Source: an optimization exercise on an open RTL-to-GDS flow (aim: small area and a short achievable clock period). Production flows keep margins and buffers that such runs may drop. RTL that was checked went through simulation tests only; none was proved equivalent to the original. Some runs may be left out. An edit can pass the tests and still lose a function that they never use. No functional check of the RTL was part of runs 25 to 30.

<file path="design/flow/constraint.sdc">
create_clock -name core_clock -period 16.0 [get_ports {clk}]
set_input_delay 3.2000 -clock core_clock [delete_from_list [all_inputs] [get_ports {clk}]]
set_output_delay 3.2000 -clock core_clock [all_outputs]
set_load 0.01 [all_outputs]
</file>
<file path="design/flow/design.v">
`default_nettype none
module top_module(
    input [11:0] angleIn,
    input [11:0] setPoint,
    input [7:0] kp,
    input [7:0] ki,
    input [7:0] kd,
    input clk,
    input rst,
    output signed [8:0] dutyCycleOut
    );
    reg signed [12:0] e_r;       
    reg [12:0] pen_r;            
    reg [8:0] kpd_r;             
    reg [7:0] kd_r, ki_r;
    reg rst_r;                   
    reg [20:0] in_r;             
    reg [8:0] ylo_r;             
    reg inr_r;                   
    reg pos_r;                   
    wire signed [20:0] integ = ~in_r;
    wire w1;
    wire w2;
    wire w3;
    wire w4;
    wire w5;
    wire w6;
    wire w7;
    wire w8;
    wire w9;
    wire w10;
    wire w11;
    wire w12;
    wire w13;
    wire w14;
    wire w15;
    wire w16;
    wire w17;
    wire w18;
    wire w19;
    wire w20;
    wire w21;
    wire w22;
    wire w23;
    wire w24;
    wire w25;
    wire w26;
    wire w27;
    wire w28;
    wire w29;
    wire w30;
    wire w31;
    wire w32;
    wire w33;
    wire w34;
    wire w35;
    wire w36;
    wire w37;
    wire w38;
    wire w39;
    wire w40;
    wire w41;
    wire w42;
    wire w43;
    wire w44;
    wire w45;
    wire w46;
    wire w47;
    wire w48;
    wire w49;
    wire w50;
    wire w51;
    wire w52;
    wire w53;
    wire w54;
    wire w55;
    wire w56;
    wire w57;
    wire w58;
    wire w59;
    wire w60;
    wire w61;
    wire w62;
    wire w63;
    wire w64;
    wire w65;
    wire w66;
    wire w67;
    wire w68;
    wire w69;
    wire w70;
    wire w71;
    wire w72;
    wire w73;
    wire w74;
    wire w75;
    wire w76;
    wire w77;
    wire w78;
    wire w79;
    wire w80;
    wire w81;
    wire w82;
    wire w83;
    wire w84;
    wire w85;
    wire w86;
    wire w87;
    wire w88;
    wire w89;
    wire w90;
    wire w91;
    wire w92;
    wire w93;
    wire w94;
    wire w95;
    wire w96;
    wire w97;
    wire w98;
    wire w99;
    wire w100;
    wire w101;
    wire w102;
    wire w103;
    wire w104;
    wire w105;
    wire w106;
    wire w107;
    wire w108;
    wire w109;
    wire w110;
    wire w111;
    wire w112;
    wire w113;
    wire w114;
    wire w115;
    wire w116;
    wire w117;
    wire w118;
    wire w119;
    wire w120;
    wire w121;
    wire w122;
    wire w123;
    wire w124;
    wire w125;
    wire w126;
    wire w127;
    wire w128;
    wire w129;
    wire w130;
    wire w131;
    wire w132;
    wire w133;
    wire w134;
    wire w135;
    wire w136;
    wire w137;
    wire w138;
    wire w139;
    wire w140;
    wire w141;
    wire w142;
    wire w143;
    wire w144;
    wire w145;
    wire w146;
    wire w147;
    wire w148;
    wire w149;
    wire w150;
    wire w151;
    wire w152;
    wire w153;
    wire w154;
    wire w155;
    wire w156;
    wire w157;
    wire w158;
    wire w159;
    wire w160;
    wire w161;
    wire w162;
    wire w163;
    wire w164;
    wire w165;
    wire w166;
    wire w167;
    wire w168;
    wire w169;
    wire w170;
    wire w171;
    wire w172;
    wire w173;
    wire w174;
    wire w175;
    wire w176;
    wire w177;
    wire w178;
    wire w179;
    wire w180;
    wire w181;
    wire w182;
    wire w183;
    wire w184;
    wire w185;
    wire w186;
    wire w187;
    wire w188;
    wire w189;
    wire w190;
    wire w191;
    wire w192;
    wire w193;
    wire w194;
    wire w195;
    wire w196;
    wire w197;
    wire w198;
    wire w199;
    wire w200;
    wire w201;
    wire w202;
    wire w203;
    wire w204;
    wire w205;
    wire w206;
    wire w207;
    wire w208;
    wire w209;
    wire w210;
    wire w211;
    wire w212;
    wire w213;
    wire w214;
    wire w215;
    wire w216;
    wire w217;
    wire w218;
    wire w219;
    wire w220;
    wire w221;
    wire w222;
    wire w223;
    wire w224;
    wire w225;
    wire w226;
    wire w227;
    wire w228;
    wire w229;
    wire w230;
    wire w231;
    wire w232;
    wire w233;
    wire w234;
    wire w235;
    wire w236;
    wire w237;
    wire w238;
    wire w239;
    wire w240;
    wire w241;
    wire w242;
    wire w243;
    wire w244;
    wire w245;
    wire w246;
    wire w247;
    wire w248;
    wire w249;
    wire w250;
    wire w251;
    wire w252;
    wire w253;
    wire w254;
    wire w255;
    wire w256;
    wire w257;
    wire w258;
    wire w259;
    wire w260;
    wire w261;
    wire w262;
    wire w263;
    wire w264;
    wire w265;
    wire w266;
    wire w267;
    wire w268;
    wire w269;
    wire w270;
    wire w271;
    wire w272;
    wire w273;
    wire w274;
    wire w275;
    wire w276;
    wire w277;
    wire w278;
    wire w279;
    wire w280;
    wire w281;
    wire w282;
    wire w283;
    wire w284;
    wire w285;
    wire w286;
    wire w287;
    wire w288;
    wire w289;
    wire w290;
    wire w291;
    wire w292;
    wire w293;
    wire w294;
    wire w295;
    wire w296;
    wire w297;
    wire w298;
    wire w299;
    wire w300;
    wire w301;
    wire w302;
    wire w303;
    wire w304;
    wire w305;
    wire w306;
    wire w307;
    wire w308;
    wire w309;
    wire w310;
    wire w311;
    wire w312;
    wire w313;
    wire w314;
    wire w315;
    wire w316;
    wire w317;
    wire w318;
    wire w319;
    wire w320;
    wire w321;
    wire w322;
    wire w323;
    wire w324;
    wire w325;
    wire w326;
    wire w327;
    wire w328;
    wire w329;
    wire w330;
    wire w331;
    wire w332;
    wire w333;
    wire w334;
    wire w335;
    wire w336;
    wire w337;
    wire w338;
    wire w339;
    wire w340;
    wire w341;
    wire w342;
    wire w343;
    wire w344;
    wire w345;
    wire w346;
    wire w347;
    wire w348;
    wire w349;
    wire w350;
    wire w351;
    wire w352;
    wire w353;
    wire w354;
    wire w355;
    wire w356;
    wire w357;
    wire w358;
    wire w359;
    wire w360;
    wire w361;
    wire w362;
    wire w363;
    wire w364;
    wire w365;
    wire w366;
    wire w367;
    wire w368;
    wire w369;
    wire w370;
    wire w371;
    wire w372;
    wire w373;
    wire w374;
    wire w375;
    wire w376;
    wire w377;
    wire w378;
    wire w379;
    wire w380;
    wire w381;
    wire w382;
    wire w383;
    wire w384;
    wire w385;
    wire w386;
    wire w387;
    wire w388;
    wire w389;
    wire w390;
    wire w391;
    wire w392;
    wire w393;
    wire w394;
    wire w395;
    wire w396;
    wire w397;
    wire w398;
    wire w399;
    wire w400;
    wire w401;
    wire w402;
    wire w403;
    wire w404;
    wire w405;
    wire w406;
    wire w407;
    wire w408;
    wire w409;
    wire w410;
    wire w411;
    wire w412;
    wire w413;
    wire w414;
    wire w415;
    wire w416;
    wire w417;
    wire w418;
    wire w419;
    wire w420;
    wire w421;
    wire w422;
    wire w423;
    wire w424;
    wire w425;
    wire w426;
    wire w427;
    wire w428;
    wire w429;
    wire w430;
    wire w431;
    wire w432;
    wire w433;
    wire w434;
    wire w435;
    wire w436;
    wire w437;
    wire w438;
    wire w439;
    wire w440;
    wire w441;
    wire w442;
    wire w443;
    wire w444;
    wire w445;
    wire w446;
    wire w447;
    wire w448;
    wire w449;
    wire w450;
    wire w451;
    wire w452;
    wire w453;
    wire w454;
    wire w455;
    wire w456;
    wire w457;
    wire w458;
    wire w459;
    wire w460;
    wire w461;
    wire w462;
    wire w463;
    wire w464;
    wire w465;
    wire w466;
    wire w467;
    wire w468;
    wire w469;
    wire w470;
    wire w471;
    wire w472;
    wire w473;
    wire w474;
    wire w475;
    wire w476;
    wire w477;
    wire w478;
    wire w479;
    wire w480;
    wire w481;
    wire w482;
    wire w483;
    wire w484;
    wire w485;
    wire w486;
    wire w487;
    wire w488;
    wire w489;
    wire w490;
    wire w491;
    wire w492;
    wire w493;
    wire w494;
    wire w495;
    wire w496;
    wire w497;
    wire w498;
    wire w499;
    wire w500;
    wire w501;
    wire w502;
    wire w503;
    wire w504;
    wire w505;
    wire w506;
    wire w507;
    wire w508;
    wire w509;
    wire w510;
    wire w511;
    wire w512;
    wire w513;
    wire w514;
    wire w515;
    wire w516;
    wire w517;
    wire w518;
    wire w519;
    wire w520;
    wire w521;
    wire w522;
    wire w523;
    wire w524;
    wire w525;
    wire w526;
    wire w527;
    wire w528;
    wire w529;
    wire w530;
    wire w531;
    wire w532;
    wire w533;
    wire w534;
    wire w535;
    wire w536;
    wire w537;
    wire w538;
    wire w539;
    wire w540;
    wire w541;
    wire w542;
    wire w543;
    wire w544;
    wire w545;
    wire w546;
    wire w547;
    wire w548;
    wire w549;
    wire w550;
    wire w551;
    wire w552;
    wire w553;
    wire w554;
    wire w555;
    wire w556;
    wire w557;
    wire w558;
    wire w559;
    wire w560;
    wire w561;
    wire w562;
    wire w563;
    wire w564;
    wire w565;
    wire w566;
    wire w567;
    wire w568;
    wire w569;
    wire w570;
    wire w571;
    wire w572;
    wire w573;
    wire w574;
    wire w575;
    wire w576;
    wire w577;
    wire w578;
    wire w579;
    wire w580;
    wire w581;
    wire w582;
    wire w583;
    wire w584;
    wire w585;
    wire w586;
    wire w587;
    wire w588;
    wire w589;
    wire w590;
    wire w591;
    wire w592;
    wire w593;
    wire w594;
    wire w595;
    wire w596;
    wire w597;
    wire w598;
    wire w599;
    wire w600;
    wire w601;
    wire w602;
    wire w603;
    wire w604;
    wire w605;
    wire w606;
    wire w607;
    wire w608;
    wire w609;
    wire w610;
    wire w611;
    wire w612;
    wire w613;
    wire w614;
    wire w615;
    wire w616;
    wire w617;
    wire w618;
    wire w619;
    wire w620;
    wire w621;
    wire w622;
    wire w623;
    wire w624;
    wire w625;
    wire w626;
    wire w627;
    wire w628;
    wire w629;
    wire w630;
    wire w631;
    wire w632;
    wire w633;
    wire w634;
    wire w635;
    wire w636;
    wire w637;
    wire w638;
    wire w639;
    wire w640;
    wire w641;
    wire w642;
    wire w643;
    wire w644;
    wire w645;
    wire w646;
    wire w647;
    wire w648;
    wire w649;
    wire w650;
    wire w651;
    wire w652;
    wire w653;
    wire w654;
    wire w655;
    wire w656;
    wire w657;
    wire w658;
    wire w659;
    wire w660;
    wire w661;
    wire w662;
    wire w663;
    wire w664;
    wire w665;
    wire w666;
    wire w667;
    wire w668;
    wire w669;
    wire w670;
    wire w671;
    wire w672;
    wire w673;
    wire w674;
    wire w675;
    wire w676;
    wire w677;
    wire w678;
    wire w679;
    wire w680;
    wire w681;
    wire w682;
    wire w683;
    wire w684;
    wire w685;
    wire w686;
    wire w687;
    wire w688;
    wire w689;
    wire w690;
    wire w691;
    wire w692;
    wire w693;
    wire w694;
    wire w695;
    wire w696;
    wire w697;
    wire w698;
    wire w699;
    wire w700;
    wire w701;
    wire w702;
    wire w703;
    wire w704;
    wire w705;
    wire w706;
    wire w707;
    wire w708;
    wire w709;
    wire w710;
    wire w711;
    wire w712;
    wire w713;
    wire w714;
    wire w715;
    wire w716;
    wire w717;
    wire w718;
    wire w719;
    wire w720;
    wire w721;
    wire w722;
    wire w723;
    wire w724;
    wire w725;
    wire w726;
    wire w727;
    wire w728;
    wire w729;
    wire w730;
    wire w731;
    wire w732;
    wire w733;
    wire w734;
    wire w735;
    wire w736;
    wire w737;
    wire w738;
    wire w739;
    wire w740;
    wire w741;
    wire w742;
    wire w743;
    wire w744;
    wire w745;
    wire w746;
    wire w747;
    wire w748;
    wire w749;
    wire w750;
    wire w751;
    wire w752;
    wire w753;
    wire w754;
    wire w755;
    wire w756;
    wire w757;
    wire w758;
    wire w759;
    wire w760;
    wire w761;
    wire w762;
    wire w763;
    wire w764;
    wire w765;
    wire w766;
    wire w767;
    wire w768;
    wire w769;
    wire w770;
    wire w771;
    wire w772;
    wire w773;
    wire w774;
    wire w775;
    wire w776;
    wire w777;
    wire w778;
    wire w779;
    wire w780;
    wire w781;
    wire w782;
    wire w783;
    wire w784;
    wire w785;
    wire w786;
    wire w787;
    wire w788;
    wire w789;
    wire w790;
    wire w791;
    wire w792;
    wire w793;
    wire w794;
    wire w795;
    wire w796;
    wire w797;
    wire w798;
    wire w799;
    wire w800;
    wire w801;
    wire w802;
    wire w803;
    wire w804;
    wire w805;
    wire w806;
    wire w807;
    wire w808;
    wire w809;
    wire w810;
    wire w811;
    wire w812;
    wire w813;
    wire w814;
    wire w815;
    wire w816;
    wire w817;
    wire w818;
    wire [22:0] sca = {1'b0, w392, w433, w431, w428, w426, w424, w422, w420, w418, w416, w414, w412, w410, w408, w406, w404, w402, w400, w398, w396, w394, w351};
    wire [22:0] scb = {1'b1, w434, w432, w430, w429, w427, w425, w423, w421, w419, w417, w415, w413, w411, w409, w407, w405, w403, w401, w399, w397, w395, w393};
    assign w1 = ~(in_r[5] ^ ~kd_r[5]);
    assign w2 = in_r[5] | ~kd_r[5];
    pid_fa u_fa1 (.a(in_r[6]), .b(~kd_r[6]), .ci(~(e_r[6] & kpd_r[0])), .s(w3), .co(w4));
    pid_fa u_fa2 (.a(~(e_r[5] & kpd_r[1])), .b(~(e_r[4] & kpd_r[2])), .ci(~(e_r[3] & kpd_r[3])), .s(w5), .co(w6));
    pid_fa u_fa3 (.a(in_r[7]), .b(~kd_r[7]), .ci(~(e_r[7] & kpd_r[0])), .s(w7), .co(w8));
    pid_fa u_fa4 (.a(~(e_r[6] & kpd_r[1])), .b(~(e_r[5] & kpd_r[2])), .ci(~(e_r[4] & kpd_r[3])), .s(w9), .co(w10));
    pid_fa u_fa5 (.a(~(e_r[3] & kpd_r[4])), .b(~(e_r[2] & kpd_r[5])), .ci(~(e_r[1] & kpd_r[6])), .s(w11), .co(w12));
    assign w13 = ~(~(e_r[0] & kpd_r[7]) ^ ~(pen_r[7] & kd_r[0]));
    assign w14 = ~(e_r[0] & kpd_r[7]) | ~(pen_r[7] & kd_r[0]);
    pid_ha u_ha1 (.a(in_r[8]), .b(~(e_r[8] & kpd_r[0])), .s(w15), .co(w16));
    pid_fa u_fa6 (.a(~(e_r[7] & kpd_r[1])), .b(~(e_r[6] & kpd_r[2])), .ci(~(e_r[5] & kpd_r[3])), .s(w17), .co(w18));
    pid_fa u_fa7 (.a(~(e_r[4] & kpd_r[4])), .b(~(e_r[3] & kpd_r[5])), .ci(~(e_r[2] & kpd_r[6])), .s(w19), .co(w20));
    pid_fa u_fa8 (.a(~(e_r[1] & kpd_r[7])), .b(~(e_r[0] & kpd_r[8])), .ci(~(pen_r[8] & kd_r[0])), .s(w21), .co(w22));
    pid_fa u_fa9 (.a(~(pen_r[7] & kd_r[1])), .b(~(pen_r[6] & kd_r[2])), .ci(~(pen_r[5] & kd_r[3])), .s(w23), .co(w24));
    pid_fa u_fa10 (.a(in_r[9]), .b(~(e_r[9] & kpd_r[0])), .ci(~(e_r[8] & kpd_r[1])), .s(w25), .co(w26));
    pid_fa u_fa11 (.a(~(e_r[7] & kpd_r[2])), .b(~(e_r[6] & kpd_r[3])), .ci(~(e_r[5] & kpd_r[4])), .s(w27), .co(w28));
    pid_fa u_fa12 (.a(~(e_r[4] & kpd_r[5])), .b(~(e_r[3] & kpd_r[6])), .ci(~(e_r[2] & kpd_r[7])), .s(w29), .co(w30));
    pid_fa u_fa13 (.a(~(e_r[1] & kpd_r[8])), .b(~(pen_r[9] & kd_r[0])), .ci(~(pen_r[8] & kd_r[1])), .s(w31), .co(w32));
    pid_fa u_fa14 (.a(~(pen_r[7] & kd_r[2])), .b(~(pen_r[6] & kd_r[3])), .ci(~(pen_r[5] & kd_r[4])), .s(w33), .co(w34));
    pid_fa u_fa15 (.a(in_r[10]), .b(~(e_r[10] & kpd_r[0])), .ci(~(e_r[9] & kpd_r[1])), .s(w35), .co(w36));
    pid_fa u_fa16 (.a(~(e_r[8] & kpd_r[2])), .b(~(e_r[7] & kpd_r[3])), .ci(~(e_r[6] & kpd_r[4])), .s(w37), .co(w38));
    pid_fa u_fa17 (.a(~(e_r[5] & kpd_r[5])), .b(~(e_r[4] & kpd_r[6])), .ci(~(e_r[3] & kpd_r[7])), .s(w39), .co(w40));
    pid_fa u_fa18 (.a(~(e_r[2] & kpd_r[8])), .b(~(pen_r[10] & kd_r[0])), .ci(~(pen_r[9] & kd_r[1])), .s(w41), .co(w42));
    pid_fa u_fa19 (.a(~(pen_r[8] & kd_r[2])), .b(~(pen_r[7] & kd_r[3])), .ci(~(pen_r[6] & kd_r[4])), .s(w43), .co(w44));
    pid_fa u_fa20 (.a(in_r[11]), .b(~(e_r[11] & kpd_r[0])), .ci(~(e_r[10] & kpd_r[1])), .s(w45), .co(w46));
    pid_fa u_fa21 (.a(~(e_r[9] & kpd_r[2])), .b(~(e_r[8] & kpd_r[3])), .ci(~(e_r[7] & kpd_r[4])), .s(w47), .co(w48));
    pid_fa u_fa22 (.a(~(e_r[6] & kpd_r[5])), .b(~(e_r[5] & kpd_r[6])), .ci(~(e_r[4] & kpd_r[7])), .s(w49), .co(w50));
    pid_fa u_fa23 (.a(~(e_r[3] & kpd_r[8])), .b(~(pen_r[11] & kd_r[0])), .ci(~(pen_r[10] & kd_r[1])), .s(w51), .co(w52));
    pid_fa u_fa24 (.a(~(pen_r[9] & kd_r[2])), .b(~(pen_r[8] & kd_r[3])), .ci(~(pen_r[7] & kd_r[4])), .s(w53), .co(w54));
    pid_fa u_fa25 (.a(in_r[12]), .b((e_r[12] & kpd_r[0])), .ci(~(e_r[11] & kpd_r[1])), .s(w55), .co(w56));
    pid_fa u_fa26 (.a(~(e_r[10] & kpd_r[2])), .b(~(e_r[9] & kpd_r[3])), .ci(~(e_r[8] & kpd_r[4])), .s(w57), .co(w58));
    pid_fa u_fa27 (.a(~(e_r[7] & kpd_r[5])), .b(~(e_r[6] & kpd_r[6])), .ci(~(e_r[5] & kpd_r[7])), .s(w59), .co(w60));
    pid_fa u_fa28 (.a(~(e_r[4] & kpd_r[8])), .b((pen_r[12] & kd_r[0])), .ci(~(pen_r[11] & kd_r[1])), .s(w61), .co(w62));
    pid_fa u_fa29 (.a(~(pen_r[10] & kd_r[2])), .b(~(pen_r[9] & kd_r[3])), .ci(~(pen_r[8] & kd_r[4])), .s(w63), .co(w64));
    pid_ha u_ha2 (.a(in_r[13]), .b((e_r[12] & kpd_r[1])), .s(w65), .co(w66));
    pid_fa u_fa30 (.a(~(e_r[11] & kpd_r[2])), .b(~(e_r[10] & kpd_r[3])), .ci(~(e_r[9] & kpd_r[4])), .s(w67), .co(w68));
    pid_fa u_fa31 (.a(~(e_r[8] & kpd_r[5])), .b(~(e_r[7] & kpd_r[6])), .ci(~(e_r[6] & kpd_r[7])), .s(w69), .co(w70));
    pid_fa u_fa32 (.a(~(e_r[5] & kpd_r[8])), .b((pen_r[12] & kd_r[1])), .ci(~(pen_r[11] & kd_r[2])), .s(w71), .co(w72));
    assign w73 = ~(~(pen_r[10] & kd_r[3]) ^ ~(pen_r[9] & kd_r[4]));
    assign w74 = ~(pen_r[10] & kd_r[3]) | ~(pen_r[9] & kd_r[4]);
    pid_fa u_fa33 (.a(in_r[14]), .b((e_r[12] & kpd_r[2])), .ci(~(e_r[11] & kpd_r[3])), .s(w75), .co(w76));
    pid_fa u_fa34 (.a(~(e_r[10] & kpd_r[4])), .b(~(e_r[9] & kpd_r[5])), .ci(~(e_r[8] & kpd_r[6])), .s(w77), .co(w78));
    pid_fa u_fa35 (.a(~(e_r[7] & kpd_r[7])), .b(~(e_r[6] & kpd_r[8])), .ci((pen_r[12] & kd_r[2])), .s(w79), .co(w80));
    pid_fa u_fa36 (.a(in_r[15]), .b((e_r[12] & kpd_r[3])), .ci(~(e_r[11] & kpd_r[4])), .s(w81), .co(w82));
    assign w83 = ~(in_r[3] ^ ~kd_r[3]);
    assign w84 = in_r[3] | ~kd_r[3];
    pid_fa u_fa37 (.a(in_r[4]), .b(~kd_r[4]), .ci(~(e_r[4] & kpd_r[0])), .s(w85), .co(w86));
    pid_fa u_fa38 (.a(~(e_r[3] & kpd_r[1])), .b(~(e_r[2] & kpd_r[2])), .ci(~(e_r[1] & kpd_r[3])), .s(w87), .co(w88));
    pid_fa u_fa39 (.a(~(e_r[5] & kpd_r[0])), .b(~(e_r[4] & kpd_r[1])), .ci(~(e_r[3] & kpd_r[2])), .s(w89), .co(w90));
    pid_fa u_fa40 (.a(~(e_r[2] & kpd_r[3])), .b(~(e_r[1] & kpd_r[4])), .ci(~(e_r[0] & kpd_r[5])), .s(w91), .co(w92));
    pid_fa u_fa41 (.a(~(pen_r[5] & kd_r[0])), .b(~(pen_r[4] & kd_r[1])), .ci(~(pen_r[3] & kd_r[2])), .s(w93), .co(w94));
    pid_fa u_fa42 (.a(~(e_r[2] & kpd_r[4])), .b(~(e_r[1] & kpd_r[5])), .ci(~(e_r[0] & kpd_r[6])), .s(w95), .co(w96));
    pid_fa u_fa43 (.a(~(pen_r[6] & kd_r[0])), .b(~(pen_r[5] & kd_r[1])), .ci(~(pen_r[4] & kd_r[2])), .s(w97), .co(w98));
    pid_fa u_fa44 (.a(~(pen_r[3] & kd_r[3])), .b(~(pen_r[2] & kd_r[4])), .ci(~(pen_r[1] & kd_r[5])), .s(w99), .co(w100));
    assign w101 = ~(~(pen_r[0] & kd_r[6]) ^ w2);
    assign w102 = ~(pen_r[0] & kd_r[6]) | w2;
    pid_fa u_fa45 (.a(~(pen_r[6] & kd_r[1])), .b(~(pen_r[5] & kd_r[2])), .ci(~(pen_r[4] & kd_r[3])), .s(w103), .co(w104));
    pid_fa u_fa46 (.a(~(pen_r[3] & kd_r[4])), .b(~(pen_r[2] & kd_r[5])), .ci(~(pen_r[1] & kd_r[6])), .s(w105), .co(w106));
    pid_fa u_fa47 (.a(~(pen_r[0] & kd_r[7])), .b(w13), .ci(w4), .s(w107), .co(w108));
    pid_fa u_fa48 (.a(w6), .b(w7), .ci(w9), .s(w109), .co(w110));
    pid_fa u_fa49 (.a(~(pen_r[4] & kd_r[4])), .b(~(pen_r[3] & kd_r[5])), .ci(~(pen_r[2] & kd_r[6])), .s(w111), .co(w112));
    pid_fa u_fa50 (.a(~(pen_r[1] & kd_r[7])), .b(w14), .ci(w15), .s(w113), .co(w114));
    pid_fa u_fa51 (.a(w8), .b(w10), .ci(w12), .s(w115), .co(w116));
    pid_fa u_fa52 (.a(w17), .b(w19), .ci(w21), .s(w117), .co(w118));
    pid_fa u_fa53 (.a(~(pen_r[4] & kd_r[5])), .b(~(pen_r[3] & kd_r[6])), .ci(~(pen_r[2] & kd_r[7])), .s(w119), .co(w120));
    pid_fa u_fa54 (.a(w16), .b(w18), .ci(w20), .s(w121), .co(w122));
    pid_fa u_fa55 (.a(w22), .b(w24), .ci(w25), .s(w123), .co(w124));
    pid_fa u_fa56 (.a(w27), .b(w29), .ci(w31), .s(w125), .co(w126));
    pid_fa u_fa57 (.a(~(pen_r[5] & kd_r[5])), .b(~(pen_r[4] & kd_r[6])), .ci(~(pen_r[3] & kd_r[7])), .s(w127), .co(w128));
    pid_fa u_fa58 (.a(w26), .b(w28), .ci(w30), .s(w129), .co(w130));
    pid_fa u_fa59 (.a(w32), .b(w34), .ci(w35), .s(w131), .co(w132));
    pid_fa u_fa60 (.a(w37), .b(w39), .ci(w41), .s(w133), .co(w134));
    pid_fa u_fa61 (.a(~(pen_r[6] & kd_r[5])), .b(~(pen_r[5] & kd_r[6])), .ci(~(pen_r[4] & kd_r[7])), .s(w135), .co(w136));
    pid_fa u_fa62 (.a(w36), .b(w38), .ci(w40), .s(w137), .co(w138));
    pid_fa u_fa63 (.a(w42), .b(w44), .ci(w45), .s(w139), .co(w140));
    pid_fa u_fa64 (.a(w47), .b(w49), .ci(w51), .s(w141), .co(w142));
    pid_fa u_fa65 (.a(~(pen_r[7] & kd_r[5])), .b(~(pen_r[6] & kd_r[6])), .ci(~(pen_r[5] & kd_r[7])), .s(w143), .co(w144));
    pid_fa u_fa66 (.a(w46), .b(w48), .ci(w50), .s(w145), .co(w146));
    pid_fa u_fa67 (.a(w52), .b(w54), .ci(w55), .s(w147), .co(w148));
    pid_fa u_fa68 (.a(w57), .b(w59), .ci(w61), .s(w149), .co(w150));
    pid_fa u_fa69 (.a(~(pen_r[8] & kd_r[5])), .b(~(pen_r[7] & kd_r[6])), .ci(~(pen_r[6] & kd_r[7])), .s(w151), .co(w152));
    pid_fa u_fa70 (.a(w65), .b(w73), .ci(w56), .s(w153), .co(w154));
    pid_fa u_fa71 (.a(w58), .b(w60), .ci(w62), .s(w155), .co(w156));
    pid_fa u_fa72 (.a(w64), .b(w67), .ci(w69), .s(w157), .co(w158));
    pid_fa u_fa73 (.a(~(pen_r[11] & kd_r[3])), .b(~(pen_r[10] & kd_r[4])), .ci(~(pen_r[9] & kd_r[5])), .s(w159), .co(w160));
    pid_fa u_fa74 (.a(~(pen_r[8] & kd_r[6])), .b(~(pen_r[7] & kd_r[7])), .ci(w66), .s(w161), .co(w162));
    pid_fa u_fa75 (.a(w74), .b(w68), .ci(w70), .s(w163), .co(w164));
    pid_fa u_fa76 (.a(w72), .b(w75), .ci(w77), .s(w165), .co(w166));
    pid_fa u_fa77 (.a(~(e_r[10] & kpd_r[5])), .b(~(e_r[9] & kpd_r[6])), .ci(~(e_r[8] & kpd_r[7])), .s(w167), .co(w168));
    pid_fa u_fa78 (.a(~(e_r[7] & kpd_r[8])), .b((pen_r[12] & kd_r[3])), .ci(~(pen_r[11] & kd_r[4])), .s(w169), .co(w170));
    pid_fa u_fa79 (.a(~(pen_r[10] & kd_r[5])), .b(~(pen_r[9] & kd_r[6])), .ci(~(pen_r[8] & kd_r[7])), .s(w171), .co(w172));
    pid_fa u_fa80 (.a(w76), .b(w78), .ci(w80), .s(w173), .co(w174));
    pid_fa u_fa81 (.a(in_r[16]), .b((e_r[12] & kpd_r[4])), .ci(~(e_r[11] & kpd_r[5])), .s(w175), .co(w176));
    pid_fa u_fa82 (.a(~(e_r[10] & kpd_r[6])), .b(~(e_r[9] & kpd_r[7])), .ci(~(e_r[8] & kpd_r[8])), .s(w177), .co(w178));
    pid_fa u_fa83 (.a((pen_r[12] & kd_r[4])), .b(~(pen_r[11] & kd_r[5])), .ci(~(pen_r[10] & kd_r[6])), .s(w179), .co(w180));
    pid_fa u_fa84 (.a(in_r[17]), .b((e_r[12] & kpd_r[5])), .ci(~(e_r[11] & kpd_r[6])), .s(w181), .co(w182));
    pid_fa u_fa85 (.a(in_r[2]), .b(~kd_r[2]), .ci(~(e_r[2] & kpd_r[0])), .s(w183), .co(w184));
    pid_fa u_fa86 (.a(~(e_r[3] & kpd_r[0])), .b(~(e_r[2] & kpd_r[1])), .ci(~(e_r[1] & kpd_r[2])), .s(w185), .co(w186));
    pid_fa u_fa87 (.a(~(e_r[0] & kpd_r[3])), .b(~(pen_r[3] & kd_r[0])), .ci(~(pen_r[2] & kd_r[1])), .s(w187), .co(w188));
    pid_fa u_fa88 (.a(~(e_r[0] & kpd_r[4])), .b(~(pen_r[4] & kd_r[0])), .ci(~(pen_r[3] & kd_r[1])), .s(w189), .co(w190));
    pid_fa u_fa89 (.a(~(pen_r[2] & kd_r[2])), .b(~(pen_r[1] & kd_r[3])), .ci(~(pen_r[0] & kd_r[4])), .s(w191), .co(w192));
    assign w193 = ~(w84 ^ w85);
    assign w194 = w84 | w85;
    pid_fa u_fa90 (.a(~(pen_r[2] & kd_r[3])), .b(~(pen_r[1] & kd_r[4])), .ci(~(pen_r[0] & kd_r[5])), .s(w195), .co(w196));
    pid_fa u_fa91 (.a(w1), .b(w86), .ci(w88), .s(w197), .co(w198));
    pid_fa u_fa92 (.a(w89), .b(w91), .ci(w93), .s(w199), .co(w200));
    pid_fa u_fa93 (.a(w90), .b(w92), .ci(w94), .s(w201), .co(w202));
    pid_fa u_fa94 (.a(w95), .b(w97), .ci(w99), .s(w203), .co(w204));
    pid_fa u_fa95 (.a(w3), .b(w5), .ci(w101), .s(w205), .co(w206));
    pid_fa u_fa96 (.a(w96), .b(w98), .ci(w100), .s(w207), .co(w208));
    pid_fa u_fa97 (.a(w102), .b(w103), .ci(w105), .s(w209), .co(w210));
    pid_fa u_fa98 (.a(w11), .b(w107), .ci(w109), .s(w211), .co(w212));
    pid_fa u_fa99 (.a(w104), .b(w106), .ci(w111), .s(w213), .co(w214));
    pid_fa u_fa100 (.a(w23), .b(w113), .ci(w108), .s(w215), .co(w216));
    pid_fa u_fa101 (.a(w115), .b(w110), .ci(w117), .s(w217), .co(w218));
    pid_fa u_fa102 (.a(w112), .b(w119), .ci(w33), .s(w219), .co(w220));
    pid_fa u_fa103 (.a(w114), .b(w116), .ci(w121), .s(w221), .co(w222));
    pid_fa u_fa104 (.a(w118), .b(w123), .ci(w125), .s(w223), .co(w224));
    pid_fa u_fa105 (.a(w120), .b(w127), .ci(w43), .s(w225), .co(w226));
    pid_fa u_fa106 (.a(w122), .b(w129), .ci(w124), .s(w227), .co(w228));
    pid_fa u_fa107 (.a(w126), .b(w131), .ci(w133), .s(w229), .co(w230));
    pid_fa u_fa108 (.a(w128), .b(w135), .ci(w53), .s(w231), .co(w232));
    pid_fa u_fa109 (.a(w130), .b(w137), .ci(w132), .s(w233), .co(w234));
    pid_fa u_fa110 (.a(w134), .b(w139), .ci(w141), .s(w235), .co(w236));
    pid_fa u_fa111 (.a(w136), .b(w143), .ci(w63), .s(w237), .co(w238));
    pid_fa u_fa112 (.a(w138), .b(w145), .ci(w140), .s(w239), .co(w240));
    pid_fa u_fa113 (.a(w142), .b(w147), .ci(w149), .s(w241), .co(w242));
    pid_fa u_fa114 (.a(w144), .b(w151), .ci(w71), .s(w243), .co(w244));
    pid_fa u_fa115 (.a(w146), .b(w153), .ci(w155), .s(w245), .co(w246));
    pid_fa u_fa116 (.a(w148), .b(w150), .ci(w157), .s(w247), .co(w248));
    pid_fa u_fa117 (.a(w152), .b(w159), .ci(w79), .s(w249), .co(w250));
    pid_fa u_fa118 (.a(w161), .b(w154), .ci(w156), .s(w251), .co(w252));
    pid_fa u_fa119 (.a(w163), .b(w158), .ci(w165), .s(w253), .co(w254));
    pid_fa u_fa120 (.a(w160), .b(w167), .ci(w169), .s(w255), .co(w256));
    pid_fa u_fa121 (.a(w171), .b(w81), .ci(w162), .s(w257), .co(w258));
    pid_fa u_fa122 (.a(w164), .b(w173), .ci(w166), .s(w259), .co(w260));
    pid_fa u_fa123 (.a(~(pen_r[9] & kd_r[7])), .b(w168), .ci(w170), .s(w261), .co(w262));
    pid_fa u_fa124 (.a(w172), .b(w82), .ci(w175), .s(w263), .co(w264));
    pid_fa u_fa125 (.a(w177), .b(w179), .ci(w174), .s(w265), .co(w266));
    pid_fa u_fa126 (.a(~(e_r[10] & kpd_r[7])), .b(~(e_r[9] & kpd_r[8])), .ci((pen_r[12] & kd_r[5])), .s(w267), .co(w268));
    pid_fa u_fa127 (.a(~(pen_r[11] & kd_r[6])), .b(~(pen_r[10] & kd_r[7])), .ci(w176), .s(w269), .co(w270));
    pid_fa u_fa128 (.a(w178), .b(w180), .ci(w181), .s(w271), .co(w272));
    pid_fa u_fa129 (.a(in_r[18]), .b((e_r[12] & kpd_r[6])), .ci(~(e_r[11] & kpd_r[7])), .s(w273), .co(w274));
    pid_fa u_fa130 (.a(~(e_r[10] & kpd_r[8])), .b((pen_r[12] & kd_r[6])), .ci(~(pen_r[11] & kd_r[7])), .s(w275), .co(w276));
    pid_fa u_fa131 (.a(in_r[1]), .b(~kd_r[1]), .ci(~(e_r[1] & kpd_r[0])), .s(w277), .co(w278));
    pid_fa u_fa132 (.a(~(e_r[1] & kpd_r[1])), .b(~(e_r[0] & kpd_r[2])), .ci(~(pen_r[2] & kd_r[0])), .s(w279), .co(w280));
    assign w281 = ~(~(pen_r[1] & kd_r[1]) ^ ~(pen_r[0] & kd_r[2]));
    assign w282 = ~(pen_r[1] & kd_r[1]) | ~(pen_r[0] & kd_r[2]);
    pid_fa u_fa133 (.a(~(pen_r[1] & kd_r[2])), .b(~(pen_r[0] & kd_r[3])), .ci(w83), .s(w283), .co(w284));
    pid_fa u_fa134 (.a(w184), .b(w185), .ci(w187), .s(w285), .co(w286));
    pid_fa u_fa135 (.a(w186), .b(w188), .ci(w189), .s(w287), .co(w288));
    pid_fa u_fa136 (.a(w191), .b(w87), .ci(w193), .s(w289), .co(w290));
    pid_fa u_fa137 (.a(w190), .b(w192), .ci(w195), .s(w291), .co(w292));
    pid_fa u_fa138 (.a(w194), .b(w197), .ci(w199), .s(w293), .co(w294));
    pid_fa u_fa139 (.a(w196), .b(w198), .ci(w201), .s(w295), .co(w296));
    pid_fa u_fa140 (.a(w200), .b(w203), .ci(w205), .s(w297), .co(w298));
    pid_fa u_fa141 (.a(w202), .b(w207), .ci(w204), .s(w299), .co(w300));
    pid_fa u_fa142 (.a(w206), .b(w209), .ci(w211), .s(w301), .co(w302));
    pid_fa u_fa143 (.a(w208), .b(w210), .ci(w213), .s(w303), .co(w304));
    pid_fa u_fa144 (.a(w215), .b(w212), .ci(w217), .s(w305), .co(w306));
    pid_fa u_fa145 (.a(w214), .b(w219), .ci(w216), .s(w307), .co(w308));
    pid_fa u_fa146 (.a(w218), .b(w221), .ci(w223), .s(w309), .co(w310));
    pid_fa u_fa147 (.a(w220), .b(w225), .ci(w222), .s(w311), .co(w312));
    pid_fa u_fa148 (.a(w224), .b(w227), .ci(w229), .s(w313), .co(w314));
    pid_fa u_fa149 (.a(w226), .b(w231), .ci(w228), .s(w315), .co(w316));
    pid_fa u_fa150 (.a(w230), .b(w233), .ci(w235), .s(w317), .co(w318));
    pid_fa u_fa151 (.a(w232), .b(w237), .ci(w234), .s(w319), .co(w320));
    pid_fa u_fa152 (.a(w236), .b(w239), .ci(w241), .s(w321), .co(w322));
    pid_fa u_fa153 (.a(w238), .b(w243), .ci(w240), .s(w323), .co(w324));
    pid_fa u_fa154 (.a(w242), .b(w245), .ci(w247), .s(w325), .co(w326));
    pid_fa u_fa155 (.a(w244), .b(w249), .ci(w246), .s(w327), .co(w328));
    pid_fa u_fa156 (.a(w251), .b(w248), .ci(w253), .s(w329), .co(w330));
    pid_fa u_fa157 (.a(w250), .b(w255), .ci(w257), .s(w331), .co(w332));
    pid_fa u_fa158 (.a(w252), .b(w254), .ci(w259), .s(w333), .co(w334));
    pid_fa u_fa159 (.a(w261), .b(w256), .ci(w263), .s(w335), .co(w336));
    pid_fa u_fa160 (.a(w258), .b(w260), .ci(w265), .s(w337), .co(w338));
    pid_fa u_fa161 (.a(w267), .b(w262), .ci(w269), .s(w339), .co(w340));
    pid_fa u_fa162 (.a(w264), .b(w271), .ci(w266), .s(w341), .co(w342));
    pid_fa u_fa163 (.a(w268), .b(w182), .ci(w273), .s(w343), .co(w344));
    pid_fa u_fa164 (.a(w275), .b(w270), .ci(w272), .s(w345), .co(w346));
    pid_fa u_fa165 (.a(in_r[19]), .b((e_r[12] & kpd_r[7])), .ci(~(e_r[11] & kpd_r[8])), .s(w347), .co(w348));
    pid_fa u_fa166 (.a((pen_r[12] & kd_r[7])), .b(w274), .ci(w276), .s(w349), .co(w350));
    assign w351 = ~(in_r[0] ^ ~kd_r[0]);
    assign w352 = in_r[0] | ~kd_r[0];
    pid_fa u_fa167 (.a(~(e_r[0] & kpd_r[1])), .b(~(pen_r[1] & kd_r[0])), .ci(~(pen_r[0] & kd_r[1])), .s(w353), .co(w354));
    pid_fa u_fa168 (.a(w281), .b(w278), .ci(w279), .s(w355), .co(w356));
    pid_fa u_fa169 (.a(w282), .b(w280), .ci(w283), .s(w357), .co(w358));
    pid_fa u_fa170 (.a(w284), .b(w286), .ci(w287), .s(w359), .co(w360));
    pid_fa u_fa171 (.a(w288), .b(w291), .ci(w290), .s(w361), .co(w362));
    pid_fa u_fa172 (.a(w292), .b(w294), .ci(w295), .s(w363), .co(w364));
    pid_fa u_fa173 (.a(w296), .b(w299), .ci(w298), .s(w365), .co(w366));
    pid_fa u_fa174 (.a(w300), .b(w303), .ci(w302), .s(w367), .co(w368));
    pid_fa u_fa175 (.a(w304), .b(w307), .ci(w306), .s(w369), .co(w370));
    pid_fa u_fa176 (.a(w308), .b(w311), .ci(w310), .s(w371), .co(w372));
    pid_fa u_fa177 (.a(w312), .b(w315), .ci(w314), .s(w373), .co(w374));
    pid_fa u_fa178 (.a(w316), .b(w319), .ci(w318), .s(w375), .co(w376));
    pid_fa u_fa179 (.a(w320), .b(w323), .ci(w322), .s(w377), .co(w378));
    pid_fa u_fa180 (.a(w324), .b(w327), .ci(w326), .s(w379), .co(w380));
    pid_fa u_fa181 (.a(w331), .b(w328), .ci(w330), .s(w381), .co(w382));
    pid_fa u_fa182 (.a(w335), .b(w332), .ci(w337), .s(w383), .co(w384));
    pid_fa u_fa183 (.a(w336), .b(w339), .ci(w338), .s(w385), .co(w386));
    pid_fa u_fa184 (.a(w343), .b(w340), .ci(w345), .s(w387), .co(w388));
    pid_fa u_fa185 (.a(w347), .b(w349), .ci(w344), .s(w389), .co(w390));
    pid_fa u_fa186 (.a(~in_r[20]), .b((e_r[12] & kpd_r[8])), .ci(w348), .s(w391), .co(w392));
    assign w393 = ~(~(e_r[0] & kpd_r[0]) ^ ~(pen_r[0] & kd_r[0]));
    assign w394 = ~(e_r[0] & kpd_r[0]) | ~(pen_r[0] & kd_r[0]);
    pid_fa u_fa187 (.a(w352), .b(w353), .ci(w277), .s(w395), .co(w396));
    pid_fa u_fa188 (.a(w354), .b(w183), .ci(w355), .s(w397), .co(w398));
    pid_fa u_fa189 (.a(w356), .b(w285), .ci(w357), .s(w399), .co(w400));
    pid_fa u_fa190 (.a(w358), .b(w289), .ci(w359), .s(w401), .co(w402));
    pid_fa u_fa191 (.a(w360), .b(w293), .ci(w361), .s(w403), .co(w404));
    pid_fa u_fa192 (.a(w297), .b(w362), .ci(w363), .s(w405), .co(w406));
    pid_fa u_fa193 (.a(w364), .b(w365), .ci(w301), .s(w407), .co(w408));
    pid_fa u_fa194 (.a(w366), .b(w305), .ci(w367), .s(w409), .co(w410));
    pid_fa u_fa195 (.a(w309), .b(w368), .ci(w369), .s(w411), .co(w412));
    pid_fa u_fa196 (.a(w313), .b(w370), .ci(w371), .s(w413), .co(w414));
    pid_fa u_fa197 (.a(w317), .b(w372), .ci(w373), .s(w415), .co(w416));
    pid_fa u_fa198 (.a(w321), .b(w374), .ci(w375), .s(w417), .co(w418));
    pid_fa u_fa199 (.a(w325), .b(w376), .ci(w377), .s(w419), .co(w420));
    pid_fa u_fa200 (.a(w329), .b(w378), .ci(w379), .s(w421), .co(w422));
    pid_fa u_fa201 (.a(w333), .b(w380), .ci(w381), .s(w423), .co(w424));
    pid_fa u_fa202 (.a(w334), .b(w382), .ci(w383), .s(w425), .co(w426));
    pid_fa u_fa203 (.a(w341), .b(w384), .ci(w385), .s(w427), .co(w428));
    pid_fa u_fa204 (.a(w342), .b(w387), .ci(w386), .s(w429), .co(w430));
    pid_fa u_fa205 (.a(w346), .b(w389), .ci(w388), .s(w431), .co(w432));
    pid_fa u_fa206 (.a(w350), .b(w391), .ci(w390), .s(w433), .co(w434));
    assign w435 = ~(~in_r[8]);
    assign w436 = ~in_r[8];
    assign w437 = ~(~(e_r[9] & ki_r[0]));
    assign w438 = ~(e_r[9] & ki_r[0]);
    assign w439 = ~(~(e_r[10] & ki_r[0]));
    assign w440 = ~(e_r[10] & ki_r[0]);
    assign w441 = ~(~(e_r[11] & ki_r[0]));
    assign w442 = ~(e_r[11] & ki_r[0]);
    assign w443 = ~(in_r[5] ^ ~(e_r[5] & ki_r[0]));
    assign w444 = in_r[5] | ~(e_r[5] & ki_r[0]);
    pid_fa u_fa207 (.a(in_r[6]), .b(~(e_r[6] & ki_r[0])), .ci(~(e_r[5] & ki_r[1])), .s(w445), .co(w446));
    assign w447 = ~(~(e_r[4] & ki_r[2]) ^ ~(e_r[3] & ki_r[3]));
    assign w448 = ~(e_r[4] & ki_r[2]) | ~(e_r[3] & ki_r[3]);
    pid_fa u_fa208 (.a(in_r[7]), .b(~(e_r[7] & ki_r[0])), .ci(~(e_r[6] & ki_r[1])), .s(w449), .co(w450));
    pid_fa u_fa209 (.a(~(e_r[5] & ki_r[2])), .b(~(e_r[4] & ki_r[3])), .ci(~(e_r[3] & ki_r[4])), .s(w451), .co(w452));
    assign w453 = ~(~(e_r[2] & ki_r[5]) ^ ~(e_r[1] & ki_r[6]));
    assign w454 = ~(e_r[2] & ki_r[5]) | ~(e_r[1] & ki_r[6]);
    pid_fa u_fa210 (.a(~(e_r[8] & ki_r[0])), .b(~(e_r[7] & ki_r[1])), .ci(~(e_r[6] & ki_r[2])), .s(w455), .co(w456));
    pid_fa u_fa211 (.a(~(e_r[5] & ki_r[3])), .b(~(e_r[4] & ki_r[4])), .ci(~(e_r[3] & ki_r[5])), .s(w457), .co(w458));
    pid_fa u_fa212 (.a(~(e_r[2] & ki_r[6])), .b(~(e_r[1] & ki_r[7])), .ci(w435), .s(w459), .co(w460));
    pid_fa u_fa213 (.a(~(e_r[8] & ki_r[1])), .b(~(e_r[7] & ki_r[2])), .ci(~(e_r[6] & ki_r[3])), .s(w461), .co(w462));
    pid_fa u_fa214 (.a(~(e_r[5] & ki_r[4])), .b(~(e_r[4] & ki_r[5])), .ci(~(e_r[3] & ki_r[6])), .s(w463), .co(w464));
    pid_fa u_fa215 (.a(~(e_r[2] & ki_r[7])), .b(w436), .ci(w437), .s(w465), .co(w466));
    pid_fa u_fa216 (.a(~(e_r[9] & ki_r[1])), .b(~(e_r[8] & ki_r[2])), .ci(~(e_r[7] & ki_r[3])), .s(w467), .co(w468));
    pid_fa u_fa217 (.a(~(e_r[6] & ki_r[4])), .b(~(e_r[5] & ki_r[5])), .ci(~(e_r[4] & ki_r[6])), .s(w469), .co(w470));
    pid_fa u_fa218 (.a(~(e_r[3] & ki_r[7])), .b(w438), .ci(w439), .s(w471), .co(w472));
    pid_fa u_fa219 (.a(~(e_r[10] & ki_r[1])), .b(~(e_r[9] & ki_r[2])), .ci(~(e_r[8] & ki_r[3])), .s(w473), .co(w474));
    pid_fa u_fa220 (.a(~(e_r[7] & ki_r[4])), .b(~(e_r[6] & ki_r[5])), .ci(~(e_r[5] & ki_r[6])), .s(w475), .co(w476));
    pid_fa u_fa221 (.a(~(e_r[4] & ki_r[7])), .b(w440), .ci(w441), .s(w477), .co(w478));
    pid_fa u_fa222 (.a((e_r[12] & ki_r[0])), .b(~(e_r[11] & ki_r[1])), .ci(~(e_r[10] & ki_r[2])), .s(w479), .co(w480));
    pid_fa u_fa223 (.a(~(e_r[9] & ki_r[3])), .b(~(e_r[8] & ki_r[4])), .ci(~(e_r[7] & ki_r[5])), .s(w481), .co(w482));
    pid_fa u_fa224 (.a(~(e_r[6] & ki_r[6])), .b(~(e_r[5] & ki_r[7])), .ci(w442), .s(w483), .co(w484));
    pid_fa u_fa225 (.a((e_r[12] & ki_r[1])), .b(~(e_r[11] & ki_r[2])), .ci(~(e_r[10] & ki_r[3])), .s(w485), .co(w486));
    pid_fa u_fa226 (.a(~(e_r[9] & ki_r[4])), .b(~(e_r[8] & ki_r[5])), .ci(~(e_r[7] & ki_r[6])), .s(w487), .co(w488));
    pid_fa u_fa227 (.a((e_r[12] & ki_r[2])), .b(~(e_r[11] & ki_r[3])), .ci(~(e_r[10] & ki_r[4])), .s(w489), .co(w490));
    assign w491 = ~(in_r[3] ^ ~(e_r[3] & ki_r[0]));
    assign w492 = in_r[3] | ~(e_r[3] & ki_r[0]);
    pid_fa u_fa228 (.a(in_r[4]), .b(~(e_r[4] & ki_r[0])), .ci(~(e_r[3] & ki_r[1])), .s(w493), .co(w494));
    assign w495 = ~(~(e_r[2] & ki_r[2]) ^ ~(e_r[1] & ki_r[3]));
    assign w496 = ~(e_r[2] & ki_r[2]) | ~(e_r[1] & ki_r[3]);
    pid_fa u_fa229 (.a(~(e_r[4] & ki_r[1])), .b(~(e_r[3] & ki_r[2])), .ci(~(e_r[2] & ki_r[3])), .s(w497), .co(w498));
    pid_fa u_fa230 (.a(~(e_r[1] & ki_r[4])), .b(~(e_r[0] & ki_r[5])), .ci(w443), .s(w499), .co(w500));
    pid_fa u_fa231 (.a(~(e_r[2] & ki_r[4])), .b(~(e_r[1] & ki_r[5])), .ci(~(e_r[0] & ki_r[6])), .s(w501), .co(w502));
    pid_fa u_fa232 (.a(w444), .b(w447), .ci(w445), .s(w503), .co(w504));
    pid_fa u_fa233 (.a(~(e_r[0] & ki_r[7])), .b(w448), .ci(w453), .s(w505), .co(w506));
    pid_fa u_fa234 (.a(w446), .b(w449), .ci(w451), .s(w507), .co(w508));
    pid_fa u_fa235 (.a(w454), .b(w450), .ci(w452), .s(w509), .co(w510));
    pid_fa u_fa236 (.a(w455), .b(w457), .ci(w459), .s(w511), .co(w512));
    pid_fa u_fa237 (.a(w456), .b(w458), .ci(w461), .s(w513), .co(w514));
    pid_fa u_fa238 (.a(w463), .b(w460), .ci(w465), .s(w515), .co(w516));
    pid_fa u_fa239 (.a(w462), .b(w464), .ci(w467), .s(w517), .co(w518));
    pid_fa u_fa240 (.a(w469), .b(w466), .ci(w471), .s(w519), .co(w520));
    pid_fa u_fa241 (.a(w468), .b(w470), .ci(w473), .s(w521), .co(w522));
    pid_fa u_fa242 (.a(w475), .b(w472), .ci(w477), .s(w523), .co(w524));
    pid_fa u_fa243 (.a(w474), .b(w476), .ci(w479), .s(w525), .co(w526));
    pid_fa u_fa244 (.a(w481), .b(w478), .ci(w483), .s(w527), .co(w528));
    pid_fa u_fa245 (.a(~(e_r[6] & ki_r[7])), .b(w480), .ci(w482), .s(w529), .co(w530));
    pid_fa u_fa246 (.a(w485), .b(w487), .ci(w484), .s(w531), .co(w532));
    pid_fa u_fa247 (.a(~(e_r[9] & ki_r[5])), .b(~(e_r[8] & ki_r[6])), .ci(~(e_r[7] & ki_r[7])), .s(w533), .co(w534));
    pid_fa u_fa248 (.a(w486), .b(w488), .ci(w489), .s(w535), .co(w536));
    pid_fa u_fa249 (.a((e_r[12] & ki_r[3])), .b(~(e_r[11] & ki_r[4])), .ci(~(e_r[10] & ki_r[5])), .s(w537), .co(w538));
    pid_fa u_fa250 (.a(~(e_r[9] & ki_r[6])), .b(~(e_r[8] & ki_r[7])), .ci(w490), .s(w539), .co(w540));
    pid_fa u_fa251 (.a((e_r[12] & ki_r[4])), .b(~(e_r[11] & ki_r[5])), .ci(~(e_r[10] & ki_r[6])), .s(w541), .co(w542));
    assign w543 = ~(in_r[2] ^ ~(e_r[2] & ki_r[0]));
    assign w544 = in_r[2] | ~(e_r[2] & ki_r[0]);
    pid_fa u_fa252 (.a(~(e_r[2] & ki_r[1])), .b(~(e_r[1] & ki_r[2])), .ci(~(e_r[0] & ki_r[3])), .s(w545), .co(w546));
    pid_fa u_fa253 (.a(~(e_r[0] & ki_r[4])), .b(w492), .ci(w495), .s(w547), .co(w548));
    pid_fa u_fa254 (.a(w496), .b(w494), .ci(w497), .s(w549), .co(w550));
    pid_fa u_fa255 (.a(w498), .b(w501), .ci(w500), .s(w551), .co(w552));
    pid_fa u_fa256 (.a(w502), .b(w505), .ci(w504), .s(w553), .co(w554));
    pid_fa u_fa257 (.a(w506), .b(w509), .ci(w508), .s(w555), .co(w556));
    pid_fa u_fa258 (.a(w510), .b(w513), .ci(w512), .s(w557), .co(w558));
    pid_fa u_fa259 (.a(w514), .b(w517), .ci(w516), .s(w559), .co(w560));
    pid_fa u_fa260 (.a(w518), .b(w521), .ci(w520), .s(w561), .co(w562));
    pid_fa u_fa261 (.a(w522), .b(w525), .ci(w524), .s(w563), .co(w564));
    pid_fa u_fa262 (.a(w529), .b(w526), .ci(w531), .s(w565), .co(w566));
    pid_fa u_fa263 (.a(w533), .b(w530), .ci(w535), .s(w567), .co(w568));
    pid_fa u_fa264 (.a(w534), .b(w537), .ci(w539), .s(w569), .co(w570));
    pid_fa u_fa265 (.a(~(e_r[9] & ki_r[7])), .b(w538), .ci(w541), .s(w571), .co(w572));
    pid_fa u_fa266 (.a((e_r[12] & ki_r[5])), .b(~(e_r[11] & ki_r[6])), .ci(~(e_r[10] & ki_r[7])), .s(w573), .co(w574));
    assign w575 = ~(in_r[1] ^ ~(e_r[1] & ki_r[0]));
    assign w576 = in_r[1] | ~(e_r[1] & ki_r[0]);
    pid_fa u_fa267 (.a(~(e_r[1] & ki_r[1])), .b(~(e_r[0] & ki_r[2])), .ci(w543), .s(w577), .co(w578));
    pid_fa u_fa268 (.a(w544), .b(w491), .ci(w545), .s(w579), .co(w580));
    pid_fa u_fa269 (.a(w546), .b(w493), .ci(w547), .s(w581), .co(w582));
    pid_fa u_fa270 (.a(w548), .b(w499), .ci(w549), .s(w583), .co(w584));
    pid_fa u_fa271 (.a(w550), .b(w503), .ci(w551), .s(w585), .co(w586));
    pid_fa u_fa272 (.a(w507), .b(w552), .ci(w553), .s(w587), .co(w588));
    pid_fa u_fa273 (.a(w511), .b(w554), .ci(w555), .s(w589), .co(w590));
    pid_fa u_fa274 (.a(w515), .b(w556), .ci(w557), .s(w591), .co(w592));
    pid_fa u_fa275 (.a(w519), .b(w558), .ci(w559), .s(w593), .co(w594));
    pid_fa u_fa276 (.a(w523), .b(w560), .ci(w561), .s(w595), .co(w596));
    pid_fa u_fa277 (.a(w527), .b(w562), .ci(w563), .s(w597), .co(w598));
    pid_fa u_fa278 (.a(w528), .b(w564), .ci(w565), .s(w599), .co(w600));
    pid_fa u_fa279 (.a(w532), .b(w567), .ci(w566), .s(w601), .co(w602));
    pid_fa u_fa280 (.a(w536), .b(w568), .ci(w569), .s(w603), .co(w604));
    pid_fa u_fa281 (.a(w540), .b(w571), .ci(w570), .s(w605), .co(w606));
    pid_fa u_fa282 (.a(w542), .b(w573), .ci(w572), .s(w607), .co(w608));
    pid_fa u_fa283 (.a((e_r[12] & ki_r[6])), .b(~(e_r[11] & ki_r[7])), .ci(w574), .s(w609), .co(w610));
    assign w612 = setPoint[0] ^ ~angleIn[0];
    assign w611 = setPoint[0] | ~angleIn[0];
    assign w614 = setPoint[1] ^ ~angleIn[1];
    assign w613 = setPoint[1] & ~angleIn[1];
    assign w616 = setPoint[2] ^ ~angleIn[2];
    assign w615 = setPoint[2] & ~angleIn[2];
    assign w618 = setPoint[3] ^ ~angleIn[3];
    assign w617 = setPoint[3] & ~angleIn[3];
    assign w620 = setPoint[4] ^ ~angleIn[4];
    assign w619 = setPoint[4] & ~angleIn[4];
    assign w622 = setPoint[5] ^ ~angleIn[5];
    assign w621 = setPoint[5] & ~angleIn[5];
    assign w624 = setPoint[6] ^ ~angleIn[6];
    assign w623 = setPoint[6] & ~angleIn[6];
    assign w626 = setPoint[7] ^ ~angleIn[7];
    assign w625 = setPoint[7] & ~angleIn[7];
    assign w628 = setPoint[8] ^ ~angleIn[8];
    assign w627 = setPoint[8] & ~angleIn[8];
    assign w630 = setPoint[9] ^ ~angleIn[9];
    assign w629 = setPoint[9] & ~angleIn[9];
    assign w632 = setPoint[10] ^ ~angleIn[10];
    assign w631 = setPoint[10] & ~angleIn[10];
    assign w634 = setPoint[11] ^ ~angleIn[11];
    assign w633 = setPoint[11] & ~angleIn[11];
    assign w635 = w612 ^ 1'b1;
    assign w636 = w614 ^ w611;
    assign w637 = w613 | (w614 & w611);
    assign w638 = w616 ^ w637;
    assign w639 = w615 | (w616 & w637);
    assign w640 = w618 ^ w639;
    assign w641 = w617 | (w618 & w615);
    assign w642 = w618 & w616;
    assign w643 = w641 | (w642 & w637);
    assign w644 = w620 ^ w643;
    assign w645 = w619 | (w620 & w643);
    assign w646 = w622 ^ w645;
    assign w647 = w621 | (w622 & w619);
    assign w648 = w622 & w620;
    assign w649 = w647 | (w648 & w643);
    assign w650 = w624 ^ w649;
    assign w651 = w623 | (w624 & w647);
    assign w652 = w624 & w648;
    assign w653 = w651 | (w652 & w643);
    assign w654 = w626 ^ w653;
    assign w655 = w625 | (w626 & w623);
    assign w656 = w626 & w624;
    assign w657 = w655 | (w656 & w647);
    assign w658 = w656 & w648;
    assign w659 = w657 | (w658 & w643);
    assign w660 = w628 ^ w659;
    assign w661 = w627 | (w628 & w659);
    assign w662 = w630 ^ w661;
    assign w663 = w629 | (w630 & w627);
    assign w664 = w630 & w628;
    assign w665 = w663 | (w664 & w659);
    assign w666 = w632 ^ w665;
    assign w667 = w631 | (w632 & w663);
    assign w668 = w632 & w664;
    assign w669 = w667 | (w668 & w659);
    assign w670 = w634 ^ w669;
    assign w671 = w633 | (w634 & w631);
    assign w672 = w634 & w632;
    assign w673 = w671 | (w672 & w663);
    assign w674 = w672 & w664;
    assign w675 = w673 | (w674 & w659);
    assign w677 = kp[0] ^ kd[0];
    assign w676 = kp[0] & kd[0];
    assign w679 = kp[1] ^ kd[1];
    assign w678 = kp[1] & kd[1];
    assign w681 = kp[2] ^ kd[2];
    assign w680 = kp[2] & kd[2];
    assign w683 = kp[3] ^ kd[3];
    assign w682 = kp[3] & kd[3];
    assign w685 = kp[4] ^ kd[4];
    assign w684 = kp[4] & kd[4];
    assign w687 = kp[5] ^ kd[5];
    assign w686 = kp[5] & kd[5];
    assign w689 = kp[6] ^ kd[6];
    assign w688 = kp[6] & kd[6];
    assign w691 = kp[7] ^ kd[7];
    assign w690 = kp[7] & kd[7];
    assign w692 = w677 ^ 1'b0;
    assign w693 = w679 ^ w676;
    assign w694 = w678 | (w679 & w676);
    assign w695 = w681 ^ w694;
    assign w696 = w680 | (w681 & w694);
    assign w697 = w683 ^ w696;
    assign w698 = w682 | (w683 & w680);
    assign w699 = w683 & w681;
    assign w700 = w698 | (w699 & w694);
    assign w701 = w685 ^ w700;
    assign w702 = w684 | (w685 & w700);
    assign w703 = w687 ^ w702;
    assign w704 = w686 | (w687 & w684);
    assign w705 = w687 & w685;
    assign w706 = w704 | (w705 & w700);
    assign w707 = w689 ^ w706;
    assign w708 = w688 | (w689 & w704);
    assign w709 = w689 & w705;
    assign w710 = w708 | (w709 & w700);
    assign w711 = w691 ^ w710;
    assign w712 = w690 | (w691 & w688);
    assign w713 = w691 & w689;
    assign w714 = w712 | (w713 & w704);
    assign w715 = w713 & w705;
    assign w716 = w714 | (w715 & w700);
    assign w718 = sca[0] ^ scb[0];
    assign w717 = sca[0] | scb[0];       
    assign w720 = sca[1] ^ scb[1];
    assign w719 = sca[1] & scb[1];
    assign w722 = sca[2] ^ scb[2];
    assign w721 = sca[2] & scb[2];
    assign w724 = sca[3] ^ scb[3];
    assign w723 = sca[3] & scb[3];
    assign w726 = sca[4] ^ scb[4];
    assign w725 = sca[4] & scb[4];
    assign w728 = sca[5] ^ scb[5];
    assign w727 = sca[5] & scb[5];
    assign w730 = sca[6] ^ scb[6];
    assign w729 = sca[6] & scb[6];
    assign w732 = sca[7] ^ scb[7];
    assign w731 = sca[7] & scb[7];
    assign w734 = sca[8] ^ scb[8];
    assign w733 = sca[8] & scb[8];
    assign w736 = sca[9] ^ scb[9];
    assign w735 = sca[9] & scb[9];
    assign w738 = sca[10] ^ scb[10];
    assign w737 = sca[10] & scb[10];
    assign w740 = sca[11] ^ scb[11];
    assign w739 = sca[11] & scb[11];
    assign w742 = sca[12] ^ scb[12];
    assign w741 = sca[12] & scb[12];
    assign w744 = sca[13] ^ scb[13];
    assign w743 = sca[13] & scb[13];
    assign w746 = sca[14] ^ scb[14];
    assign w745 = sca[14] & scb[14];
    assign w748 = sca[15] ^ scb[15];
    assign w747 = sca[15] & scb[15];
    assign w750 = sca[16] ^ scb[16];
    assign w749 = sca[16] & scb[16];
    assign w752 = sca[17] ^ scb[17];
    assign w751 = sca[17] & scb[17];
    assign w754 = sca[18] ^ scb[18];
    assign w753 = sca[18] & scb[18];
    assign w756 = sca[19] ^ scb[19];
    assign w755 = sca[19] & scb[19];
    assign w758 = sca[20] ^ scb[20];
    assign w757 = sca[20] & scb[20];
    assign w760 = sca[21] ^ scb[21];
    assign w759 = sca[21] & scb[21];
    assign w762 = sca[22] ^ scb[22];
    assign w761 = sca[22] & scb[22];
    assign w763 = w718 ^ 1'b1;
    assign w764 = w720 ^ w717;
    assign w766 = w719 | (w720 & w717);
    assign w765 = w722 ^ w766;
    assign w768 = w721 | (w722 & w766);
    assign w767 = w724 ^ w768;
    assign w770 = w723 | (w724 & w721);
    assign w771 = w724 & w722;
    assign w772 = w770 | (w771 & w766);
    assign w769 = w726 ^ w772;
    assign w774 = w725 | (w726 & w772);
    assign w773 = w728 ^ w774;
    assign w776 = w727 | (w728 & w725);
    assign w777 = w728 & w726;
    assign w778 = w776 | (w777 & w772);
    assign w775 = w730 ^ w778;
    assign w780 = w729 | (w730 & w776);
    assign w781 = w730 & w777;
    assign w782 = w780 | (w781 & w772);
    assign w779 = w732 ^ w782;
    assign w784 = w731 | (w732 & w729);
    assign w785 = w732 & w730;
    assign w786 = w784 | (w785 & w776);
    assign w787 = w785 & w777;
    assign w788 = w786 | (w787 & w772);
    assign w783 = w734 ^ w788;
    assign w790 = w735 | (w736 & w733);
    assign w791 = w736 & w734;
    assign w792 = w739 | (w740 & w737);
    assign w793 = w740 & w738;
    assign w794 = w792 | (w793 & w790);
    assign w795 = w793 & w791;
    assign w796 = w743 | (w744 & w741);
    assign w797 = w744 & w742;
    assign w798 = w747 | (w748 & w745);
    assign w799 = w748 & w746;
    assign w800 = w798 | (w799 & w796);
    assign w801 = w799 & w797;
    assign w802 = w800 | (w801 & w794);
    assign w803 = w801 & w795;
    assign w804 = w802 | (w803 & w788);
    assign w805 = w751 | (w752 & w749);
    assign w806 = w752 & w750;
    assign w807 = w755 | (w756 & w753);
    assign w808 = w756 & w754;
    assign w809 = w807 | (w808 & w805);
    assign w810 = w808 & w806;
    assign w811 = w759 | (w760 & w757);
    assign w812 = w760 & w758;
    assign w813 = w811 | (w812 & w809);
    assign w814 = w812 & w810;
    assign w815 = w813 | (w814 & w804);
    assign w789 = w762 ^ w815;
    assign w816 = w733 | (w734 & w788);
    assign w817 = (w736 ^ w816) & (w738 ^ w735) & (w740 ^ w737) & (w742 ^ w739) & (w744 ^ w741) & (w746 ^ w743) & (w748 ^ w745) & (w750 ^ w747) & (w752 ^ w749) & (w754 ^ w751) & (w756 ^ w753) & (w758 ^ w755) & (w760 ^ w757) & (w762 ^ w759);
    assign w818 = ~w718 & (w720 ^ w717) & (w722 ^ w719) & (w724 ^ w721) & (w726 ^ w723) & (w728 ^ w725) & (w730 ^ w727) & (w732 ^ w729) & (w734 ^ w731);
    wire in_range = w817;                       
    wire s_pos = w789;                          
    wire [8:0] y_lo = {w783, ~w779, ~w775, ~w773, ~w769, ~w767, ~w765, ~w764, ~w763 | w818};
    wire [12:0] e = {~w675, w670, w666, w662, w660, w654, w650, w646, w644, w640, w638, w636, w635};           
    wire [8:0] kpd = {w716, w711, w707, w703, w701, w697, w695, w693, w692};        
    wire [20:0] ica = {1'b0, (e_r[12] & ki_r[7]), w609, w607, w604, w603, w600, w598, w596, w594, w592, w590, w588, w586, w584, w582, w580, w578, w576, ~(e_r[0] & ki_r[1]), in_r[0]};
    wire [20:0] icb = {1'b1, w610, w608, w606, w605, w602, w601, w599, w597, w595, w593, w591, w589, w587, w585, w583, w581, w579, w577, w575, ~(e_r[0] & ki_r[0])};
    wire [20:0] isum_n = ica + icb + 21'd1;    
    always @(posedge clk) begin
        rst_r <= rst;
        e_r <= e;
        pen_r <= rst_r ? 13'h1fff : ~e_r;    
        kpd_r <= kpd;
        kd_r <= kd;
        ki_r <= ki;
        if (rst_r) in_r <= ~21'd0;
        else if (integ > 255) in_r <= ~21'd255;
        else if (integ < -255) in_r <= ~(-21'sd255);
        else in_r <= isum_n;
        if (rst | rst_r) begin
            ylo_r <= 9'd0;
            inr_r <= 1'b1;
            pos_r <= 1'b0;
        end else begin
            ylo_r <= y_lo;
            inr_r <= in_range;
            pos_r <= s_pos;
        end
    end
    assign dutyCycleOut = inr_r ? ylo_r : pos_r ? 9'sd255 : -9'sd255;
endmodule
module pid_fa(input a, input b, input ci, output s, output co);
    assign s = a ^ b ^ ci;
    assign co = (a & b) | (ci & (a ^ b));
endmodule
module pid_ha(input a, input b, output s, output co);
    assign s = a ^ b;
    assign co = a & b;
endmodule
</file>
<file path="design/flow/flow/margin.txt">
11.5
</file>
<file path="design/flow/standard.sh">
#!/bin/bash
# synth_recipe.tcl (not shown) runs the flow's synth.tcl, then flattens the netlist and writes it again
# the make line also repeats each setting of config.mk as NAME=value (left out here)
make -C /OpenROAD-flow-scripts/flow DESIGN_CONFIG=/design/flow/config.mk WORK_HOME=/design/flow/orfs CLKGATE_MAP_FILE= SYNTH_SCRIPT=/design/flow/synth_recipe.tcl "${@:-finish}"
</file>
<file path="design/flow/config.mk">
export PLATFORM = sky130hd
export DESIGN_NAME = top_module
export DESIGN_NICKNAME = top_module
export VERILOG_FILES = /design/flow/design.v
export SDC_FILE = /design/flow/constraint.sdc
export NUM_CORES = 4
export LEC_CHECK = 0
export CAP_MARGIN = 20
export CORE_MARGIN = 2
export CORE_UTILIZATION = 60
export SLEW_MARGIN = 20
export SYNTH_HIERARCHICAL = 1
</file>
<file path="design/flow/flow/run.sh">
#!/bin/bash
# Standard layout, with timing repair aimed past the clock period (the SDC is
# unchanged) and ordinary buffers on the ports instead of delay cells.
set -euo pipefail
MARGIN=$(cat flow/margin.txt)
bash standard.sh SETUP_SLACK_MARGIN=$MARGIN \
  BUFFER_PORTS_ARGS="-buffer_cell sky130_fd_sc_hd__buf_2" MATCH_CELL_FOOTPRINT=0 finish > standard_make.log 2>&1
</file>
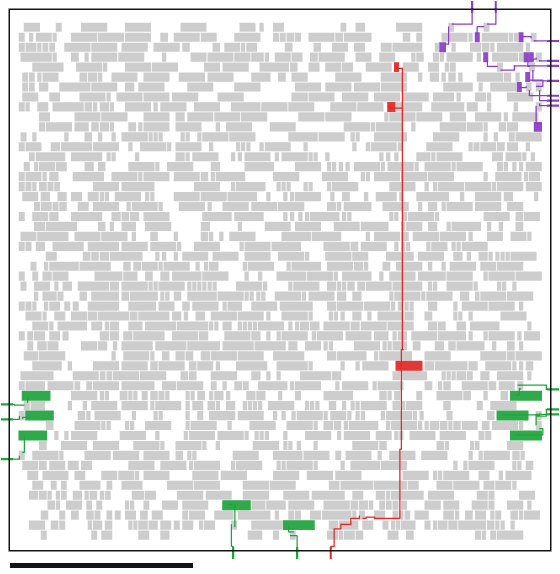
(run_1/io_fan.png)
Bar = 50 um.
legend:
  red:
    port: `rst`
    direction: input
    edge: bottom
    end_cells: 3
    buffers: 1
    wire: 158 um
  green:
    port: `ki`
    direction: input
    edge: 3 right, 3 left, 2 bottom
    end_cells: 8
    buffers: 8
    wire: 85.0 um
  purple:
    port: `dutyCycleOut`
    direction: output
    edge: 7 right, 2 top
    end_cells: 9
    buffers: 9
    wire: 91.8 um
IO Count: 59
port bufs: 58

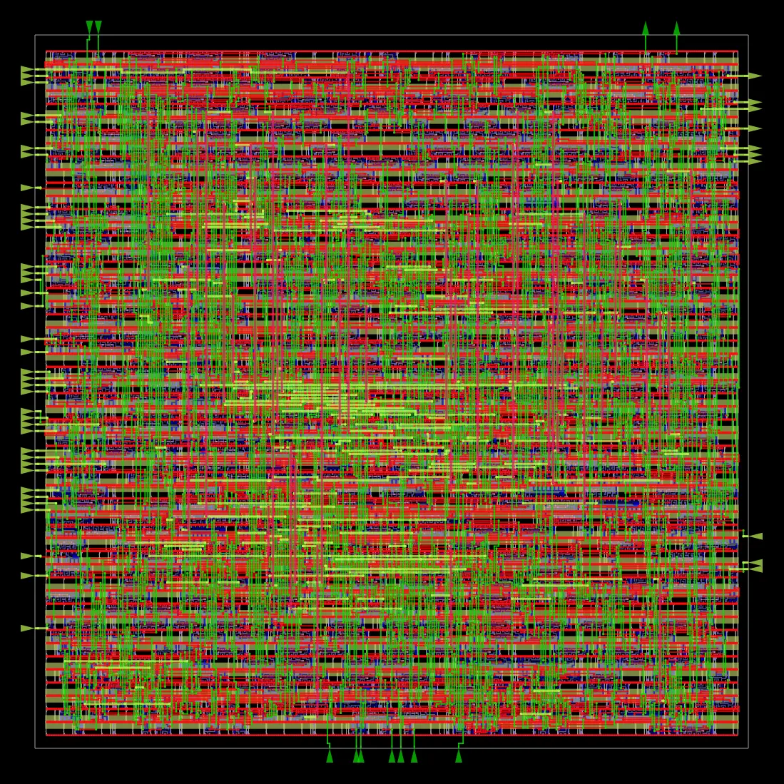
(run_1/routing.png)
metal3 WL: 1790 um
post-DR wirelength/cell: 20.6 um

==> impl_metrics.toml, run 1 <==
[run_status]
outcome = "complete, no violations"

[final_layout]
antenna_cells = 0
regArea_sq_mm = 0.00182
final_cells = 1576
multi_input_area_sq_mm = 0.0103
largest_register_ff_count = 21

[clocking]
clockBufferDepth = 2
cts_hold_buf = 0

[synthesis]
synth_area_sq_mm = 0.0124
synth_edf_count = 0
synthAdderAreaFrac_pct = 57.1
yosysUniqueCellTypes = 43

[route]
top_layer = "met4"
via_per_inst = 5.77

[hold_path]
worstHoldStart = "e_r[11]$_DFF_P_"

[die]
die_h_um = 148
die-width_um = 148

[global_route]
grt_util_met2_pct = 53.7
grt_max_degree = 25

[critical_path]
crit_end = "inr_r$_SDFF_PP1_"
path_depth = 13

[sta]
slew_violations = 0
max_slew_margin_pct = 27.3
finalHoldViolations = 0

[placed_design]
pre_cts_slack_ns = 10.88
place_inst = 1489

[run]
drv_cap = 0
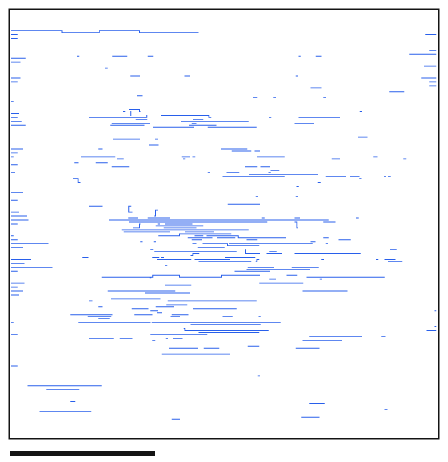
(run_1/layer_met3.png)
Bar = 50 um.
longest straight run: 75.4 um
share of all routed wire: 5.5%
main direction: horizontal
wire length on this layer: 1790 um
nets with wire on the layer: 159
routed vias: 9091
total routed wirelength: 32400 um

==> run_1/layer_met1.png <==
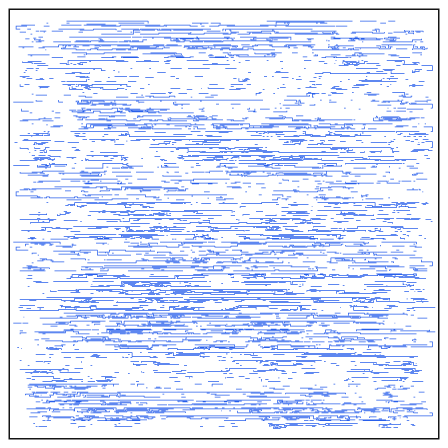

## Run 2: what changed since run 1
==> design/flow/flow/margin.txt (replaced) <==
11
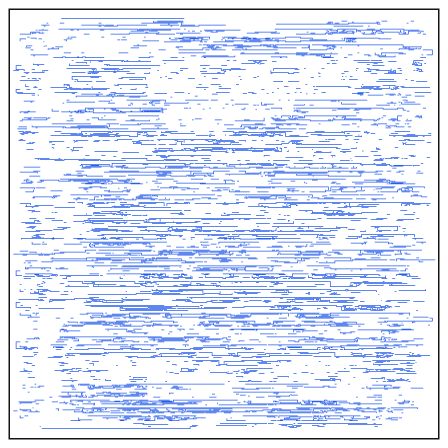
(run_2/layer_met1.png)
wire length on this layer: 12000 um
longest straight run: 60.7 um
total routed wirelength: 29700 um
routed vias: 8654

==> run 2 against run 1 <==
Effect of this change: area after synthesis unchanged; via count shrank 4.8%; maximum frequency shrank 3.5%; worst setup slack got worse by 0.17 ns; final cell count is 4.4% lower; largest cell class unchanged; die area did not move; worst hold slack improved by 0.044 ns; synthesized cell count unchanged; non-clock buffer count down 70.
==> impl_metrics.toml, run 2 <==
[synthesis]
synth_edf_count = 0
synthAdderAreaFrac_pct = 57.1
synth_area_per_cell_sq_um = 10.1
synth_area_sq_mm = 0.0124
yosysUniqueCellTypes = 43

[placed_design]
place_inst = 1490
pre_cts_slack_ns = 10.54
io_buffers = 58

[global_route]
gr-usage-met1_pct = 39.1
grt_util_met2_pct = 50.9
grt_max_degree = 25

[sta]
max_freq_mhz = 207
slew_violations = 0
finalHoldViolations = 0
timing.final.ws_setup_ns = 11.18
max_slew_margin_pct = 33.6

[run_status]
outcome = "complete, no violations"

[critical_path]
crit_end = "inr_r$_SDFF_PP1_"
critPathRequiredTime_ns = 16.28
crit_buf_inv = 1
path_depth = 15

[final_layout]
multi_input_area_sq_mm = 0.0101
largest_class = "multi-input gates"
antenna_cells = 0
final_cells = 1506
largest_register_ff_count = 21
clock_buffers = 9
fill_cells = 1636

[route]
via_per_inst = 5.75
top_layer = "met4"
drtIter0Drc = 553
postRouteAntennaNets = 0

[die]
die_h_um = 148
tapCellCount = 270
die-width_um = 148

[clocking]
cts_sinks = 84
cts_tree = "built"
clockBufferDepth = 2

[run]
drv_cap = 0

[hold_path]
worstHoldStart = "e_r[10]$_DFF_P_"
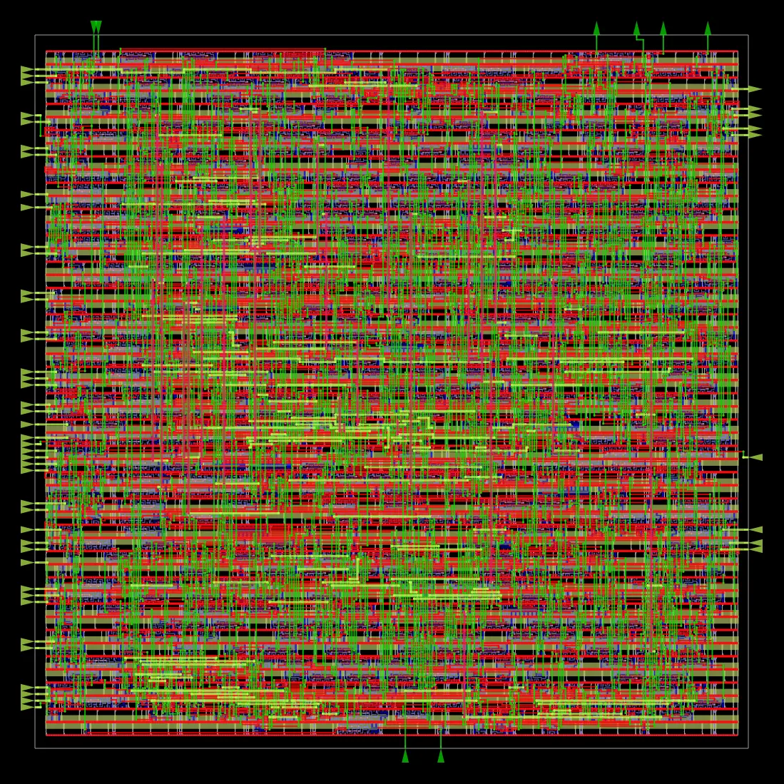
(run_2/routing.png)
Met2 Wirelength: 14900 um
Post-Route M1 WL: 12000 um
Overall Global Routing Usage: 29.6%
post-DR wirelength/cell: 19.7 um
metal3 WL: 1790 um

==> run_2/io_fan.png <==
Bar = 50 um.
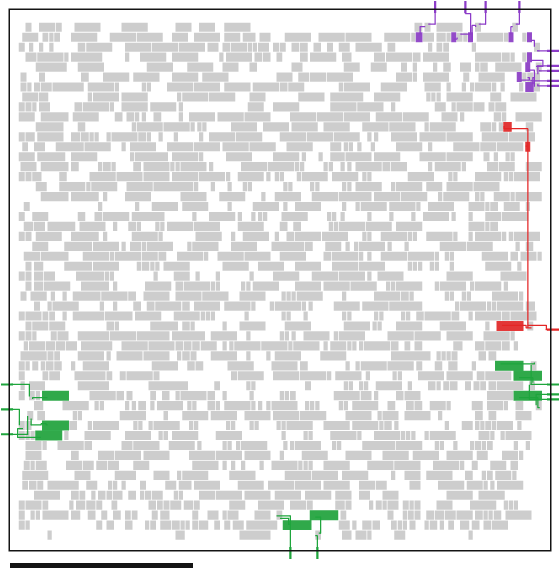

## Run 3: what changed since run 2
==> design/flow/flow/margin.txt (replaced) <==
10
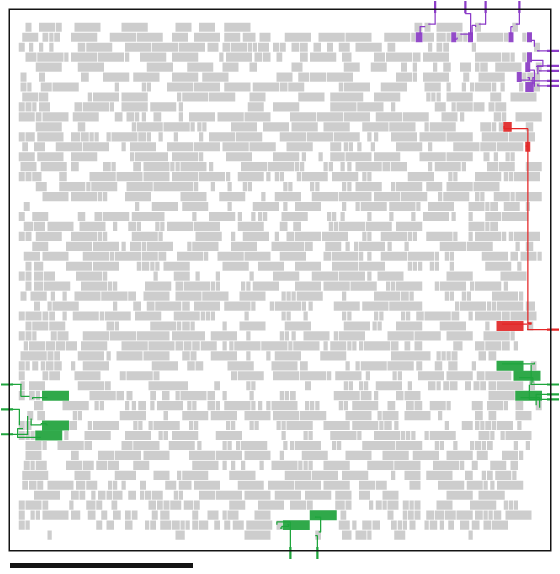
(run_3/io_fan.png)
Bar = 50 um.
legend:
  green:
    port: `ki`
    direction: input
    edge: 3 right, 3 left, 2 bottom
    end_cells: 8
    buffers: 8
    wire: 116 um
  red:
    port: `rst`
    direction: input
    edge: right
    end_cells: 3
    buffers: 1
    wire: 76.2 um
  purple:
    port: `dutyCycleOut`
    direction: output
    edge: 5 right, 4 top
    end_cells: 9
    buffers: 9
    wire: 76.8 um

==> run 3 against run 2 <==
Effect of this change: clock-buffer cell count did not move; clock skew down 0.0014 ns; critical path depth is 1 lower; first-iteration DRC count rose by 6.1%; worst hold slack improved by 0.11 ns; via count grew 0.24%; core utilization shrank 0.34 points; cell area is 0.52% lower.
==> impl_metrics.toml, run 3 <==
[run_status]
outcome = "complete, no violations"

[global_route]
grt_max_degree = 25
grt_util_met2_pct = 50.8
grt_use_total_pct = 29.5

[route]
top_layer = "met4"
dr_wl_met2_um = 14900
via_per_inst = 5.76
drtIter0Drc = 587

[die]
die_h_um = 148
die-width_um = 148
tapCellCount = 270

[synthesis]
synthAdderAreaFrac_pct = 57.1
synth_edf_count = 0
synth_area_per_cell_sq_um = 10.1
yosysUniqueCellTypes = 43

[critical_path]
critPathRequiredTime_ns = 16.28
crit_end = "inr_r$_SDFF_PP1_"
path_depth = 14

[final_layout]
largest_class = "multi-input gates"
clock_buffers = 9
final_cells = 1506
antenna_cells = 0

[sta]
finalHoldViolations = 0
slew_violations = 0

[clocking]
cts_sinks = 84

[placed_design]
pre_cts_slack_ns = 10.54
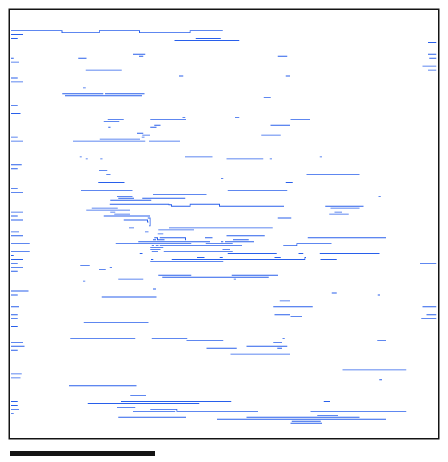
(run_3/layer_met3.png)
Bar = 50 um.
total routed wirelength: 29600 um
routed vias: 8675
met3 GRT Util: 4.01%

==> run_3/layer_met2.png <==
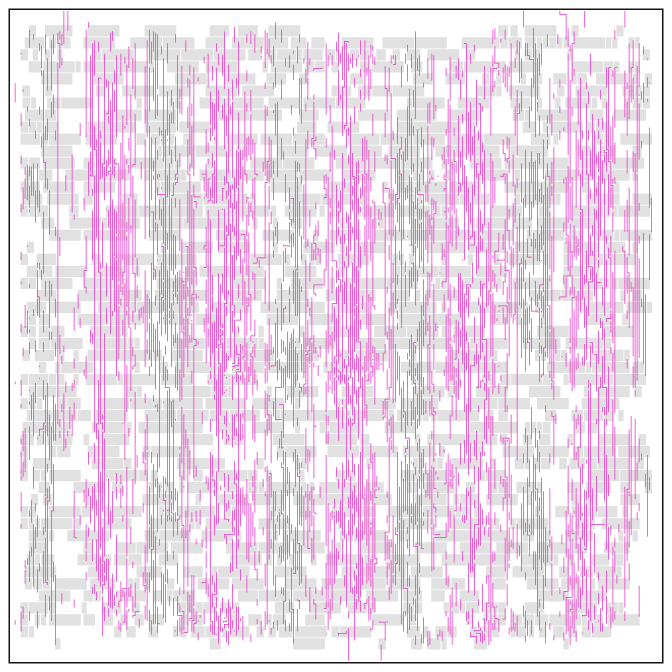

## Run 4: what changed since run 3
==> design/flow/flow/margin.txt (replaced) <==
12.5
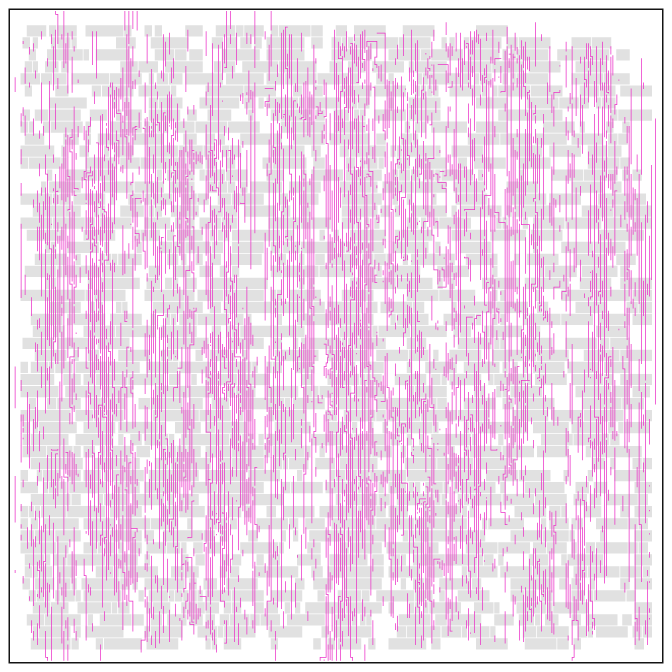
(run_4/layer_met2.png)
main direction: vertical
share of all routed wire: 49%
routed vias: 9222
total routed wirelength: 33400 um
global routing usage on met2: 54.0%

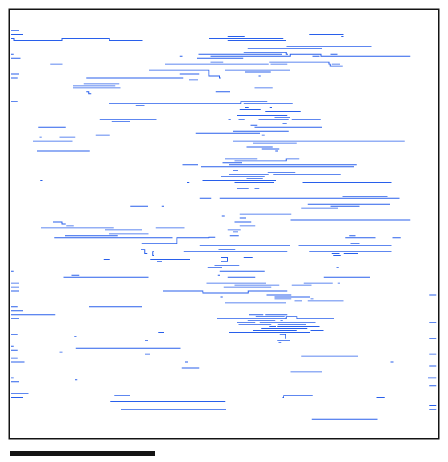
(run_4/layer_met3.png)
Bar = 50 um.
share of all routed wire: 7.5%
nets with wire on the layer: 176
longest straight run: 61.6 um
wire length on this layer: 2510 um
main direction: horizontal
met3 GRT Util: 6.51%

==> run 4 against run 3 <==
Effect of this change: wire length up 13%; non-clock buffer count rose by 93; register-to-register slack better by 0.68 ns; highest routed layer unchanged.
==> impl_metrics.toml, run 4 <==
[run_status]
outcome = "complete, no violations"

[route]
top_layer = "met4"
via_per_inst = 5.77

[synthesis]
synth_edf_count = 0
synthAdderAreaFrac_pct = 57.1
yosysSeqAreaShare_pct = 13.6
yosysUniqueCellTypes = 43
synth_area_per_cell_sq_um = 10.1

[sta]
finalHoldViolations = 0
slew_violations = 0

[clocking]
cts_sinks = 84

[global_route]
grt_use_total_pct = 32.5
grt_max_degree = 25

[final_layout]
largest_class = "multi-input gates"
antenna_cells = 0
clock_buffers = 10
final_cells = 1598

[die]
die-width_um = 148
die_h_um = 148
tapCellCount = 270

[critical_path]
critPathRequiredTime_ns = 16.28
worstSetupPathType = "reg -> reg"
==> run_4/layer_met1.png <==
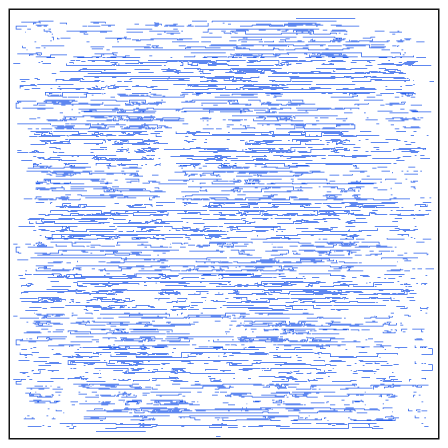

## Run 5: what changed since run 4
==> design/flow/flow/margin.txt (replaced) <==
10.5
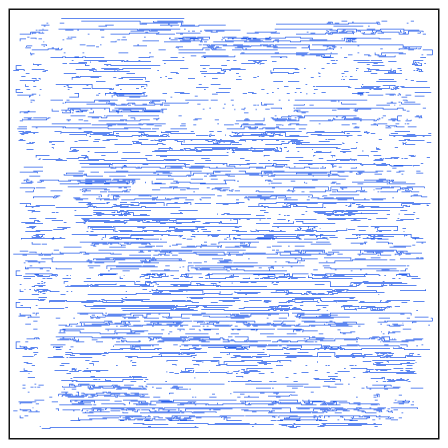
(run_5/layer_met1.png)
wire length on this layer: 12200 um
nets with wire on the layer: 1445
longest straight run: 63.5 um
total routed wirelength: 29600 um
M1 GR Usage: 39.1%

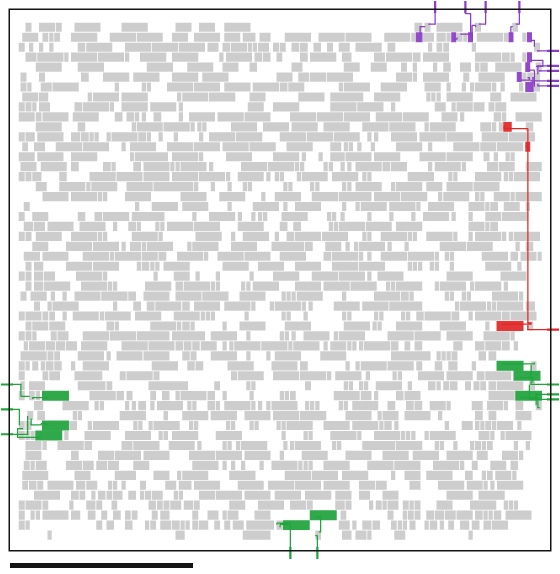
(run_5/io_fan.png)
Bar = 50 um.
legend:
  green:
    port: `ki`
    direction: input
    edge: 3 right, 3 left, 2 bottom
    end_cells: 8
    buffers: 8
    wire: 115 um
  red:
    port: `rst`
    direction: input
    edge: right
    end_cells: 3
    buffers: 1
    wire: 76.2 um
  purple:
    port: `dutyCycleOut`
    direction: output
    edge: 5 right, 4 top
    end_cells: 9
    buffers: 9
    wire: 76.8 um

==> run 5 against run 4 <==
Effect of this change: worst hold slack better by 0.13 ns; die area stayed put.
==> impl_metrics.toml, run 5 <==
[run_status]
outcome = "complete, no violations"

[synthesis]
synth_area_per_cell_sq_um = 10.1
synth_edf_count = 0
async_flop_share_pct = 0
synth.most_common_cell = "nand2_1"
yosysSeqAreaShare_pct = 13.6
yosysUniqueCellTypes = 43
synthAdderAreaFrac_pct = 57.1
synth_area_sq_mm = 0.0124

[global_route]
antenna_found_initial = 0
use_met3_pct = 4.01
grt_max_degree = 25
grt_util_met2_pct = 50.8
grt_use_total_pct = 29.5

[route]
wl_per_cell_um = 19.7
postRouteAntennaNets = 0
dr_total_vias = 8604
via_per_inst = 5.71
routedLengthMet1_um = 12200
top_layer = "met4"

[final_layout]
antenna_cells = 0
nonClkBufAreaFrac_pct = 2.44
largest_class = "multi-input gates"
layout_common_cells = "nand2_1 (318), fa_1 (304), inv_1 (95)"
nNonClkBuffers = 62
clock_buffers = 9
final_common_cell = "nand2_1"
area.growth.synth_to_final_pct = 6.08
final_cells = 1506

[sta]
min_period_ns = 5.26
finalHoldViolations = 0
slew_violations = 0
max_slew_margin_pct = 37.2

[die]
tapCellCount = 270
die_h_um = 148
die-width_um = 148

[critical_path]
r2r_start = "e_r[6]$_DFF_P_"
worstSetupPathType = "reg -> reg"
crit_buf_inv = 0
endpoint_kind = "register"
crit_top_cell = "fa_1"
crit_chain = "nand2_1 -> fa_1 -> fa_1 -> fa_1 -> fa_1 -> fa_1 -> ha_1 -> o211ai_1 -> nand2_1 -> fa_1 -> xnor2_1 -> nor4_1 -> nand4_1 -> o21ai_0"
critPathRequiredTime_ns = 16.28
r2r_slack_ns = 10.74

[clocking]
cts_sinks = 84
numCtsBuffers = 9
clockBufferDepth = 2

[placed_design]
place_area_sq_mm = 0.0127

[run]
drv_cap = 0
==> run_5/layer_met2.png <==
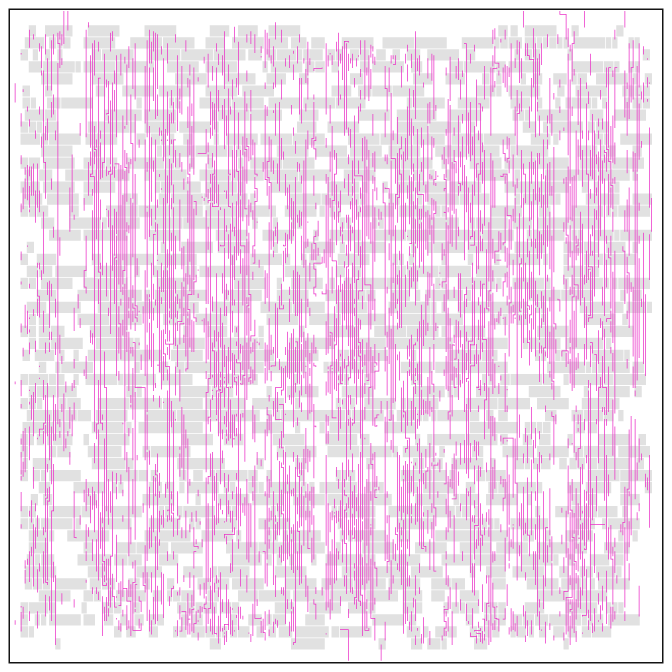

## Run 6: what changed since run 5
==> design/flow/flow/margin.txt (replaced) <==
11.2
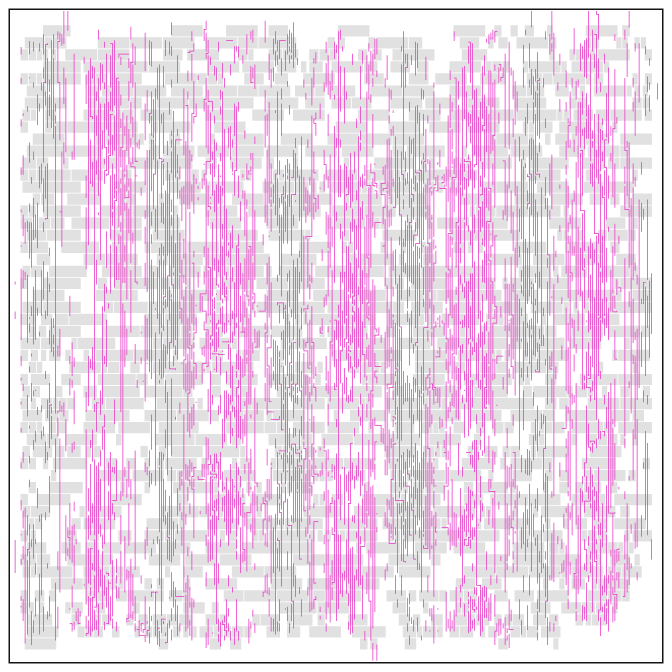
(run_6/layer_met2.png)
total routed wirelength: 31200 um
routed vias: 9010
global routing usage on met2: 51.8%

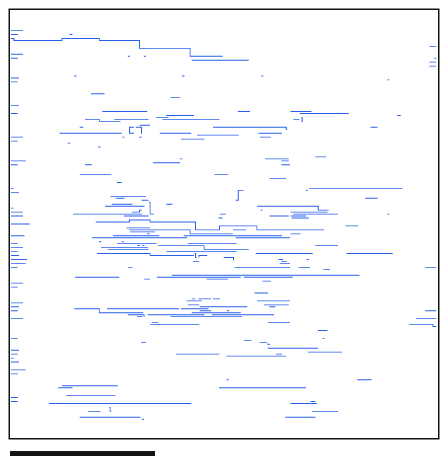
(run_6/layer_met3.png)
Bar = 50 um.
longest straight run: 64.4 um
share of all routed wire: 5.9%
wire length on this layer: 1830 um
nets with wire on the layer: 156
main direction: horizontal
met3 GRT Util: 3.73%

==> run 6 against run 5 <==
Effect of this change: global-route usage grew 0.41 points; worst hold slack worse by 0.13 ns; register-to-register slack gained 0.53 ns; cell area up 4.8%; via count grew 4.7%; worst setup slack better by 0.53 ns; highest routed layer unchanged.
==> impl_metrics.toml, run 6 <==
[final_layout]
clock_buffers = 10
final_common_cell = "nand2_1"
nNonClkBuffers = 120
antenna_cells = 0
area.growth.synth_to_final_pct = 11.2
largest_class = "multi-input gates"
nonClkBufAreaFrac_pct = 5.91

[die]
die-width_um = 148
tapCellCount = 270

[clocking]
numCtsBuffers = 9
clockBufferDepth = 2

[synthesis]
yosysSeqAreaShare_pct = 13.6
yosysUniqueCellTypes = 43
synthAdderAreaFrac_pct = 57.1

[global_route]
gr-usage-met1_pct = 39.0
antenna_found_initial = 0
grt_use_total_pct = 29.9
grt_max_degree = 25

[route]
routedLengthMet1_um = 12400
wl_per_cell_um = 20.0
top_layer = "met4"
postRouteAntennaNets = 0

[critical_path]
crit_buf_inv = 0
r2r_slack_ns = 11.27

[run_status]
outcome = "complete, no violations"

[placed_design]
place_area_sq_mm = 0.0128

[sta]
finalHoldViolations = 0
min_period_ns = 4.73
==> run_6/io_fan.png <==
Bar = 50 um.
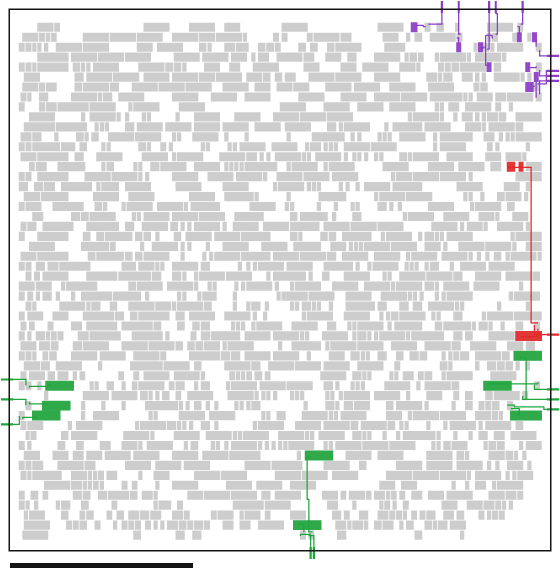

## Run 7: what changed since run 6
==> design/flow/flow/margin.txt (replaced) <==
10.8
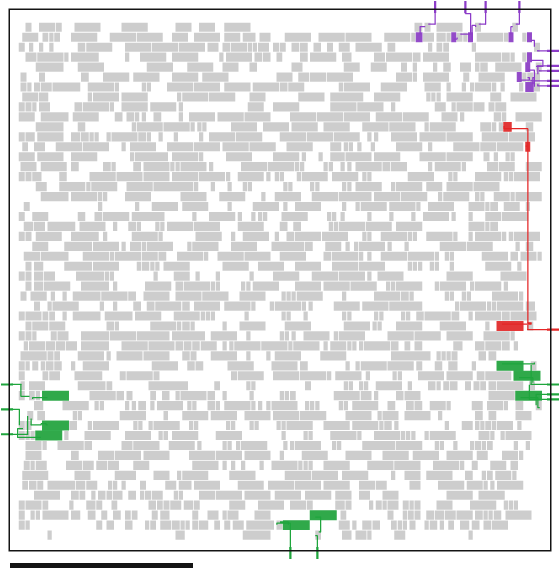
(run_7/io_fan.png)
Bar = 50 um.
legend:
  green:
    port: `ki`
    direction: input
    edge: 3 right, 3 left, 2 bottom
    end_cells: 8
    buffers: 8
    wire: 115 um
  red:
    port: `rst`
    direction: input
    edge: right
    end_cells: 3
    buffers: 1
    wire: 76.2 um
  purple:
    port: `dutyCycleOut`
    direction: output
    edge: 5 right, 4 top
    end_cells: 9
    buffers: 9
    wire: 76.8 um

==> run 7 against run 6 <==
Effect of this change: core utilization decreased by 3.0 points; still clean; critical endpoint unchanged; maximum frequency fell by 5.2%; area after synthesis stayed put; first-iteration DRC count decreased by 18%; cell area is 4.4% lower; clock-buffer cell count is 1 lower; highest routed layer unchanged.
==> impl_metrics.toml, run 7 <==
[run_status]
outcome = "complete, no violations"

[global_route]
grt_util_met2_pct = 50.8
grt_use_total_pct = 29.5
grt_max_degree = 25
use_met3_pct = 4.01
antenna_found_initial = 0

[die]
die-width_um = 148
tapCellCount = 270

[route]
drt-total-wl_um = 29600
postRouteAntennaNets = 0
routedLengthMet1_um = 12200
wl_per_cell_um = 19.7

[final_layout]
final_common_cell = "nand2_1"
clock_buffers = 9
antenna_cells = 0
area.growth.synth_to_final_pct = 6.28

[synthesis]
yosysSeqAreaShare_pct = 13.6
synthAdderAreaFrac_pct = 57.1
yosysUniqueCellTypes = 43

[clocking]
clockBufferDepth = 2

[sta]
min_period_ns = 4.99
finalHoldViolations = 0

[critical_path]
crit_buf_inv = 0
r2r_slack_ns = 11.01

[placed_design]
place_area_sq_mm = 0.0127
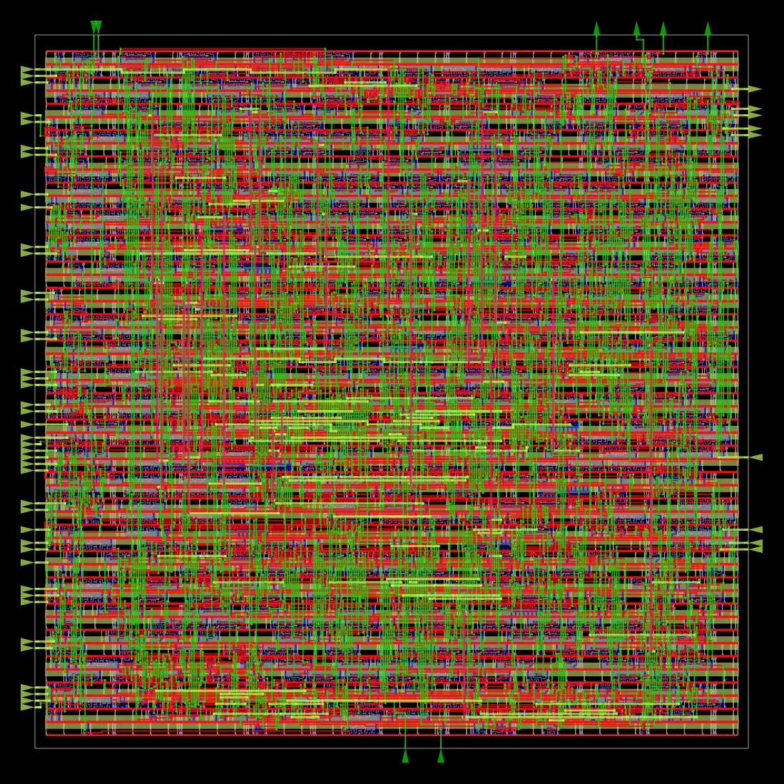
(run_7/routing.png)
top sig layer: met4
routed vias: 8632

==> run_7/layer_met2.png <==
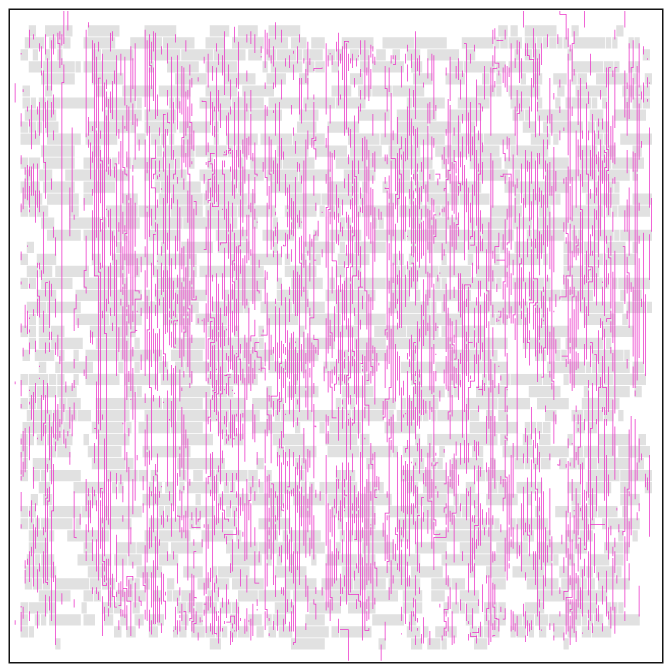

## Run 8: what changed since run 7
==> design/flow/flow/margin.txt (replaced) <==
10.9
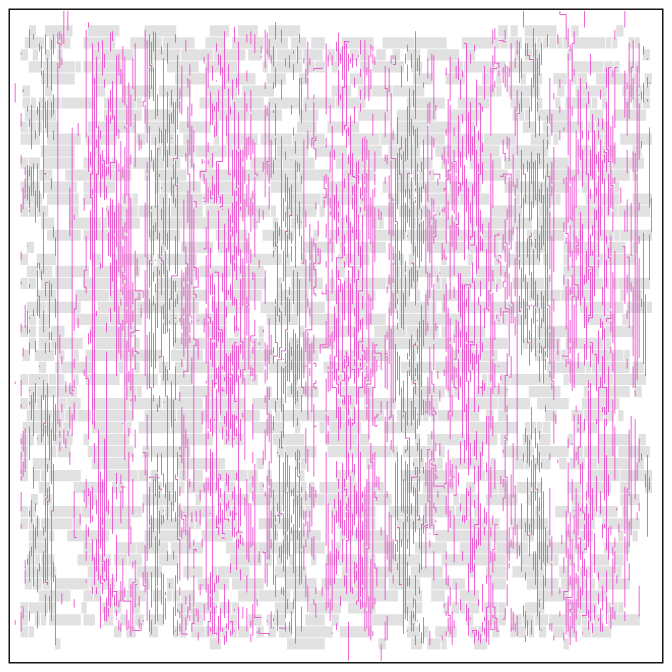
(run_8/layer_met2.png)
nets with wire on the layer: 1462
main direction: vertical
wire length on this layer: 14900 um
share of all routed wire: 50%
global routing usage on met2: 50.8%
routed vias: 8619
total routed wirelength: 29600 um

==> run 8 against run 7 <==
Effect of this change: first-iteration DRC count rose by 0.40%; maximum frequency grew 1.9%; clock skew decreased by 0.0010 ns; die area did not move; core utilization is 0.11 points higher; clock-buffer cell count unchanged; global-route usage about the same; critical path depth is the same; final cell count stayed put; synthesized cell count unchanged; critical endpoint unchanged.
==> impl_metrics.toml, run 8 <==
[hold_path]
hp-class = "reg -> reg"
worstHoldStart = "e_r[7]$_DFF_P_"

[critical_path]
cp_top_family = "adder cells"
crit_buf_inv = 0
r2r_slack_ns = 11.10

[route]
postRouteAntennaNets = 0
wl_per_cell_um = 19.7
routedLengthMet1_um = 12200

[sta]
finalHoldViolations = 0
fin_setup_tns_ns = 0
setup-violations-final = 0
min_period_ns = 4.90
max_freq_mhz = 204

[run_status]
outcome = "complete, no violations"

[run]
drv_cap = 0

[die]
start_util_pct = 61.1
rows = 52
tapCellCount = 270
die-width_um = 148

[global_route]
use_met3_pct = 4.01
antenna_found_initial = 0
grt_max_degree = 25
grt_use_total_pct = 29.5
grt_overflow_total = 0

[synthesis]
synthAdderAreaFrac_pct = 57.1
yosysUniqueCellTypes = 43
yosysSeqAreaShare_pct = 13.6

[final_layout]
fill_cells = 1635
layout_common_cells = "nand2_1 (318), fa_1 (304), inv_1 (95)"
clock_buffers = 9
final_common_cell = "nand2_1"
final_cells = 1506
multi_input_area_share_pct = 76.4
antenna_cells = 0
area.growth.synth_to_final_pct = 6.45

[clocking]
cts_sinks = 84
clock_latency_ns = 0.36
clockBufferDepth = 2

[placed_design]
place_area_sq_mm = 0.0127
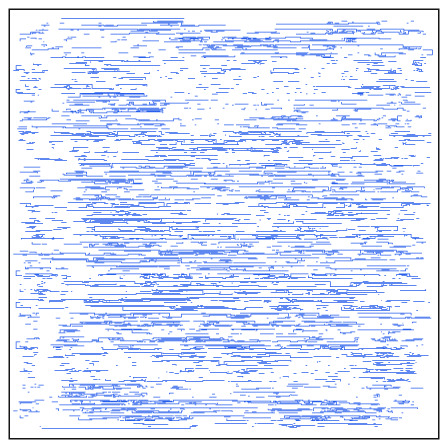
(run_8/layer_met1.png)
wire length on this layer: 12200 um
main direction: horizontal
nets with wire on the layer: 1447
M1 GR Usage: 39.1%

==> run_8/io_fan.png <==
Bar = 50 um.
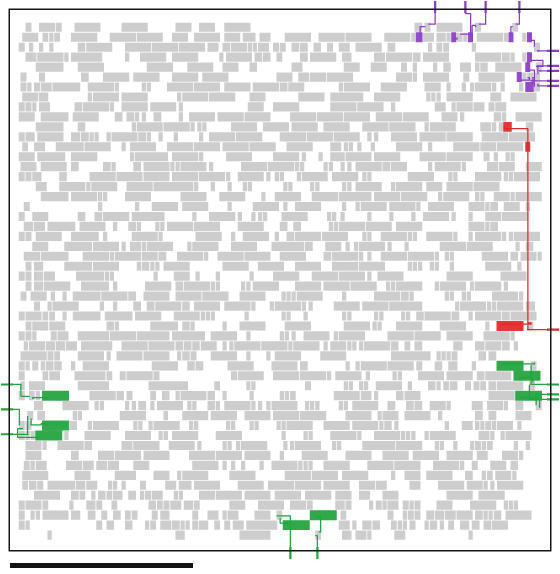

## Run 9: what changed since run 8
==> design/flow/flow/margin.txt (replaced) <==
11.35
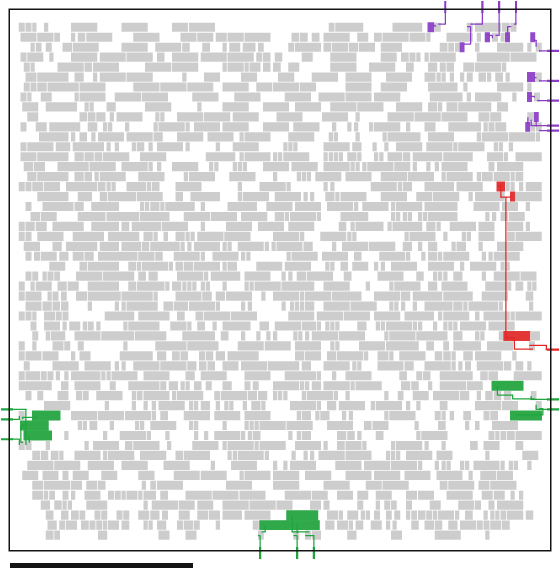
(run_9/io_fan.png)
Bar = 50 um.

==> run 9 against run 8 <==
Effect of this change: still clean on timing, DRC and antenna; clock skew barely moved; core utilization rose by 4.1 points; worst hold slack got worse by 0.064 ns; die area did not move; area after synthesis did not move; worst setup slack improved by 0.22 ns; first-iteration DRC count rose by 12%; critical path type unchanged; critical endpoint is now pos_r$_SDFF_PP0_.
==> impl_metrics.toml, run 9 <==
[final_layout]
area.growth.synth_to_final_pct = 13.1
fill_cells = 1614
largest_class = "multi-input gates"
final_common_cell = "nand2_1"
final_cells = 1575
clock_buffers = 10
multi_input_area_share_pct = 73.3
antenna_cells = 0
layout_common_cells = "nand2_1 (317), fa_1 (280), inv_1 (91)"
nonClkBufAreaFrac_pct = 6.45
multi_input_area_sq_mm = 0.0102

[synthesis]
synthAdderAreaFrac_pct = 57.1
synth-compound-area-share_pct = 5.03
yosysTopAreaCellShare_pct = 49.2
synth-simple-area-share_pct = 16.2
yosysUniqueCellTypes = 43
yosysSeqAreaShare_pct = 13.6
synth_top_family_by_area = "adder cells"

[die]
tapCellCount = 270
die-width_um = 148
start_util_pct = 61.1

[critical_path]
r2r_slack_ns = 11.32
endpoint_kind = "register"
r2r_cells = 15
cp.arrival_ns = 4.97
cpMaxStageDelayCell = "fa_1"
crit_buf_inv = 1
path_depth = 15
cp_top_family = "adder cells"

[global_route]
antenna_found_initial = 0
grt_use_total_pct = 30.7
grt_max_degree = 25
gr-usage-met1_pct = 40.1
grt_overflow_total = 0
use_met3_pct = 4.07

[run_status]
outcome = "complete, no violations"

[route]
wl_per_cell_um = 20.3
wl_met3_um = 2330
postRouteAntennaNets = 0
routedLengthMet1_um = 12500

[hold_path]
holdPathEnd = "pen_r[12]$_SDFF_PP1_"
hp-class = "reg -> reg"
worstHoldStart = "e_r[12]$_DFF_P_"

[clocking]
clockBufferDepth = 2
cts_sinks = 84
clock_latency_ns = 0.36
h-tree-depth = 3

[sta]
max_freq_mhz = 214
setup-violations-final = 0
fin_setup_tns_ns = 0
finalHoldViolations = 0
min_period_ns = 4.68

[run]
drv_cap = 0

[placed_design]
place_area_sq_mm = 0.0128
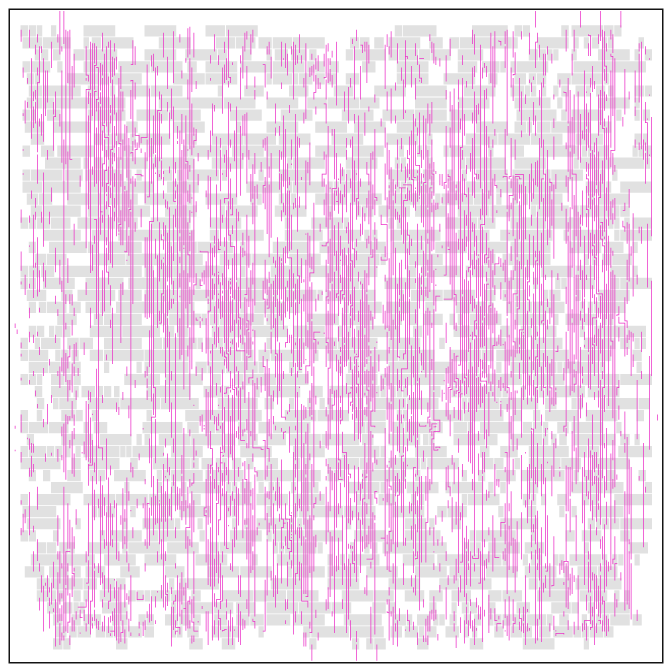
(run_9/layer_met2.png)
global routing usage on met2: 51.6%
routed vias: 9173
total routed wirelength: 32000 um

==> run_9/layer_met3.png <==
Bar = 50 um.
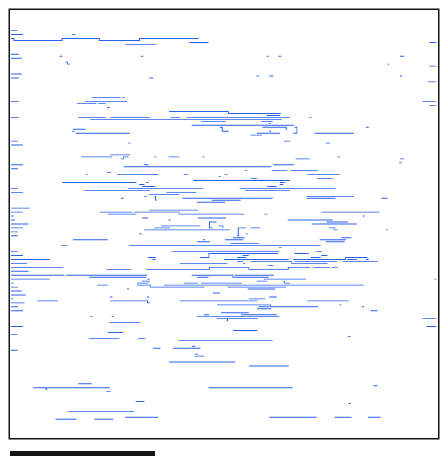

## Run 10: what changed since run 9
==> design/flow/flow/run.sh (replaced) <==
#!/bin/bash
# Standard layout, with timing repair aimed past the clock period (the SDC is
# unchanged) and ordinary buffers on the ports instead of delay cells.
set -euo pipefail
MARGIN=$(cat flow/margin.txt)
bash standard.sh SETUP_SLACK_MARGIN=$MARGIN \
  BUFFER_PORTS_ARGS="-buffer_cell sky130_fd_sc_hd__buf_2" MATCH_CELL_FOOTPRINT=0 SETUP_MOVE_SEQUENCE=unbuffer,sizeup,swap finish > standard_make.log 2>&1
==> design/flow/flow/margin.txt (replaced) <==
12
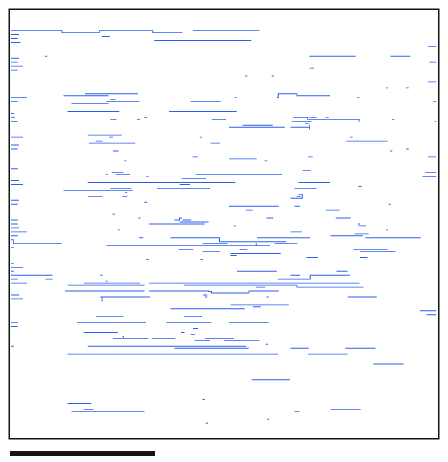
(run_10/layer_met3.png)
Bar = 50 um.
main direction: horizontal
nets with wire on the layer: 145
wire length on this layer: 1810 um
met3 GRT Util: 5.22%
total routed wirelength: 30900 um
routed vias: 8748

==> run 10 against run 9 <==
Effect of this change: core utilization shrank 0.49 points; cell area fell by 0.71%; first-iteration DRC count down 20%; sequential cell count unchanged; worst setup slack improved by 0.032 ns; die area stayed put; critical path depth shrank 3; final cell count fell by 4.4%; global-route usage grew 0.35 points; clock skew is 0.0041 ns lower; largest cell class unchanged.
==> impl_metrics.toml, run 10 <==
[die]
die-width_um = 148
start_util_pct = 61.1
tapCellCount = 270

[synthesis]
synthAdderAreaFrac_pct = 57.1
yosysTopAreaCellShare_pct = 49.2
synth_top_family_by_area = "adder cells"
synth-simple-area-share_pct = 16.2

[clocking]
h-tree-depth = 3
clockBufferDepth = 2

[global_route]
grt_overflow_total = 0
grt_util_met2_pct = 54.1
grt_max_degree = 24

[critical_path]
cpMaxStageDelayCell = "dfxtp_4"
cp_top_family = "adder cells"
crit_buf_inv = 0
path_depth = 12
r2r_slack_ns = 11.35
cp.arrival_ns = 4.93
r2r_cells = 12

[final_layout]
nonClkBufAreaFrac_pct = 2.70
final_cells = 1506
layout_common_cells = "nand2_1 (284), fa_1 (259), inv_1 (90)"
antenna_cells = 0
area.growth.synth_to_final_pct = 12.3
multi_input_area_sq_mm = 0.0107
multi_input_area_share_pct = 76.9

[sta]
fin_setup_tns_ns = 0
finalHoldViolations = 0
max_freq_mhz = 215
min_period_ns = 4.65

[route]
postRouteAntennaNets = 0

[run_status]
outcome = "complete, no violations"

[hold_path]
hp-class = "reg -> reg"
holdPathEnd = "pen_r[12]$_SDFF_PP1_"
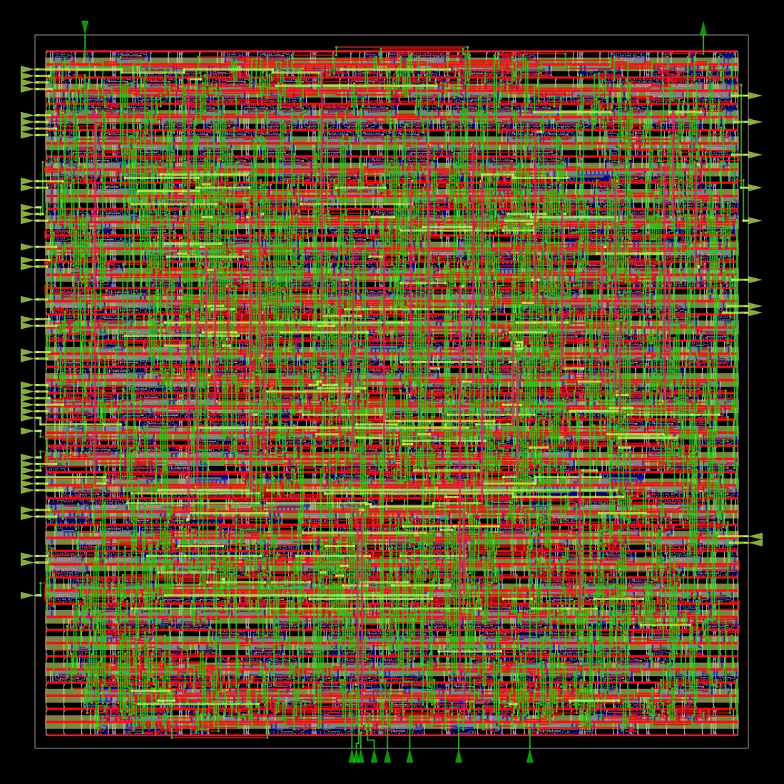
(run_10/routing.png)
Overall Global Routing Usage: 31.0%
post-DR wirelength/cell: 20.5 um
Post-Route M1 WL: 11900 um
Met2 Wirelength: 16000 um
metal3 WL: 1810 um

==> run_10/io_fan.png <==
Bar = 50 um.
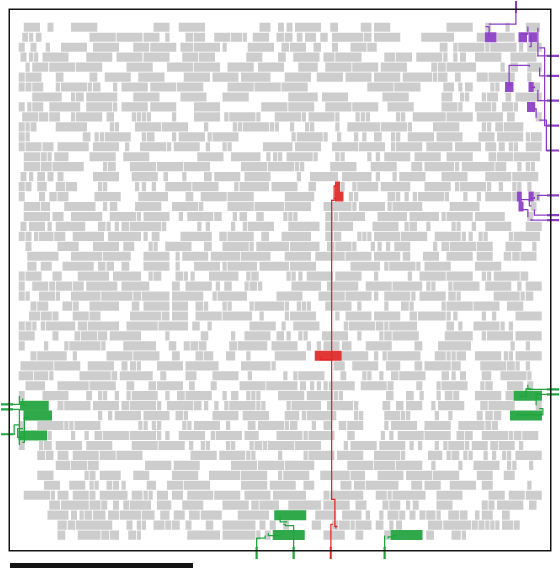

## Run 11: what changed since run 10
==> design/flow/flow/margin.txt (replaced) <==
11.5
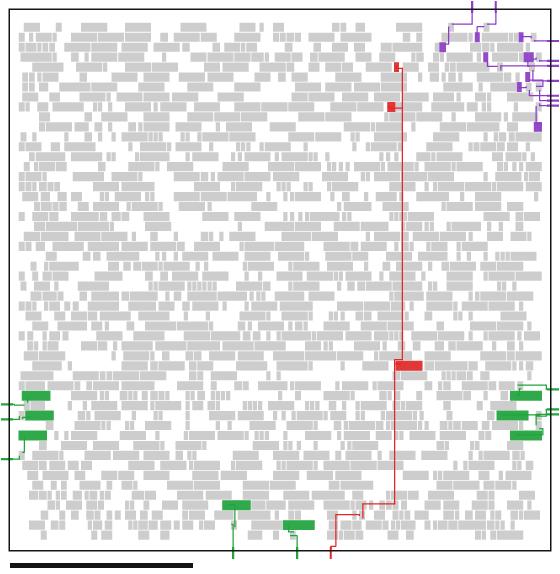
(run_11/io_fan.png)
Bar = 50 um.
legend:
  red:
    port: `rst`
    direction: input
    edge: bottom
    end_cells: 3
    buffers: 1
    wire: 160 um
  green:
    port: `ki`
    direction: input
    edge: 3 right, 3 left, 2 bottom
    end_cells: 8
    buffers: 8
    wire: 85.0 um
  purple:
    port: `dutyCycleOut`
    direction: output
    edge: 7 right, 2 top
    end_cells: 9
    buffers: 9
    wire: 91.8 um

==> run 11 against run 10 <==
Effect of this change: still clean; clock-buffer cell count is the same; non-clock buffer count shrank 1; global-route usage shrank 0.37 points; clock skew shrank 0.0013 ns; worst hold slack gained 0.020 ns; final cell count is essentially flat; register-to-register slack lost 0.02 ns; sequential cell count is the same; worst setup slack lost 0.022 ns; via count shrank 0.24%; critical path type unchanged; critical endpoint unchanged; largest cell class unchanged.
==> impl_metrics.toml, run 11 <==
[sta]
fin_setup_tns_ns = 0
finalHoldViolations = 0
min_period_ns = 4.67

[hold_path]
holdPathEnd = "pen_r[12]$_SDFF_PP1_"
hp-class = "reg -> reg"

[die]
tapCellCount = 270
start_util_pct = 61.1

[final_layout]
multi_input_area_sq_mm = 0.0103
multi_input_area_share_pct = 76.6
layout_common_cells = "nand2_1 (304), fa_1 (281), inv_1 (92)"
final_cells = 1505

[run_status]
outcome = "complete, no violations"

[route]
dr_wl_met2_um = 15600
wl_met3_um = 1390

[critical_path]
crit_buf_inv = 0
cpMaxStageDelayCell = "fa_2"
r2r_cells = 14

[global_route]
grt_overflow_total = 0
grt_use_total_pct = 30.7

[synthesis]
synthAdderAreaFrac_pct = 57.1
yosysTopAreaCellShare_pct = 49.2

[clocking]
h-tree-depth = 3
clockBufferDepth = 2
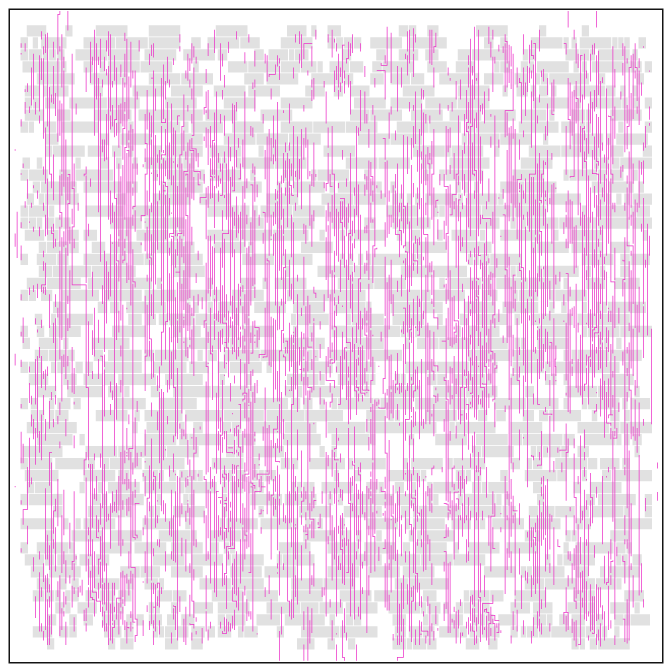
(run_11/layer_met2.png)
share of all routed wire: 51%
longest straight run: 56.1 um
main direction: vertical
wire length on this layer: 15600 um
nets with wire on the layer: 1471
total routed wirelength: 30500 um
global routing usage on met2: 53.1%
routed vias: 8727

==> run_11/routing.png <==
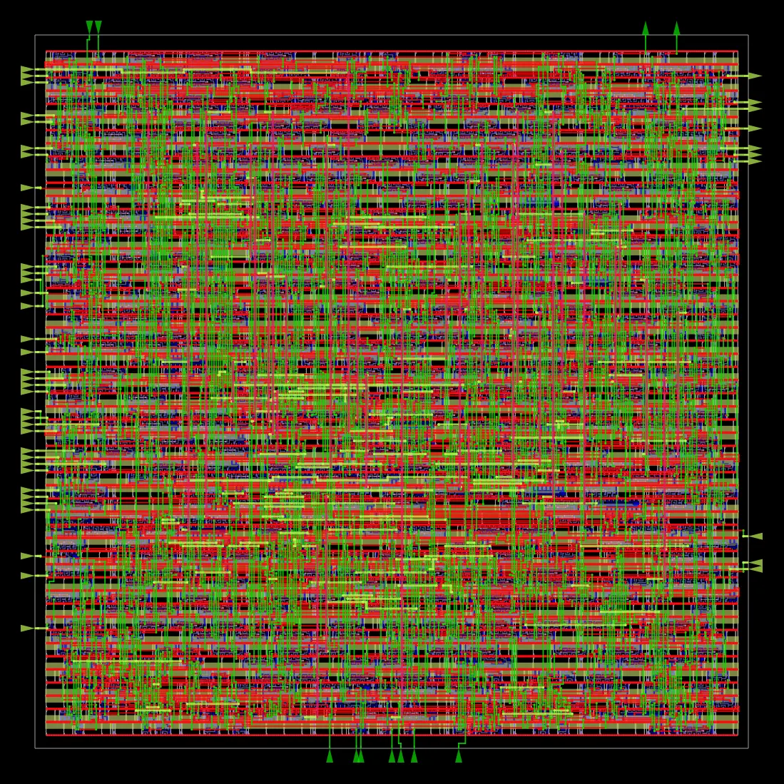

## Run 12: what changed since run 11
--- a/design/flow/config.mk
+++ b/design/flow/config.mk
@@ -7,6 +7,6 @@
 export LEC_CHECK = 0
 export CAP_MARGIN = 20
 export CORE_MARGIN = 2
-export CORE_UTILIZATION = 60
+export CORE_UTILIZATION = 75
 export SLEW_MARGIN = 20
 export SYNTH_HIERARCHICAL = 1
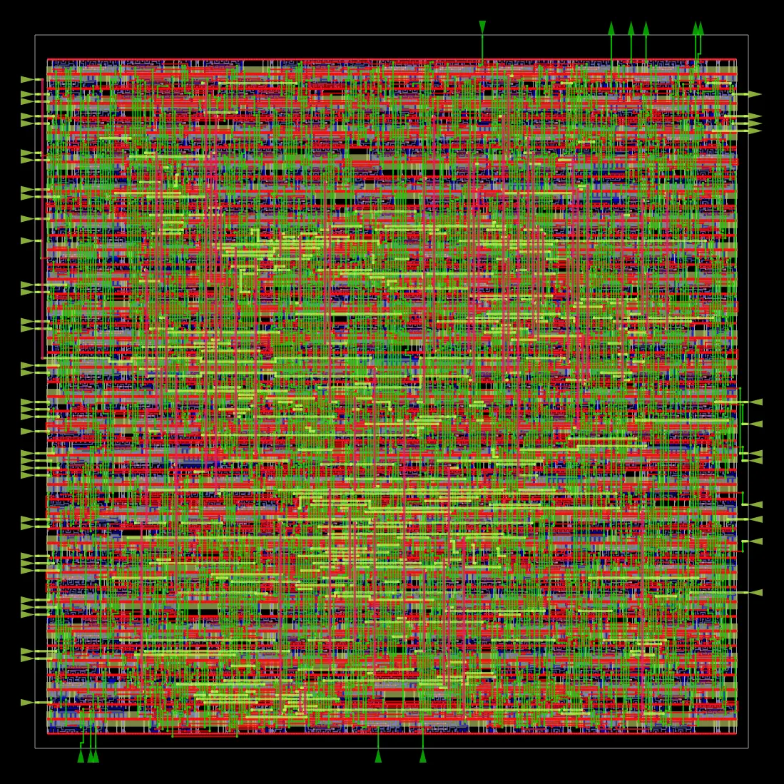
(run_12/routing.png)
total routed wirelength: 31000 um
Met2 Wirelength: 15900 um
post-DR wirelength/cell: 21.4 um
routed vias: 9198

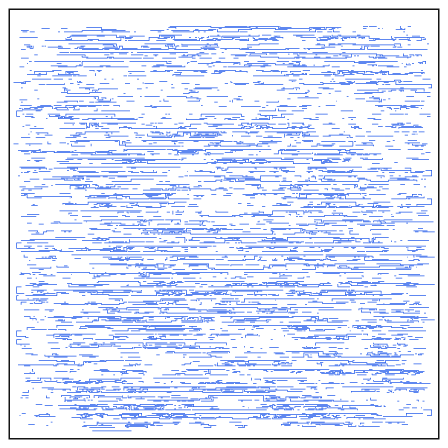
(run_12/layer_met1.png)
M1 GR Usage: 46.1%

==> run 12 against run 11 <==
Effect of this change: still clean on timing, DRC and antenna; worst hold slack lost 0.014 ns; core utilization is 18 points higher; largest cell class unchanged; critical path depth unchanged; final cell count is 3.6% lower; maximum frequency shrank 1.6%; sequential share of layout area down 0.073 points; cell area grew 0.61%.
==> impl_metrics.toml, run 12 <==
[global_route]
grt_use_total_pct = 37.5
grt_util_met2_pct = 64.2

[synthesis]
synthAdderAreaFrac_pct = 57.1
synth.most_common_cell = "nand2_1"
synth_common_cells = "nand2_1 (318), fa_1 (304), inv_1 (95)"
async_flop_share_pct = 0

[critical_path]
cpMaxStageDelayCell = "fa_1"
endpoint_kind = "register"
crit_buf_inv = 0

[clocking]
ctsResizeCount = 116
clockBufferDepth = 2
h-tree-depth = 3

[final_layout]
layout_common_cells = "nand2_1 (291), fa_1 (271), inv_1 (91)"
multi_input_area_sq_mm = 0.0104
final_cells = 1451

[sta]
max_slew_margin_pct = 22.9
finalHoldViolations = 0
min_period_ns = 4.74
fin_setup_tns_ns = 0

[hold_path]
hp-class = "reg -> reg"
holdPathEnd = "pen_r[12]$_SDFF_PP1_"

[die]
start_util_pct = 77.2

[route]
wl_met3_um = 2440

[placed_design]
place_area_sq_mm = 0.0127

[run_status]
outcome = "complete, no violations"
==> run_12/layer_met2.png <==
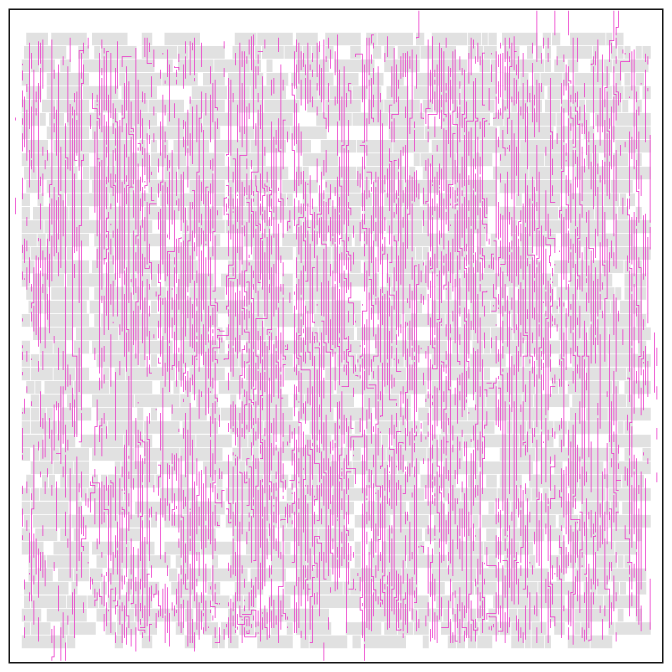

## Run 13: what changed since run 12
==> design/flow/flow/run.sh (replaced) <==
#!/bin/bash
# Standard layout, with timing repair aimed past the clock period (the SDC is
# unchanged) and ordinary buffers on the ports instead of delay cells.
set -euo pipefail
MARGIN=$(cat flow/margin.txt)
bash standard.sh SETUP_SLACK_MARGIN=$MARGIN \
  BUFFER_PORTS_ARGS="-buffer_cell sky130_fd_sc_hd__buf_1" MATCH_CELL_FOOTPRINT=0 SETUP_MOVE_SEQUENCE=unbuffer,sizeup,swap finish > standard_make.log 2>&1
--- a/design/flow/config.mk
+++ b/design/flow/config.mk
@@ -7,6 +7,7 @@
 export LEC_CHECK = 0
 export CAP_MARGIN = 20
 export CORE_MARGIN = 2
-export CORE_UTILIZATION = 75
+export CORE_UTILIZATION = 60
+export CTS_BUF_LIST = sky130_fd_sc_hd__clkbuf_8
 export SLEW_MARGIN = 20
 export SYNTH_HIERARCHICAL = 1
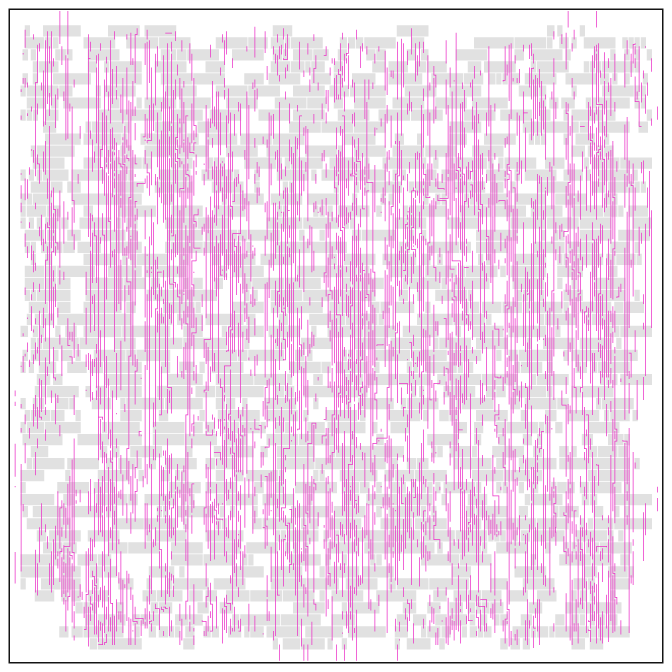
(run_13/layer_met2.png)
routed vias: 8596
total routed wirelength: 29900 um
global routing usage on met2: 51.0%

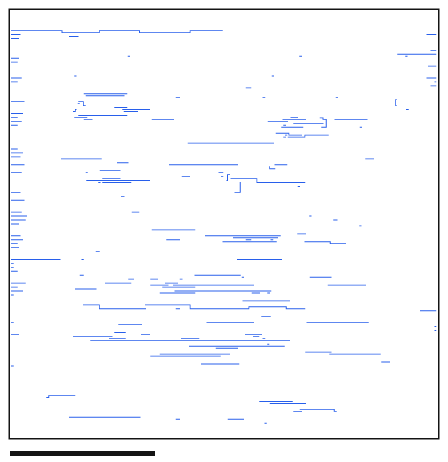
(run_13/layer_met3.png)
Bar = 50 um.
wire length on this layer: 1300 um
nets with wire on the layer: 127
share of all routed wire: 4.3%
main direction: horizontal
longest straight run: 68.5 um
met3 GRT Util: 3.70%

==> run 13 against run 12 <==
Effect of this change: critical endpoint unchanged; still clean on timing, DRC and antenna; worst setup slack gained 0.061 ns; worst hold slack gained 0.00074 ns; register-to-register slack gained 0.06 ns; sequential share of layout area is essentially flat.
==> impl_metrics.toml, run 13 <==
[sta]
finalHoldViolations = 0
min_period_ns = 4.68
max_slew_margin_pct = 29.1
fin_setup_tns_ns = 0

[hold_path]
hp-class = "reg -> reg"
holdPathEnd = "pen_r[12]$_SDFF_PP1_"

[global_route]
grt_use_total_pct = 29.8
gr-usage-met1_pct = 39.4

[final_layout]
multi_input_area_sq_mm = 0.0105

[run_status]
outcome = "complete, no violations"

[route]
wl_met3_um = 1300
dr_wl_met2_um = 15200
wl_per_cell_um = 19.9

[clocking]
ctsResizeCount = 96
clockBufferDepth = 2
h-tree-depth = 3

[critical_path]
endpoint_kind = "register"
cpMaxStageDelayCell = "fa_1"

[synthesis]
async_flop_share_pct = 0

[placed_design]
place_area_sq_mm = 0.0127
==> run_13/layer_met1.png <==
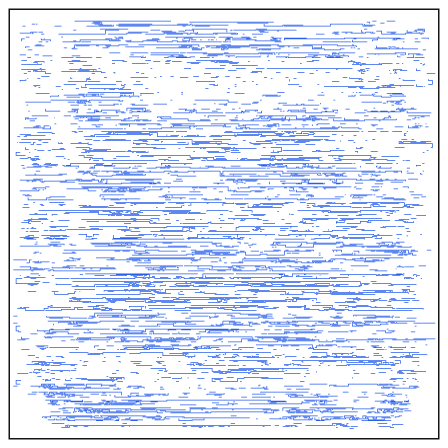

## Run 14: what changed since run 13
==> design/flow/flow/margin.txt (replaced) <==
11.3
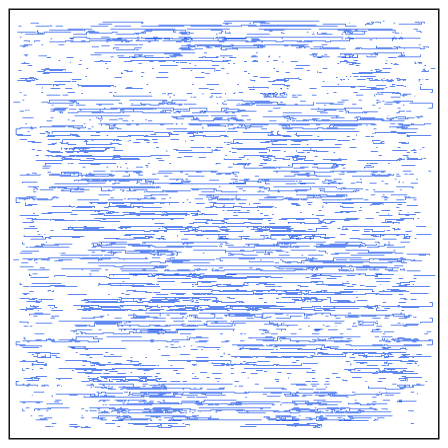
(run_14/layer_met1.png)
wire length on this layer: 12000 um
longest straight run: 64.4 um
nets with wire on the layer: 1461
routed vias: 8692
M1 GR Usage: 38.1%

==> run 14 against run 13 <==
Effect of this change: still clean; final cell count barely moved; cell area fell by 2.5%; synthesized cell count did not move; global-route usage fell by 0.20 points.
==> impl_metrics.toml, run 14 <==
[placed_design]
place_area_sq_mm = 0.0127

[critical_path]
endpoint_kind = "register"
cpMaxStageDelayCell = "dfxtp_4"

[synthesis]
async_flop_share_pct = 0
yosysTopAreaCell = "fa_1"

[hold_path]
holdPathEnd = "pen_r[12]$_SDFF_PP1_"
hp-class = "reg -> reg"

[global_route]
grt_util_met2_pct = 51.3

[final_layout]
multi_input_area_sq_mm = 0.0102
final_core_util_pct = 65.0

[sta]
min_period_ns = 4.71
fin_setup_tns_ns = 0
finalHoldViolations = 0

[clocking]
ctsResizeCount = 74
cts_setup_buffers = 0
h-tree-depth = 3

[route]
wl_met3_um = 1560
dr_wl_met2_um = 15200

[run_status]
outcome = "complete, no violations"
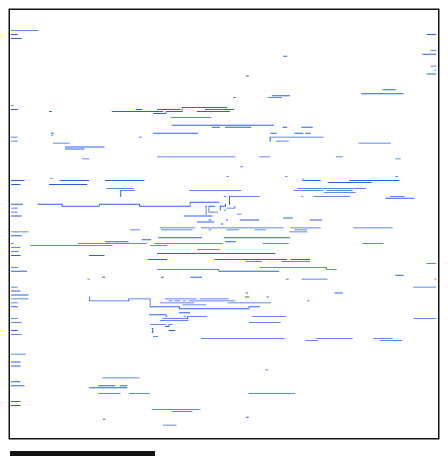
(run_14/layer_met3.png)
Bar = 50 um.
nets with wire on the layer: 138
main direction: horizontal
met3 GRT Util: 4.51%
total routed wirelength: 29700 um

==> run_14/io_fan.png <==
Bar = 50 um.
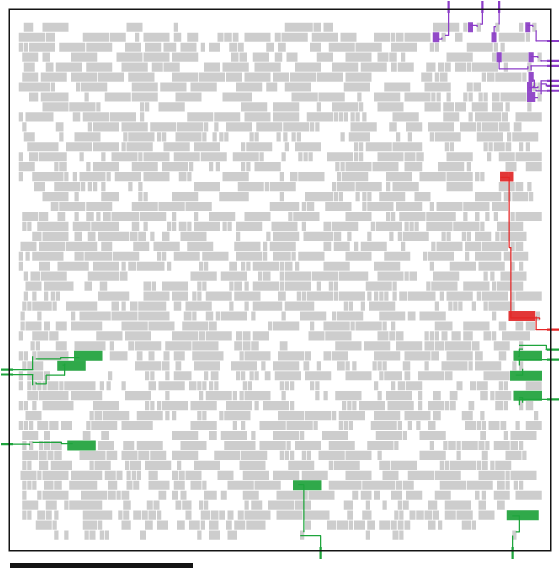

## Run 15: what changed since run 14
==> design/flow/flow/margin.txt (replaced) <==
11.7
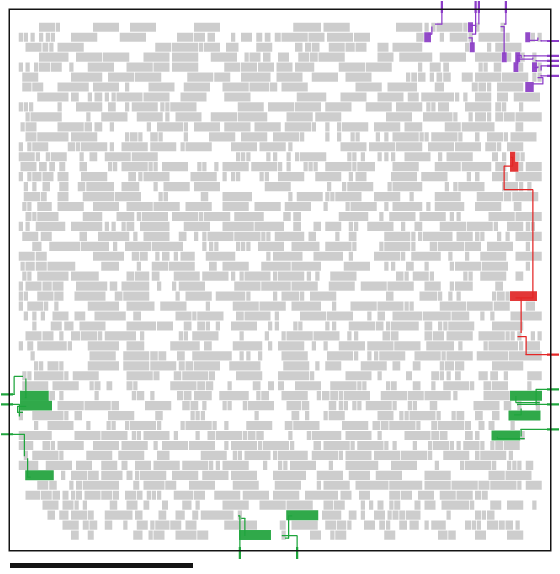
(run_15/io_fan.png)
Bar = 50 um.
legend:
  purple:
    port: `dutyCycleOut`
    direction: output
    edge: 5 right, 4 top
    end_cells: 9
    buffers: 9
    wire: 70.4 um
  red:
    port: `rst`
    direction: input
    edge: right
    end_cells: 3
    buffers: 1
    wire: 76.1 um
  green:
    port: `ki`
    direction: input
    edge: 3 right, 3 left, 2 bottom
    end_cells: 8
    buffers: 8
    wire: 114 um

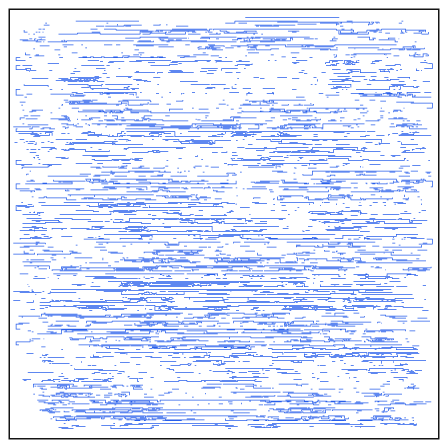
(run_15/layer_met1.png)
nets with wire on the layer: 1449
main direction: horizontal
total routed wirelength: 30600 um
routed vias: 8736
M1 GR Usage: 39.0%

==> run 15 against run 14 <==
Effect of this change: die area is the same; via count grew 0.51%; clock-buffer cell count grew 2; still clean on timing, DRC and antenna; worst setup slack gained 0.017 ns; final cell count shrank 0.20%; cell area grew 3.5%; core utilization grew 2.3 points.
==> impl_metrics.toml, run 15 <==
[placed_design]
place_area_sq_mm = 0.0128
io_buffers = 58

[hold_path]
hp-class = "reg -> reg"
holdPathEnd = "pen_r[12]$_SDFF_PP1_"

[sta]
worstMarginPinSlew_ns = 1.20
hold_slack_ns = 0.536
fin_setup_tns_ns = 0
min_period_ns = 4.70
rsz0062_at_grt = "yes"
timing.final.ws_setup_ns = 11.30
finalHoldViolations = 0

[route]
wl_met3_um = 1880
routedLengthMet1_um = 12000
dr_wl_met2_um = 15800

[final_layout]
final_cells = 1504
final_core_util_pct = 67.3
multi_input_area_sq_mm = 0.0106
largest_register_ff_count = 21

[global_route]
use_met3_pct = 4.35

[synthesis]
synth-seq-cells = 84
yosysTopAreaCell = "fa_1"
synthCells = 1229
async_flop_share_pct = 0
synthAdderAreaFrac_pct = 57.1

[clocking]
cts_setup_buffers = 0
ctsResizeCount = 133
h-tree-depth = 3

[critical_path]
endpoint_kind = "register"
crit_top_cell = "fa_1"
r2r_slack_ns = 11.30
cp_top_family = "adder cells"

[run_status]
outcome = "complete, no violations"

[die]
die-width_um = 148
==> run_15/layer_met2.png <==
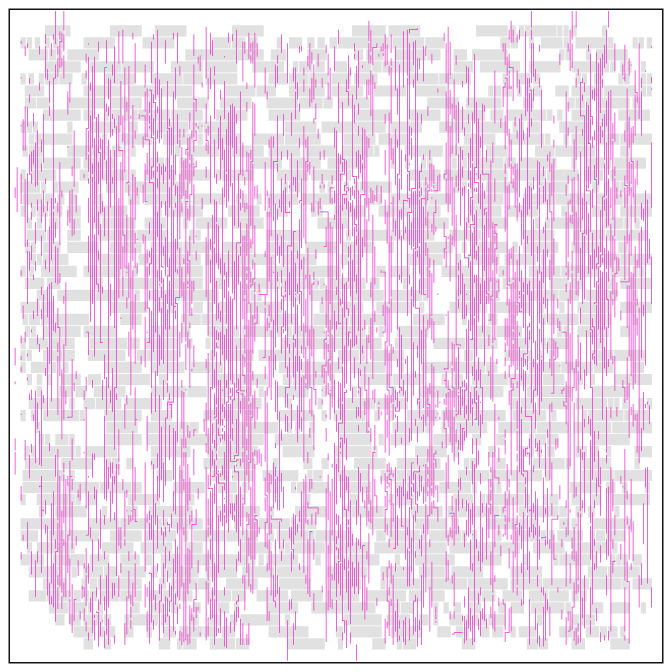

## Run 16: what changed since run 15
--- a/design/flow/design.v
+++ b/design/flow/design.v
@@ -1164,214 +1164,214 @@
     pid_fa u_fa281 (.a(w540), .b(w571), .ci(w570), .s(w605), .co(w606));
     pid_fa u_fa282 (.a(w542), .b(w573), .ci(w572), .s(w607), .co(w608));
     pid_fa u_fa283 (.a((e_r[12] & ki_r[6])), .b(~(e_r[11] & ki_r[7])), .ci(w574), .s(w609), .co(w610));
-    assign w612 = setPoint[0] ^ ~angleIn[0];
-    assign w611 = setPoint[0] | ~angleIn[0];
-    assign w614 = setPoint[1] ^ ~angleIn[1];
-    assign w613 = setPoint[1] & ~angleIn[1];
-    assign w616 = setPoint[2] ^ ~angleIn[2];
-    assign w615 = setPoint[2] & ~angleIn[2];
-    assign w618 = setPoint[3] ^ ~angleIn[3];
-    assign w617 = setPoint[3] & ~angleIn[3];
-    assign w620 = setPoint[4] ^ ~angleIn[4];
-    assign w619 = setPoint[4] & ~angleIn[4];
-    assign w622 = setPoint[5] ^ ~angleIn[5];
-    assign w621 = setPoint[5] & ~angleIn[5];
-    assign w624 = setPoint[6] ^ ~angleIn[6];
-    assign w623 = setPoint[6] & ~angleIn[6];
-    assign w626 = setPoint[7] ^ ~angleIn[7];
-    assign w625 = setPoint[7] & ~angleIn[7];
-    assign w628 = setPoint[8] ^ ~angleIn[8];
-    assign w627 = setPoint[8] & ~angleIn[8];
-    assign w630 = setPoint[9] ^ ~angleIn[9];
-    assign w629 = setPoint[9] & ~angleIn[9];
-    assign w632 = setPoint[10] ^ ~angleIn[10];
-    assign w631 = setPoint[10] & ~angleIn[10];
-    assign w634 = setPoint[11] ^ ~angleIn[11];
-    assign w633 = setPoint[11] & ~angleIn[11];
-    assign w635 = w612 ^ 1'b1;
-    assign w636 = w614 ^ w611;
-    assign w637 = w613 | (w614 & w611);
-    assign w638 = w616 ^ w637;
-    assign w639 = w615 | (w616 & w637);
-    assign w640 = w618 ^ w639;
-    assign w641 = w617 | (w618 & w615);
-    assign w642 = w618 & w616;
+    assign w611 = setPoint[0] ^ ~angleIn[0];
+    assign w612 = setPoint[0] | ~angleIn[0];
+    assign w613 = setPoint[1] ^ ~angleIn[1];
+    assign w614 = setPoint[1] & ~angleIn[1];
+    assign w615 = setPoint[2] ^ ~angleIn[2];
+    assign w616 = setPoint[2] & ~angleIn[2];
+    assign w617 = setPoint[3] ^ ~angleIn[3];
+    assign w618 = setPoint[3] & ~angleIn[3];
+    assign w619 = setPoint[4] ^ ~angleIn[4];
+    assign w620 = setPoint[4] & ~angleIn[4];
+    assign w621 = setPoint[5] ^ ~angleIn[5];
+    assign w622 = setPoint[5] & ~angleIn[5];
+    assign w623 = setPoint[6] ^ ~angleIn[6];
+    assign w624 = setPoint[6] & ~angleIn[6];
+    assign w625 = setPoint[7] ^ ~angleIn[7];
+    assign w626 = setPoint[7] & ~angleIn[7];
+    assign w627 = setPoint[8] ^ ~angleIn[8];
+    assign w628 = setPoint[8] & ~angleIn[8];
+    assign w629 = setPoint[9] ^ ~angleIn[9];
+    assign w630 = setPoint[9] & ~angleIn[9];
+    assign w631 = setPoint[10] ^ ~angleIn[10];
+    assign w632 = setPoint[10] & ~angleIn[10];
+    assign w633 = setPoint[11] ^ ~angleIn[11];
+    assign w634 = setPoint[11] & ~angleIn[11];
+    assign w635 = w611 ^ 1'b1;
+    assign w636 = w613 ^ w612;
+    assign w637 = w614 | (w613 & w612);
+    assign w638 = w615 ^ w637;
+    assign w639 = w616 | (w615 & w637);
+    assign w640 = w617 ^ w639;
+    assign w641 = w618 | (w617 & w616);
+    assign w642 = w617 & w615;
     assign w643 = w641 | (w642 & w637);
-    assign w644 = w620 ^ w643;
-    assign w645 = w619 | (w620 & w643);
-    assign w646 = w622 ^ w645;
-    assign w647 = w621 | (w622 & w619);
-    assign w648 = w622 & w620;
+    assign w644 = w619 ^ w643;
+    assign w645 = w620 | (w619 & w643);
+    assign w646 = w621 ^ w645;
+    assign w647 = w622 | (w621 & w620);
+    assign w648 = w621 & w619;
     assign w649 = w647 | (w648 & w643);
-    assign w650 = w624 ^ w649;
-    assign w651 = w623 | (w624 & w647);
-    assign w652 = w624 & w648;
+    assign w650 = w623 ^ w649;
+    assign w651 = w624 | (w623 & w647);
+    assign w652 = w623 & w648;
     assign w653 = w651 | (w652 & w643);
-    assign w654 = w626 ^ w653;
-    assign w655 = w625 | (w626 & w623);
-    assign w656 = w626 & w624;
+    assign w654 = w625 ^ w653;
+    assign w655 = w626 | (w625 & w624);
+    assign w656 = w625 & w623;
     assign w657 = w655 | (w656 & w647);
     assign w658 = w656 & w648;
     assign w659 = w657 | (w658 & w643);
-    assign w660 = w628 ^ w659;
-    assign w661 = w627 | (w628 & w659);
-    assign w662 = w630 ^ w661;
-    assign w663 = w629 | (w630 & w627);
-    assign w664 = w630 & w628;
+    assign w660 = w627 ^ w659;
+    assign w661 = w628 | (w627 & w659);
+    assign w662 = w629 ^ w661;
+    assign w663 = w630 | (w629 & w628);
+    assign w664 = w629 & w627;
     assign w665 = w663 | (w664 & w659);
-    assign w666 = w632 ^ w665;
-    assign w667 = w631 | (w632 & w663);
-    assign w668 = w632 & w664;
+    assign w666 = w631 ^ w665;
+    assign w667 = w632 | (w631 & w663);
+    assign w668 = w631 & w664;
     assign w669 = w667 | (w668 & w659);
-    assign w670 = w634 ^ w669;
-    assign w671 = w633 | (w634 & w631);
-    assign w672 = w634 & w632;
+    assign w670 = w633 ^ w669;
+    assign w671 = w634 | (w633 & w632);
+    assign w672 = w633 & w631;
     assign w673 = w671 | (w672 & w663);
     assign w674 = w672 & w664;
     assign w675 = w673 | (w674 & w659);
-    assign w677 = kp[0] ^ kd[0];
-    assign w676 = kp[0] & kd[0];
-    assign w679 = kp[1] ^ kd[1];
-    assign w678 = kp[1] & kd[1];
-    assign w681 = kp[2] ^ kd[2];
-    assign w680 = kp[2] & kd[2];
-    assign w683 = kp[3] ^ kd[3];
-    assign w682 = kp[3] & kd[3];
-    assign w685 = kp[4] ^ kd[4];
-    assign w684 = kp[4] & kd[4];
-    assign w687 = kp[5] ^ kd[5];
-    assign w686 = kp[5] & kd[5];
-    assign w689 = kp[6] ^ kd[6];
-    assign w688 = kp[6] & kd[6];
-    assign w691 = kp[7] ^ kd[7];
-    assign w690 = kp[7] & kd[7];
-    assign w692 = w677 ^ 1'b0;
-    assign w693 = w679 ^ w676;
-    assign w694 = w678 | (w679 & w676);
-    assign w695 = w681 ^ w694;
-    assign w696 = w680 | (w681 & w694);
-    assign w697 = w683 ^ w696;
-    assign w698 = w682 | (w683 & w680);
-    assign w699 = w683 & w681;
+    assign w676 = kp[0] ^ kd[0];
+    assign w677 = kp[0] & kd[0];
+    assign w678 = kp[1] ^ kd[1];
+    assign w679 = kp[1] & kd[1];
+    assign w680 = kp[2] ^ kd[2];
+    assign w681 = kp[2] & kd[2];
+    assign w682 = kp[3] ^ kd[3];
+    assign w683 = kp[3] & kd[3];
+    assign w684 = kp[4] ^ kd[4];
+    assign w685 = kp[4] & kd[4];
+    assign w686 = kp[5] ^ kd[5];
+    assign w687 = kp[5] & kd[5];
+    assign w688 = kp[6] ^ kd[6];
+    assign w689 = kp[6] & kd[6];
+    assign w690 = kp[7] ^ kd[7];
+    assign w691 = kp[7] & kd[7];
+    assign w692 = w676 ^ 1'b0;
+    assign w693 = w678 ^ w677;
+    assign w694 = w679 | (w678 & w677);
+    assign w695 = w680 ^ w694;
+    assign w696 = w681 | (w680 & w694);
+    assign w697 = w682 ^ w696;
+    assign w698 = w683 | (w682 & w681);
+    assign w699 = w682 & w680;
     assign w700 = w698 | (w699 & w694);
-    assign w701 = w685 ^ w700;
-    assign w702 = w684 | (w685 & w700);
-    assign w703 = w687 ^ w702;
-    assign w704 = w686 | (w687 & w684);
-    assign w705 = w687 & w685;
+    assign w701 = w684 ^ w700;
+    assign w702 = w685 | (w684 & w700);
+    assign w703 = w686 ^ w702;
+    assign w704 = w687 | (w686 & w685);
+    assign w705 = w686 & w684;
     assign w706 = w704 | (w705 & w700);
-    assign w707 = w689 ^ w706;
-    assign w708 = w688 | (w689 & w704);
-    assign w709 = w689 & w705;
+    assign w707 = w688 ^ w706;
+    assign w708 = w689 | (w688 & w704);
+    assign w709 = w688 & w705;
     assign w710 = w708 | (w709 & w700);
-    assign w711 = w691 ^ w710;
-    assign w712 = w690 | (w691 & w688);
-    assign w713 = w691 & w689;
+    assign w711 = w690 ^ w710;
+    assign w712 = w691 | (w690 & w689);
+    assign w713 = w690 & w688;
     assign w714 = w712 | (w713 & w704);
     assign w715 = w713 & w705;
     assign w716 = w714 | (w715 & w700);
-    assign w718 = sca[0] ^ scb[0];
-    assign w717 = sca[0] | scb[0];       
-    assign w720 = sca[1] ^ scb[1];
-    assign w719 = sca[1] & scb[1];
-    assign w722 = sca[2] ^ scb[2];
-    assign w721 = sca[2] & scb[2];
-    assign w724 = sca[3] ^ scb[3];
-    assign w723 = sca[3] & scb[3];
-    assign w726 = sca[4] ^ scb[4];
-    assign w725 = sca[4] & scb[4];
-    assign w728 = sca[5] ^ scb[5];
-    assign w727 = sca[5] & scb[5];
-    assign w730 = sca[6] ^ scb[6];
-    assign w729 = sca[6] & scb[6];
-    assign w732 = sca[7] ^ scb[7];
-    assign w731 = sca[7] & scb[7];
-    assign w734 = sca[8] ^ scb[8];
-    assign w733 = sca[8] & scb[8];
-    assign w736 = sca[9] ^ scb[9];
-    assign w735 = sca[9] & scb[9];
-    assign w738 = sca[10] ^ scb[10];
-    assign w737 = sca[10] & scb[10];
-    assign w740 = sca[11] ^ scb[11];
-    assign w739 = sca[11] & scb[11];
-    assign w742 = sca[12] ^ scb[12];
-    assign w741 = sca[12] & scb[12];
-    assign w744 = sca[13] ^ scb[13];
-    assign w743 = sca[13] & scb[13];
-    assign w746 = sca[14] ^ scb[14];
-    assign w745 = sca[14] & scb[14];
-    assign w748 = sca[15] ^ scb[15];
-    assign w747 = sca[15] & scb[15];
-    assign w750 = sca[16] ^ scb[16];
-    assign w749 = sca[16] & scb[16];
-    assign w752 = sca[17] ^ scb[17];
-    assign w751 = sca[17] & scb[17];
-    assign w754 = sca[18] ^ scb[18];
-    assign w753 = sca[18] & scb[18];
-    assign w756 = sca[19] ^ scb[19];
-    assign w755 = sca[19] & scb[19];
-    assign w758 = sca[20] ^ scb[20];
-    assign w757 = sca[20] & scb[20];
-    assign w760 = sca[21] ^ scb[21];
-    assign w759 = sca[21] & scb[21];
-    assign w762 = sca[22] ^ scb[22];
-    assign w761 = sca[22] & scb[22];
-    assign w763 = w718 ^ 1'b1;
-    assign w764 = w720 ^ w717;
-    assign w766 = w719 | (w720 & w717);
-    assign w765 = w722 ^ w766;
-    assign w768 = w721 | (w722 & w766);
-    assign w767 = w724 ^ w768;
-    assign w770 = w723 | (w724 & w721);
-    assign w771 = w724 & w722;
+    assign w717 = sca[0] ^ scb[0];
+    assign w718 = sca[0] | scb[0];
+    assign w719 = sca[1] ^ scb[1];
+    assign w720 = sca[1] & scb[1];
+    assign w721 = sca[2] ^ scb[2];
+    assign w722 = sca[2] & scb[2];
+    assign w723 = sca[3] ^ scb[3];
+    assign w724 = sca[3] & scb[3];
+    assign w725 = sca[4] ^ scb[4];
+    assign w726 = sca[4] & scb[4];
+    assign w727 = sca[5] ^ scb[5];
+    assign w728 = sca[5] & scb[5];
+    assign w729 = sca[6] ^ scb[6];
+    assign w730 = sca[6] & scb[6];
+    assign w731 = sca[7] ^ scb[7];
+    assign w732 = sca[7] & scb[7];
+    assign w733 = sca[8] ^ scb[8];
+    assign w734 = sca[8] & scb[8];
+    assign w735 = sca[9] ^ scb[9];
+    assign w736 = sca[9] & scb[9];
+    assign w737 = sca[10] ^ scb[10];
+    assign w738 = sca[10] & scb[10];
+    assign w739 = sca[11] ^ scb[11];
+    assign w740 = sca[11] & scb[11];
+    assign w741 = sca[12] ^ scb[12];
+    assign w742 = sca[12] & scb[12];
+    assign w743 = sca[13] ^ scb[13];
+    assign w744 = sca[13] & scb[13];
+    assign w745 = sca[14] ^ scb[14];
+    assign w746 = sca[14] & scb[14];
+    assign w747 = sca[15] ^ scb[15];
+    assign w748 = sca[15] & scb[15];
+    assign w749 = sca[16] ^ scb[16];
+    assign w750 = sca[16] & scb[16];
+    assign w751 = sca[17] ^ scb[17];
+    assign w752 = sca[17] & scb[17];
+    assign w753 = sca[18] ^ scb[18];
+    assign w754 = sca[18] & scb[18];
+    assign w755 = sca[19] ^ scb[19];
+    assign w756 = sca[19] & scb[19];
+    assign w757 = sca[20] ^ scb[20];
+    assign w758 = sca[20] & scb[20];
+    assign w759 = sca[21] ^ scb[21];
+    assign w760 = sca[21] & scb[21];
+    assign w761 = sca[22] ^ scb[22];
+    assign w762 = sca[22] & scb[22];
+    assign w763 = w717 ^ 1'b1;
+    assign w764 = w719 ^ w718;
+    assign w766 = w720 | (w719 & w718);
+    assign w765 = w721 ^ w766;
+    assign w768 = w722 | (w721 & w766);
+    assign w767 = w723 ^ w768;
+    assign w770 = w724 | (w723 & w722);
+    assign w771 = w723 & w721;
     assign w772 = w770 | (w771 & w766);
-    assign w769 = w726 ^ w772;
-    assign w774 = w725 | (w726 & w772);
-    assign w773 = w728 ^ w774;
-    assign w776 = w727 | (w728 & w725);
-    assign w777 = w728 & w726;
+    assign w769 = w725 ^ w772;
+    assign w774 = w726 | (w725 & w772);
+    assign w773 = w727 ^ w774;
+    assign w776 = w728 | (w727 & w726);
+    assign w777 = w727 & w725;
     assign w778 = w776 | (w777 & w772);
-    assign w775 = w730 ^ w778;
-    assign w780 = w729 | (w730 & w776);
-    assign w781 = w730 & w777;
+    assign w775 = w729 ^ w778;
+    assign w780 = w730 | (w729 & w776);
+    assign w781 = w729 & w777;
     assign w782 = w780 | (w781 & w772);
-    assign w779 = w732 ^ w782;
-    assign w784 = w731 | (w732 & w729);
-    assign w785 = w732 & w730;
+    assign w779 = w731 ^ w782;
+    assign w784 = w732 | (w731 & w730);
+    assign w785 = w731 & w729;
     assign w786 = w784 | (w785 & w776);
     assign w787 = w785 & w777;
     assign w788 = w786 | (w787 & w772);
-    assign w783 = w734 ^ w788;
-    assign w790 = w735 | (w736 & w733);
-    assign w791 = w736 & w734;
-    assign w792 = w739 | (w740 & w737);
-    assign w793 = w740 & w738;
+    assign w783 = w733 ^ w788;
+    assign w790 = w736 | (w735 & w734);
+    assign w791 = w735 & w733;
+    assign w792 = w740 | (w739 & w738);
+    assign w793 = w739 & w737;
     assign w794 = w792 | (w793 & w790);
     assign w795 = w793 & w791;
-    assign w796 = w743 | (w744 & w741);
-    assign w797 = w744 & w742;
-    assign w798 = w747 | (w748 & w745);
-    assign w799 = w748 & w746;
+    assign w796 = w744 | (w743 & w742);
+    assign w797 = w743 & w741;
+    assign w798 = w748 | (w747 & w746);
+    assign w799 = w747 & w745;
     assign w800 = w798 | (w799 & w796);
     assign w801 = w799 & w797;
     assign w802 = w800 | (w801 & w794);
     assign w803 = w801 & w795;
     assign w804 = w802 | (w803 & w788);
-    assign w805 = w751 | (w752 & w749);
-    assign w806 = w752 & w750;
-    assign w807 = w755 | (w756 & w753);
-    assign w808 = w756 & w754;
+    assign w805 = w752 | (w751 & w750);
+    assign w806 = w751 & w749;
+    assign w807 = w756 | (w755 & w754);
+    assign w808 = w755 & w753;
     assign w809 = w807 | (w808 & w805);
     assign w810 = w808 & w806;
-    assign w811 = w759 | (w760 & w757);
-    assign w812 = w760 & w758;
+    assign w811 = w760 | (w759 & w758);
+    assign w812 = w759 & w757;
     assign w813 = w811 | (w812 & w809);
     assign w814 = w812 & w810;
     assign w815 = w813 | (w814 & w804);
-    assign w789 = w762 ^ w815;
-    assign w816 = w733 | (w734 & w788);
-    assign w817 = (w736 ^ w816) & (w738 ^ w735) & (w740 ^ w737) & (w742 ^ w739) & (w744 ^ w741) & (w746 ^ w743) & (w748 ^ w745) & (w750 ^ w747) & (w752 ^ w749) & (w754 ^ w751) & (w756 ^ w753) & (w758 ^ w755) & (w760 ^ w757) & (w762 ^ w759);
-    assign w818 = ~w718 & (w720 ^ w717) & (w722 ^ w719) & (w724 ^ w721) & (w726 ^ w723) & (w728 ^ w725) & (w730 ^ w727) & (w732 ^ w729) & (w734 ^ w731);
+    assign w789 = w761 ^ w815;
+    assign w816 = w734 | (w733 & w788);
+    assign w817 = (w735 ^ w816) & (w737 ^ w736) & (w739 ^ w738) & (w741 ^ w740) & (w743 ^ w742) & (w745 ^ w744) & (w747 ^ w746) & (w749 ^ w748) & (w751 ^ w750) & (w753 ^ w752) & (w755 ^ w754) & (w757 ^ w756) & (w759 ^ w758) & (w761 ^ w760);
+    assign w818 = ~w717 & (w719 ^ w718) & (w721 ^ w720) & (w723 ^ w722) & (w725 ^ w724) & (w727 ^ w726) & (w729 ^ w728) & (w731 ^ w730) & (w733 ^ w732);
     wire in_range = w817;                       
     wire s_pos = w789;                          
     wire [8:0] y_lo = {w783, ~w779, ~w775, ~w773, ~w769, ~w767, ~w765, ~w764, ~w763 | w818};
@@ -1394,12 +1394,11 @@
         if (rst | rst_r) begin
             ylo_r <= 9'd0;
             inr_r <= 1'b1;
-            pos_r <= 1'b0;
         end else begin
             ylo_r <= y_lo;
             inr_r <= in_range;
-            pos_r <= s_pos;
         end
+        pos_r <= s_pos;
     end
     assign dutyCycleOut = inr_r ? ylo_r : pos_r ? 9'sd255 : -9'sd255;
 endmodule
@@ -1411,3 +1410,7 @@
     assign s = a ^ b;
     assign co = a & b;
 endmodule
+module pid_hao(input a, input b, output s, output co);
+    assign s = a ^ b;
+    assign co = a | b;
+endmodule
==> design/flow/flow/margin.txt (replaced) <==
11.3
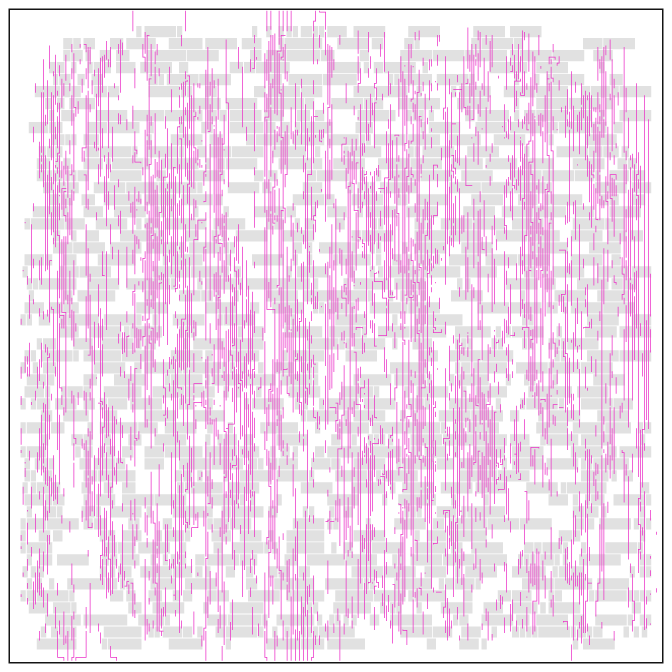
(run_16/layer_met2.png)
wire length on this layer: 13900 um
longest straight run: 75.6 um
share of all routed wire: 47%
total routed wirelength: 29600 um
global routing usage on met2: 46.3%
routed vias: 8574

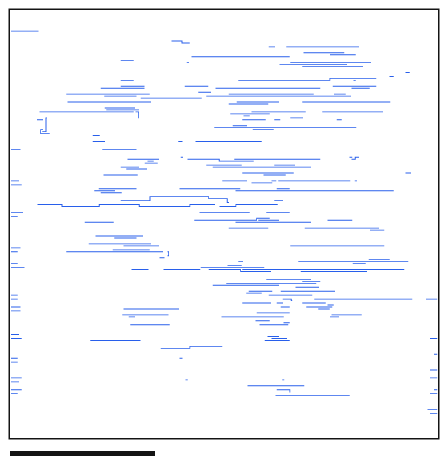
(run_16/layer_met3.png)
Bar = 50 um.
nets with wire on the layer: 155
longest straight run: 55.7 um
share of all routed wire: 7.5%
wire length on this layer: 2210 um
met3 GRT Util: 6.39%

==> run 16 against run 15 <==
Effect of this change: global-route usage fell by 1.2 points; critical path depth did not move; worst setup slack got worse by 0.028 ns; via count fell by 1.9%; cell area fell by 3.7%; largest cell class unchanged.
==> impl_metrics.toml, run 16 <==
[run_status]
outcome = "complete, no violations"

[route]
routedLengthMet1_um = 13100
wl_met3_um = 2210
dr_wl_met2_um = 13900

[global_route]
gr-usage-met1_pct = 42.3

[hold_path]
hp-class = "reg -> reg"

[sta]
timing.final.ws_setup_ns = 11.27
rsz0062_at_grt = "yes"
worstMarginPinSlew_ns = 0.795
finalHoldViolations = 0
hold_slack_ns = 0.548
fin_setup_tns_ns = 0

[placed_design]
io_buffers = 58
place_area_sq_mm = 0.0127

[final_layout]
multi_input_area_sq_mm = 0.0102
largest_register_ff_count = 21

[clocking]
ctsResizeCount = 59
cts_setup_buffers = 0

[die]
die-width_um = 148

[critical_path]
r2r_slack_ns = 11.27

[synthesis]
synth-seq-cells = 84
synthCells = 1227
==> run_16/layer_met1.png <==
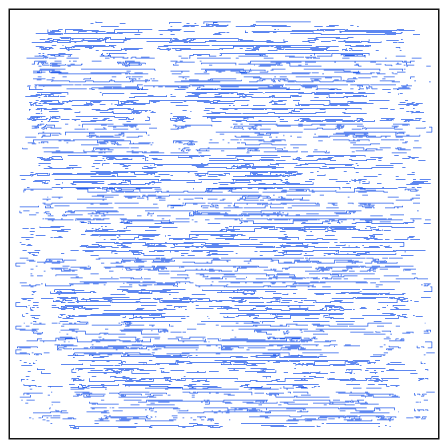

## Run 17: what changed since run 16
==> design/flow/flow/margin.txt (replaced) <==
11.4
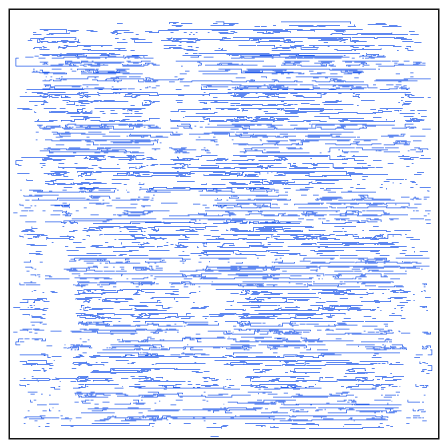
(run_17/layer_met1.png)
share of all routed wire: 43%
wire length on this layer: 13100 um
total routed wirelength: 30600 um
M1 GR Usage: 42.3%
routed vias: 8639

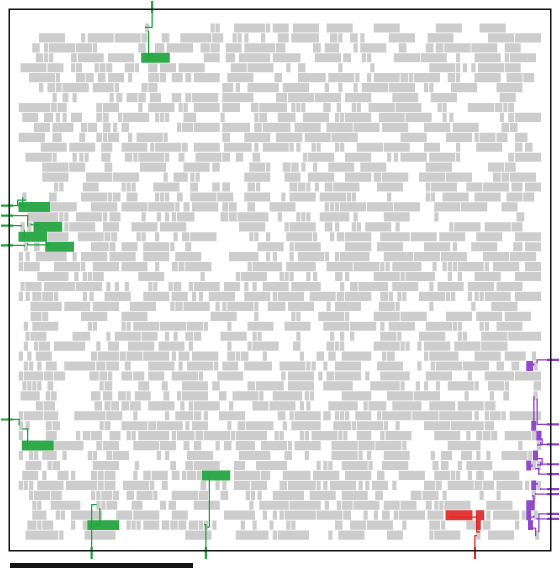
(run_17/io_fan.png)
Bar = 50 um.
legend:
  red:
    port: `rst`
    direction: input
    edge: bottom
    end_cells: 3
    buffers: 1
    wire: 16.0 um
  purple:
    port: `dutyCycleOut`
    direction: output
    edge: right
    end_cells: 9
    buffers: 9
    wire: 68.2 um
  green:
    port: `ki`
    direction: input
    edge: 5 left, 2 bottom, 1 top
    end_cells: 8
    buffers: 8
    wire: 102 um

==> run 17 against run 16 <==
Effect of this change: register-to-register slack better by 0.09 ns; area after synthesis unchanged; worst setup slack better by 0.046 ns; global-route usage up 0.98 points; maximum frequency up 0.99%; clock-buffer cell count unchanged; sequential cell count unchanged; highest routed layer unchanged; cell area up 1.3%.
==> impl_metrics.toml, run 17 <==
[run_status]
outcome = "complete, no violations"

[sta]
worstMarginPinSlew_ns = 0.769
fin_setup_tns_ns = 0
post-route-period-util_pct = 29.2
timing.final.ws_setup_ns = 11.32
hold_slack_ns = 0.527
rsz0062_at_grt = "yes"
finalHoldViolations = 0

[synthesis]
synthCells = 1227
synth-simple-area-share_pct = 16.3
synth-seq-cells = 84

[placed_design]
place_area_sq_mm = 0.0128
io_buffers = 58

[route]
dr_wl_met2_um = 14800
wl_met3_um = 2350
routedLengthMet1_um = 13100

[clocking]
cts_setup_buffers = 0
ctsResizeCount = 110

[hold_path]
hp-class = "reg -> reg"

[global_route]
grt_util_met2_pct = 49.7
use_met3_pct = 5.99

[die]
die-width_um = 148
core_sq_mm = 0.0202

[critical_path]
r2r_slack_ns = 11.36

[final_layout]
largest_register_ff_count = 21
multi_input_area_sq_mm = 0.0103
==> run_17/layer_met2.png <==
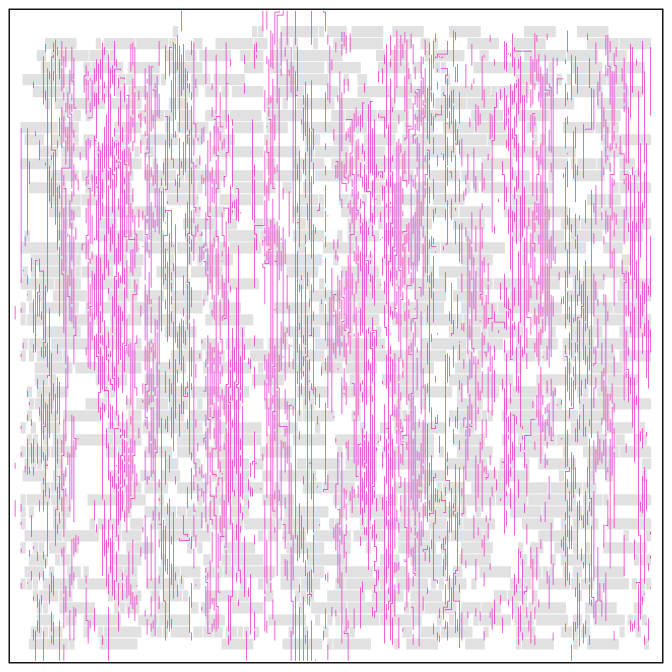

## Run 18: what changed since run 17
==> design/flow/flow/run.sh (replaced) <==
#!/bin/bash
# The standard layout (standard.sh, unchanged synthesis), with:
#  - timing repair aimed past the clock period: SETUP_SLACK_MARGIN from
#    flow/margin.txt, repair limited to sizing moves (the SDC is unchanged);
#  - plain buffers (buf_1, resized as needed) on the ports instead of delay cells;
#  - sizing not restricted to the same cell footprint.
set -euo pipefail
MARGIN=$(cat flow/margin.txt)
bash standard.sh SETUP_SLACK_MARGIN=$MARGIN \
  BUFFER_PORTS_ARGS="-buffer_cell sky130_fd_sc_hd__buf_2" MATCH_CELL_FOOTPRINT=0 \
  SETUP_MOVE_SEQUENCE=unbuffer,sizeup,swap finish > standard_make.log 2>&1
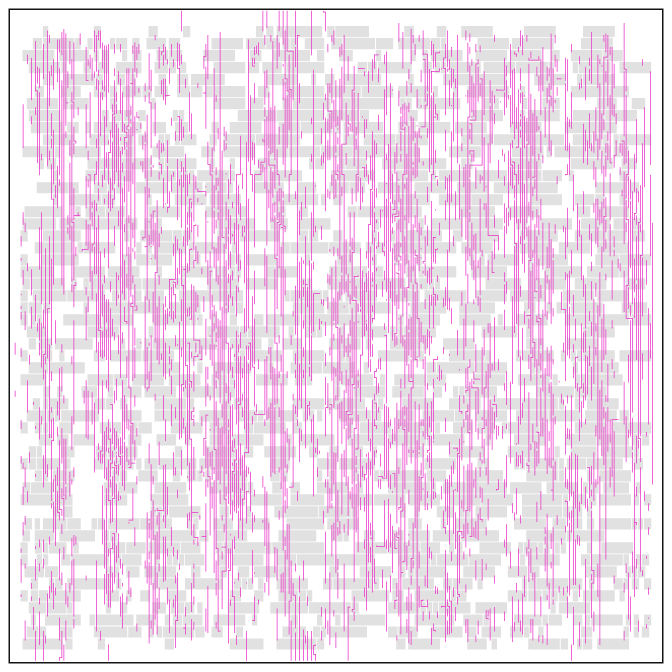
(run_18/layer_met2.png)
routed vias: 8558
total routed wirelength: 30100 um
global routing usage on met2: 49.0%

==> run 18 against run 17 <==
Effect of this change: still clean on timing, DRC and antenna; worst hold slack gained 0.014 ns; worst setup slack improved by 0.0065 ns; area after synthesis did not move; global-route usage hardly changed; highest routed layer unchanged.
==> impl_metrics.toml, run 18 <==
[run_status]
outcome = "complete, no violations"

[synthesis]
synth-simple-area-share_pct = 16.3
yosysTopAreaCellShare_pct = 49.1
synth_warnings = 7
yosysUniqueCellTypes = 52
synth-seq-cells = 84
synthCells = 1227

[die]
die-width_um = 148
core_sq_mm = 0.0202

[sta]
hold_slack_ns = 0.541
worstMarginPinSlew_ns = 0.789
timing.final.ws_setup_ns = 11.33
fin_setup_tns_ns = 0
post-route-period-util_pct = 29.2
max_freq_mhz = 214
finalHoldViolations = 0
rsz0062_at_grt = "yes"

[clocking]
ctsResizeCount = 94
clk_pin_slew_ns = 0.10

[critical_path]
r2r_slack_ns = 11.33
cp_top_family = "adder cells"

[final_layout]
multi_input_area_sq_mm = 0.0103
largest_register_ff_count = 21

[global_route]
gr-usage-met1_pct = 43.6
grt_overflow_total = 0

[placed_design]
io_buffers = 58

[route]
routedLengthMet1_um = 13200
wl_met3_um = 2080
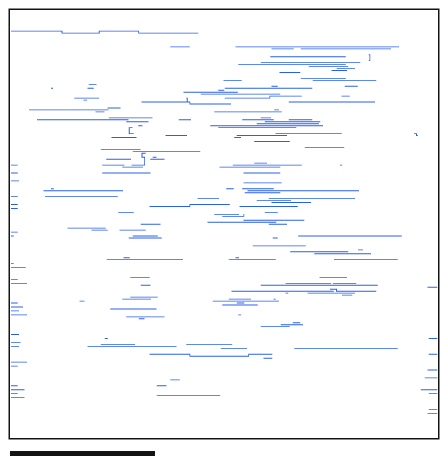
(run_18/layer_met3.png)
Bar = 50 um.
longest straight run: 56.1 um
nets with wire on the layer: 140
met3 GRT Util: 5.68%

==> run_18/routing.png <==
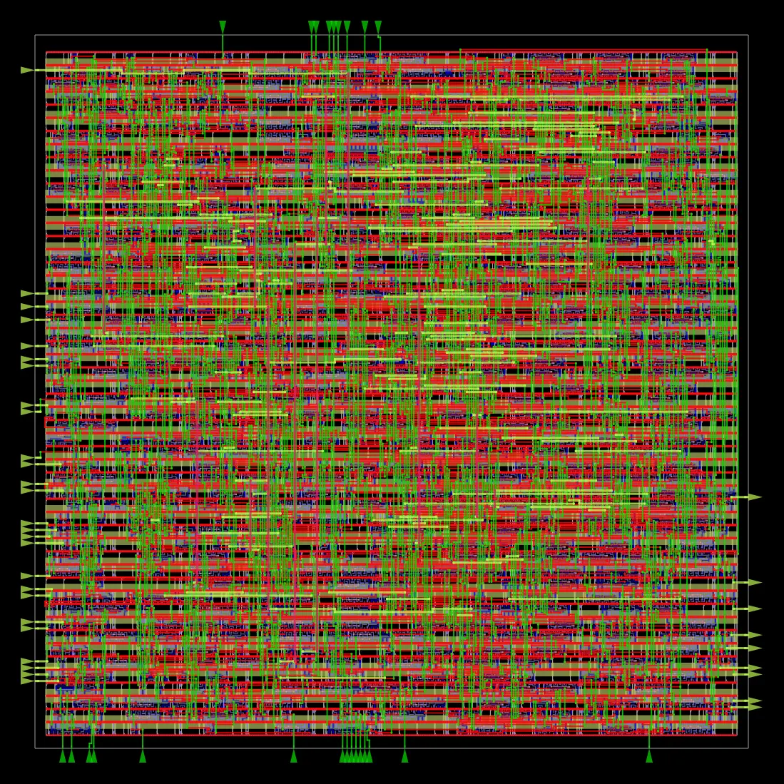

## Run 19: what changed since run 18
--- a/design/flow/flow/run.sh
+++ b/design/flow/flow/run.sh
@@ -7,5 +7,5 @@
 set -euo pipefail
 MARGIN=$(cat flow/margin.txt)
 bash standard.sh SETUP_SLACK_MARGIN=$MARGIN \
-  BUFFER_PORTS_ARGS="-buffer_cell sky130_fd_sc_hd__buf_2" MATCH_CELL_FOOTPRINT=0 \
+  BUFFER_PORTS_ARGS="-buffer_cell sky130_fd_sc_hd__buf_1" MATCH_CELL_FOOTPRINT=0 \
   SETUP_MOVE_SEQUENCE=unbuffer,sizeup,swap finish > standard_make.log 2>&1
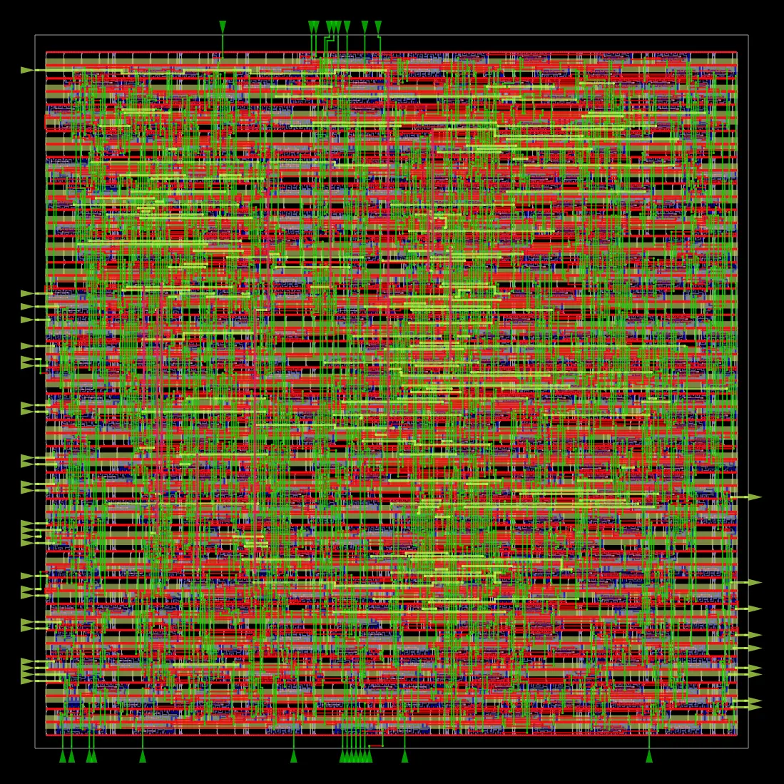
(run_19/routing.png)
routed vias: 8639
total routed wirelength: 30600 um
Post-Route M1 WL: 13100 um
Overall Global Routing Usage: 30.3%
Met2 Wirelength: 14800 um

==> run 19 against run 18 <==
Effect of this change: area after synthesis did not move; critical path depth fell by 9; non-clock buffer count did not move; register-to-register slack improved by 0.03 ns; worst hold slack got worse by 0.014 ns; maximum frequency fell by 0.14%; sequential cell count did not move; final cell count did not move; sequential share of layout area rose by 0.13 points; highest routed layer unchanged; critical path type is now reg -> out.
==> impl_metrics.toml, run 19 <==
[sta]
worstMarginPinSlew_ns = 0.769
finalHoldViolations = 0
timing.final.ws_setup_ns = 11.32
fin_setup_tns_ns = 0
max_slew_margin_pct = 48.4
post-route-period-util_pct = 29.2
rsz0062_at_grt = "yes"
hold_slack_ns = 0.527

[clocking]
ctsResizeCount = 110
clk_pin_slew_ns = 0.11

[run_status]
outcome = "complete, no violations"

[global_route]
grt_overflow_total = 0
grt_util_met2_pct = 49.7
gr-usage-met1_pct = 42.3

[synthesis]
synth_area_per_cell_sq_um = 10.1
synth_warnings = 7
yosysTopAreaCellShare_pct = 49.1
synth-simple-area-share_pct = 16.3
yosysUniqueCellTypes = 52
synth_common_cells = "nand2_1 (316), fa_1 (304), inv_1 (95)"
synthCells = 1227
yosysSeqAreaShare_pct = 13.6
synth-seq-cells = 84

[final_layout]
largest_register_ff_count = 21
multi_input_area_sq_mm = 0.0103
drive_gt1_share_pct = 11.1

[critical_path]
r2r_slack_ns = 11.36

[route]
wl_met3_um = 2350

[die]
die-width_um = 148

[hold_path]
hp-class = "reg -> reg"
hold_depth = 1

[placed_design]
io_buffers = 58
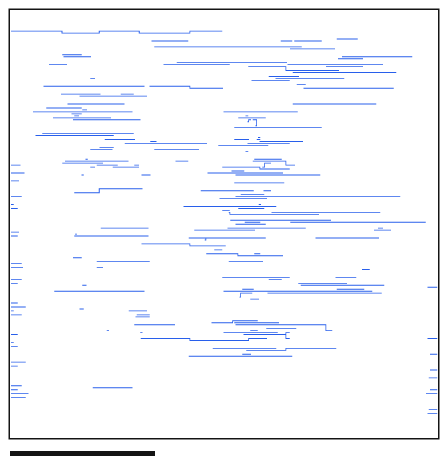
(run_19/layer_met3.png)
Bar = 50 um.
longest straight run: 56.6 um
share of all routed wire: 7.7%
main direction: horizontal
met3 GRT Util: 5.99%

## Run 20: what changed since run 19
==> design/flow/flow/margin.txt (replaced) <==
11.5
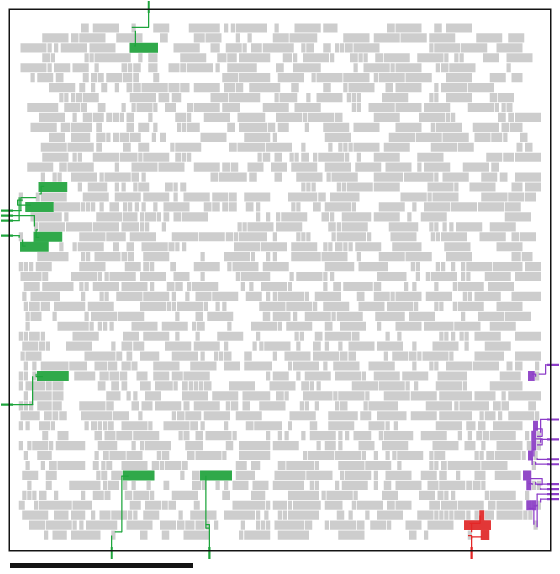
(run_20/io_fan.png)
Bar = 50 um.

==> run 20 against run 19 <==
Effect of this change: clock skew decreased by 0.0016 ns; still clean; register-to-register slack improved by 0.02 ns; area after synthesis unchanged; cell area increased by 1.3%; core utilization increased by 0.87 points; final cell count increased by 0.20%.
==> impl_metrics.toml, run 20 <==
[run_status]
outcome = "complete, no violations"

[clocking]
ctsResizeCount = 128
clk_pin_slew_ns = 0.11
cts_hold_buf = 0

[final_layout]
multi_input_area_sq_mm = 0.0104
area.growth.synth_to_final_pct = 8.56
drive_gt1_share_pct = 13.3
largest_register_ff_count = 21
largest_class = "multi-input gates"

[sta]
post-route-period-util_pct = 29.1
hold_slack_ns = 0.540
fin_setup_tns_ns = 0
worstMarginPinSlew_ns = 0.791
timing.final.ws_setup_ns = 11.34
max_slew_margin_pct = 47.1
rsz0062_at_grt = "yes"
finalHoldViolations = 0

[route]
routedLengthMet1_um = 13300
wl_met3_um = 1960
dr_wl_met2_um = 14800
top_layer = "met4"

[global_route]
grt_overflow_total = 0
grt_util_met2_pct = 49.8
grt_use_total_pct = 30.2
gr-usage-met1_pct = 42.2

[hold_path]
holdPathEnd = "pen_r[12]$_SDFF_PP1_"
hold_depth = 1
hp-class = "reg -> reg"

[critical_path]
r2r_cells = 14
cpPeakStageDelay_ns = 0.56
r2r_slack_ns = 11.38

[die]
die_h_um = 148
die-width_um = 148
dieArea_sq_mm = 0.0218

[synthesis]
synth-xor-area-share_pct = 2.83
synth_mux_area_share_pct = 0.0808
yosysTopAreaCellShare_pct = 49.1
synth_area_per_cell_sq_um = 10.1
yosysUniqueCellTypes = 52
yosysSeqAreaShare_pct = 13.6
synth_common_cells = "nand2_1 (316), fa_1 (304), inv_1 (95)"
synth-seq-cells = 84
synthCells = 1227

[placed_design]
io_buffers = 58
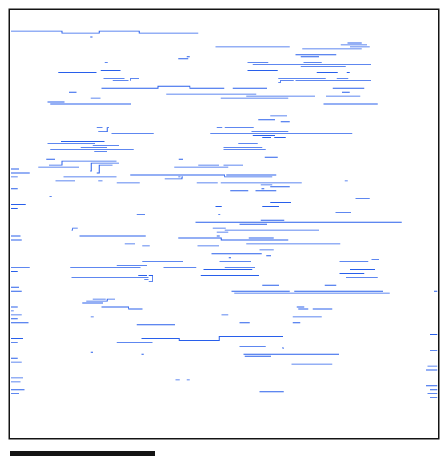
(run_20/layer_met3.png)
Bar = 50 um.
total routed wirelength: 30700 um
met3 GRT Util: 4.69%
routed vias: 8627

==> run_20/routing.png <==
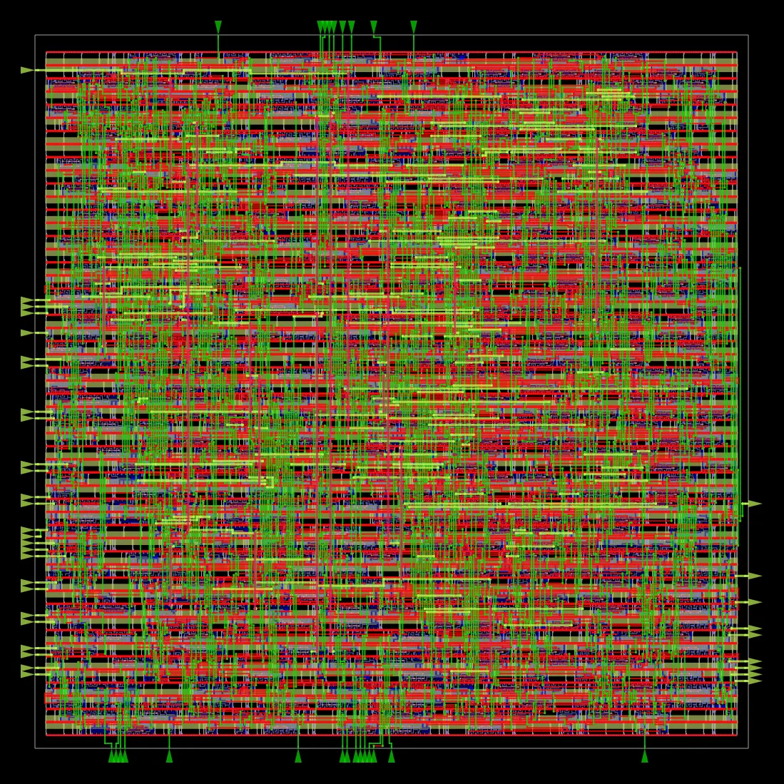

## Run 21: what changed since run 20
==> design/flow/flow/margin.txt (replaced) <==
11.4
--- a/design/flow/config.mk
+++ b/design/flow/config.mk
@@ -7,7 +7,7 @@
 export LEC_CHECK = 0
 export CAP_MARGIN = 20
 export CORE_MARGIN = 2
-export CORE_UTILIZATION = 60
+export CORE_UTILIZATION = 55
 export CTS_BUF_LIST = sky130_fd_sc_hd__clkbuf_8
 export SLEW_MARGIN = 20
 export SYNTH_HIERARCHICAL = 1
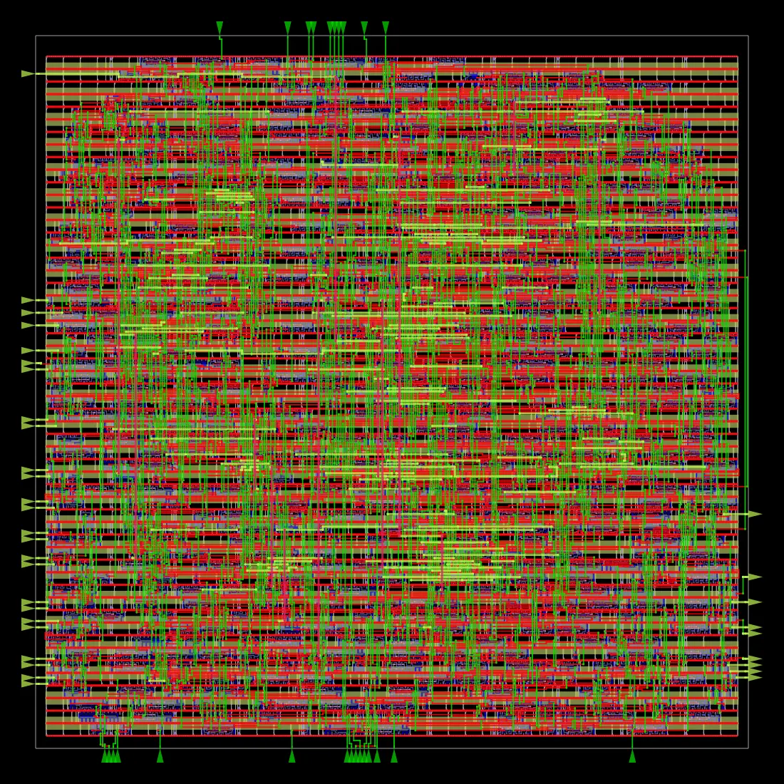
(run_21/routing.png)
metal3 WL: 1960 um
Met2 Wirelength: 14300 um
Overall Global Routing Usage: 27.8%

==> run 21 against run 20 <==
Effect of this change: clock-buffer cell count down 1; synthesized cell count unchanged; cell area decreased by 1.2%.
==> impl_metrics.toml, run 21 <==
[route]
drtIter0Drc = 495
routedLengthMet1_um = 13800
top_layer = "met4"
drt-total-wl_um = 30600

[sta]
fin_setup_tns_ns = 0
rsz0062_at_grt = "yes"
post-route-period-util_pct = 29.1
worstMarginPinSlew_ns = 0.885
timing.final.ws_setup_ns = 11.34
max_slew_margin_pct = 40.9
finalHoldViolations = 0
hold_slack_ns = 0.521

[critical_path]
r2r_slack_ns = 11.35
r2r_cells = 14
start_kind = "register"
cpPeakStageDelay_ns = 0.57
critPathRequiredTime_ns = 12.80

[synthesis]
yosysSeqAreaShare_pct = 13.6
synth_common_cells = "nand2_1 (316), fa_1 (304), inv_1 (95)"
synth_area_per_cell_sq_um = 10.1
yosysTopAreaCellShare_pct = 49.1
synth-seq-cells = 84
synthCells = 1227
synth_mux_area_share_pct = 0.0808
yosysUniqueCellTypes = 52

[hold_path]
hp-class = "reg -> reg"
hold_depth = 1
holdPathEnd = "pen_r[12]$_SDFF_PP1_"

[clocking]
clk_pin_slew_ns = 0.11
ctsResizeCount = 114

[final_layout]
multi_input_area_sq_mm = 0.0103
final_common_cell = "nand2_1"
drive_gt1_share_pct = 10.9
area.growth.synth_to_final_pct = 7.28
largest_register_ff_count = 21
clock_buffers = 9

[die]
die-width_um = 154
dieArea_sq_mm = 0.0237

[global_route]
grt_overflow_total = 0
grt_util_met2_pct = 44.9
gr-usage-met1_pct = 40.0

[placed_design]
io_buffers = 58
dpl.hpwl_um = 24100

[run_status]
outcome = "complete, no violations"
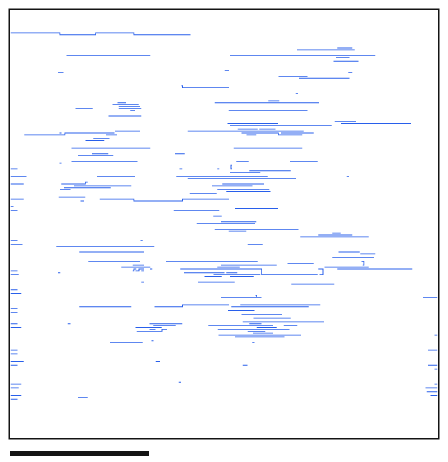
(run_21/layer_met3.png)
Bar = 50 um.
routed vias: 8596
met3 GRT Util: 4.11%

==> run_21/io_fan.png <==
Bar = 50 um.
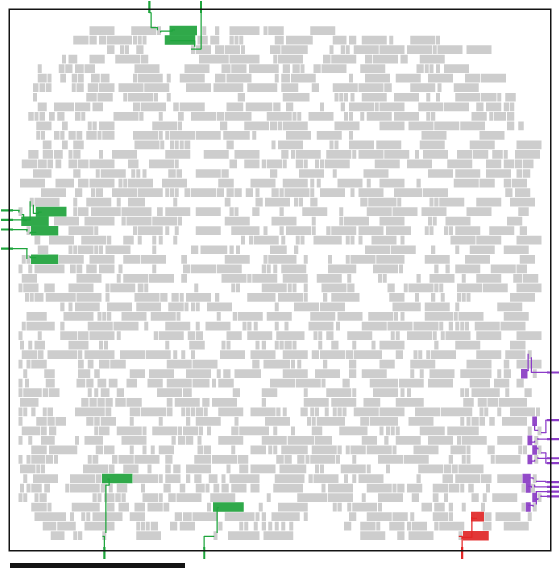

## Run 22: what changed since run 21
--- a/design/flow/config.mk
+++ b/design/flow/config.mk
@@ -7,7 +7,7 @@
 export LEC_CHECK = 0
 export CAP_MARGIN = 20
 export CORE_MARGIN = 2
-export CORE_UTILIZATION = 55
+export CORE_UTILIZATION = 65
 export CTS_BUF_LIST = sky130_fd_sc_hd__clkbuf_8
 export SLEW_MARGIN = 20
 export SYNTH_HIERARCHICAL = 1
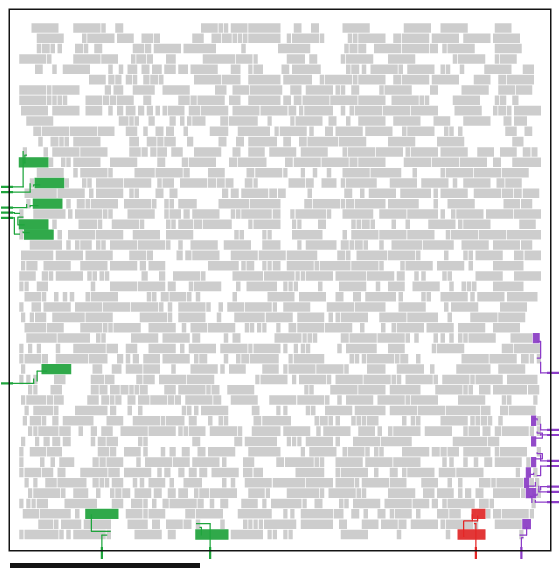
(run_22/io_fan.png)
Bar = 50 um.
legend:
  purple:
    port: `dutyCycleOut`
    direction: output
    edge: 8 right, 1 bottom
    end_cells: 9
    buffers: 9
    wire: 63.8 um
  green:
    port: `ki`
    direction: input
    edge: 6 left, 2 bottom
    end_cells: 8
    buffers: 8
    wire: 86.4 um
  red:
    port: `rst`
    direction: input
    edge: bottom
    end_cells: 3
    buffers: 1
    wire: 18.0 um

==> run 22 against run 21 <==
Effect of this change: sequential cell count is the same; via count shrank 0.27%; final cell count shrank 3.0%; register-to-register slack gained 0.03 ns; first-iteration DRC count shrank 5.9%; area after synthesis is the same; global-route usage grew 3.6 points; worst hold slack lost 0.0071 ns; highest routed layer unchanged; core utilization grew 11 points; die area shrank 15%; largest cell class unchanged; non-clock buffer count is the same.
==> impl_metrics.toml, run 22 <==
[critical_path]
start_kind = "register"
cpPeakStageDelay_ns = 0.56
r2r_slack_ns = 11.38
critPathRequiredTime_ns = 16.29
r2r_cells = 13

[route]
dr_wl_met2_um = 14100
top_layer = "met4"
routedLengthMet1_um = 12100
wl_met3_um = 2440
drtIter0Drc = 466

[global_route]
grt_use_total_pct = 31.4
gr-usage-met1_pct = 43.0
grt_overflow_total = 0
use_met3_pct = 7.07

[sta]
rsz0062_at_grt = "yes"
fin_setup_tns_ns = 0
hold_slack_ns = 0.514
max_slew_margin_pct = 48.8
post-route-period-util_pct = 28.9
worstMarginPinSlew_ns = 0.764
final.setup_skew_ns = 0.0176
finalHoldViolations = 0

[final_layout]
area.growth.synth_to_final_pct = 7.69
drive_gt1_share_pct = 13.7
final_common_cell = "nand2_1"
clock_buffers = 10
largest_register_ff_count = 21

[hold_path]
holdPathEnd = "pen_r[12]$_SDFF_PP1_"
hold_depth = 1

[synthesis]
yosysUniqueCellTypes = 52
synthCells = 1227
yosysTopAreaCellShare_pct = 49.1
synth_mux_area_share_pct = 0.0808
yosysSeqAreaShare_pct = 13.6

[clocking]
clk_pin_slew_ns = 0.10

[die]
dieArea_sq_mm = 0.0202
tapCellCount = 234
die-width_um = 142

[run_status]
outcome = "complete, no violations"

[placed_design]
io_buffers = 58
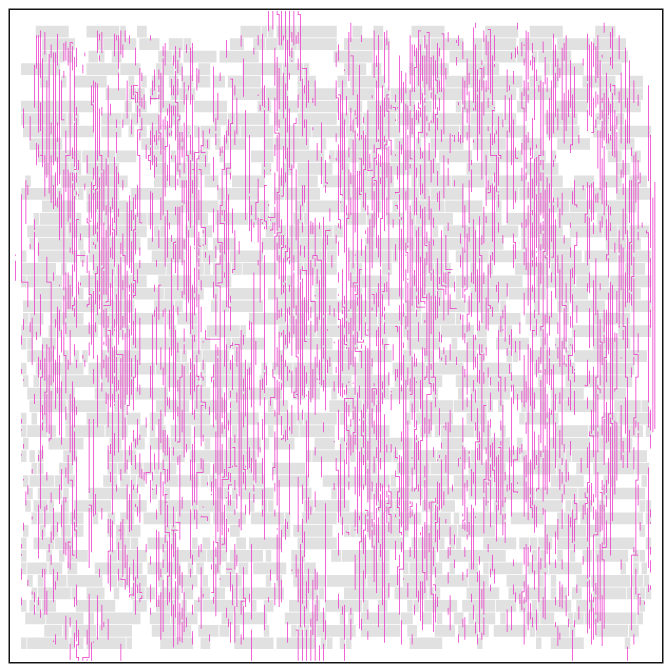
(run_22/layer_met2.png)
routed vias: 8573
total routed wirelength: 29400 um
global routing usage on met2: 51.0%

## Run 23: what changed since run 22
--- a/design/flow/flow/run.sh
+++ b/design/flow/flow/run.sh
@@ -8,4 +8,4 @@
 MARGIN=$(cat flow/margin.txt)
 bash standard.sh SETUP_SLACK_MARGIN=$MARGIN \
   BUFFER_PORTS_ARGS="-buffer_cell sky130_fd_sc_hd__buf_1" MATCH_CELL_FOOTPRINT=0 \
-  SETUP_MOVE_SEQUENCE=unbuffer,sizeup,swap finish > standard_make.log 2>&1
+  SETUP_MOVE_SEQUENCE=unbuffer,sizeup,swap,clone finish > standard_make.log 2>&1
--- a/design/flow/config.mk
+++ b/design/flow/config.mk
@@ -7,7 +7,7 @@
 export LEC_CHECK = 0
 export CAP_MARGIN = 20
 export CORE_MARGIN = 2
-export CORE_UTILIZATION = 65
+export CORE_UTILIZATION = 60
 export CTS_BUF_LIST = sky130_fd_sc_hd__clkbuf_8
 export SLEW_MARGIN = 20
 export SYNTH_HIERARCHICAL = 1
==> run 23 against run 22 <==
Effect of this change: global-route usage down 1.1 points; maximum frequency down 1.3%; synthesized cell count unchanged; core utilization down 5.7 points; register-to-register slack worse by 0.02 ns; worst hold slack better by 0.013 ns; still clean; wire length up 4.3%; sequential cell count unchanged.
==> impl_metrics.toml, run 23 <==
[route]
drt-total-wl_um = 30600
routedLengthMet1_um = 13100
wl_met3_um = 2350
top_layer = "met4"
dr_wl_met2_um = 14800
drtIter0Drc = 448
dr_total_vias = 8639

[critical_path]
start_kind = "register"
cpPeakStageDelay_ns = 0.56
r2r_cells = 12
critPathRequiredTime_ns = 12.80

[clocking]
ctsResizeCount = 110
clk_pin_slew_ns = 0.11

[sta]
post-route-period-util_pct = 29.2
max_slew_margin_pct = 48.4
worstMarginPinSlew_ns = 0.769
setup-violations-final = 0
hold_slack_ns = 0.527
fin_setup_tns_ns = 0
final.setup_skew_ns = 0.0154

[final_layout]
largest_register_ff_count = 21
clk_share_pct = 1.39
drive_gt1_share_pct = 11.1
area.growth.synth_to_final_pct = 7.14
reg_top3 = "in_r x21, e_r x13, pen_r x13"
seq_share_pct = 13.7
final_common_cell = "nand2_1"

[synthesis]
synthCells = 1227
yosysUniqueCellTypes = 52
synth.most_common_cell = "nand2_1"
yosysTopAreaCellShare_pct = 49.1

[run_status]
outcome = "complete, no violations"

[global_route]
use_met3_pct = 5.99
gr-usage-met1_pct = 42.3
grt_util_met2_pct = 49.7

[die]
dieArea_sq_mm = 0.0218
rows = 52
tapCellCount = 270
die-width_um = 148

[placed_design]
io_buffers = 58
## Run 24: what changed since run 23
==> design/flow/flow/margin.txt (replaced) <==
11.6
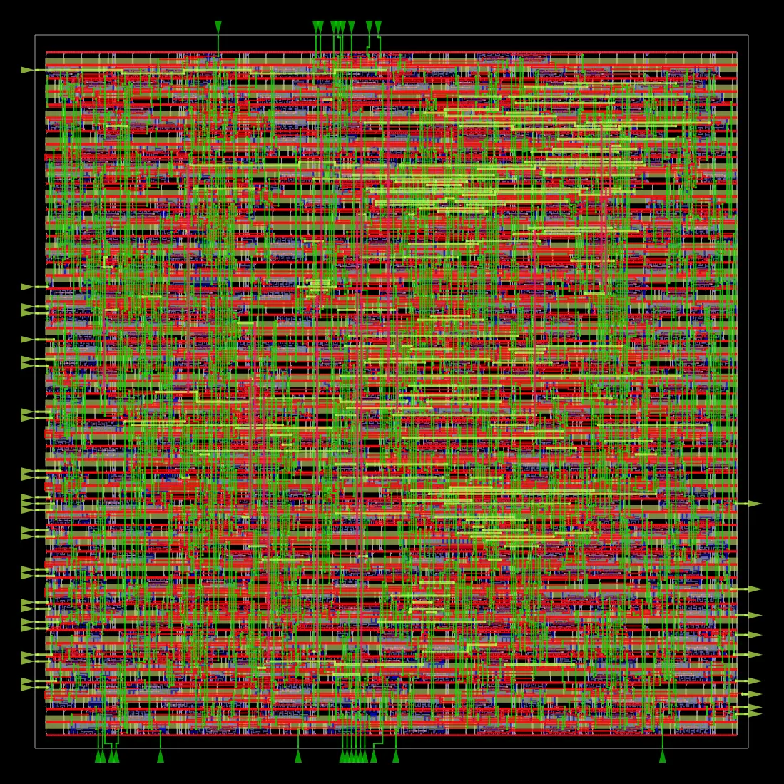
(run_24/routing.png)
metal3 WL: 2160 um
total routed wirelength: 30200 um
Overall Global Routing Usage: 29.9%
post-DR wirelength/cell: 20.1 um
Post-Route M1 WL: 13100 um

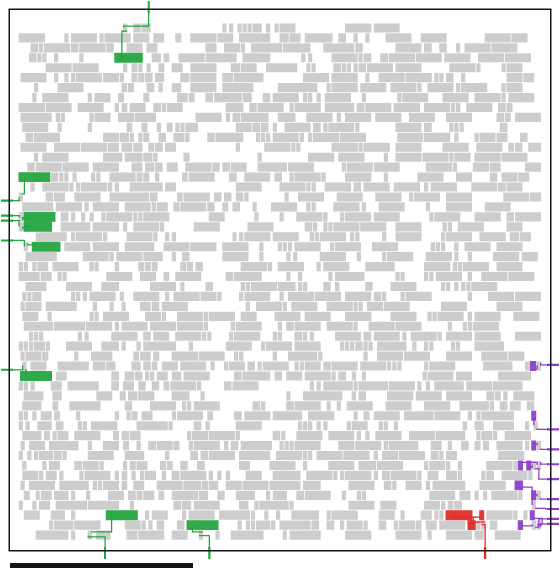
(run_24/io_fan.png)
Bar = 50 um.
legend:
  green:
    port: `ki`
    direction: input
    edge: 5 left, 2 bottom, 1 top
    end_cells: 8
    buffers: 8
    wire: 83.1 um
  red:
    port: `rst`
    direction: input
    edge: bottom
    end_cells: 3
    buffers: 1
    wire: 22.4 um
  purple:
    port: `dutyCycleOut`
    direction: output
    edge: right
    end_cells: 9
    buffers: 9
    wire: 61.7 um

==> run 24 against run 23 <==
Effect of this change: cell area grew 0.93%; die area stayed put; still clean on timing, DRC and antenna; register-to-register slack got worse by 0.07 ns; largest cell class unchanged; via count is 1.7% lower; area after synthesis did not move; synthesized cell count is the same.
==> impl_metrics.toml, run 24 <==
[die]
tapCellCount = 270
die_h_um = 148
dieArea_sq_mm = 0.0218
die-width_um = 148

[critical_path]
cpPeakStageDelay_ns = 0.57
r2r_cells = 14
crit_chain = "nand2_2 -> fa_1 -> fa_1 -> fa_1 -> fa_2 -> fa_1 -> ha_4 -> o211ai_1 -> nand2_2 -> fa_2 -> xnor2_2 -> nor4_2 -> nand4_1 -> o21ai_0"
start_kind = "register"
critPathRequiredTime_ns = 16.33

[route]
postRouteAntennaNets = 0
drtIter0Drc = 531
top_layer = "met4"
dr_wl_met2_um = 14300

[synthesis]
synth_mux_area_share_pct = 0.0808
yosys-top-cells-area = "fa_1 (49%), dfxtp_1 (14%), nand2_1 (9.6%), ha_1 (7.9%), inv_1 (2.9%)"
synth.most_common_cell = "nand2_1"
yosysUniqueCellTypes = 52
yosysTopAreaCell = "fa_1"
synth-simple-area-share_pct = 16.3
yosysTopAreaCellShare_pct = 49.1
synthCells = 1227

[sta]
max_slew_margin_pct = 49.2
final.setup_skew_ns = 0.0166
fin_setup_tns_ns = 0
setup-violations-final = 0
slew_violations = 0
hold_slack_ns = 0.544
worstMarginPinSlew_ns = 0.760

[final_layout]
final_common_cell = "nand2_1"
reg_top3 = "in_r x21, e_r x13, pen_r x13"
seq_share_pct = 13.5
largest_register_ff_count = 21
regArea_sq_mm = 0.00181
drive_gt1_share_pct = 12.0
clk_share_pct = 1.78

[global_route]
grt_max_degree = 25
use_met3_pct = 6.73
grt_util_met2_pct = 48.1
gr-usage-met1_pct = 41.3

[clocking]
ctsResizeCount = 81
clk_pin_slew_ns = 0.10

[placed_design]
io_buffers = 58

[run_status]
outcome = "complete, no violations"

[hold_path]
hp-class = "reg -> reg"
==> run_24/layer_met3.png <==
Bar = 50 um.
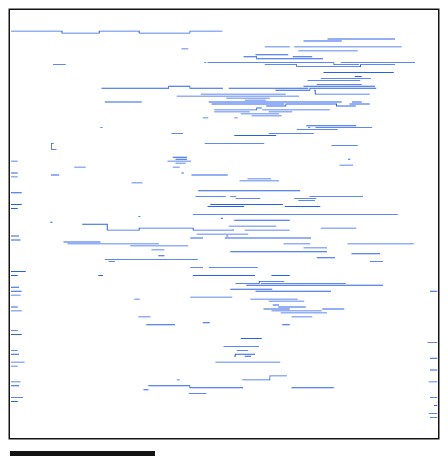

## Run 25: what changed since run 24
--- a/design/flow/design.v
+++ b/design/flow/design.v
@@ -18,6 +18,8 @@
     reg [8:0] ylo_r;             
     reg inr_r;                   
     reg pos_r;                   
+    reg outr_r;                  
+    reg neg_r;                   
     wire signed [20:0] integ = ~in_r;
     wire w1;
     wire w2;
@@ -1394,13 +1396,17 @@
         if (rst | rst_r) begin
             ylo_r <= 9'd0;
             inr_r <= 1'b1;
+            outr_r <= 1'b0;
         end else begin
             ylo_r <= y_lo;
             inr_r <= in_range;
+            outr_r <= ~in_range;
         end
         pos_r <= s_pos;
+        neg_r <= ~s_pos;
     end
-    assign dutyCycleOut = inr_r ? ylo_r : pos_r ? 9'sd255 : -9'sd255;
+    assign dutyCycleOut[3:0] = inr_r ? ylo_r[3:0] : {{3{pos_r}}, 1'b1};
+    assign dutyCycleOut[8:4] = outr_r ? {neg_r, {4{~neg_r}}} : ylo_r[8:4];
 endmodule
 module pid_fa(input a, input b, input ci, output s, output co);
     assign s = a ^ b ^ ci;
--- a/design/flow/flow/run.sh
+++ b/design/flow/flow/run.sh
@@ -8,4 +8,4 @@
 MARGIN=$(cat flow/margin.txt)
 bash standard.sh SETUP_SLACK_MARGIN=$MARGIN \
   BUFFER_PORTS_ARGS="-buffer_cell sky130_fd_sc_hd__buf_1" MATCH_CELL_FOOTPRINT=0 \
-  SETUP_MOVE_SEQUENCE=unbuffer,sizeup,swap,clone finish > standard_make.log 2>&1
+  SETUP_MOVE_SEQUENCE=unbuffer,sizeup,swap finish > standard_make.log 2>&1
==> design/flow/flow/margin.txt (replaced) <==
11.4
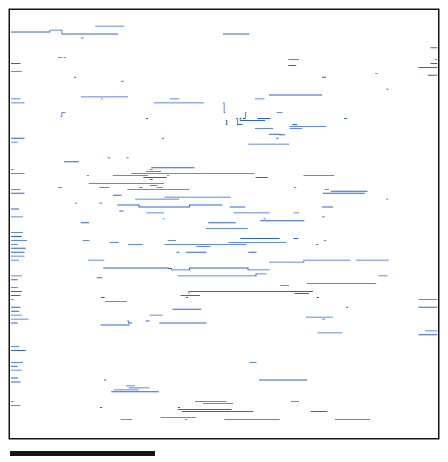
(run_25/layer_met3.png)
Bar = 50 um.
share of all routed wire: 4.2%
nets with wire on the layer: 141
longest straight run: 42.8 um
main direction: horizontal
total routed wirelength: 29800 um
routed vias: 8710
met3 GRT Util: 3.68%

==> run 25 against run 24 <==
Effect of this change: core utilization down 0.14 points; wire length is 1.5% lower; worst setup slack got worse by 0.087 ns; global-route usage shrank 0.34 points; critical path depth up 3; area after synthesis up 0.47%.
==> impl_metrics.toml, run 25 <==
[run_status]
outcome = "complete, no violations"

[route]
drtIter0Drc = 479
postRouteAntennaNets = 0
dr_wl_met2_um = 14900
routedLengthMet1_um = 12300
wl_per_cell_um = 19.8
top_layer = "met4"

[die]
die-width_um = 148
die_h_um = 148

[synthesis]
yosysUniqueCellTypes = 54
synth-simple-area-share_pct = 15.8
yosysTopAreaCellShare_pct = 48.9
yosysTopAreaCell = "fa_1"
yosys-top-cells-area = "fa_1 (49%), dfxtp_1 (14%), nand2_1 (9.0%), ha_1 (7.8%), inv_1 (2.9%)"
synth.most_common_cell = "fa_1"
synthCells = 1223
synth_mux_area_share_pct = 0.251

[final_layout]
clk_share_pct = 1.63
seq_share_pct = 13.8
largest_register_ff_count = 21
regArea_sq_mm = 0.00185
final_common_cell = "fa_1"

[sta]
max_slew_margin_pct = 50.4
fin_setup_tns_ns = 0
setup-violations-final = 0
final.setup_skew_ns = 0.0120
slew_violations = 0
hold_slack_ns = 0.527

[clocking]
cts_tree = "built"
ctsResizeCount = 118
cts_setup_buffers = 0
h-tree-depth = 3

[global_route]
grt_max_degree = 26
grt_util_met2_pct = 50.3
gr-usage-met1_pct = 38.6
grt_use_total_pct = 29.5

[placed_design]
io_buffers = 58

[hold_path]
worstHoldStart = "e_r[12]$_DFF_P_"

[critical_path]
crit_chain = "nand2_4 -> fa_2 -> fa_1 -> fa_1 -> fa_1 -> fa_1 -> ha_2 -> inv_1 -> fa_1 -> inv_1 -> a31o_1 -> fa_2 -> xnor2_2 -> nor4_2 -> nand4_1 -> o21ai_1 -> inv_1"
start_kind = "register"
critPathRequiredTime_ns = 16.28
cpPeakStageDelay_ns = 0.57
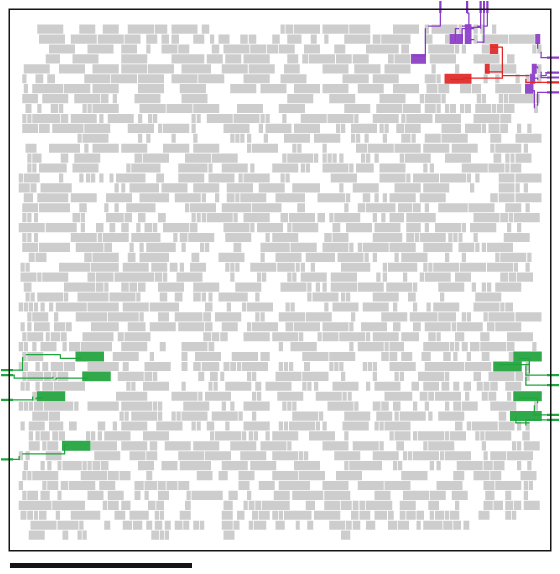
(run_25/io_fan.png)
Bar = 50 um.
legend:
  purple:
    port: `dutyCycleOut`
    direction: output
    edge: 5 top, 4 right
    end_cells: 9
    buffers: 9
    wire: 87.5 um
  green:
    port: `ki`
    direction: input
    edge: 4 right, 4 left
    end_cells: 8
    buffers: 8
    wire: 129 um
  red:
    port: `rst`
    direction: input
    edge: right
    end_cells: 3
    buffers: 1
    wire: 46.4 um

==> run_25/routing.png <==
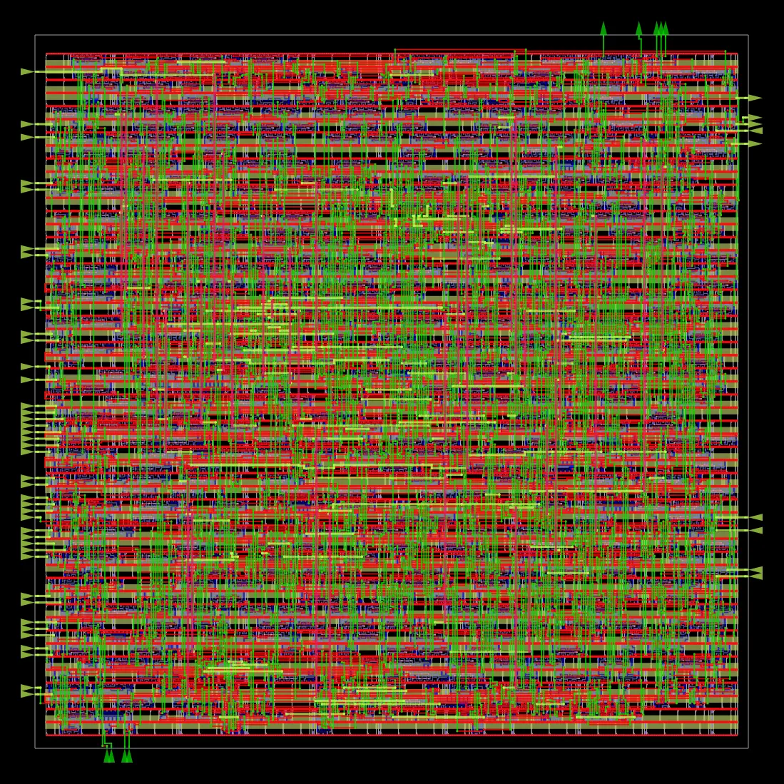

## Run 26: what changed since run 25
--- a/design/flow/design.v
+++ b/design/flow/design.v
@@ -18,8 +18,6 @@
     reg [8:0] ylo_r;             
     reg inr_r;                   
     reg pos_r;                   
-    reg outr_r;                  
-    reg neg_r;                   
     wire signed [20:0] integ = ~in_r;
     wire w1;
     wire w2;
@@ -1274,50 +1272,28 @@
     assign w716 = w714 | (w715 & w700);
     assign w717 = sca[0] ^ scb[0];
     assign w718 = sca[0] | scb[0];
-    assign w719 = sca[1] ^ scb[1];
-    assign w720 = sca[1] & scb[1];
-    assign w721 = sca[2] ^ scb[2];
-    assign w722 = sca[2] & scb[2];
-    assign w723 = sca[3] ^ scb[3];
-    assign w724 = sca[3] & scb[3];
-    assign w725 = sca[4] ^ scb[4];
-    assign w726 = sca[4] & scb[4];
-    assign w727 = sca[5] ^ scb[5];
-    assign w728 = sca[5] & scb[5];
-    assign w729 = sca[6] ^ scb[6];
-    assign w730 = sca[6] & scb[6];
-    assign w731 = sca[7] ^ scb[7];
-    assign w732 = sca[7] & scb[7];
-    assign w733 = sca[8] ^ scb[8];
-    assign w734 = sca[8] & scb[8];
-    assign w735 = sca[9] ^ scb[9];
-    assign w736 = sca[9] & scb[9];
-    assign w737 = sca[10] ^ scb[10];
-    assign w738 = sca[10] & scb[10];
-    assign w739 = sca[11] ^ scb[11];
-    assign w740 = sca[11] & scb[11];
-    assign w741 = sca[12] ^ scb[12];
-    assign w742 = sca[12] & scb[12];
-    assign w743 = sca[13] ^ scb[13];
-    assign w744 = sca[13] & scb[13];
-    assign w745 = sca[14] ^ scb[14];
-    assign w746 = sca[14] & scb[14];
-    assign w747 = sca[15] ^ scb[15];
-    assign w748 = sca[15] & scb[15];
-    assign w749 = sca[16] ^ scb[16];
-    assign w750 = sca[16] & scb[16];
-    assign w751 = sca[17] ^ scb[17];
-    assign w752 = sca[17] & scb[17];
-    assign w753 = sca[18] ^ scb[18];
-    assign w754 = sca[18] & scb[18];
-    assign w755 = sca[19] ^ scb[19];
-    assign w756 = sca[19] & scb[19];
-    assign w757 = sca[20] ^ scb[20];
-    assign w758 = sca[20] & scb[20];
-    assign w759 = sca[21] ^ scb[21];
-    assign w760 = sca[21] & scb[21];
-    assign w761 = sca[22] ^ scb[22];
-    assign w762 = sca[22] & scb[22];
+    pid_ha u_ha3 (.a(sca[1]), .b(scb[1]), .s(w719), .co(w720));
+    pid_ha u_ha4 (.a(sca[2]), .b(scb[2]), .s(w721), .co(w722));
+    pid_ha u_ha5 (.a(sca[3]), .b(scb[3]), .s(w723), .co(w724));
+    pid_ha u_ha6 (.a(sca[4]), .b(scb[4]), .s(w725), .co(w726));
+    pid_ha u_ha7 (.a(sca[5]), .b(scb[5]), .s(w727), .co(w728));
+    pid_ha u_ha8 (.a(sca[6]), .b(scb[6]), .s(w729), .co(w730));
+    pid_ha u_ha9 (.a(sca[7]), .b(scb[7]), .s(w731), .co(w732));
+    pid_ha u_ha10 (.a(sca[8]), .b(scb[8]), .s(w733), .co(w734));
+    pid_ha u_ha11 (.a(sca[9]), .b(scb[9]), .s(w735), .co(w736));
+    pid_ha u_ha12 (.a(sca[10]), .b(scb[10]), .s(w737), .co(w738));
+    pid_ha u_ha13 (.a(sca[11]), .b(scb[11]), .s(w739), .co(w740));
+    pid_ha u_ha14 (.a(sca[12]), .b(scb[12]), .s(w741), .co(w742));
+    pid_ha u_ha15 (.a(sca[13]), .b(scb[13]), .s(w743), .co(w744));
+    pid_ha u_ha16 (.a(sca[14]), .b(scb[14]), .s(w745), .co(w746));
+    pid_ha u_ha17 (.a(sca[15]), .b(scb[15]), .s(w747), .co(w748));
+    pid_ha u_ha18 (.a(sca[16]), .b(scb[16]), .s(w749), .co(w750));
+    pid_ha u_ha19 (.a(sca[17]), .b(scb[17]), .s(w751), .co(w752));
+    pid_ha u_ha20 (.a(sca[18]), .b(scb[18]), .s(w753), .co(w754));
+    pid_ha u_ha21 (.a(sca[19]), .b(scb[19]), .s(w755), .co(w756));
+    pid_ha u_ha22 (.a(sca[20]), .b(scb[20]), .s(w757), .co(w758));
+    pid_ha u_ha23 (.a(sca[21]), .b(scb[21]), .s(w759), .co(w760));
+    pid_ha u_ha24 (.a(sca[22]), .b(scb[22]), .s(w761), .co(w762));
     assign w763 = w717 ^ 1'b1;
     assign w764 = w719 ^ w718;
     assign w766 = w720 | (w719 & w718);
@@ -1396,17 +1372,13 @@
         if (rst | rst_r) begin
             ylo_r <= 9'd0;
             inr_r <= 1'b1;
-            outr_r <= 1'b0;
         end else begin
             ylo_r <= y_lo;
             inr_r <= in_range;
-            outr_r <= ~in_range;
         end
         pos_r <= s_pos;
-        neg_r <= ~s_pos;
     end
-    assign dutyCycleOut[3:0] = inr_r ? ylo_r[3:0] : {{3{pos_r}}, 1'b1};
-    assign dutyCycleOut[8:4] = outr_r ? {neg_r, {4{~neg_r}}} : ylo_r[8:4];
+    assign dutyCycleOut = inr_r ? ylo_r : pos_r ? 9'sd255 : -9'sd255;
 endmodule
 module pid_fa(input a, input b, input ci, output s, output co);
     assign s = a ^ b ^ ci;
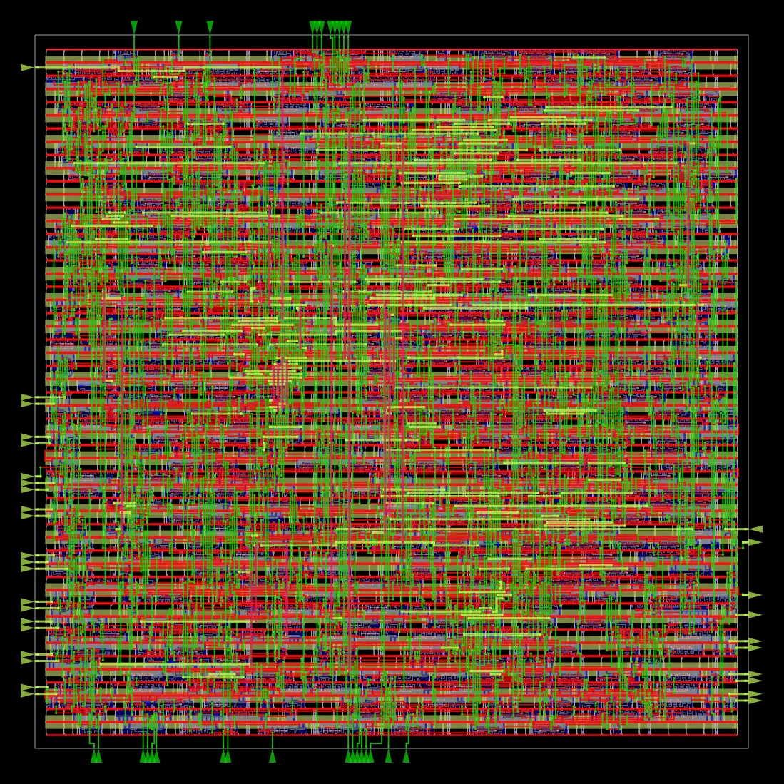
(run_26/routing.png)
routed vias: 8804
post-DR wirelength/cell: 20.2 um

==> run 26 against run 25 <==
Effect of this change: still clean on timing, DRC and antenna; register-to-register slack got worse by 0.26 ns; area after synthesis fell by 1.2%; cell area grew 0.30%; critical path type unchanged.
==> impl_metrics.toml, run 26 <==
[run_status]
outcome = "complete, no violations"

[final_layout]
regArea_sq_mm = 0.00181
seq_share_pct = 13.5
largest_register_ff_count = 21
final_common_cell = "nand2_1"

[synthesis]
yosysTopAreaCell = "fa_1"
yosysUniqueCellTypes = 52
synthCells = 1224
synth-simple-area-share_pct = 16.2
synth_mux_area_share_pct = 0
yosysTopAreaCellShare_pct = 47.4

[route]
top_layer = "met4"
drtIter0Drc = 652
postRouteAntennaNets = 0
dr_wl_met2_um = 14300
routedLengthMet1_um = 13100

[clocking]
cts_setup_buffers = 0
cts_tree = "built"
h-tree-depth = 3
ctsResizeCount = 109

[critical_path]
cpPeakStageDelay_ns = 0.59
start_kind = "register"
critPathRequiredTime_ns = 16.33
crit_chain = "nand2_1 -> fa_1 -> fa_2 -> fa_1 -> fa_1 -> fa_2 -> fa_1 -> ha_1 -> a21oi_1 -> o21ai_0 -> nand3_1 -> o211ai_1 -> a2111oi_2 -> xnor2_1"

[placed_design]
io_buffers = 58

[die]
die-width_um = 147

[sta]
slew_violations = 0
fin_setup_tns_ns = 0

[global_route]
grt_use_total_pct = 30.2
grt_max_degree = 20
use_met3_pct = 6.74
grt_util_met2_pct = 48.2

[hold_path]
worstHoldStart = "e_r[3]$_DFF_P_"
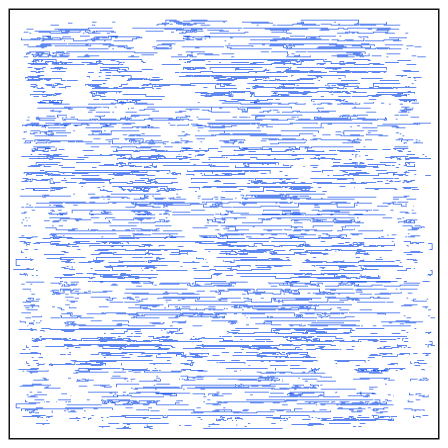
(run_26/layer_met1.png)
share of all routed wire: 43%
nets with wire on the layer: 1495
wire length on this layer: 13100 um
total routed wirelength: 30400 um
M1 GR Usage: 42.4%

==> run_26/layer_met2.png <==
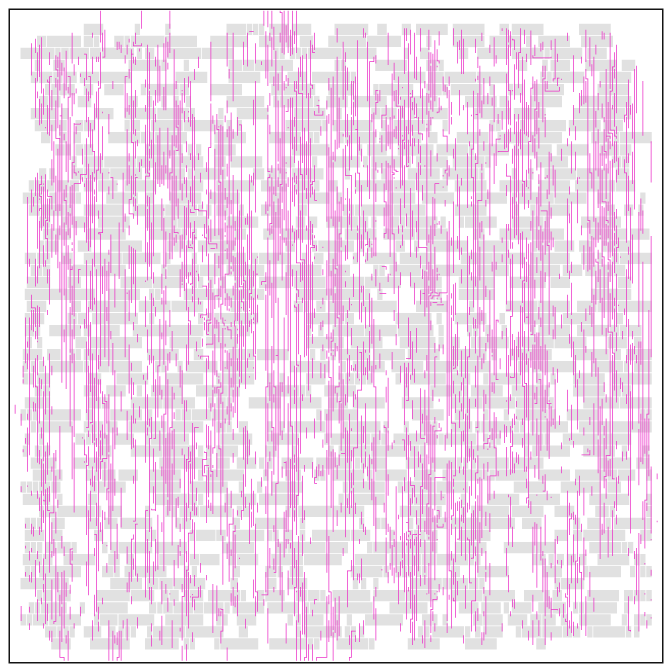

## Run 27: what changed since run 26
--- a/design/flow/design.v
+++ b/design/flow/design.v
@@ -837,6 +837,133 @@
     wire w816;
     wire w817;
     wire w818;
+    wire w819;
+    wire w820;
+    wire w821;
+    wire w822;
+    wire w823;
+    wire w824;
+    wire w825;
+    wire w826;
+    wire w827;
+    wire w828;
+    wire w829;
+    wire w830;
+    wire w831;
+    wire w832;
+    wire w833;
+    wire w834;
+    wire w835;
+    wire w836;
+    wire w837;
+    wire w838;
+    wire w839;
+    wire w840;
+    wire w841;
+    wire w842;
+    wire w843;
+    wire w844;
+    wire w845;
+    wire w846;
+    wire w847;
+    wire w848;
+    wire w849;
+    wire w850;
+    wire w851;
+    wire w852;
+    wire w853;
+    wire w854;
+    wire w855;
+    wire w856;
+    wire w857;
+    wire w858;
+    wire w859;
+    wire w860;
+    wire w861;
+    wire w862;
+    wire w863;
+    wire w864;
+    wire w865;
+    wire w866;
+    wire w867;
+    wire w868;
+    wire w869;
+    wire w870;
+    wire w871;
+    wire w872;
+    wire w873;
+    wire w874;
+    wire w875;
+    wire w876;
+    wire w877;
+    wire w878;
+    wire w879;
+    wire w880;
+    wire w881;
+    wire w882;
+    wire w883;
+    wire w884;
+    wire w885;
+    wire w886;
+    wire w887;
+    wire w888;
+    wire w889;
+    wire w890;
+    wire w891;
+    wire w892;
+    wire w893;
+    wire w894;
+    wire w895;
+    wire w896;
+    wire w897;
+    wire w898;
+    wire w899;
+    wire w900;
+    wire w901;
+    wire w902;
+    wire w903;
+    wire w904;
+    wire w905;
+    wire w906;
+    wire w907;
+    wire w908;
+    wire w909;
+    wire w910;
+    wire w911;
+    wire w912;
+    wire w913;
+    wire w914;
+    wire w915;
+    wire w916;
+    wire w917;
+    wire w918;
+    wire w919;
+    wire w920;
+    wire w921;
+    wire w922;
+    wire w923;
+    wire w924;
+    wire w925;
+    wire w926;
+    wire w927;
+    wire w928;
+    wire w929;
+    wire w930;
+    wire w931;
+    wire w932;
+    wire w933;
+    wire w934;
+    wire w935;
+    wire w936;
+    wire w937;
+    wire w938;
+    wire w939;
+    wire w940;
+    wire w941;
+    wire w942;
+    wire w943;
+    wire w944;
+    wire w945;
     wire [22:0] sca = {1'b0, w392, w433, w431, w428, w426, w424, w422, w420, w418, w416, w414, w412, w410, w408, w406, w404, w402, w400, w398, w396, w394, w351};
     wire [22:0] scb = {1'b1, w434, w432, w430, w429, w427, w425, w423, w421, w419, w417, w415, w413, w411, w409, w407, w405, w403, w401, w399, w397, w395, w393};
     assign w1 = ~(in_r[5] ^ ~kd_r[5]);
@@ -1272,28 +1399,50 @@
     assign w716 = w714 | (w715 & w700);
     assign w717 = sca[0] ^ scb[0];
     assign w718 = sca[0] | scb[0];
-    pid_ha u_ha3 (.a(sca[1]), .b(scb[1]), .s(w719), .co(w720));
-    pid_ha u_ha4 (.a(sca[2]), .b(scb[2]), .s(w721), .co(w722));
-    pid_ha u_ha5 (.a(sca[3]), .b(scb[3]), .s(w723), .co(w724));
-    pid_ha u_ha6 (.a(sca[4]), .b(scb[4]), .s(w725), .co(w726));
-    pid_ha u_ha7 (.a(sca[5]), .b(scb[5]), .s(w727), .co(w728));
-    pid_ha u_ha8 (.a(sca[6]), .b(scb[6]), .s(w729), .co(w730));
-    pid_ha u_ha9 (.a(sca[7]), .b(scb[7]), .s(w731), .co(w732));
-    pid_ha u_ha10 (.a(sca[8]), .b(scb[8]), .s(w733), .co(w734));
-    pid_ha u_ha11 (.a(sca[9]), .b(scb[9]), .s(w735), .co(w736));
-    pid_ha u_ha12 (.a(sca[10]), .b(scb[10]), .s(w737), .co(w738));
-    pid_ha u_ha13 (.a(sca[11]), .b(scb[11]), .s(w739), .co(w740));
-    pid_ha u_ha14 (.a(sca[12]), .b(scb[12]), .s(w741), .co(w742));
-    pid_ha u_ha15 (.a(sca[13]), .b(scb[13]), .s(w743), .co(w744));
-    pid_ha u_ha16 (.a(sca[14]), .b(scb[14]), .s(w745), .co(w746));
-    pid_ha u_ha17 (.a(sca[15]), .b(scb[15]), .s(w747), .co(w748));
-    pid_ha u_ha18 (.a(sca[16]), .b(scb[16]), .s(w749), .co(w750));
-    pid_ha u_ha19 (.a(sca[17]), .b(scb[17]), .s(w751), .co(w752));
-    pid_ha u_ha20 (.a(sca[18]), .b(scb[18]), .s(w753), .co(w754));
-    pid_ha u_ha21 (.a(sca[19]), .b(scb[19]), .s(w755), .co(w756));
-    pid_ha u_ha22 (.a(sca[20]), .b(scb[20]), .s(w757), .co(w758));
-    pid_ha u_ha23 (.a(sca[21]), .b(scb[21]), .s(w759), .co(w760));
-    pid_ha u_ha24 (.a(sca[22]), .b(scb[22]), .s(w761), .co(w762));
+    assign w719 = sca[1] ^ scb[1];
+    assign w720 = sca[1] & scb[1];
+    assign w721 = sca[2] ^ scb[2];
+    assign w722 = sca[2] & scb[2];
+    assign w723 = sca[3] ^ scb[3];
+    assign w724 = sca[3] & scb[3];
+    assign w725 = sca[4] ^ scb[4];
+    assign w726 = sca[4] & scb[4];
+    assign w727 = sca[5] ^ scb[5];
+    assign w728 = sca[5] & scb[5];
+    assign w729 = sca[6] ^ scb[6];
+    assign w730 = sca[6] & scb[6];
+    assign w731 = sca[7] ^ scb[7];
+    assign w732 = sca[7] & scb[7];
+    assign w733 = sca[8] ^ scb[8];
+    assign w734 = sca[8] & scb[8];
+    assign w735 = sca[9] ^ scb[9];
+    assign w736 = sca[9] & scb[9];
+    assign w737 = sca[10] ^ scb[10];
+    assign w738 = sca[10] & scb[10];
+    assign w739 = sca[11] ^ scb[11];
+    assign w740 = sca[11] & scb[11];
+    assign w741 = sca[12] ^ scb[12];
+    assign w742 = sca[12] & scb[12];
+    assign w743 = sca[13] ^ scb[13];
+    assign w744 = sca[13] & scb[13];
+    assign w745 = sca[14] ^ scb[14];
+    assign w746 = sca[14] & scb[14];
+    assign w747 = sca[15] ^ scb[15];
+    assign w748 = sca[15] & scb[15];
+    assign w749 = sca[16] ^ scb[16];
+    assign w750 = sca[16] & scb[16];
+    assign w751 = sca[17] ^ scb[17];
+    assign w752 = sca[17] & scb[17];
+    assign w753 = sca[18] ^ scb[18];
+    assign w754 = sca[18] & scb[18];
+    assign w755 = sca[19] ^ scb[19];
+    assign w756 = sca[19] & scb[19];
+    assign w757 = sca[20] ^ scb[20];
+    assign w758 = sca[20] & scb[20];
+    assign w759 = sca[21] ^ scb[21];
+    assign w760 = sca[21] & scb[21];
+    assign w761 = sca[22] ^ scb[22];
+    assign w762 = sca[22] & scb[22];
     assign w763 = w717 ^ 1'b1;
     assign w764 = w719 ^ w718;
     assign w766 = w720 | (w719 & w718);
@@ -1350,6 +1499,133 @@
     assign w816 = w734 | (w733 & w788);
     assign w817 = (w735 ^ w816) & (w737 ^ w736) & (w739 ^ w738) & (w741 ^ w740) & (w743 ^ w742) & (w745 ^ w744) & (w747 ^ w746) & (w749 ^ w748) & (w751 ^ w750) & (w753 ^ w752) & (w755 ^ w754) & (w757 ^ w756) & (w759 ^ w758) & (w761 ^ w760);
     assign w818 = ~w717 & (w719 ^ w718) & (w721 ^ w720) & (w723 ^ w722) & (w725 ^ w724) & (w727 ^ w726) & (w729 ^ w728) & (w731 ^ w730) & (w733 ^ w732);
+    assign w819 = ica[0] ^ icb[0];
+    assign w820 = ica[0] | icb[0];
+    assign w821 = ica[1] ^ icb[1];
+    assign w822 = ica[1] & icb[1];
+    assign w823 = ica[2] ^ icb[2];
+    assign w824 = ica[2] & icb[2];
+    assign w825 = ica[3] ^ icb[3];
+    assign w826 = ica[3] & icb[3];
+    assign w827 = ica[4] ^ icb[4];
+    assign w828 = ica[4] & icb[4];
+    assign w829 = ica[5] ^ icb[5];
+    assign w830 = ica[5] & icb[5];
+    assign w831 = ica[6] ^ icb[6];
+    assign w832 = ica[6] & icb[6];
+    assign w833 = ica[7] ^ icb[7];
+    assign w834 = ica[7] & icb[7];
+    assign w835 = ica[8] ^ icb[8];
+    assign w836 = ica[8] & icb[8];
+    assign w837 = ica[9] ^ icb[9];
+    assign w838 = ica[9] & icb[9];
+    assign w839 = ica[10] ^ icb[10];
+    assign w840 = ica[10] & icb[10];
+    assign w841 = ica[11] ^ icb[11];
+    assign w842 = ica[11] & icb[11];
+    assign w843 = ica[12] ^ icb[12];
+    assign w844 = ica[12] & icb[12];
+    assign w845 = ica[13] ^ icb[13];
+    assign w846 = ica[13] & icb[13];
+    assign w847 = ica[14] ^ icb[14];
+    assign w848 = ica[14] & icb[14];
+    assign w849 = ica[15] ^ icb[15];
+    assign w850 = ica[15] & icb[15];
+    assign w851 = ica[16] ^ icb[16];
+    assign w852 = ica[16] & icb[16];
+    assign w853 = ica[17] ^ icb[17];
+    assign w854 = ica[17] & icb[17];
+    assign w855 = ica[18] ^ icb[18];
+    assign w856 = ica[18] & icb[18];
+    assign w857 = ica[19] ^ icb[19];
+    assign w858 = ica[19] & icb[19];
+    assign w859 = ica[20] ^ icb[20];
+    assign w860 = ica[20] & icb[20];
+    assign w861 = w819 ^ 1'b1;
+    assign w862 = w821 ^ w820;
+    assign w863 = w822 | (w821 & w820);
+    assign w864 = w823 ^ w863;
+    assign w865 = w824 | (w823 & w863);
+    assign w866 = w825 ^ w865;
+    assign w867 = w826 | (w825 & w824);
+    assign w868 = w825 & w823;
+    assign w869 = w867 | (w868 & w863);
+    assign w870 = w827 ^ w869;
+    assign w871 = w828 | (w827 & w869);
+    assign w872 = w829 ^ w871;
+    assign w873 = w830 | (w829 & w828);
+    assign w874 = w829 & w827;
+    assign w875 = w873 | (w874 & w869);
+    assign w876 = w831 ^ w875;
+    assign w877 = w832 | (w831 & w873);
+    assign w878 = w831 & w874;
+    assign w879 = w877 | (w878 & w869);
+    assign w880 = w833 ^ w879;
+    assign w881 = w834 | (w833 & w832);
+    assign w882 = w833 & w831;
+    assign w883 = w881 | (w882 & w873);
+    assign w884 = w882 & w874;
+    assign w885 = w883 | (w884 & w869);
+    assign w886 = w835 ^ w885;
+    assign w887 = w836 | (w835 & w885);
+    assign w888 = w837 ^ w887;
+    assign w889 = w838 | (w837 & w836);
+    assign w890 = w837 & w835;
+    assign w891 = w889 | (w890 & w885);
+    assign w892 = w839 ^ w891;
+    assign w893 = w840 | (w839 & w889);
+    assign w894 = w839 & w890;
+    assign w895 = w893 | (w894 & w885);
+    assign w896 = w841 ^ w895;
+    assign w897 = w842 | (w841 & w840);
+    assign w898 = w841 & w839;
+    assign w899 = w897 | (w898 & w889);
+    assign w900 = w898 & w890;
+    assign w901 = w899 | (w900 & w885);
+    assign w902 = w843 ^ w901;
+    assign w903 = w844 | (w843 & w899);
+    assign w904 = w843 & w900;
+    assign w905 = w903 | (w904 & w885);
+    assign w906 = w845 ^ w905;
+    assign w907 = w846 | (w845 & w844);
+    assign w908 = w845 & w843;
+    assign w909 = w907 | (w908 & w899);
+    assign w910 = w908 & w900;
+    assign w911 = w909 | (w910 & w885);
+    assign w912 = w847 ^ w911;
+    assign w913 = w848 | (w847 & w907);
+    assign w914 = w847 & w908;
+    assign w915 = w913 | (w914 & w899);
+    assign w916 = w914 & w900;
+    assign w917 = w915 | (w916 & w885);
+    assign w918 = w849 ^ w917;
+    assign w919 = w850 | (w849 & w848);
+    assign w920 = w849 & w847;
+    assign w921 = w919 | (w920 & w907);
+    assign w922 = w920 & w908;
+    assign w923 = w921 | (w922 & w899);
+    assign w924 = w922 & w900;
+    assign w925 = w923 | (w924 & w885);
+    assign w926 = w851 ^ w925;
+    assign w927 = w852 | (w851 & w925);
+    assign w928 = w853 ^ w927;
+    assign w929 = w854 | (w853 & w852);
+    assign w930 = w853 & w851;
+    assign w931 = w929 | (w930 & w925);
+    assign w932 = w855 ^ w931;
+    assign w933 = w856 | (w855 & w929);
+    assign w934 = w855 & w930;
+    assign w935 = w933 | (w934 & w925);
+    assign w936 = w857 ^ w935;
+    assign w937 = w858 | (w857 & w856);
+    assign w938 = w857 & w855;
+    assign w939 = w937 | (w938 & w929);
+    assign w940 = w938 & w930;
+    assign w941 = w939 | (w940 & w925);
+    assign w942 = w859 ^ w941;
+    assign w943 = w860 | (w859 & w939);
+    assign w944 = w859 & w940;
+    assign w945 = w943 | (w944 & w925);
     wire in_range = w817;                       
     wire s_pos = w789;                          
     wire [8:0] y_lo = {w783, ~w779, ~w775, ~w773, ~w769, ~w767, ~w765, ~w764, ~w763 | w818};
@@ -1357,7 +1633,7 @@
     wire [8:0] kpd = {w716, w711, w707, w703, w701, w697, w695, w693, w692};        
     wire [20:0] ica = {1'b0, (e_r[12] & ki_r[7]), w609, w607, w604, w603, w600, w598, w596, w594, w592, w590, w588, w586, w584, w582, w580, w578, w576, ~(e_r[0] & ki_r[1]), in_r[0]};
     wire [20:0] icb = {1'b1, w610, w608, w606, w605, w602, w601, w599, w597, w595, w593, w591, w589, w587, w585, w583, w581, w579, w577, w575, ~(e_r[0] & ki_r[0])};
-    wire [20:0] isum_n = ica + icb + 21'd1;    
+    wire [20:0] isum_n = {w942, w936, w932, w928, w926, w918, w912, w906, w902, w896, w892, w888, w886, w880, w876, w872, w870, w866, w864, w862, w861};    
     always @(posedge clk) begin
         rst_r <= rst;
         e_r <= e;
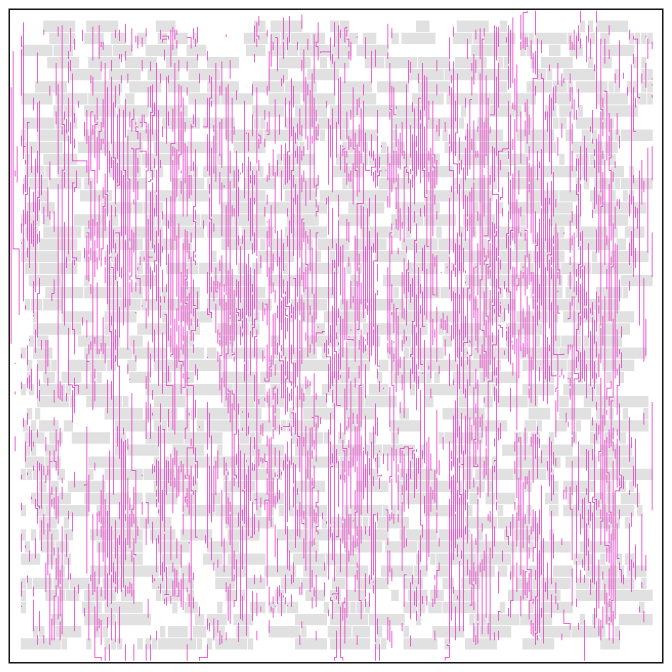
(run_27/layer_met2.png)
wire length on this layer: 15200 um
longest straight run: 72.4 um
nets with wire on the layer: 1444
share of all routed wire: 52%
main direction: vertical
routed vias: 8329
global routing usage on met2: 51.7%

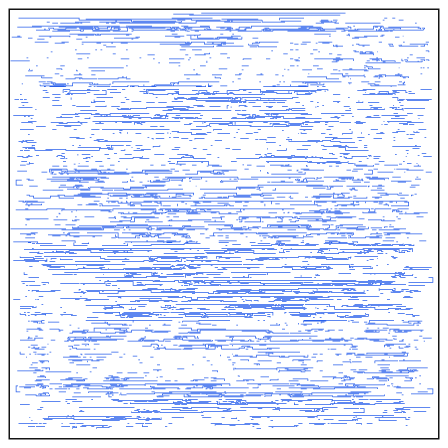
(run_27/layer_met1.png)
main direction: horizontal
share of all routed wire: 40%
wire length on this layer: 11700 um
nets with wire on the layer: 1424
longest straight run: 57.5 um
M1 GR Usage: 37.9%
total routed wirelength: 29100 um

==> run 27 against run 26 <==
Effect of this change: clock-buffer cell count unchanged; core utilization down 1.3 points; worst hold slack worse by 0.013 ns; synthesized cell count down 3.5%; die area down 0.95%; maximum frequency up 2.8%; still clean on timing, DRC and antenna.
==> impl_metrics.toml, run 27 <==
[sta]
fin_setup_tns_ns = 0
setup-violations-final = 0
slew_violations = 0
hold_slack_ns = 0.533

[run_status]
outcome = "complete, no violations"

[die]
die-width_um = 146
start_util_pct = 60.6
die_h_um = 146
rows = 52
tapCellCount = 270
io_pins = 59

[synthesis]
synthFlopType = "dfxtp_1"
yosysTopAreaCell = "fa_1"
yosysUniqueCellTypes = 50
synth-simple-area-share_pct = 15.8
synth_mux_area_share_pct = 0
synthCells = 1181

[global_route]
grt_pass1_vias = 9215
grt_max_degree = 21
grt_pass1_wl_um = 47800
grt_overflow_total = 0
grt_use_total_pct = 29.4
use_met3_pct = 4.00

[critical_path]
cp_top_family = "adder cells"
cpPeakStageDelay_ns = 0.61
crit_chain = "nand2_2 -> fa_2 -> fa_2 -> fa_2 -> fa_2 -> fa_1 -> fa_1 -> ha_1 -> fa_1 -> a311o_1 -> or3_1 -> a211oi_1"
start_kind = "register"

[clocking]
h-tree-depth = 3
cts_hold_buf = 0
cts_setup_buffers = 0
cts_tree = "built"
ctsResizeCount = 89
clock_latency_ns = 0.40
numCtsBuffers = 9

[final_layout]
seq_share_pct = 13.7
multi_input_area_sq_mm = 0.0102
final_common_cell = "nand2_1"
regArea_sq_mm = 0.00181
largest_register_ff_count = 21
top_register = "in_r"
inverters_excl_clock = 91
nMultiInputCombCells = 939

[route]
routedLengthMet1_um = 11700
top_layer = "met4"
postRouteAntennaNets = 0
dr_wl_met2_um = 15200
wl_per_cell_um = 19.9
drtIter0Drc = 432

[placed_design]
place_inst = 1447
io_buffers = 58

[hold_path]
worstHoldStart = "e_r[12]$_DFF_P_"
==> run_27/io_fan.png <==
Bar = 50 um.
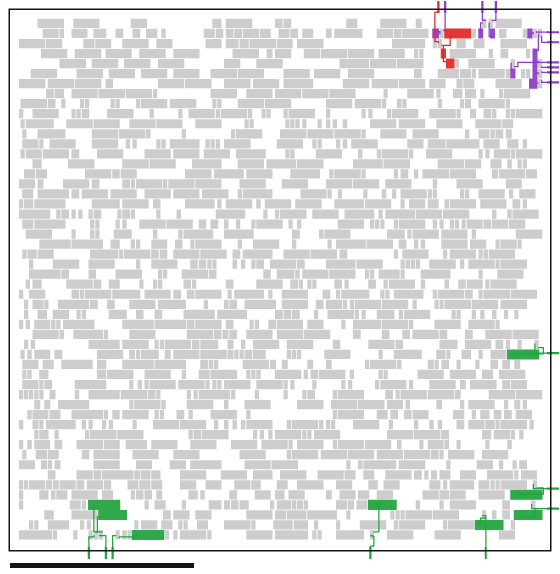

## Run 28: what changed since run 27
--- a/design/flow/design.v
+++ b/design/flow/design.v
@@ -18,6 +18,8 @@
     reg [8:0] ylo_r;             
     reg inr_r;                   
     reg pos_r;                   
+    reg outr_r;                  
+    reg neg_r;                   
     wire signed [20:0] integ = ~in_r;
     wire w1;
     wire w2;
@@ -1648,13 +1650,17 @@
         if (rst | rst_r) begin
             ylo_r <= 9'd0;
             inr_r <= 1'b1;
+            outr_r <= 1'b0;
         end else begin
             ylo_r <= y_lo;
             inr_r <= in_range;
+            outr_r <= ~in_range;
         end
         pos_r <= s_pos;
+        neg_r <= ~s_pos;
     end
-    assign dutyCycleOut = inr_r ? ylo_r : pos_r ? 9'sd255 : -9'sd255;
+    assign dutyCycleOut[3:0] = inr_r ? ylo_r[3:0] : {{3{pos_r}}, 1'b1};
+    assign dutyCycleOut[8:4] = outr_r ? {neg_r, {4{~neg_r}}} : ylo_r[8:4];
 endmodule
 module pid_fa(input a, input b, input ci, output s, output co);
     assign s = a ^ b ^ ci;
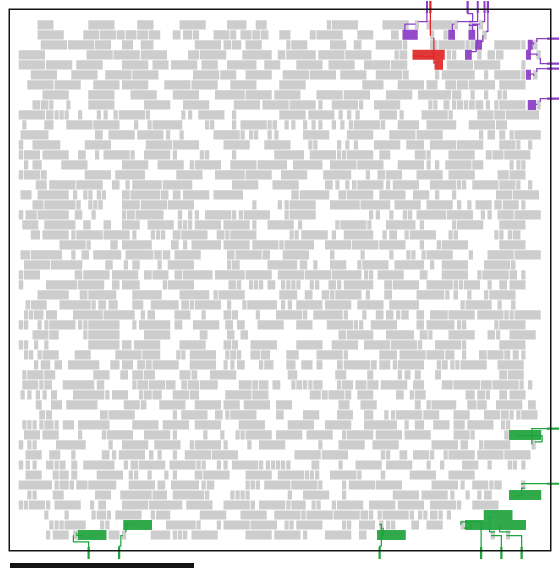
(run_28/io_fan.png)
Bar = 50 um.

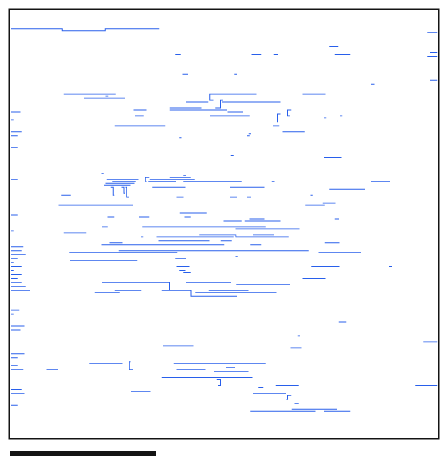
(run_28/layer_met3.png)
Bar = 50 um.
share of all routed wire: 4.6%
main direction: horizontal
longest straight run: 64.9 um
wire length on this layer: 1320 um
total routed wirelength: 28600 um
met3 GRT Util: 3.85%
routed vias: 8398

==> run 28 against run 27 <==
Effect of this change: non-clock buffer count increased by 1; critical path depth increased by 2; sequential share of layout area up 0.12 points; worst hold slack lost 0.016 ns; cell area grew 0.90%; critical endpoint is now outr_r$_SDFF_PP0_.
==> impl_metrics.toml, run 28 <==
[die]
io_pins = 59
rows = 52
die_h_um = 147
tapCellCount = 270
die-width_um = 147
start_util_pct = 60.9

[final_layout]
final_common_cell = "nand2_1"
nMultiInputCombCells = 936
largest_register_ff_count = 21
top_register = "in_r"
seq_share_pct = 13.9
multi_input_area_sq_mm = 0.0102

[global_route]
grt_pass1_wl_um = 47500
grt_max_degree = 21
grt_pass1_vias = 9146
grt_overflow_total = 0
grt_util_met2_pct = 50.1
grt_use_total_pct = 28.9
gr-usage-met1_pct = 37.8

[route]
drtIter0Drc = 451
wl_per_cell_um = 19.5
routedLengthMet1_um = 11800
top_layer = "met4"
postRouteAntennaNets = 0
dr_wl_met2_um = 14700

[synthesis]
synthCells = 1184
yosysTopAreaCell = "fa_1"
synthFlopType = "dfxtp_1"
synth-simple-area-share_pct = 15.5

[sta]
worstMarginPinSlew_ns = 0.845
slew_violations = 0
hold_slack_ns = 0.517
fin_setup_tns_ns = 0

[clocking]
cts_hold_buf = 0
clock_latency_ns = 0.39
numCtsBuffers = 9
cts_tree = "built"
ctsResizeCount = 126
h-tree-depth = 3

[critical_path]
start_kind = "register"
cp_top_family = "adder cells"
crit_chain = "nand2_1 -> fa_1 -> fa_2 -> fa_1 -> fa_2 -> fa_1 -> ha_4 -> o211ai_1 -> nand2_1 -> fa_1 -> xor2_2 -> nand4_1 -> o21ai_1 -> inv_1"

[run_status]
outcome = "complete, no violations"

[placed_design]
io_buffers = 58
place_inst = 1452
==> run_28/routing.png <==
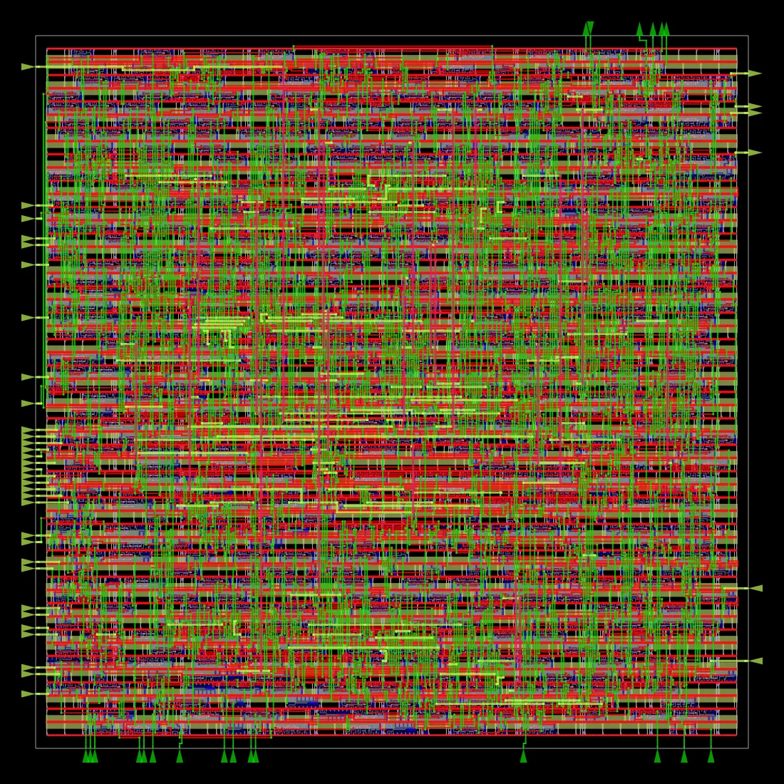

## Run 29: what changed since run 28
--- a/design/flow/design.v
+++ b/design/flow/design.v
@@ -18,8 +18,6 @@
     reg [8:0] ylo_r;             
     reg inr_r;                   
     reg pos_r;                   
-    reg outr_r;                  
-    reg neg_r;                   
     wire signed [20:0] integ = ~in_r;
     wire w1;
     wire w2;
@@ -1650,17 +1648,14 @@
         if (rst | rst_r) begin
             ylo_r <= 9'd0;
             inr_r <= 1'b1;
-            outr_r <= 1'b0;
+            pos_r <= 1'b0;
         end else begin
             ylo_r <= y_lo;
             inr_r <= in_range;
-            outr_r <= ~in_range;
+            pos_r <= s_pos;
         end
-        pos_r <= s_pos;
-        neg_r <= ~s_pos;
     end
-    assign dutyCycleOut[3:0] = inr_r ? ylo_r[3:0] : {{3{pos_r}}, 1'b1};
-    assign dutyCycleOut[8:4] = outr_r ? {neg_r, {4{~neg_r}}} : ylo_r[8:4];
+    assign dutyCycleOut = inr_r ? ylo_r : pos_r ? 9'sd255 : -9'sd255;
 endmodule
 module pid_fa(input a, input b, input ci, output s, output co);
     assign s = a ^ b ^ ci;
==> design/flow/flow/run.sh (replaced) <==
#!/bin/bash
# Standard layout, with timing repair aimed past the clock period (the SDC is
# unchanged) and ordinary buffers on the ports instead of delay cells.
set -euo pipefail
MARGIN=$(cat flow/margin.txt)
bash standard.sh SETUP_SLACK_MARGIN=$MARGIN \
  BUFFER_PORTS_ARGS="-buffer_cell sky130_fd_sc_hd__buf_1" MATCH_CELL_FOOTPRINT=0 SETUP_MOVE_SEQUENCE=unbuffer,sizeup,swap finish > standard_make.log 2>&1
==> design/flow/flow/margin.txt (replaced) <==
11.3
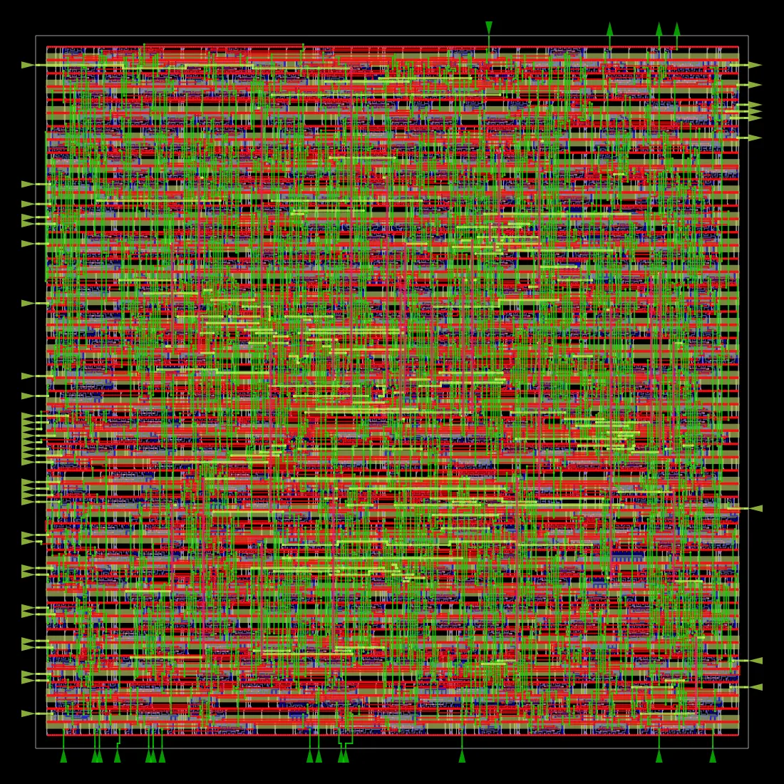
(run_29/routing.png)
post-DR wirelength/cell: 20.3 um
routed vias: 8309
total routed wirelength: 29600 um
Met2 Wirelength: 15200 um
Overall Global Routing Usage: 30.3%

==> run 29 against run 28 <==
Effect of this change: still clean; non-clock buffer count fell by 4; area after synthesis fell by 0.53%; maximum frequency fell by 3.8%; wire length rose by 3.5%; largest cell class unchanged; highest routed layer unchanged.
==> impl_metrics.toml, run 29 <==
[route]
postRouteAntennaNets = 0
drtIter0Drc = 461
top_layer = "met4"

[final_layout]
top_register = "in_r"
multi_input_area_sq_mm = 0.0101
largest_register_ff_count = 21
final_common_cell = "nand2_1"
seq_share_pct = 13.9

[global_route]
gr-usage-met1_pct = 40.2
grt_pass1_vias = 9273
grt_overflow_total = 0
grt_pass1_wl_um = 49100

[run_status]
outcome = "complete, no violations"

[synthesis]
synthCells = 1181
yosysTopAreaCell = "fa_1"

[critical_path]
start_kind = "register"
cp_top_family = "adder cells"

[die]
rows = 52
tapCellCount = 270
io_pins = 59

[clocking]
clock_latency_ns = 0.40
ctsResizeCount = 94
h-tree-depth = 3

[sta]
worstMarginPinSlew_ns = 0.826
fin_setup_tns_ns = 0
slew_violations = 0

[placed_design]
io_buffers = 58
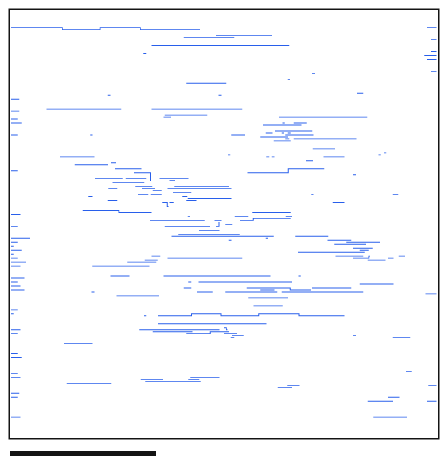
(run_29/layer_met3.png)
Bar = 50 um.
met3 GRT Util: 4.34%

==> run_29/layer_met1.png <==
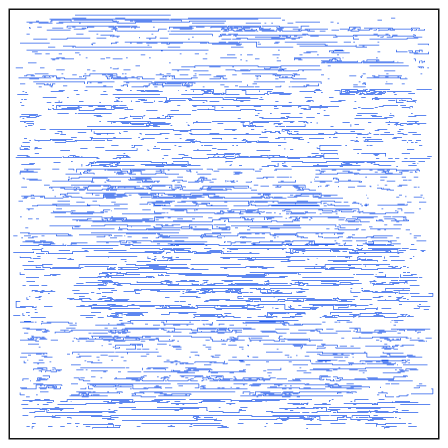

## Run 30: what changed since run 29
==> design/flow/flow/margin.txt (replaced) <==
11.5
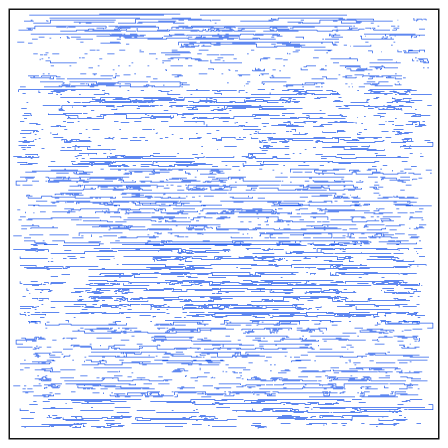
(run_30/layer_met1.png)
nets with wire on the layer: 1442
wire length on this layer: 12200 um
longest straight run: 61.2 um
main direction: horizontal
total routed wirelength: 29400 um
M1 GR Usage: 39.7%

==> run 30 against run 29 <==
Effect of this change: register-to-register slack got worse by 0.05 ns; area after synthesis did not move; worst hold slack improved by 0.020 ns; cell area rose by 0.73%; critical endpoint unchanged; sequential cell count did not move; maximum frequency fell by 0.92%; clock-buffer cell count fell by 1; wire length fell by 0.78%; global-route usage fell by 0.16 points; final cell count barely moved; synthesized cell count did not move.
==> impl_metrics.toml, run 30 <==
[run_status]
outcome = "complete, no violations"

[final_layout]
nonClkBufAreaFrac_pct = 2.26
clock_buffers = 9
multi_input_area_sq_mm = 0.0102
final_common_cell = "nand2_1"
regArea_sq_mm = 0.00182
drive_gt1_share_pct = 13.6
top_register = "in_r"
seq_share_pct = 13.8
largest_register_ff_count = 21

[global_route]
grt_pass1_vias = 9299
grt_overflow_total = 0
grt_use_total_pct = 30.1
use_met3_pct = 3.44
grt_pass1_wl_um = 49000

[synthesis]
yosys-top-cells-area = "fa_1 (51%), dfxtp_1 (14%), nand2_1 (9.5%), ha_1 (7.9%), inv_1 (2.8%)"
yosysTopAreaCell = "fa_1"
synthCells = 1181
async_flop_share_pct = 0
yosysUniqueCellTypes = 49

[critical_path]
crit_end = "pos_r$_SDFF_PP0_"
start_kind = "register"
crit_fanout = 18
path_depth = 14
cp_top_family = "adder cells"

[die]
tapCellCount = 270
io_pins = 59
rows = 52

[sta]
fin_setup_tns_ns = 0
slew_violations = 0
worstMarginPinSlew_ns = 0.817

[run]
drv_cap = 0

[route]
dr_wl_met2_um = 15000
dr_total_vias = 8309
top_layer = "met4"
postRouteAntennaNets = 0
drtIter0Drc = 423

[hold_path]
holdPathEnd = "pen_r[12]$_SDFF_PP1_"
hp-class = "reg -> reg"

[placed_design]
io_buffers = 58

[clocking]
cts_sinks = 84
ctsResizeCount = 100
h-tree-depth = 3
clock_latency_ns = 0.39

[power]
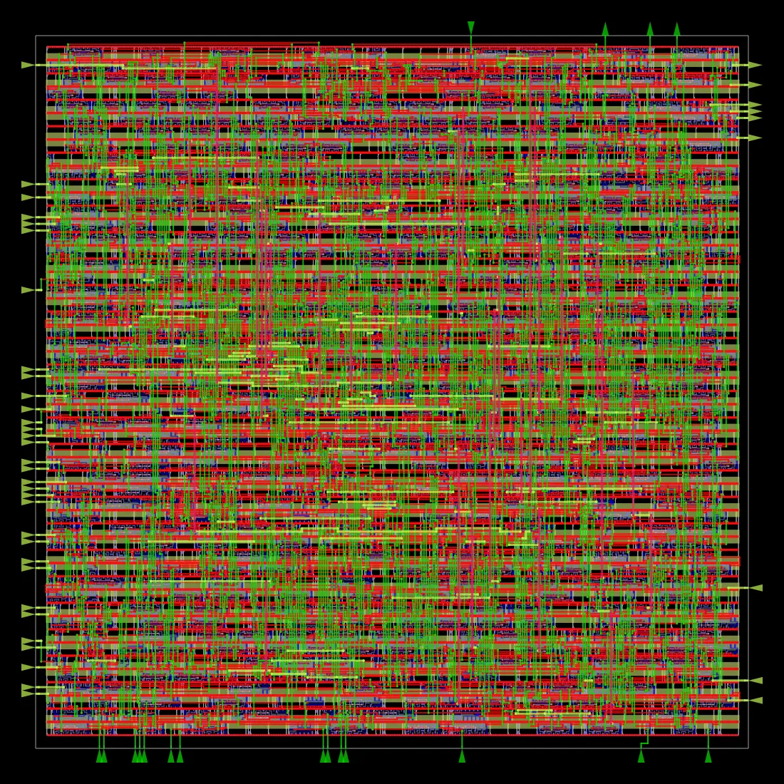
(run_30/routing.png)
post-DR wirelength/cell: 20.1 um
metal3 WL: 1130 um


## Gallery

Nets reached from selected ports.
Bar = 50 um.
(a)
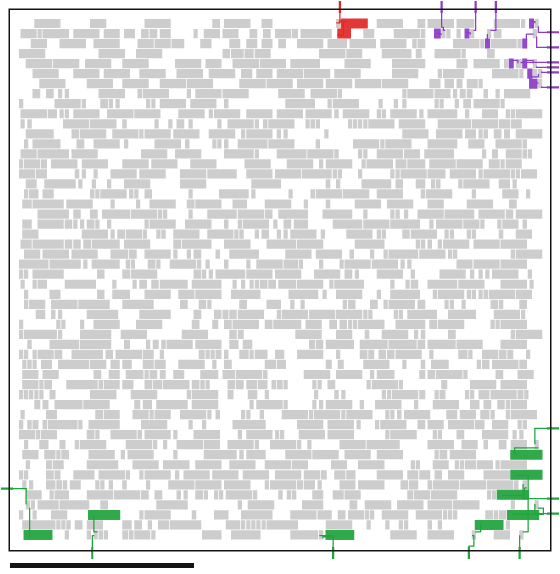
(b)
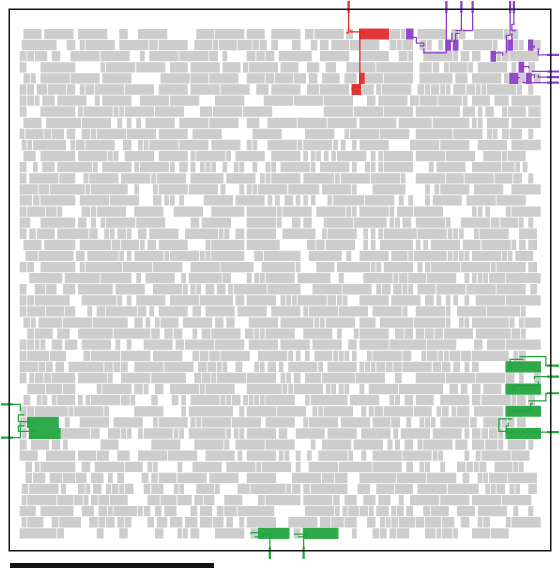
(c)
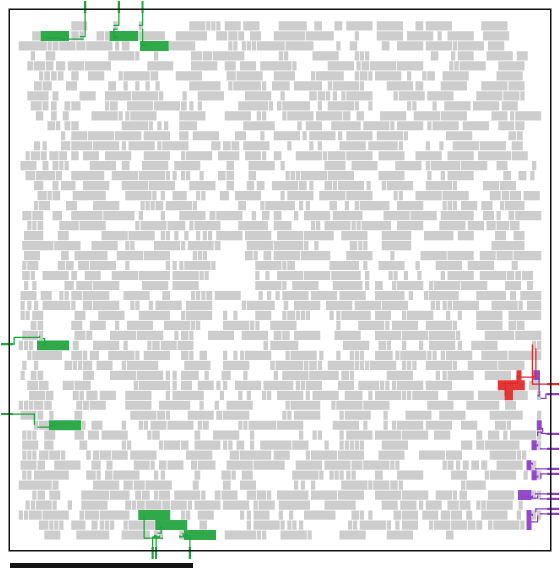
(d)
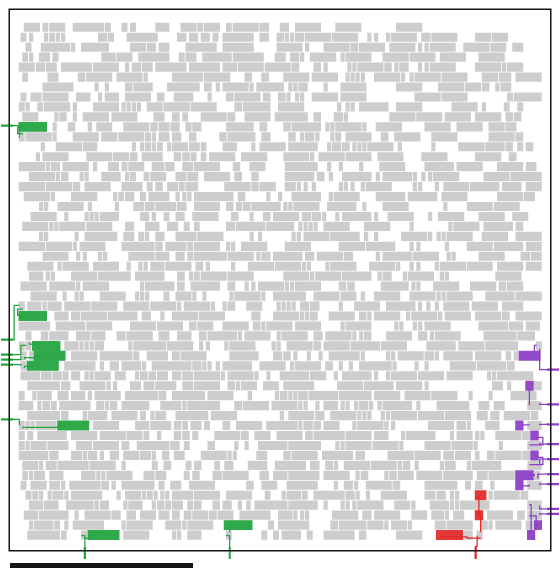
(e)
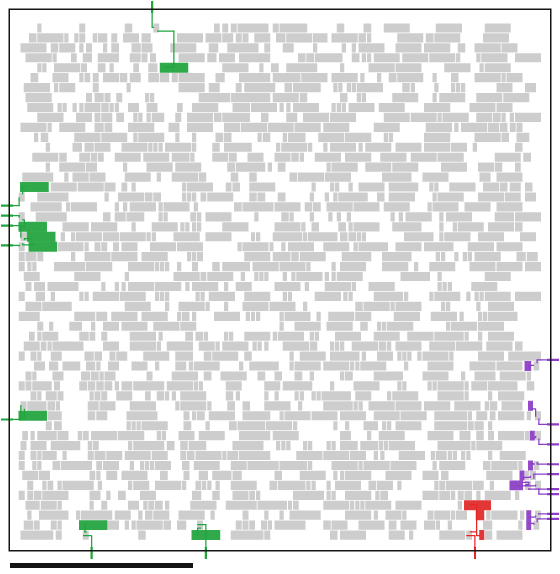
| picture | from |
|---|---|
| (a) | run 30 |
| (c) | run 26 |
| (e) | run 18 |
| (d) | run 4 |
| (b) | run 12 |
Of these, smallest die: (b)


==> layout pictures side by side <==
Nets reached from selected ports.
Bar = 50 um.
picture 1
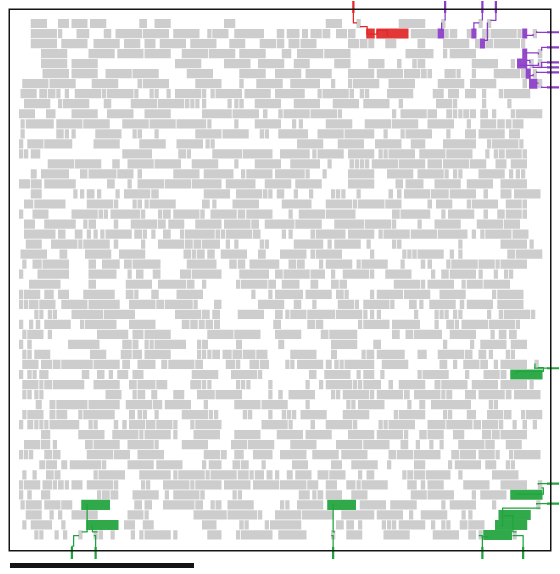
picture 2
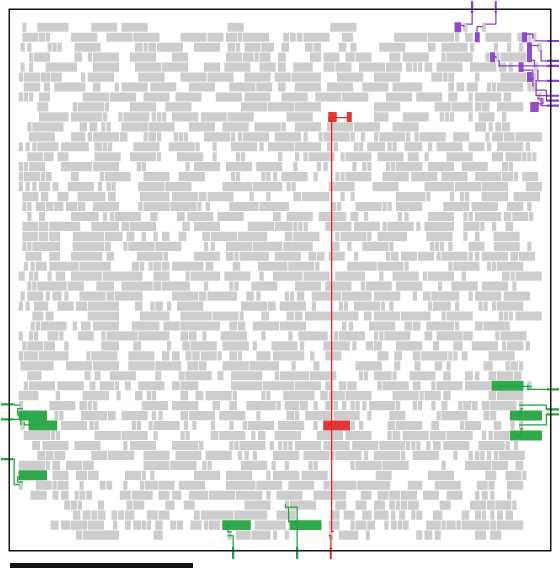
picture 3
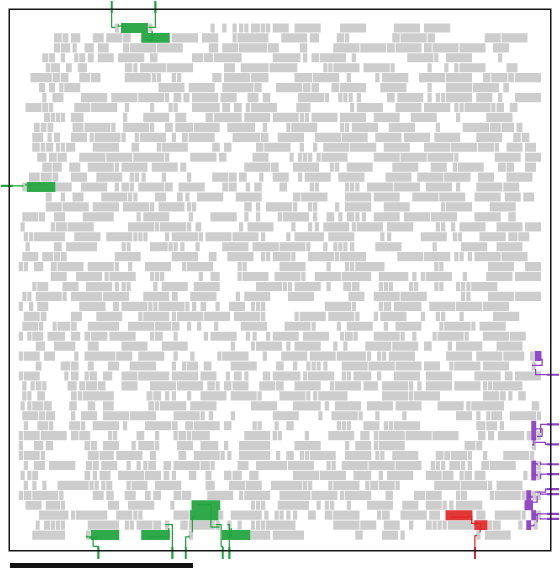
Picture 1 comes from run 29.
Picture 3 comes from run 16.
Picture 2 comes from run 13.

Key to picture 3:
legend:
  purple:
    port: `dutyCycleOut`
    direction: output
    edge: right
    end_cells: 9
    buffers: 9
    wire: 56.7 um
  green:
    port: `ki`
    direction: input
    edge: 5 bottom, 2 top, 1 left
    end_cells: 8
    buffers: 8
    wire: 89.5 um
  red:
    port: `rst`
    direction: input
    edge: bottom
    end_cells: 3
    buffers: 1
    wire: 16.7 um

==> static timing again, ports no longer ideal <==
No port has a modelled driver above. Below, the same layouts with a new extraction and two added sets of constraints. Step 1 sets driving cells, clkbuf_16 on the clock port and buf_2 on the other inputs (assumed; they add their load-dependent delay and slew). Step 2 also shifts input and output timing later by t, the mid clock arrival at the registers, as if the neighbouring blocks saw the same clock. Slacks: ideal / step 1 / step 2; pairs: ideal / step 1.
run | t (ns) | setup slack, ns | clock arrival spread, ns
run 1 | 0.405 | 11.348 / 11.348 / 11.013 | 0.005 / 0.006
run 2 | 0.401 | 11.180 / 11.180 / 10.834 | 0.014 / 0.014
run 3 | 0.400 | 10.641 / 10.641 / 10.638 | 0.013 / 0.013
run 4 | 0.402 | 11.317 / 11.317 / 10.925 | 0.016 / 0.016
run 5 | 0.401 | 10.738 / 10.738 / 10.637 | 0.014 / 0.014
run 6 | 0.401 | 11.267 / 11.267 / 10.957 | 0.019 / 0.018
run 7 | 0.400 | 11.006 / 11.006 / 10.643 | 0.014 / 0.014
run 8 | 0.401 | 11.099 / 11.099 / 10.755 | 0.013 / 0.013
run 9 | 0.399 | 11.323 / 11.323 / 10.959 | 0.012 / 0.012
run 10 | 0.398 | 11.355 / 11.355 / 10.988 | 0.008 / 0.008
run 11 | 0.403 | 11.332 / 11.332 / 10.975 | 0.007 / 0.007
run 12 | 0.391 | 11.258 / 11.258 / 10.949 | 0.009 / 0.009
run 13 | 0.423 | 11.319 / 11.319 / 11.020 | 0.009 / 0.009
run 14 | 0.446 | 11.285 / 11.285 / 10.974 | 0.015 / 0.015
run 15 | 0.421 | 11.302 / 11.302 / 11.022 | 0.013 / 0.013
run 16 | 0.429 | 11.275 / 11.275 / 10.997 | 0.022 / 0.022
run 17 | 0.429 | 11.321 / 11.275 / 11.032 | 0.015 / 0.015
run 18 | 0.422 | 11.327 / 11.288 / 11.019 | 0.013 / 0.014
run 19 | 0.429 | 11.321 / 11.275 / 11.032 | 0.015 / 0.015
run 20 | 0.438 | 11.341 / 11.299 / 11.022 | 0.015 / 0.015
run 21 | 0.426 | 11.341 / 11.299 / 11.017 | 0.022 / 0.022
run 22 | 0.434 | 11.380 / 11.380 / 11.007 | 0.018 / 0.017
run 23 | 0.429 | 11.321 / 11.275 / 11.032 | 0.015 / 0.015
run 24 | 0.427 | 11.291 / 11.291 / 11.057 | 0.017 / 0.017
run 25 | 0.420 | 11.204 / 11.204 / 10.784 | 0.012 / 0.012
run 26 | 0.429 | 10.942 / 10.942 / 10.925 | 0.021 / 0.020
run 27 | 0.430 | 11.078 / 11.078 / 10.898 | 0.026 / 0.026
run 28 | 0.426 | 11.312 / 11.312 / 10.903 | 0.017 / 0.017
run 29 | 0.439 | 11.127 / 11.127 / 10.924 | 0.015 / 0.015
run 30 | 0.425 | 11.081 / 11.081 / 10.836 | 0.021 / 0.021
After both steps setup and hold are still met in every run listed. The setup slack of run 25, which loses most, moves by 0.000 ns with the drivers and by -0.420 ns with both steps.
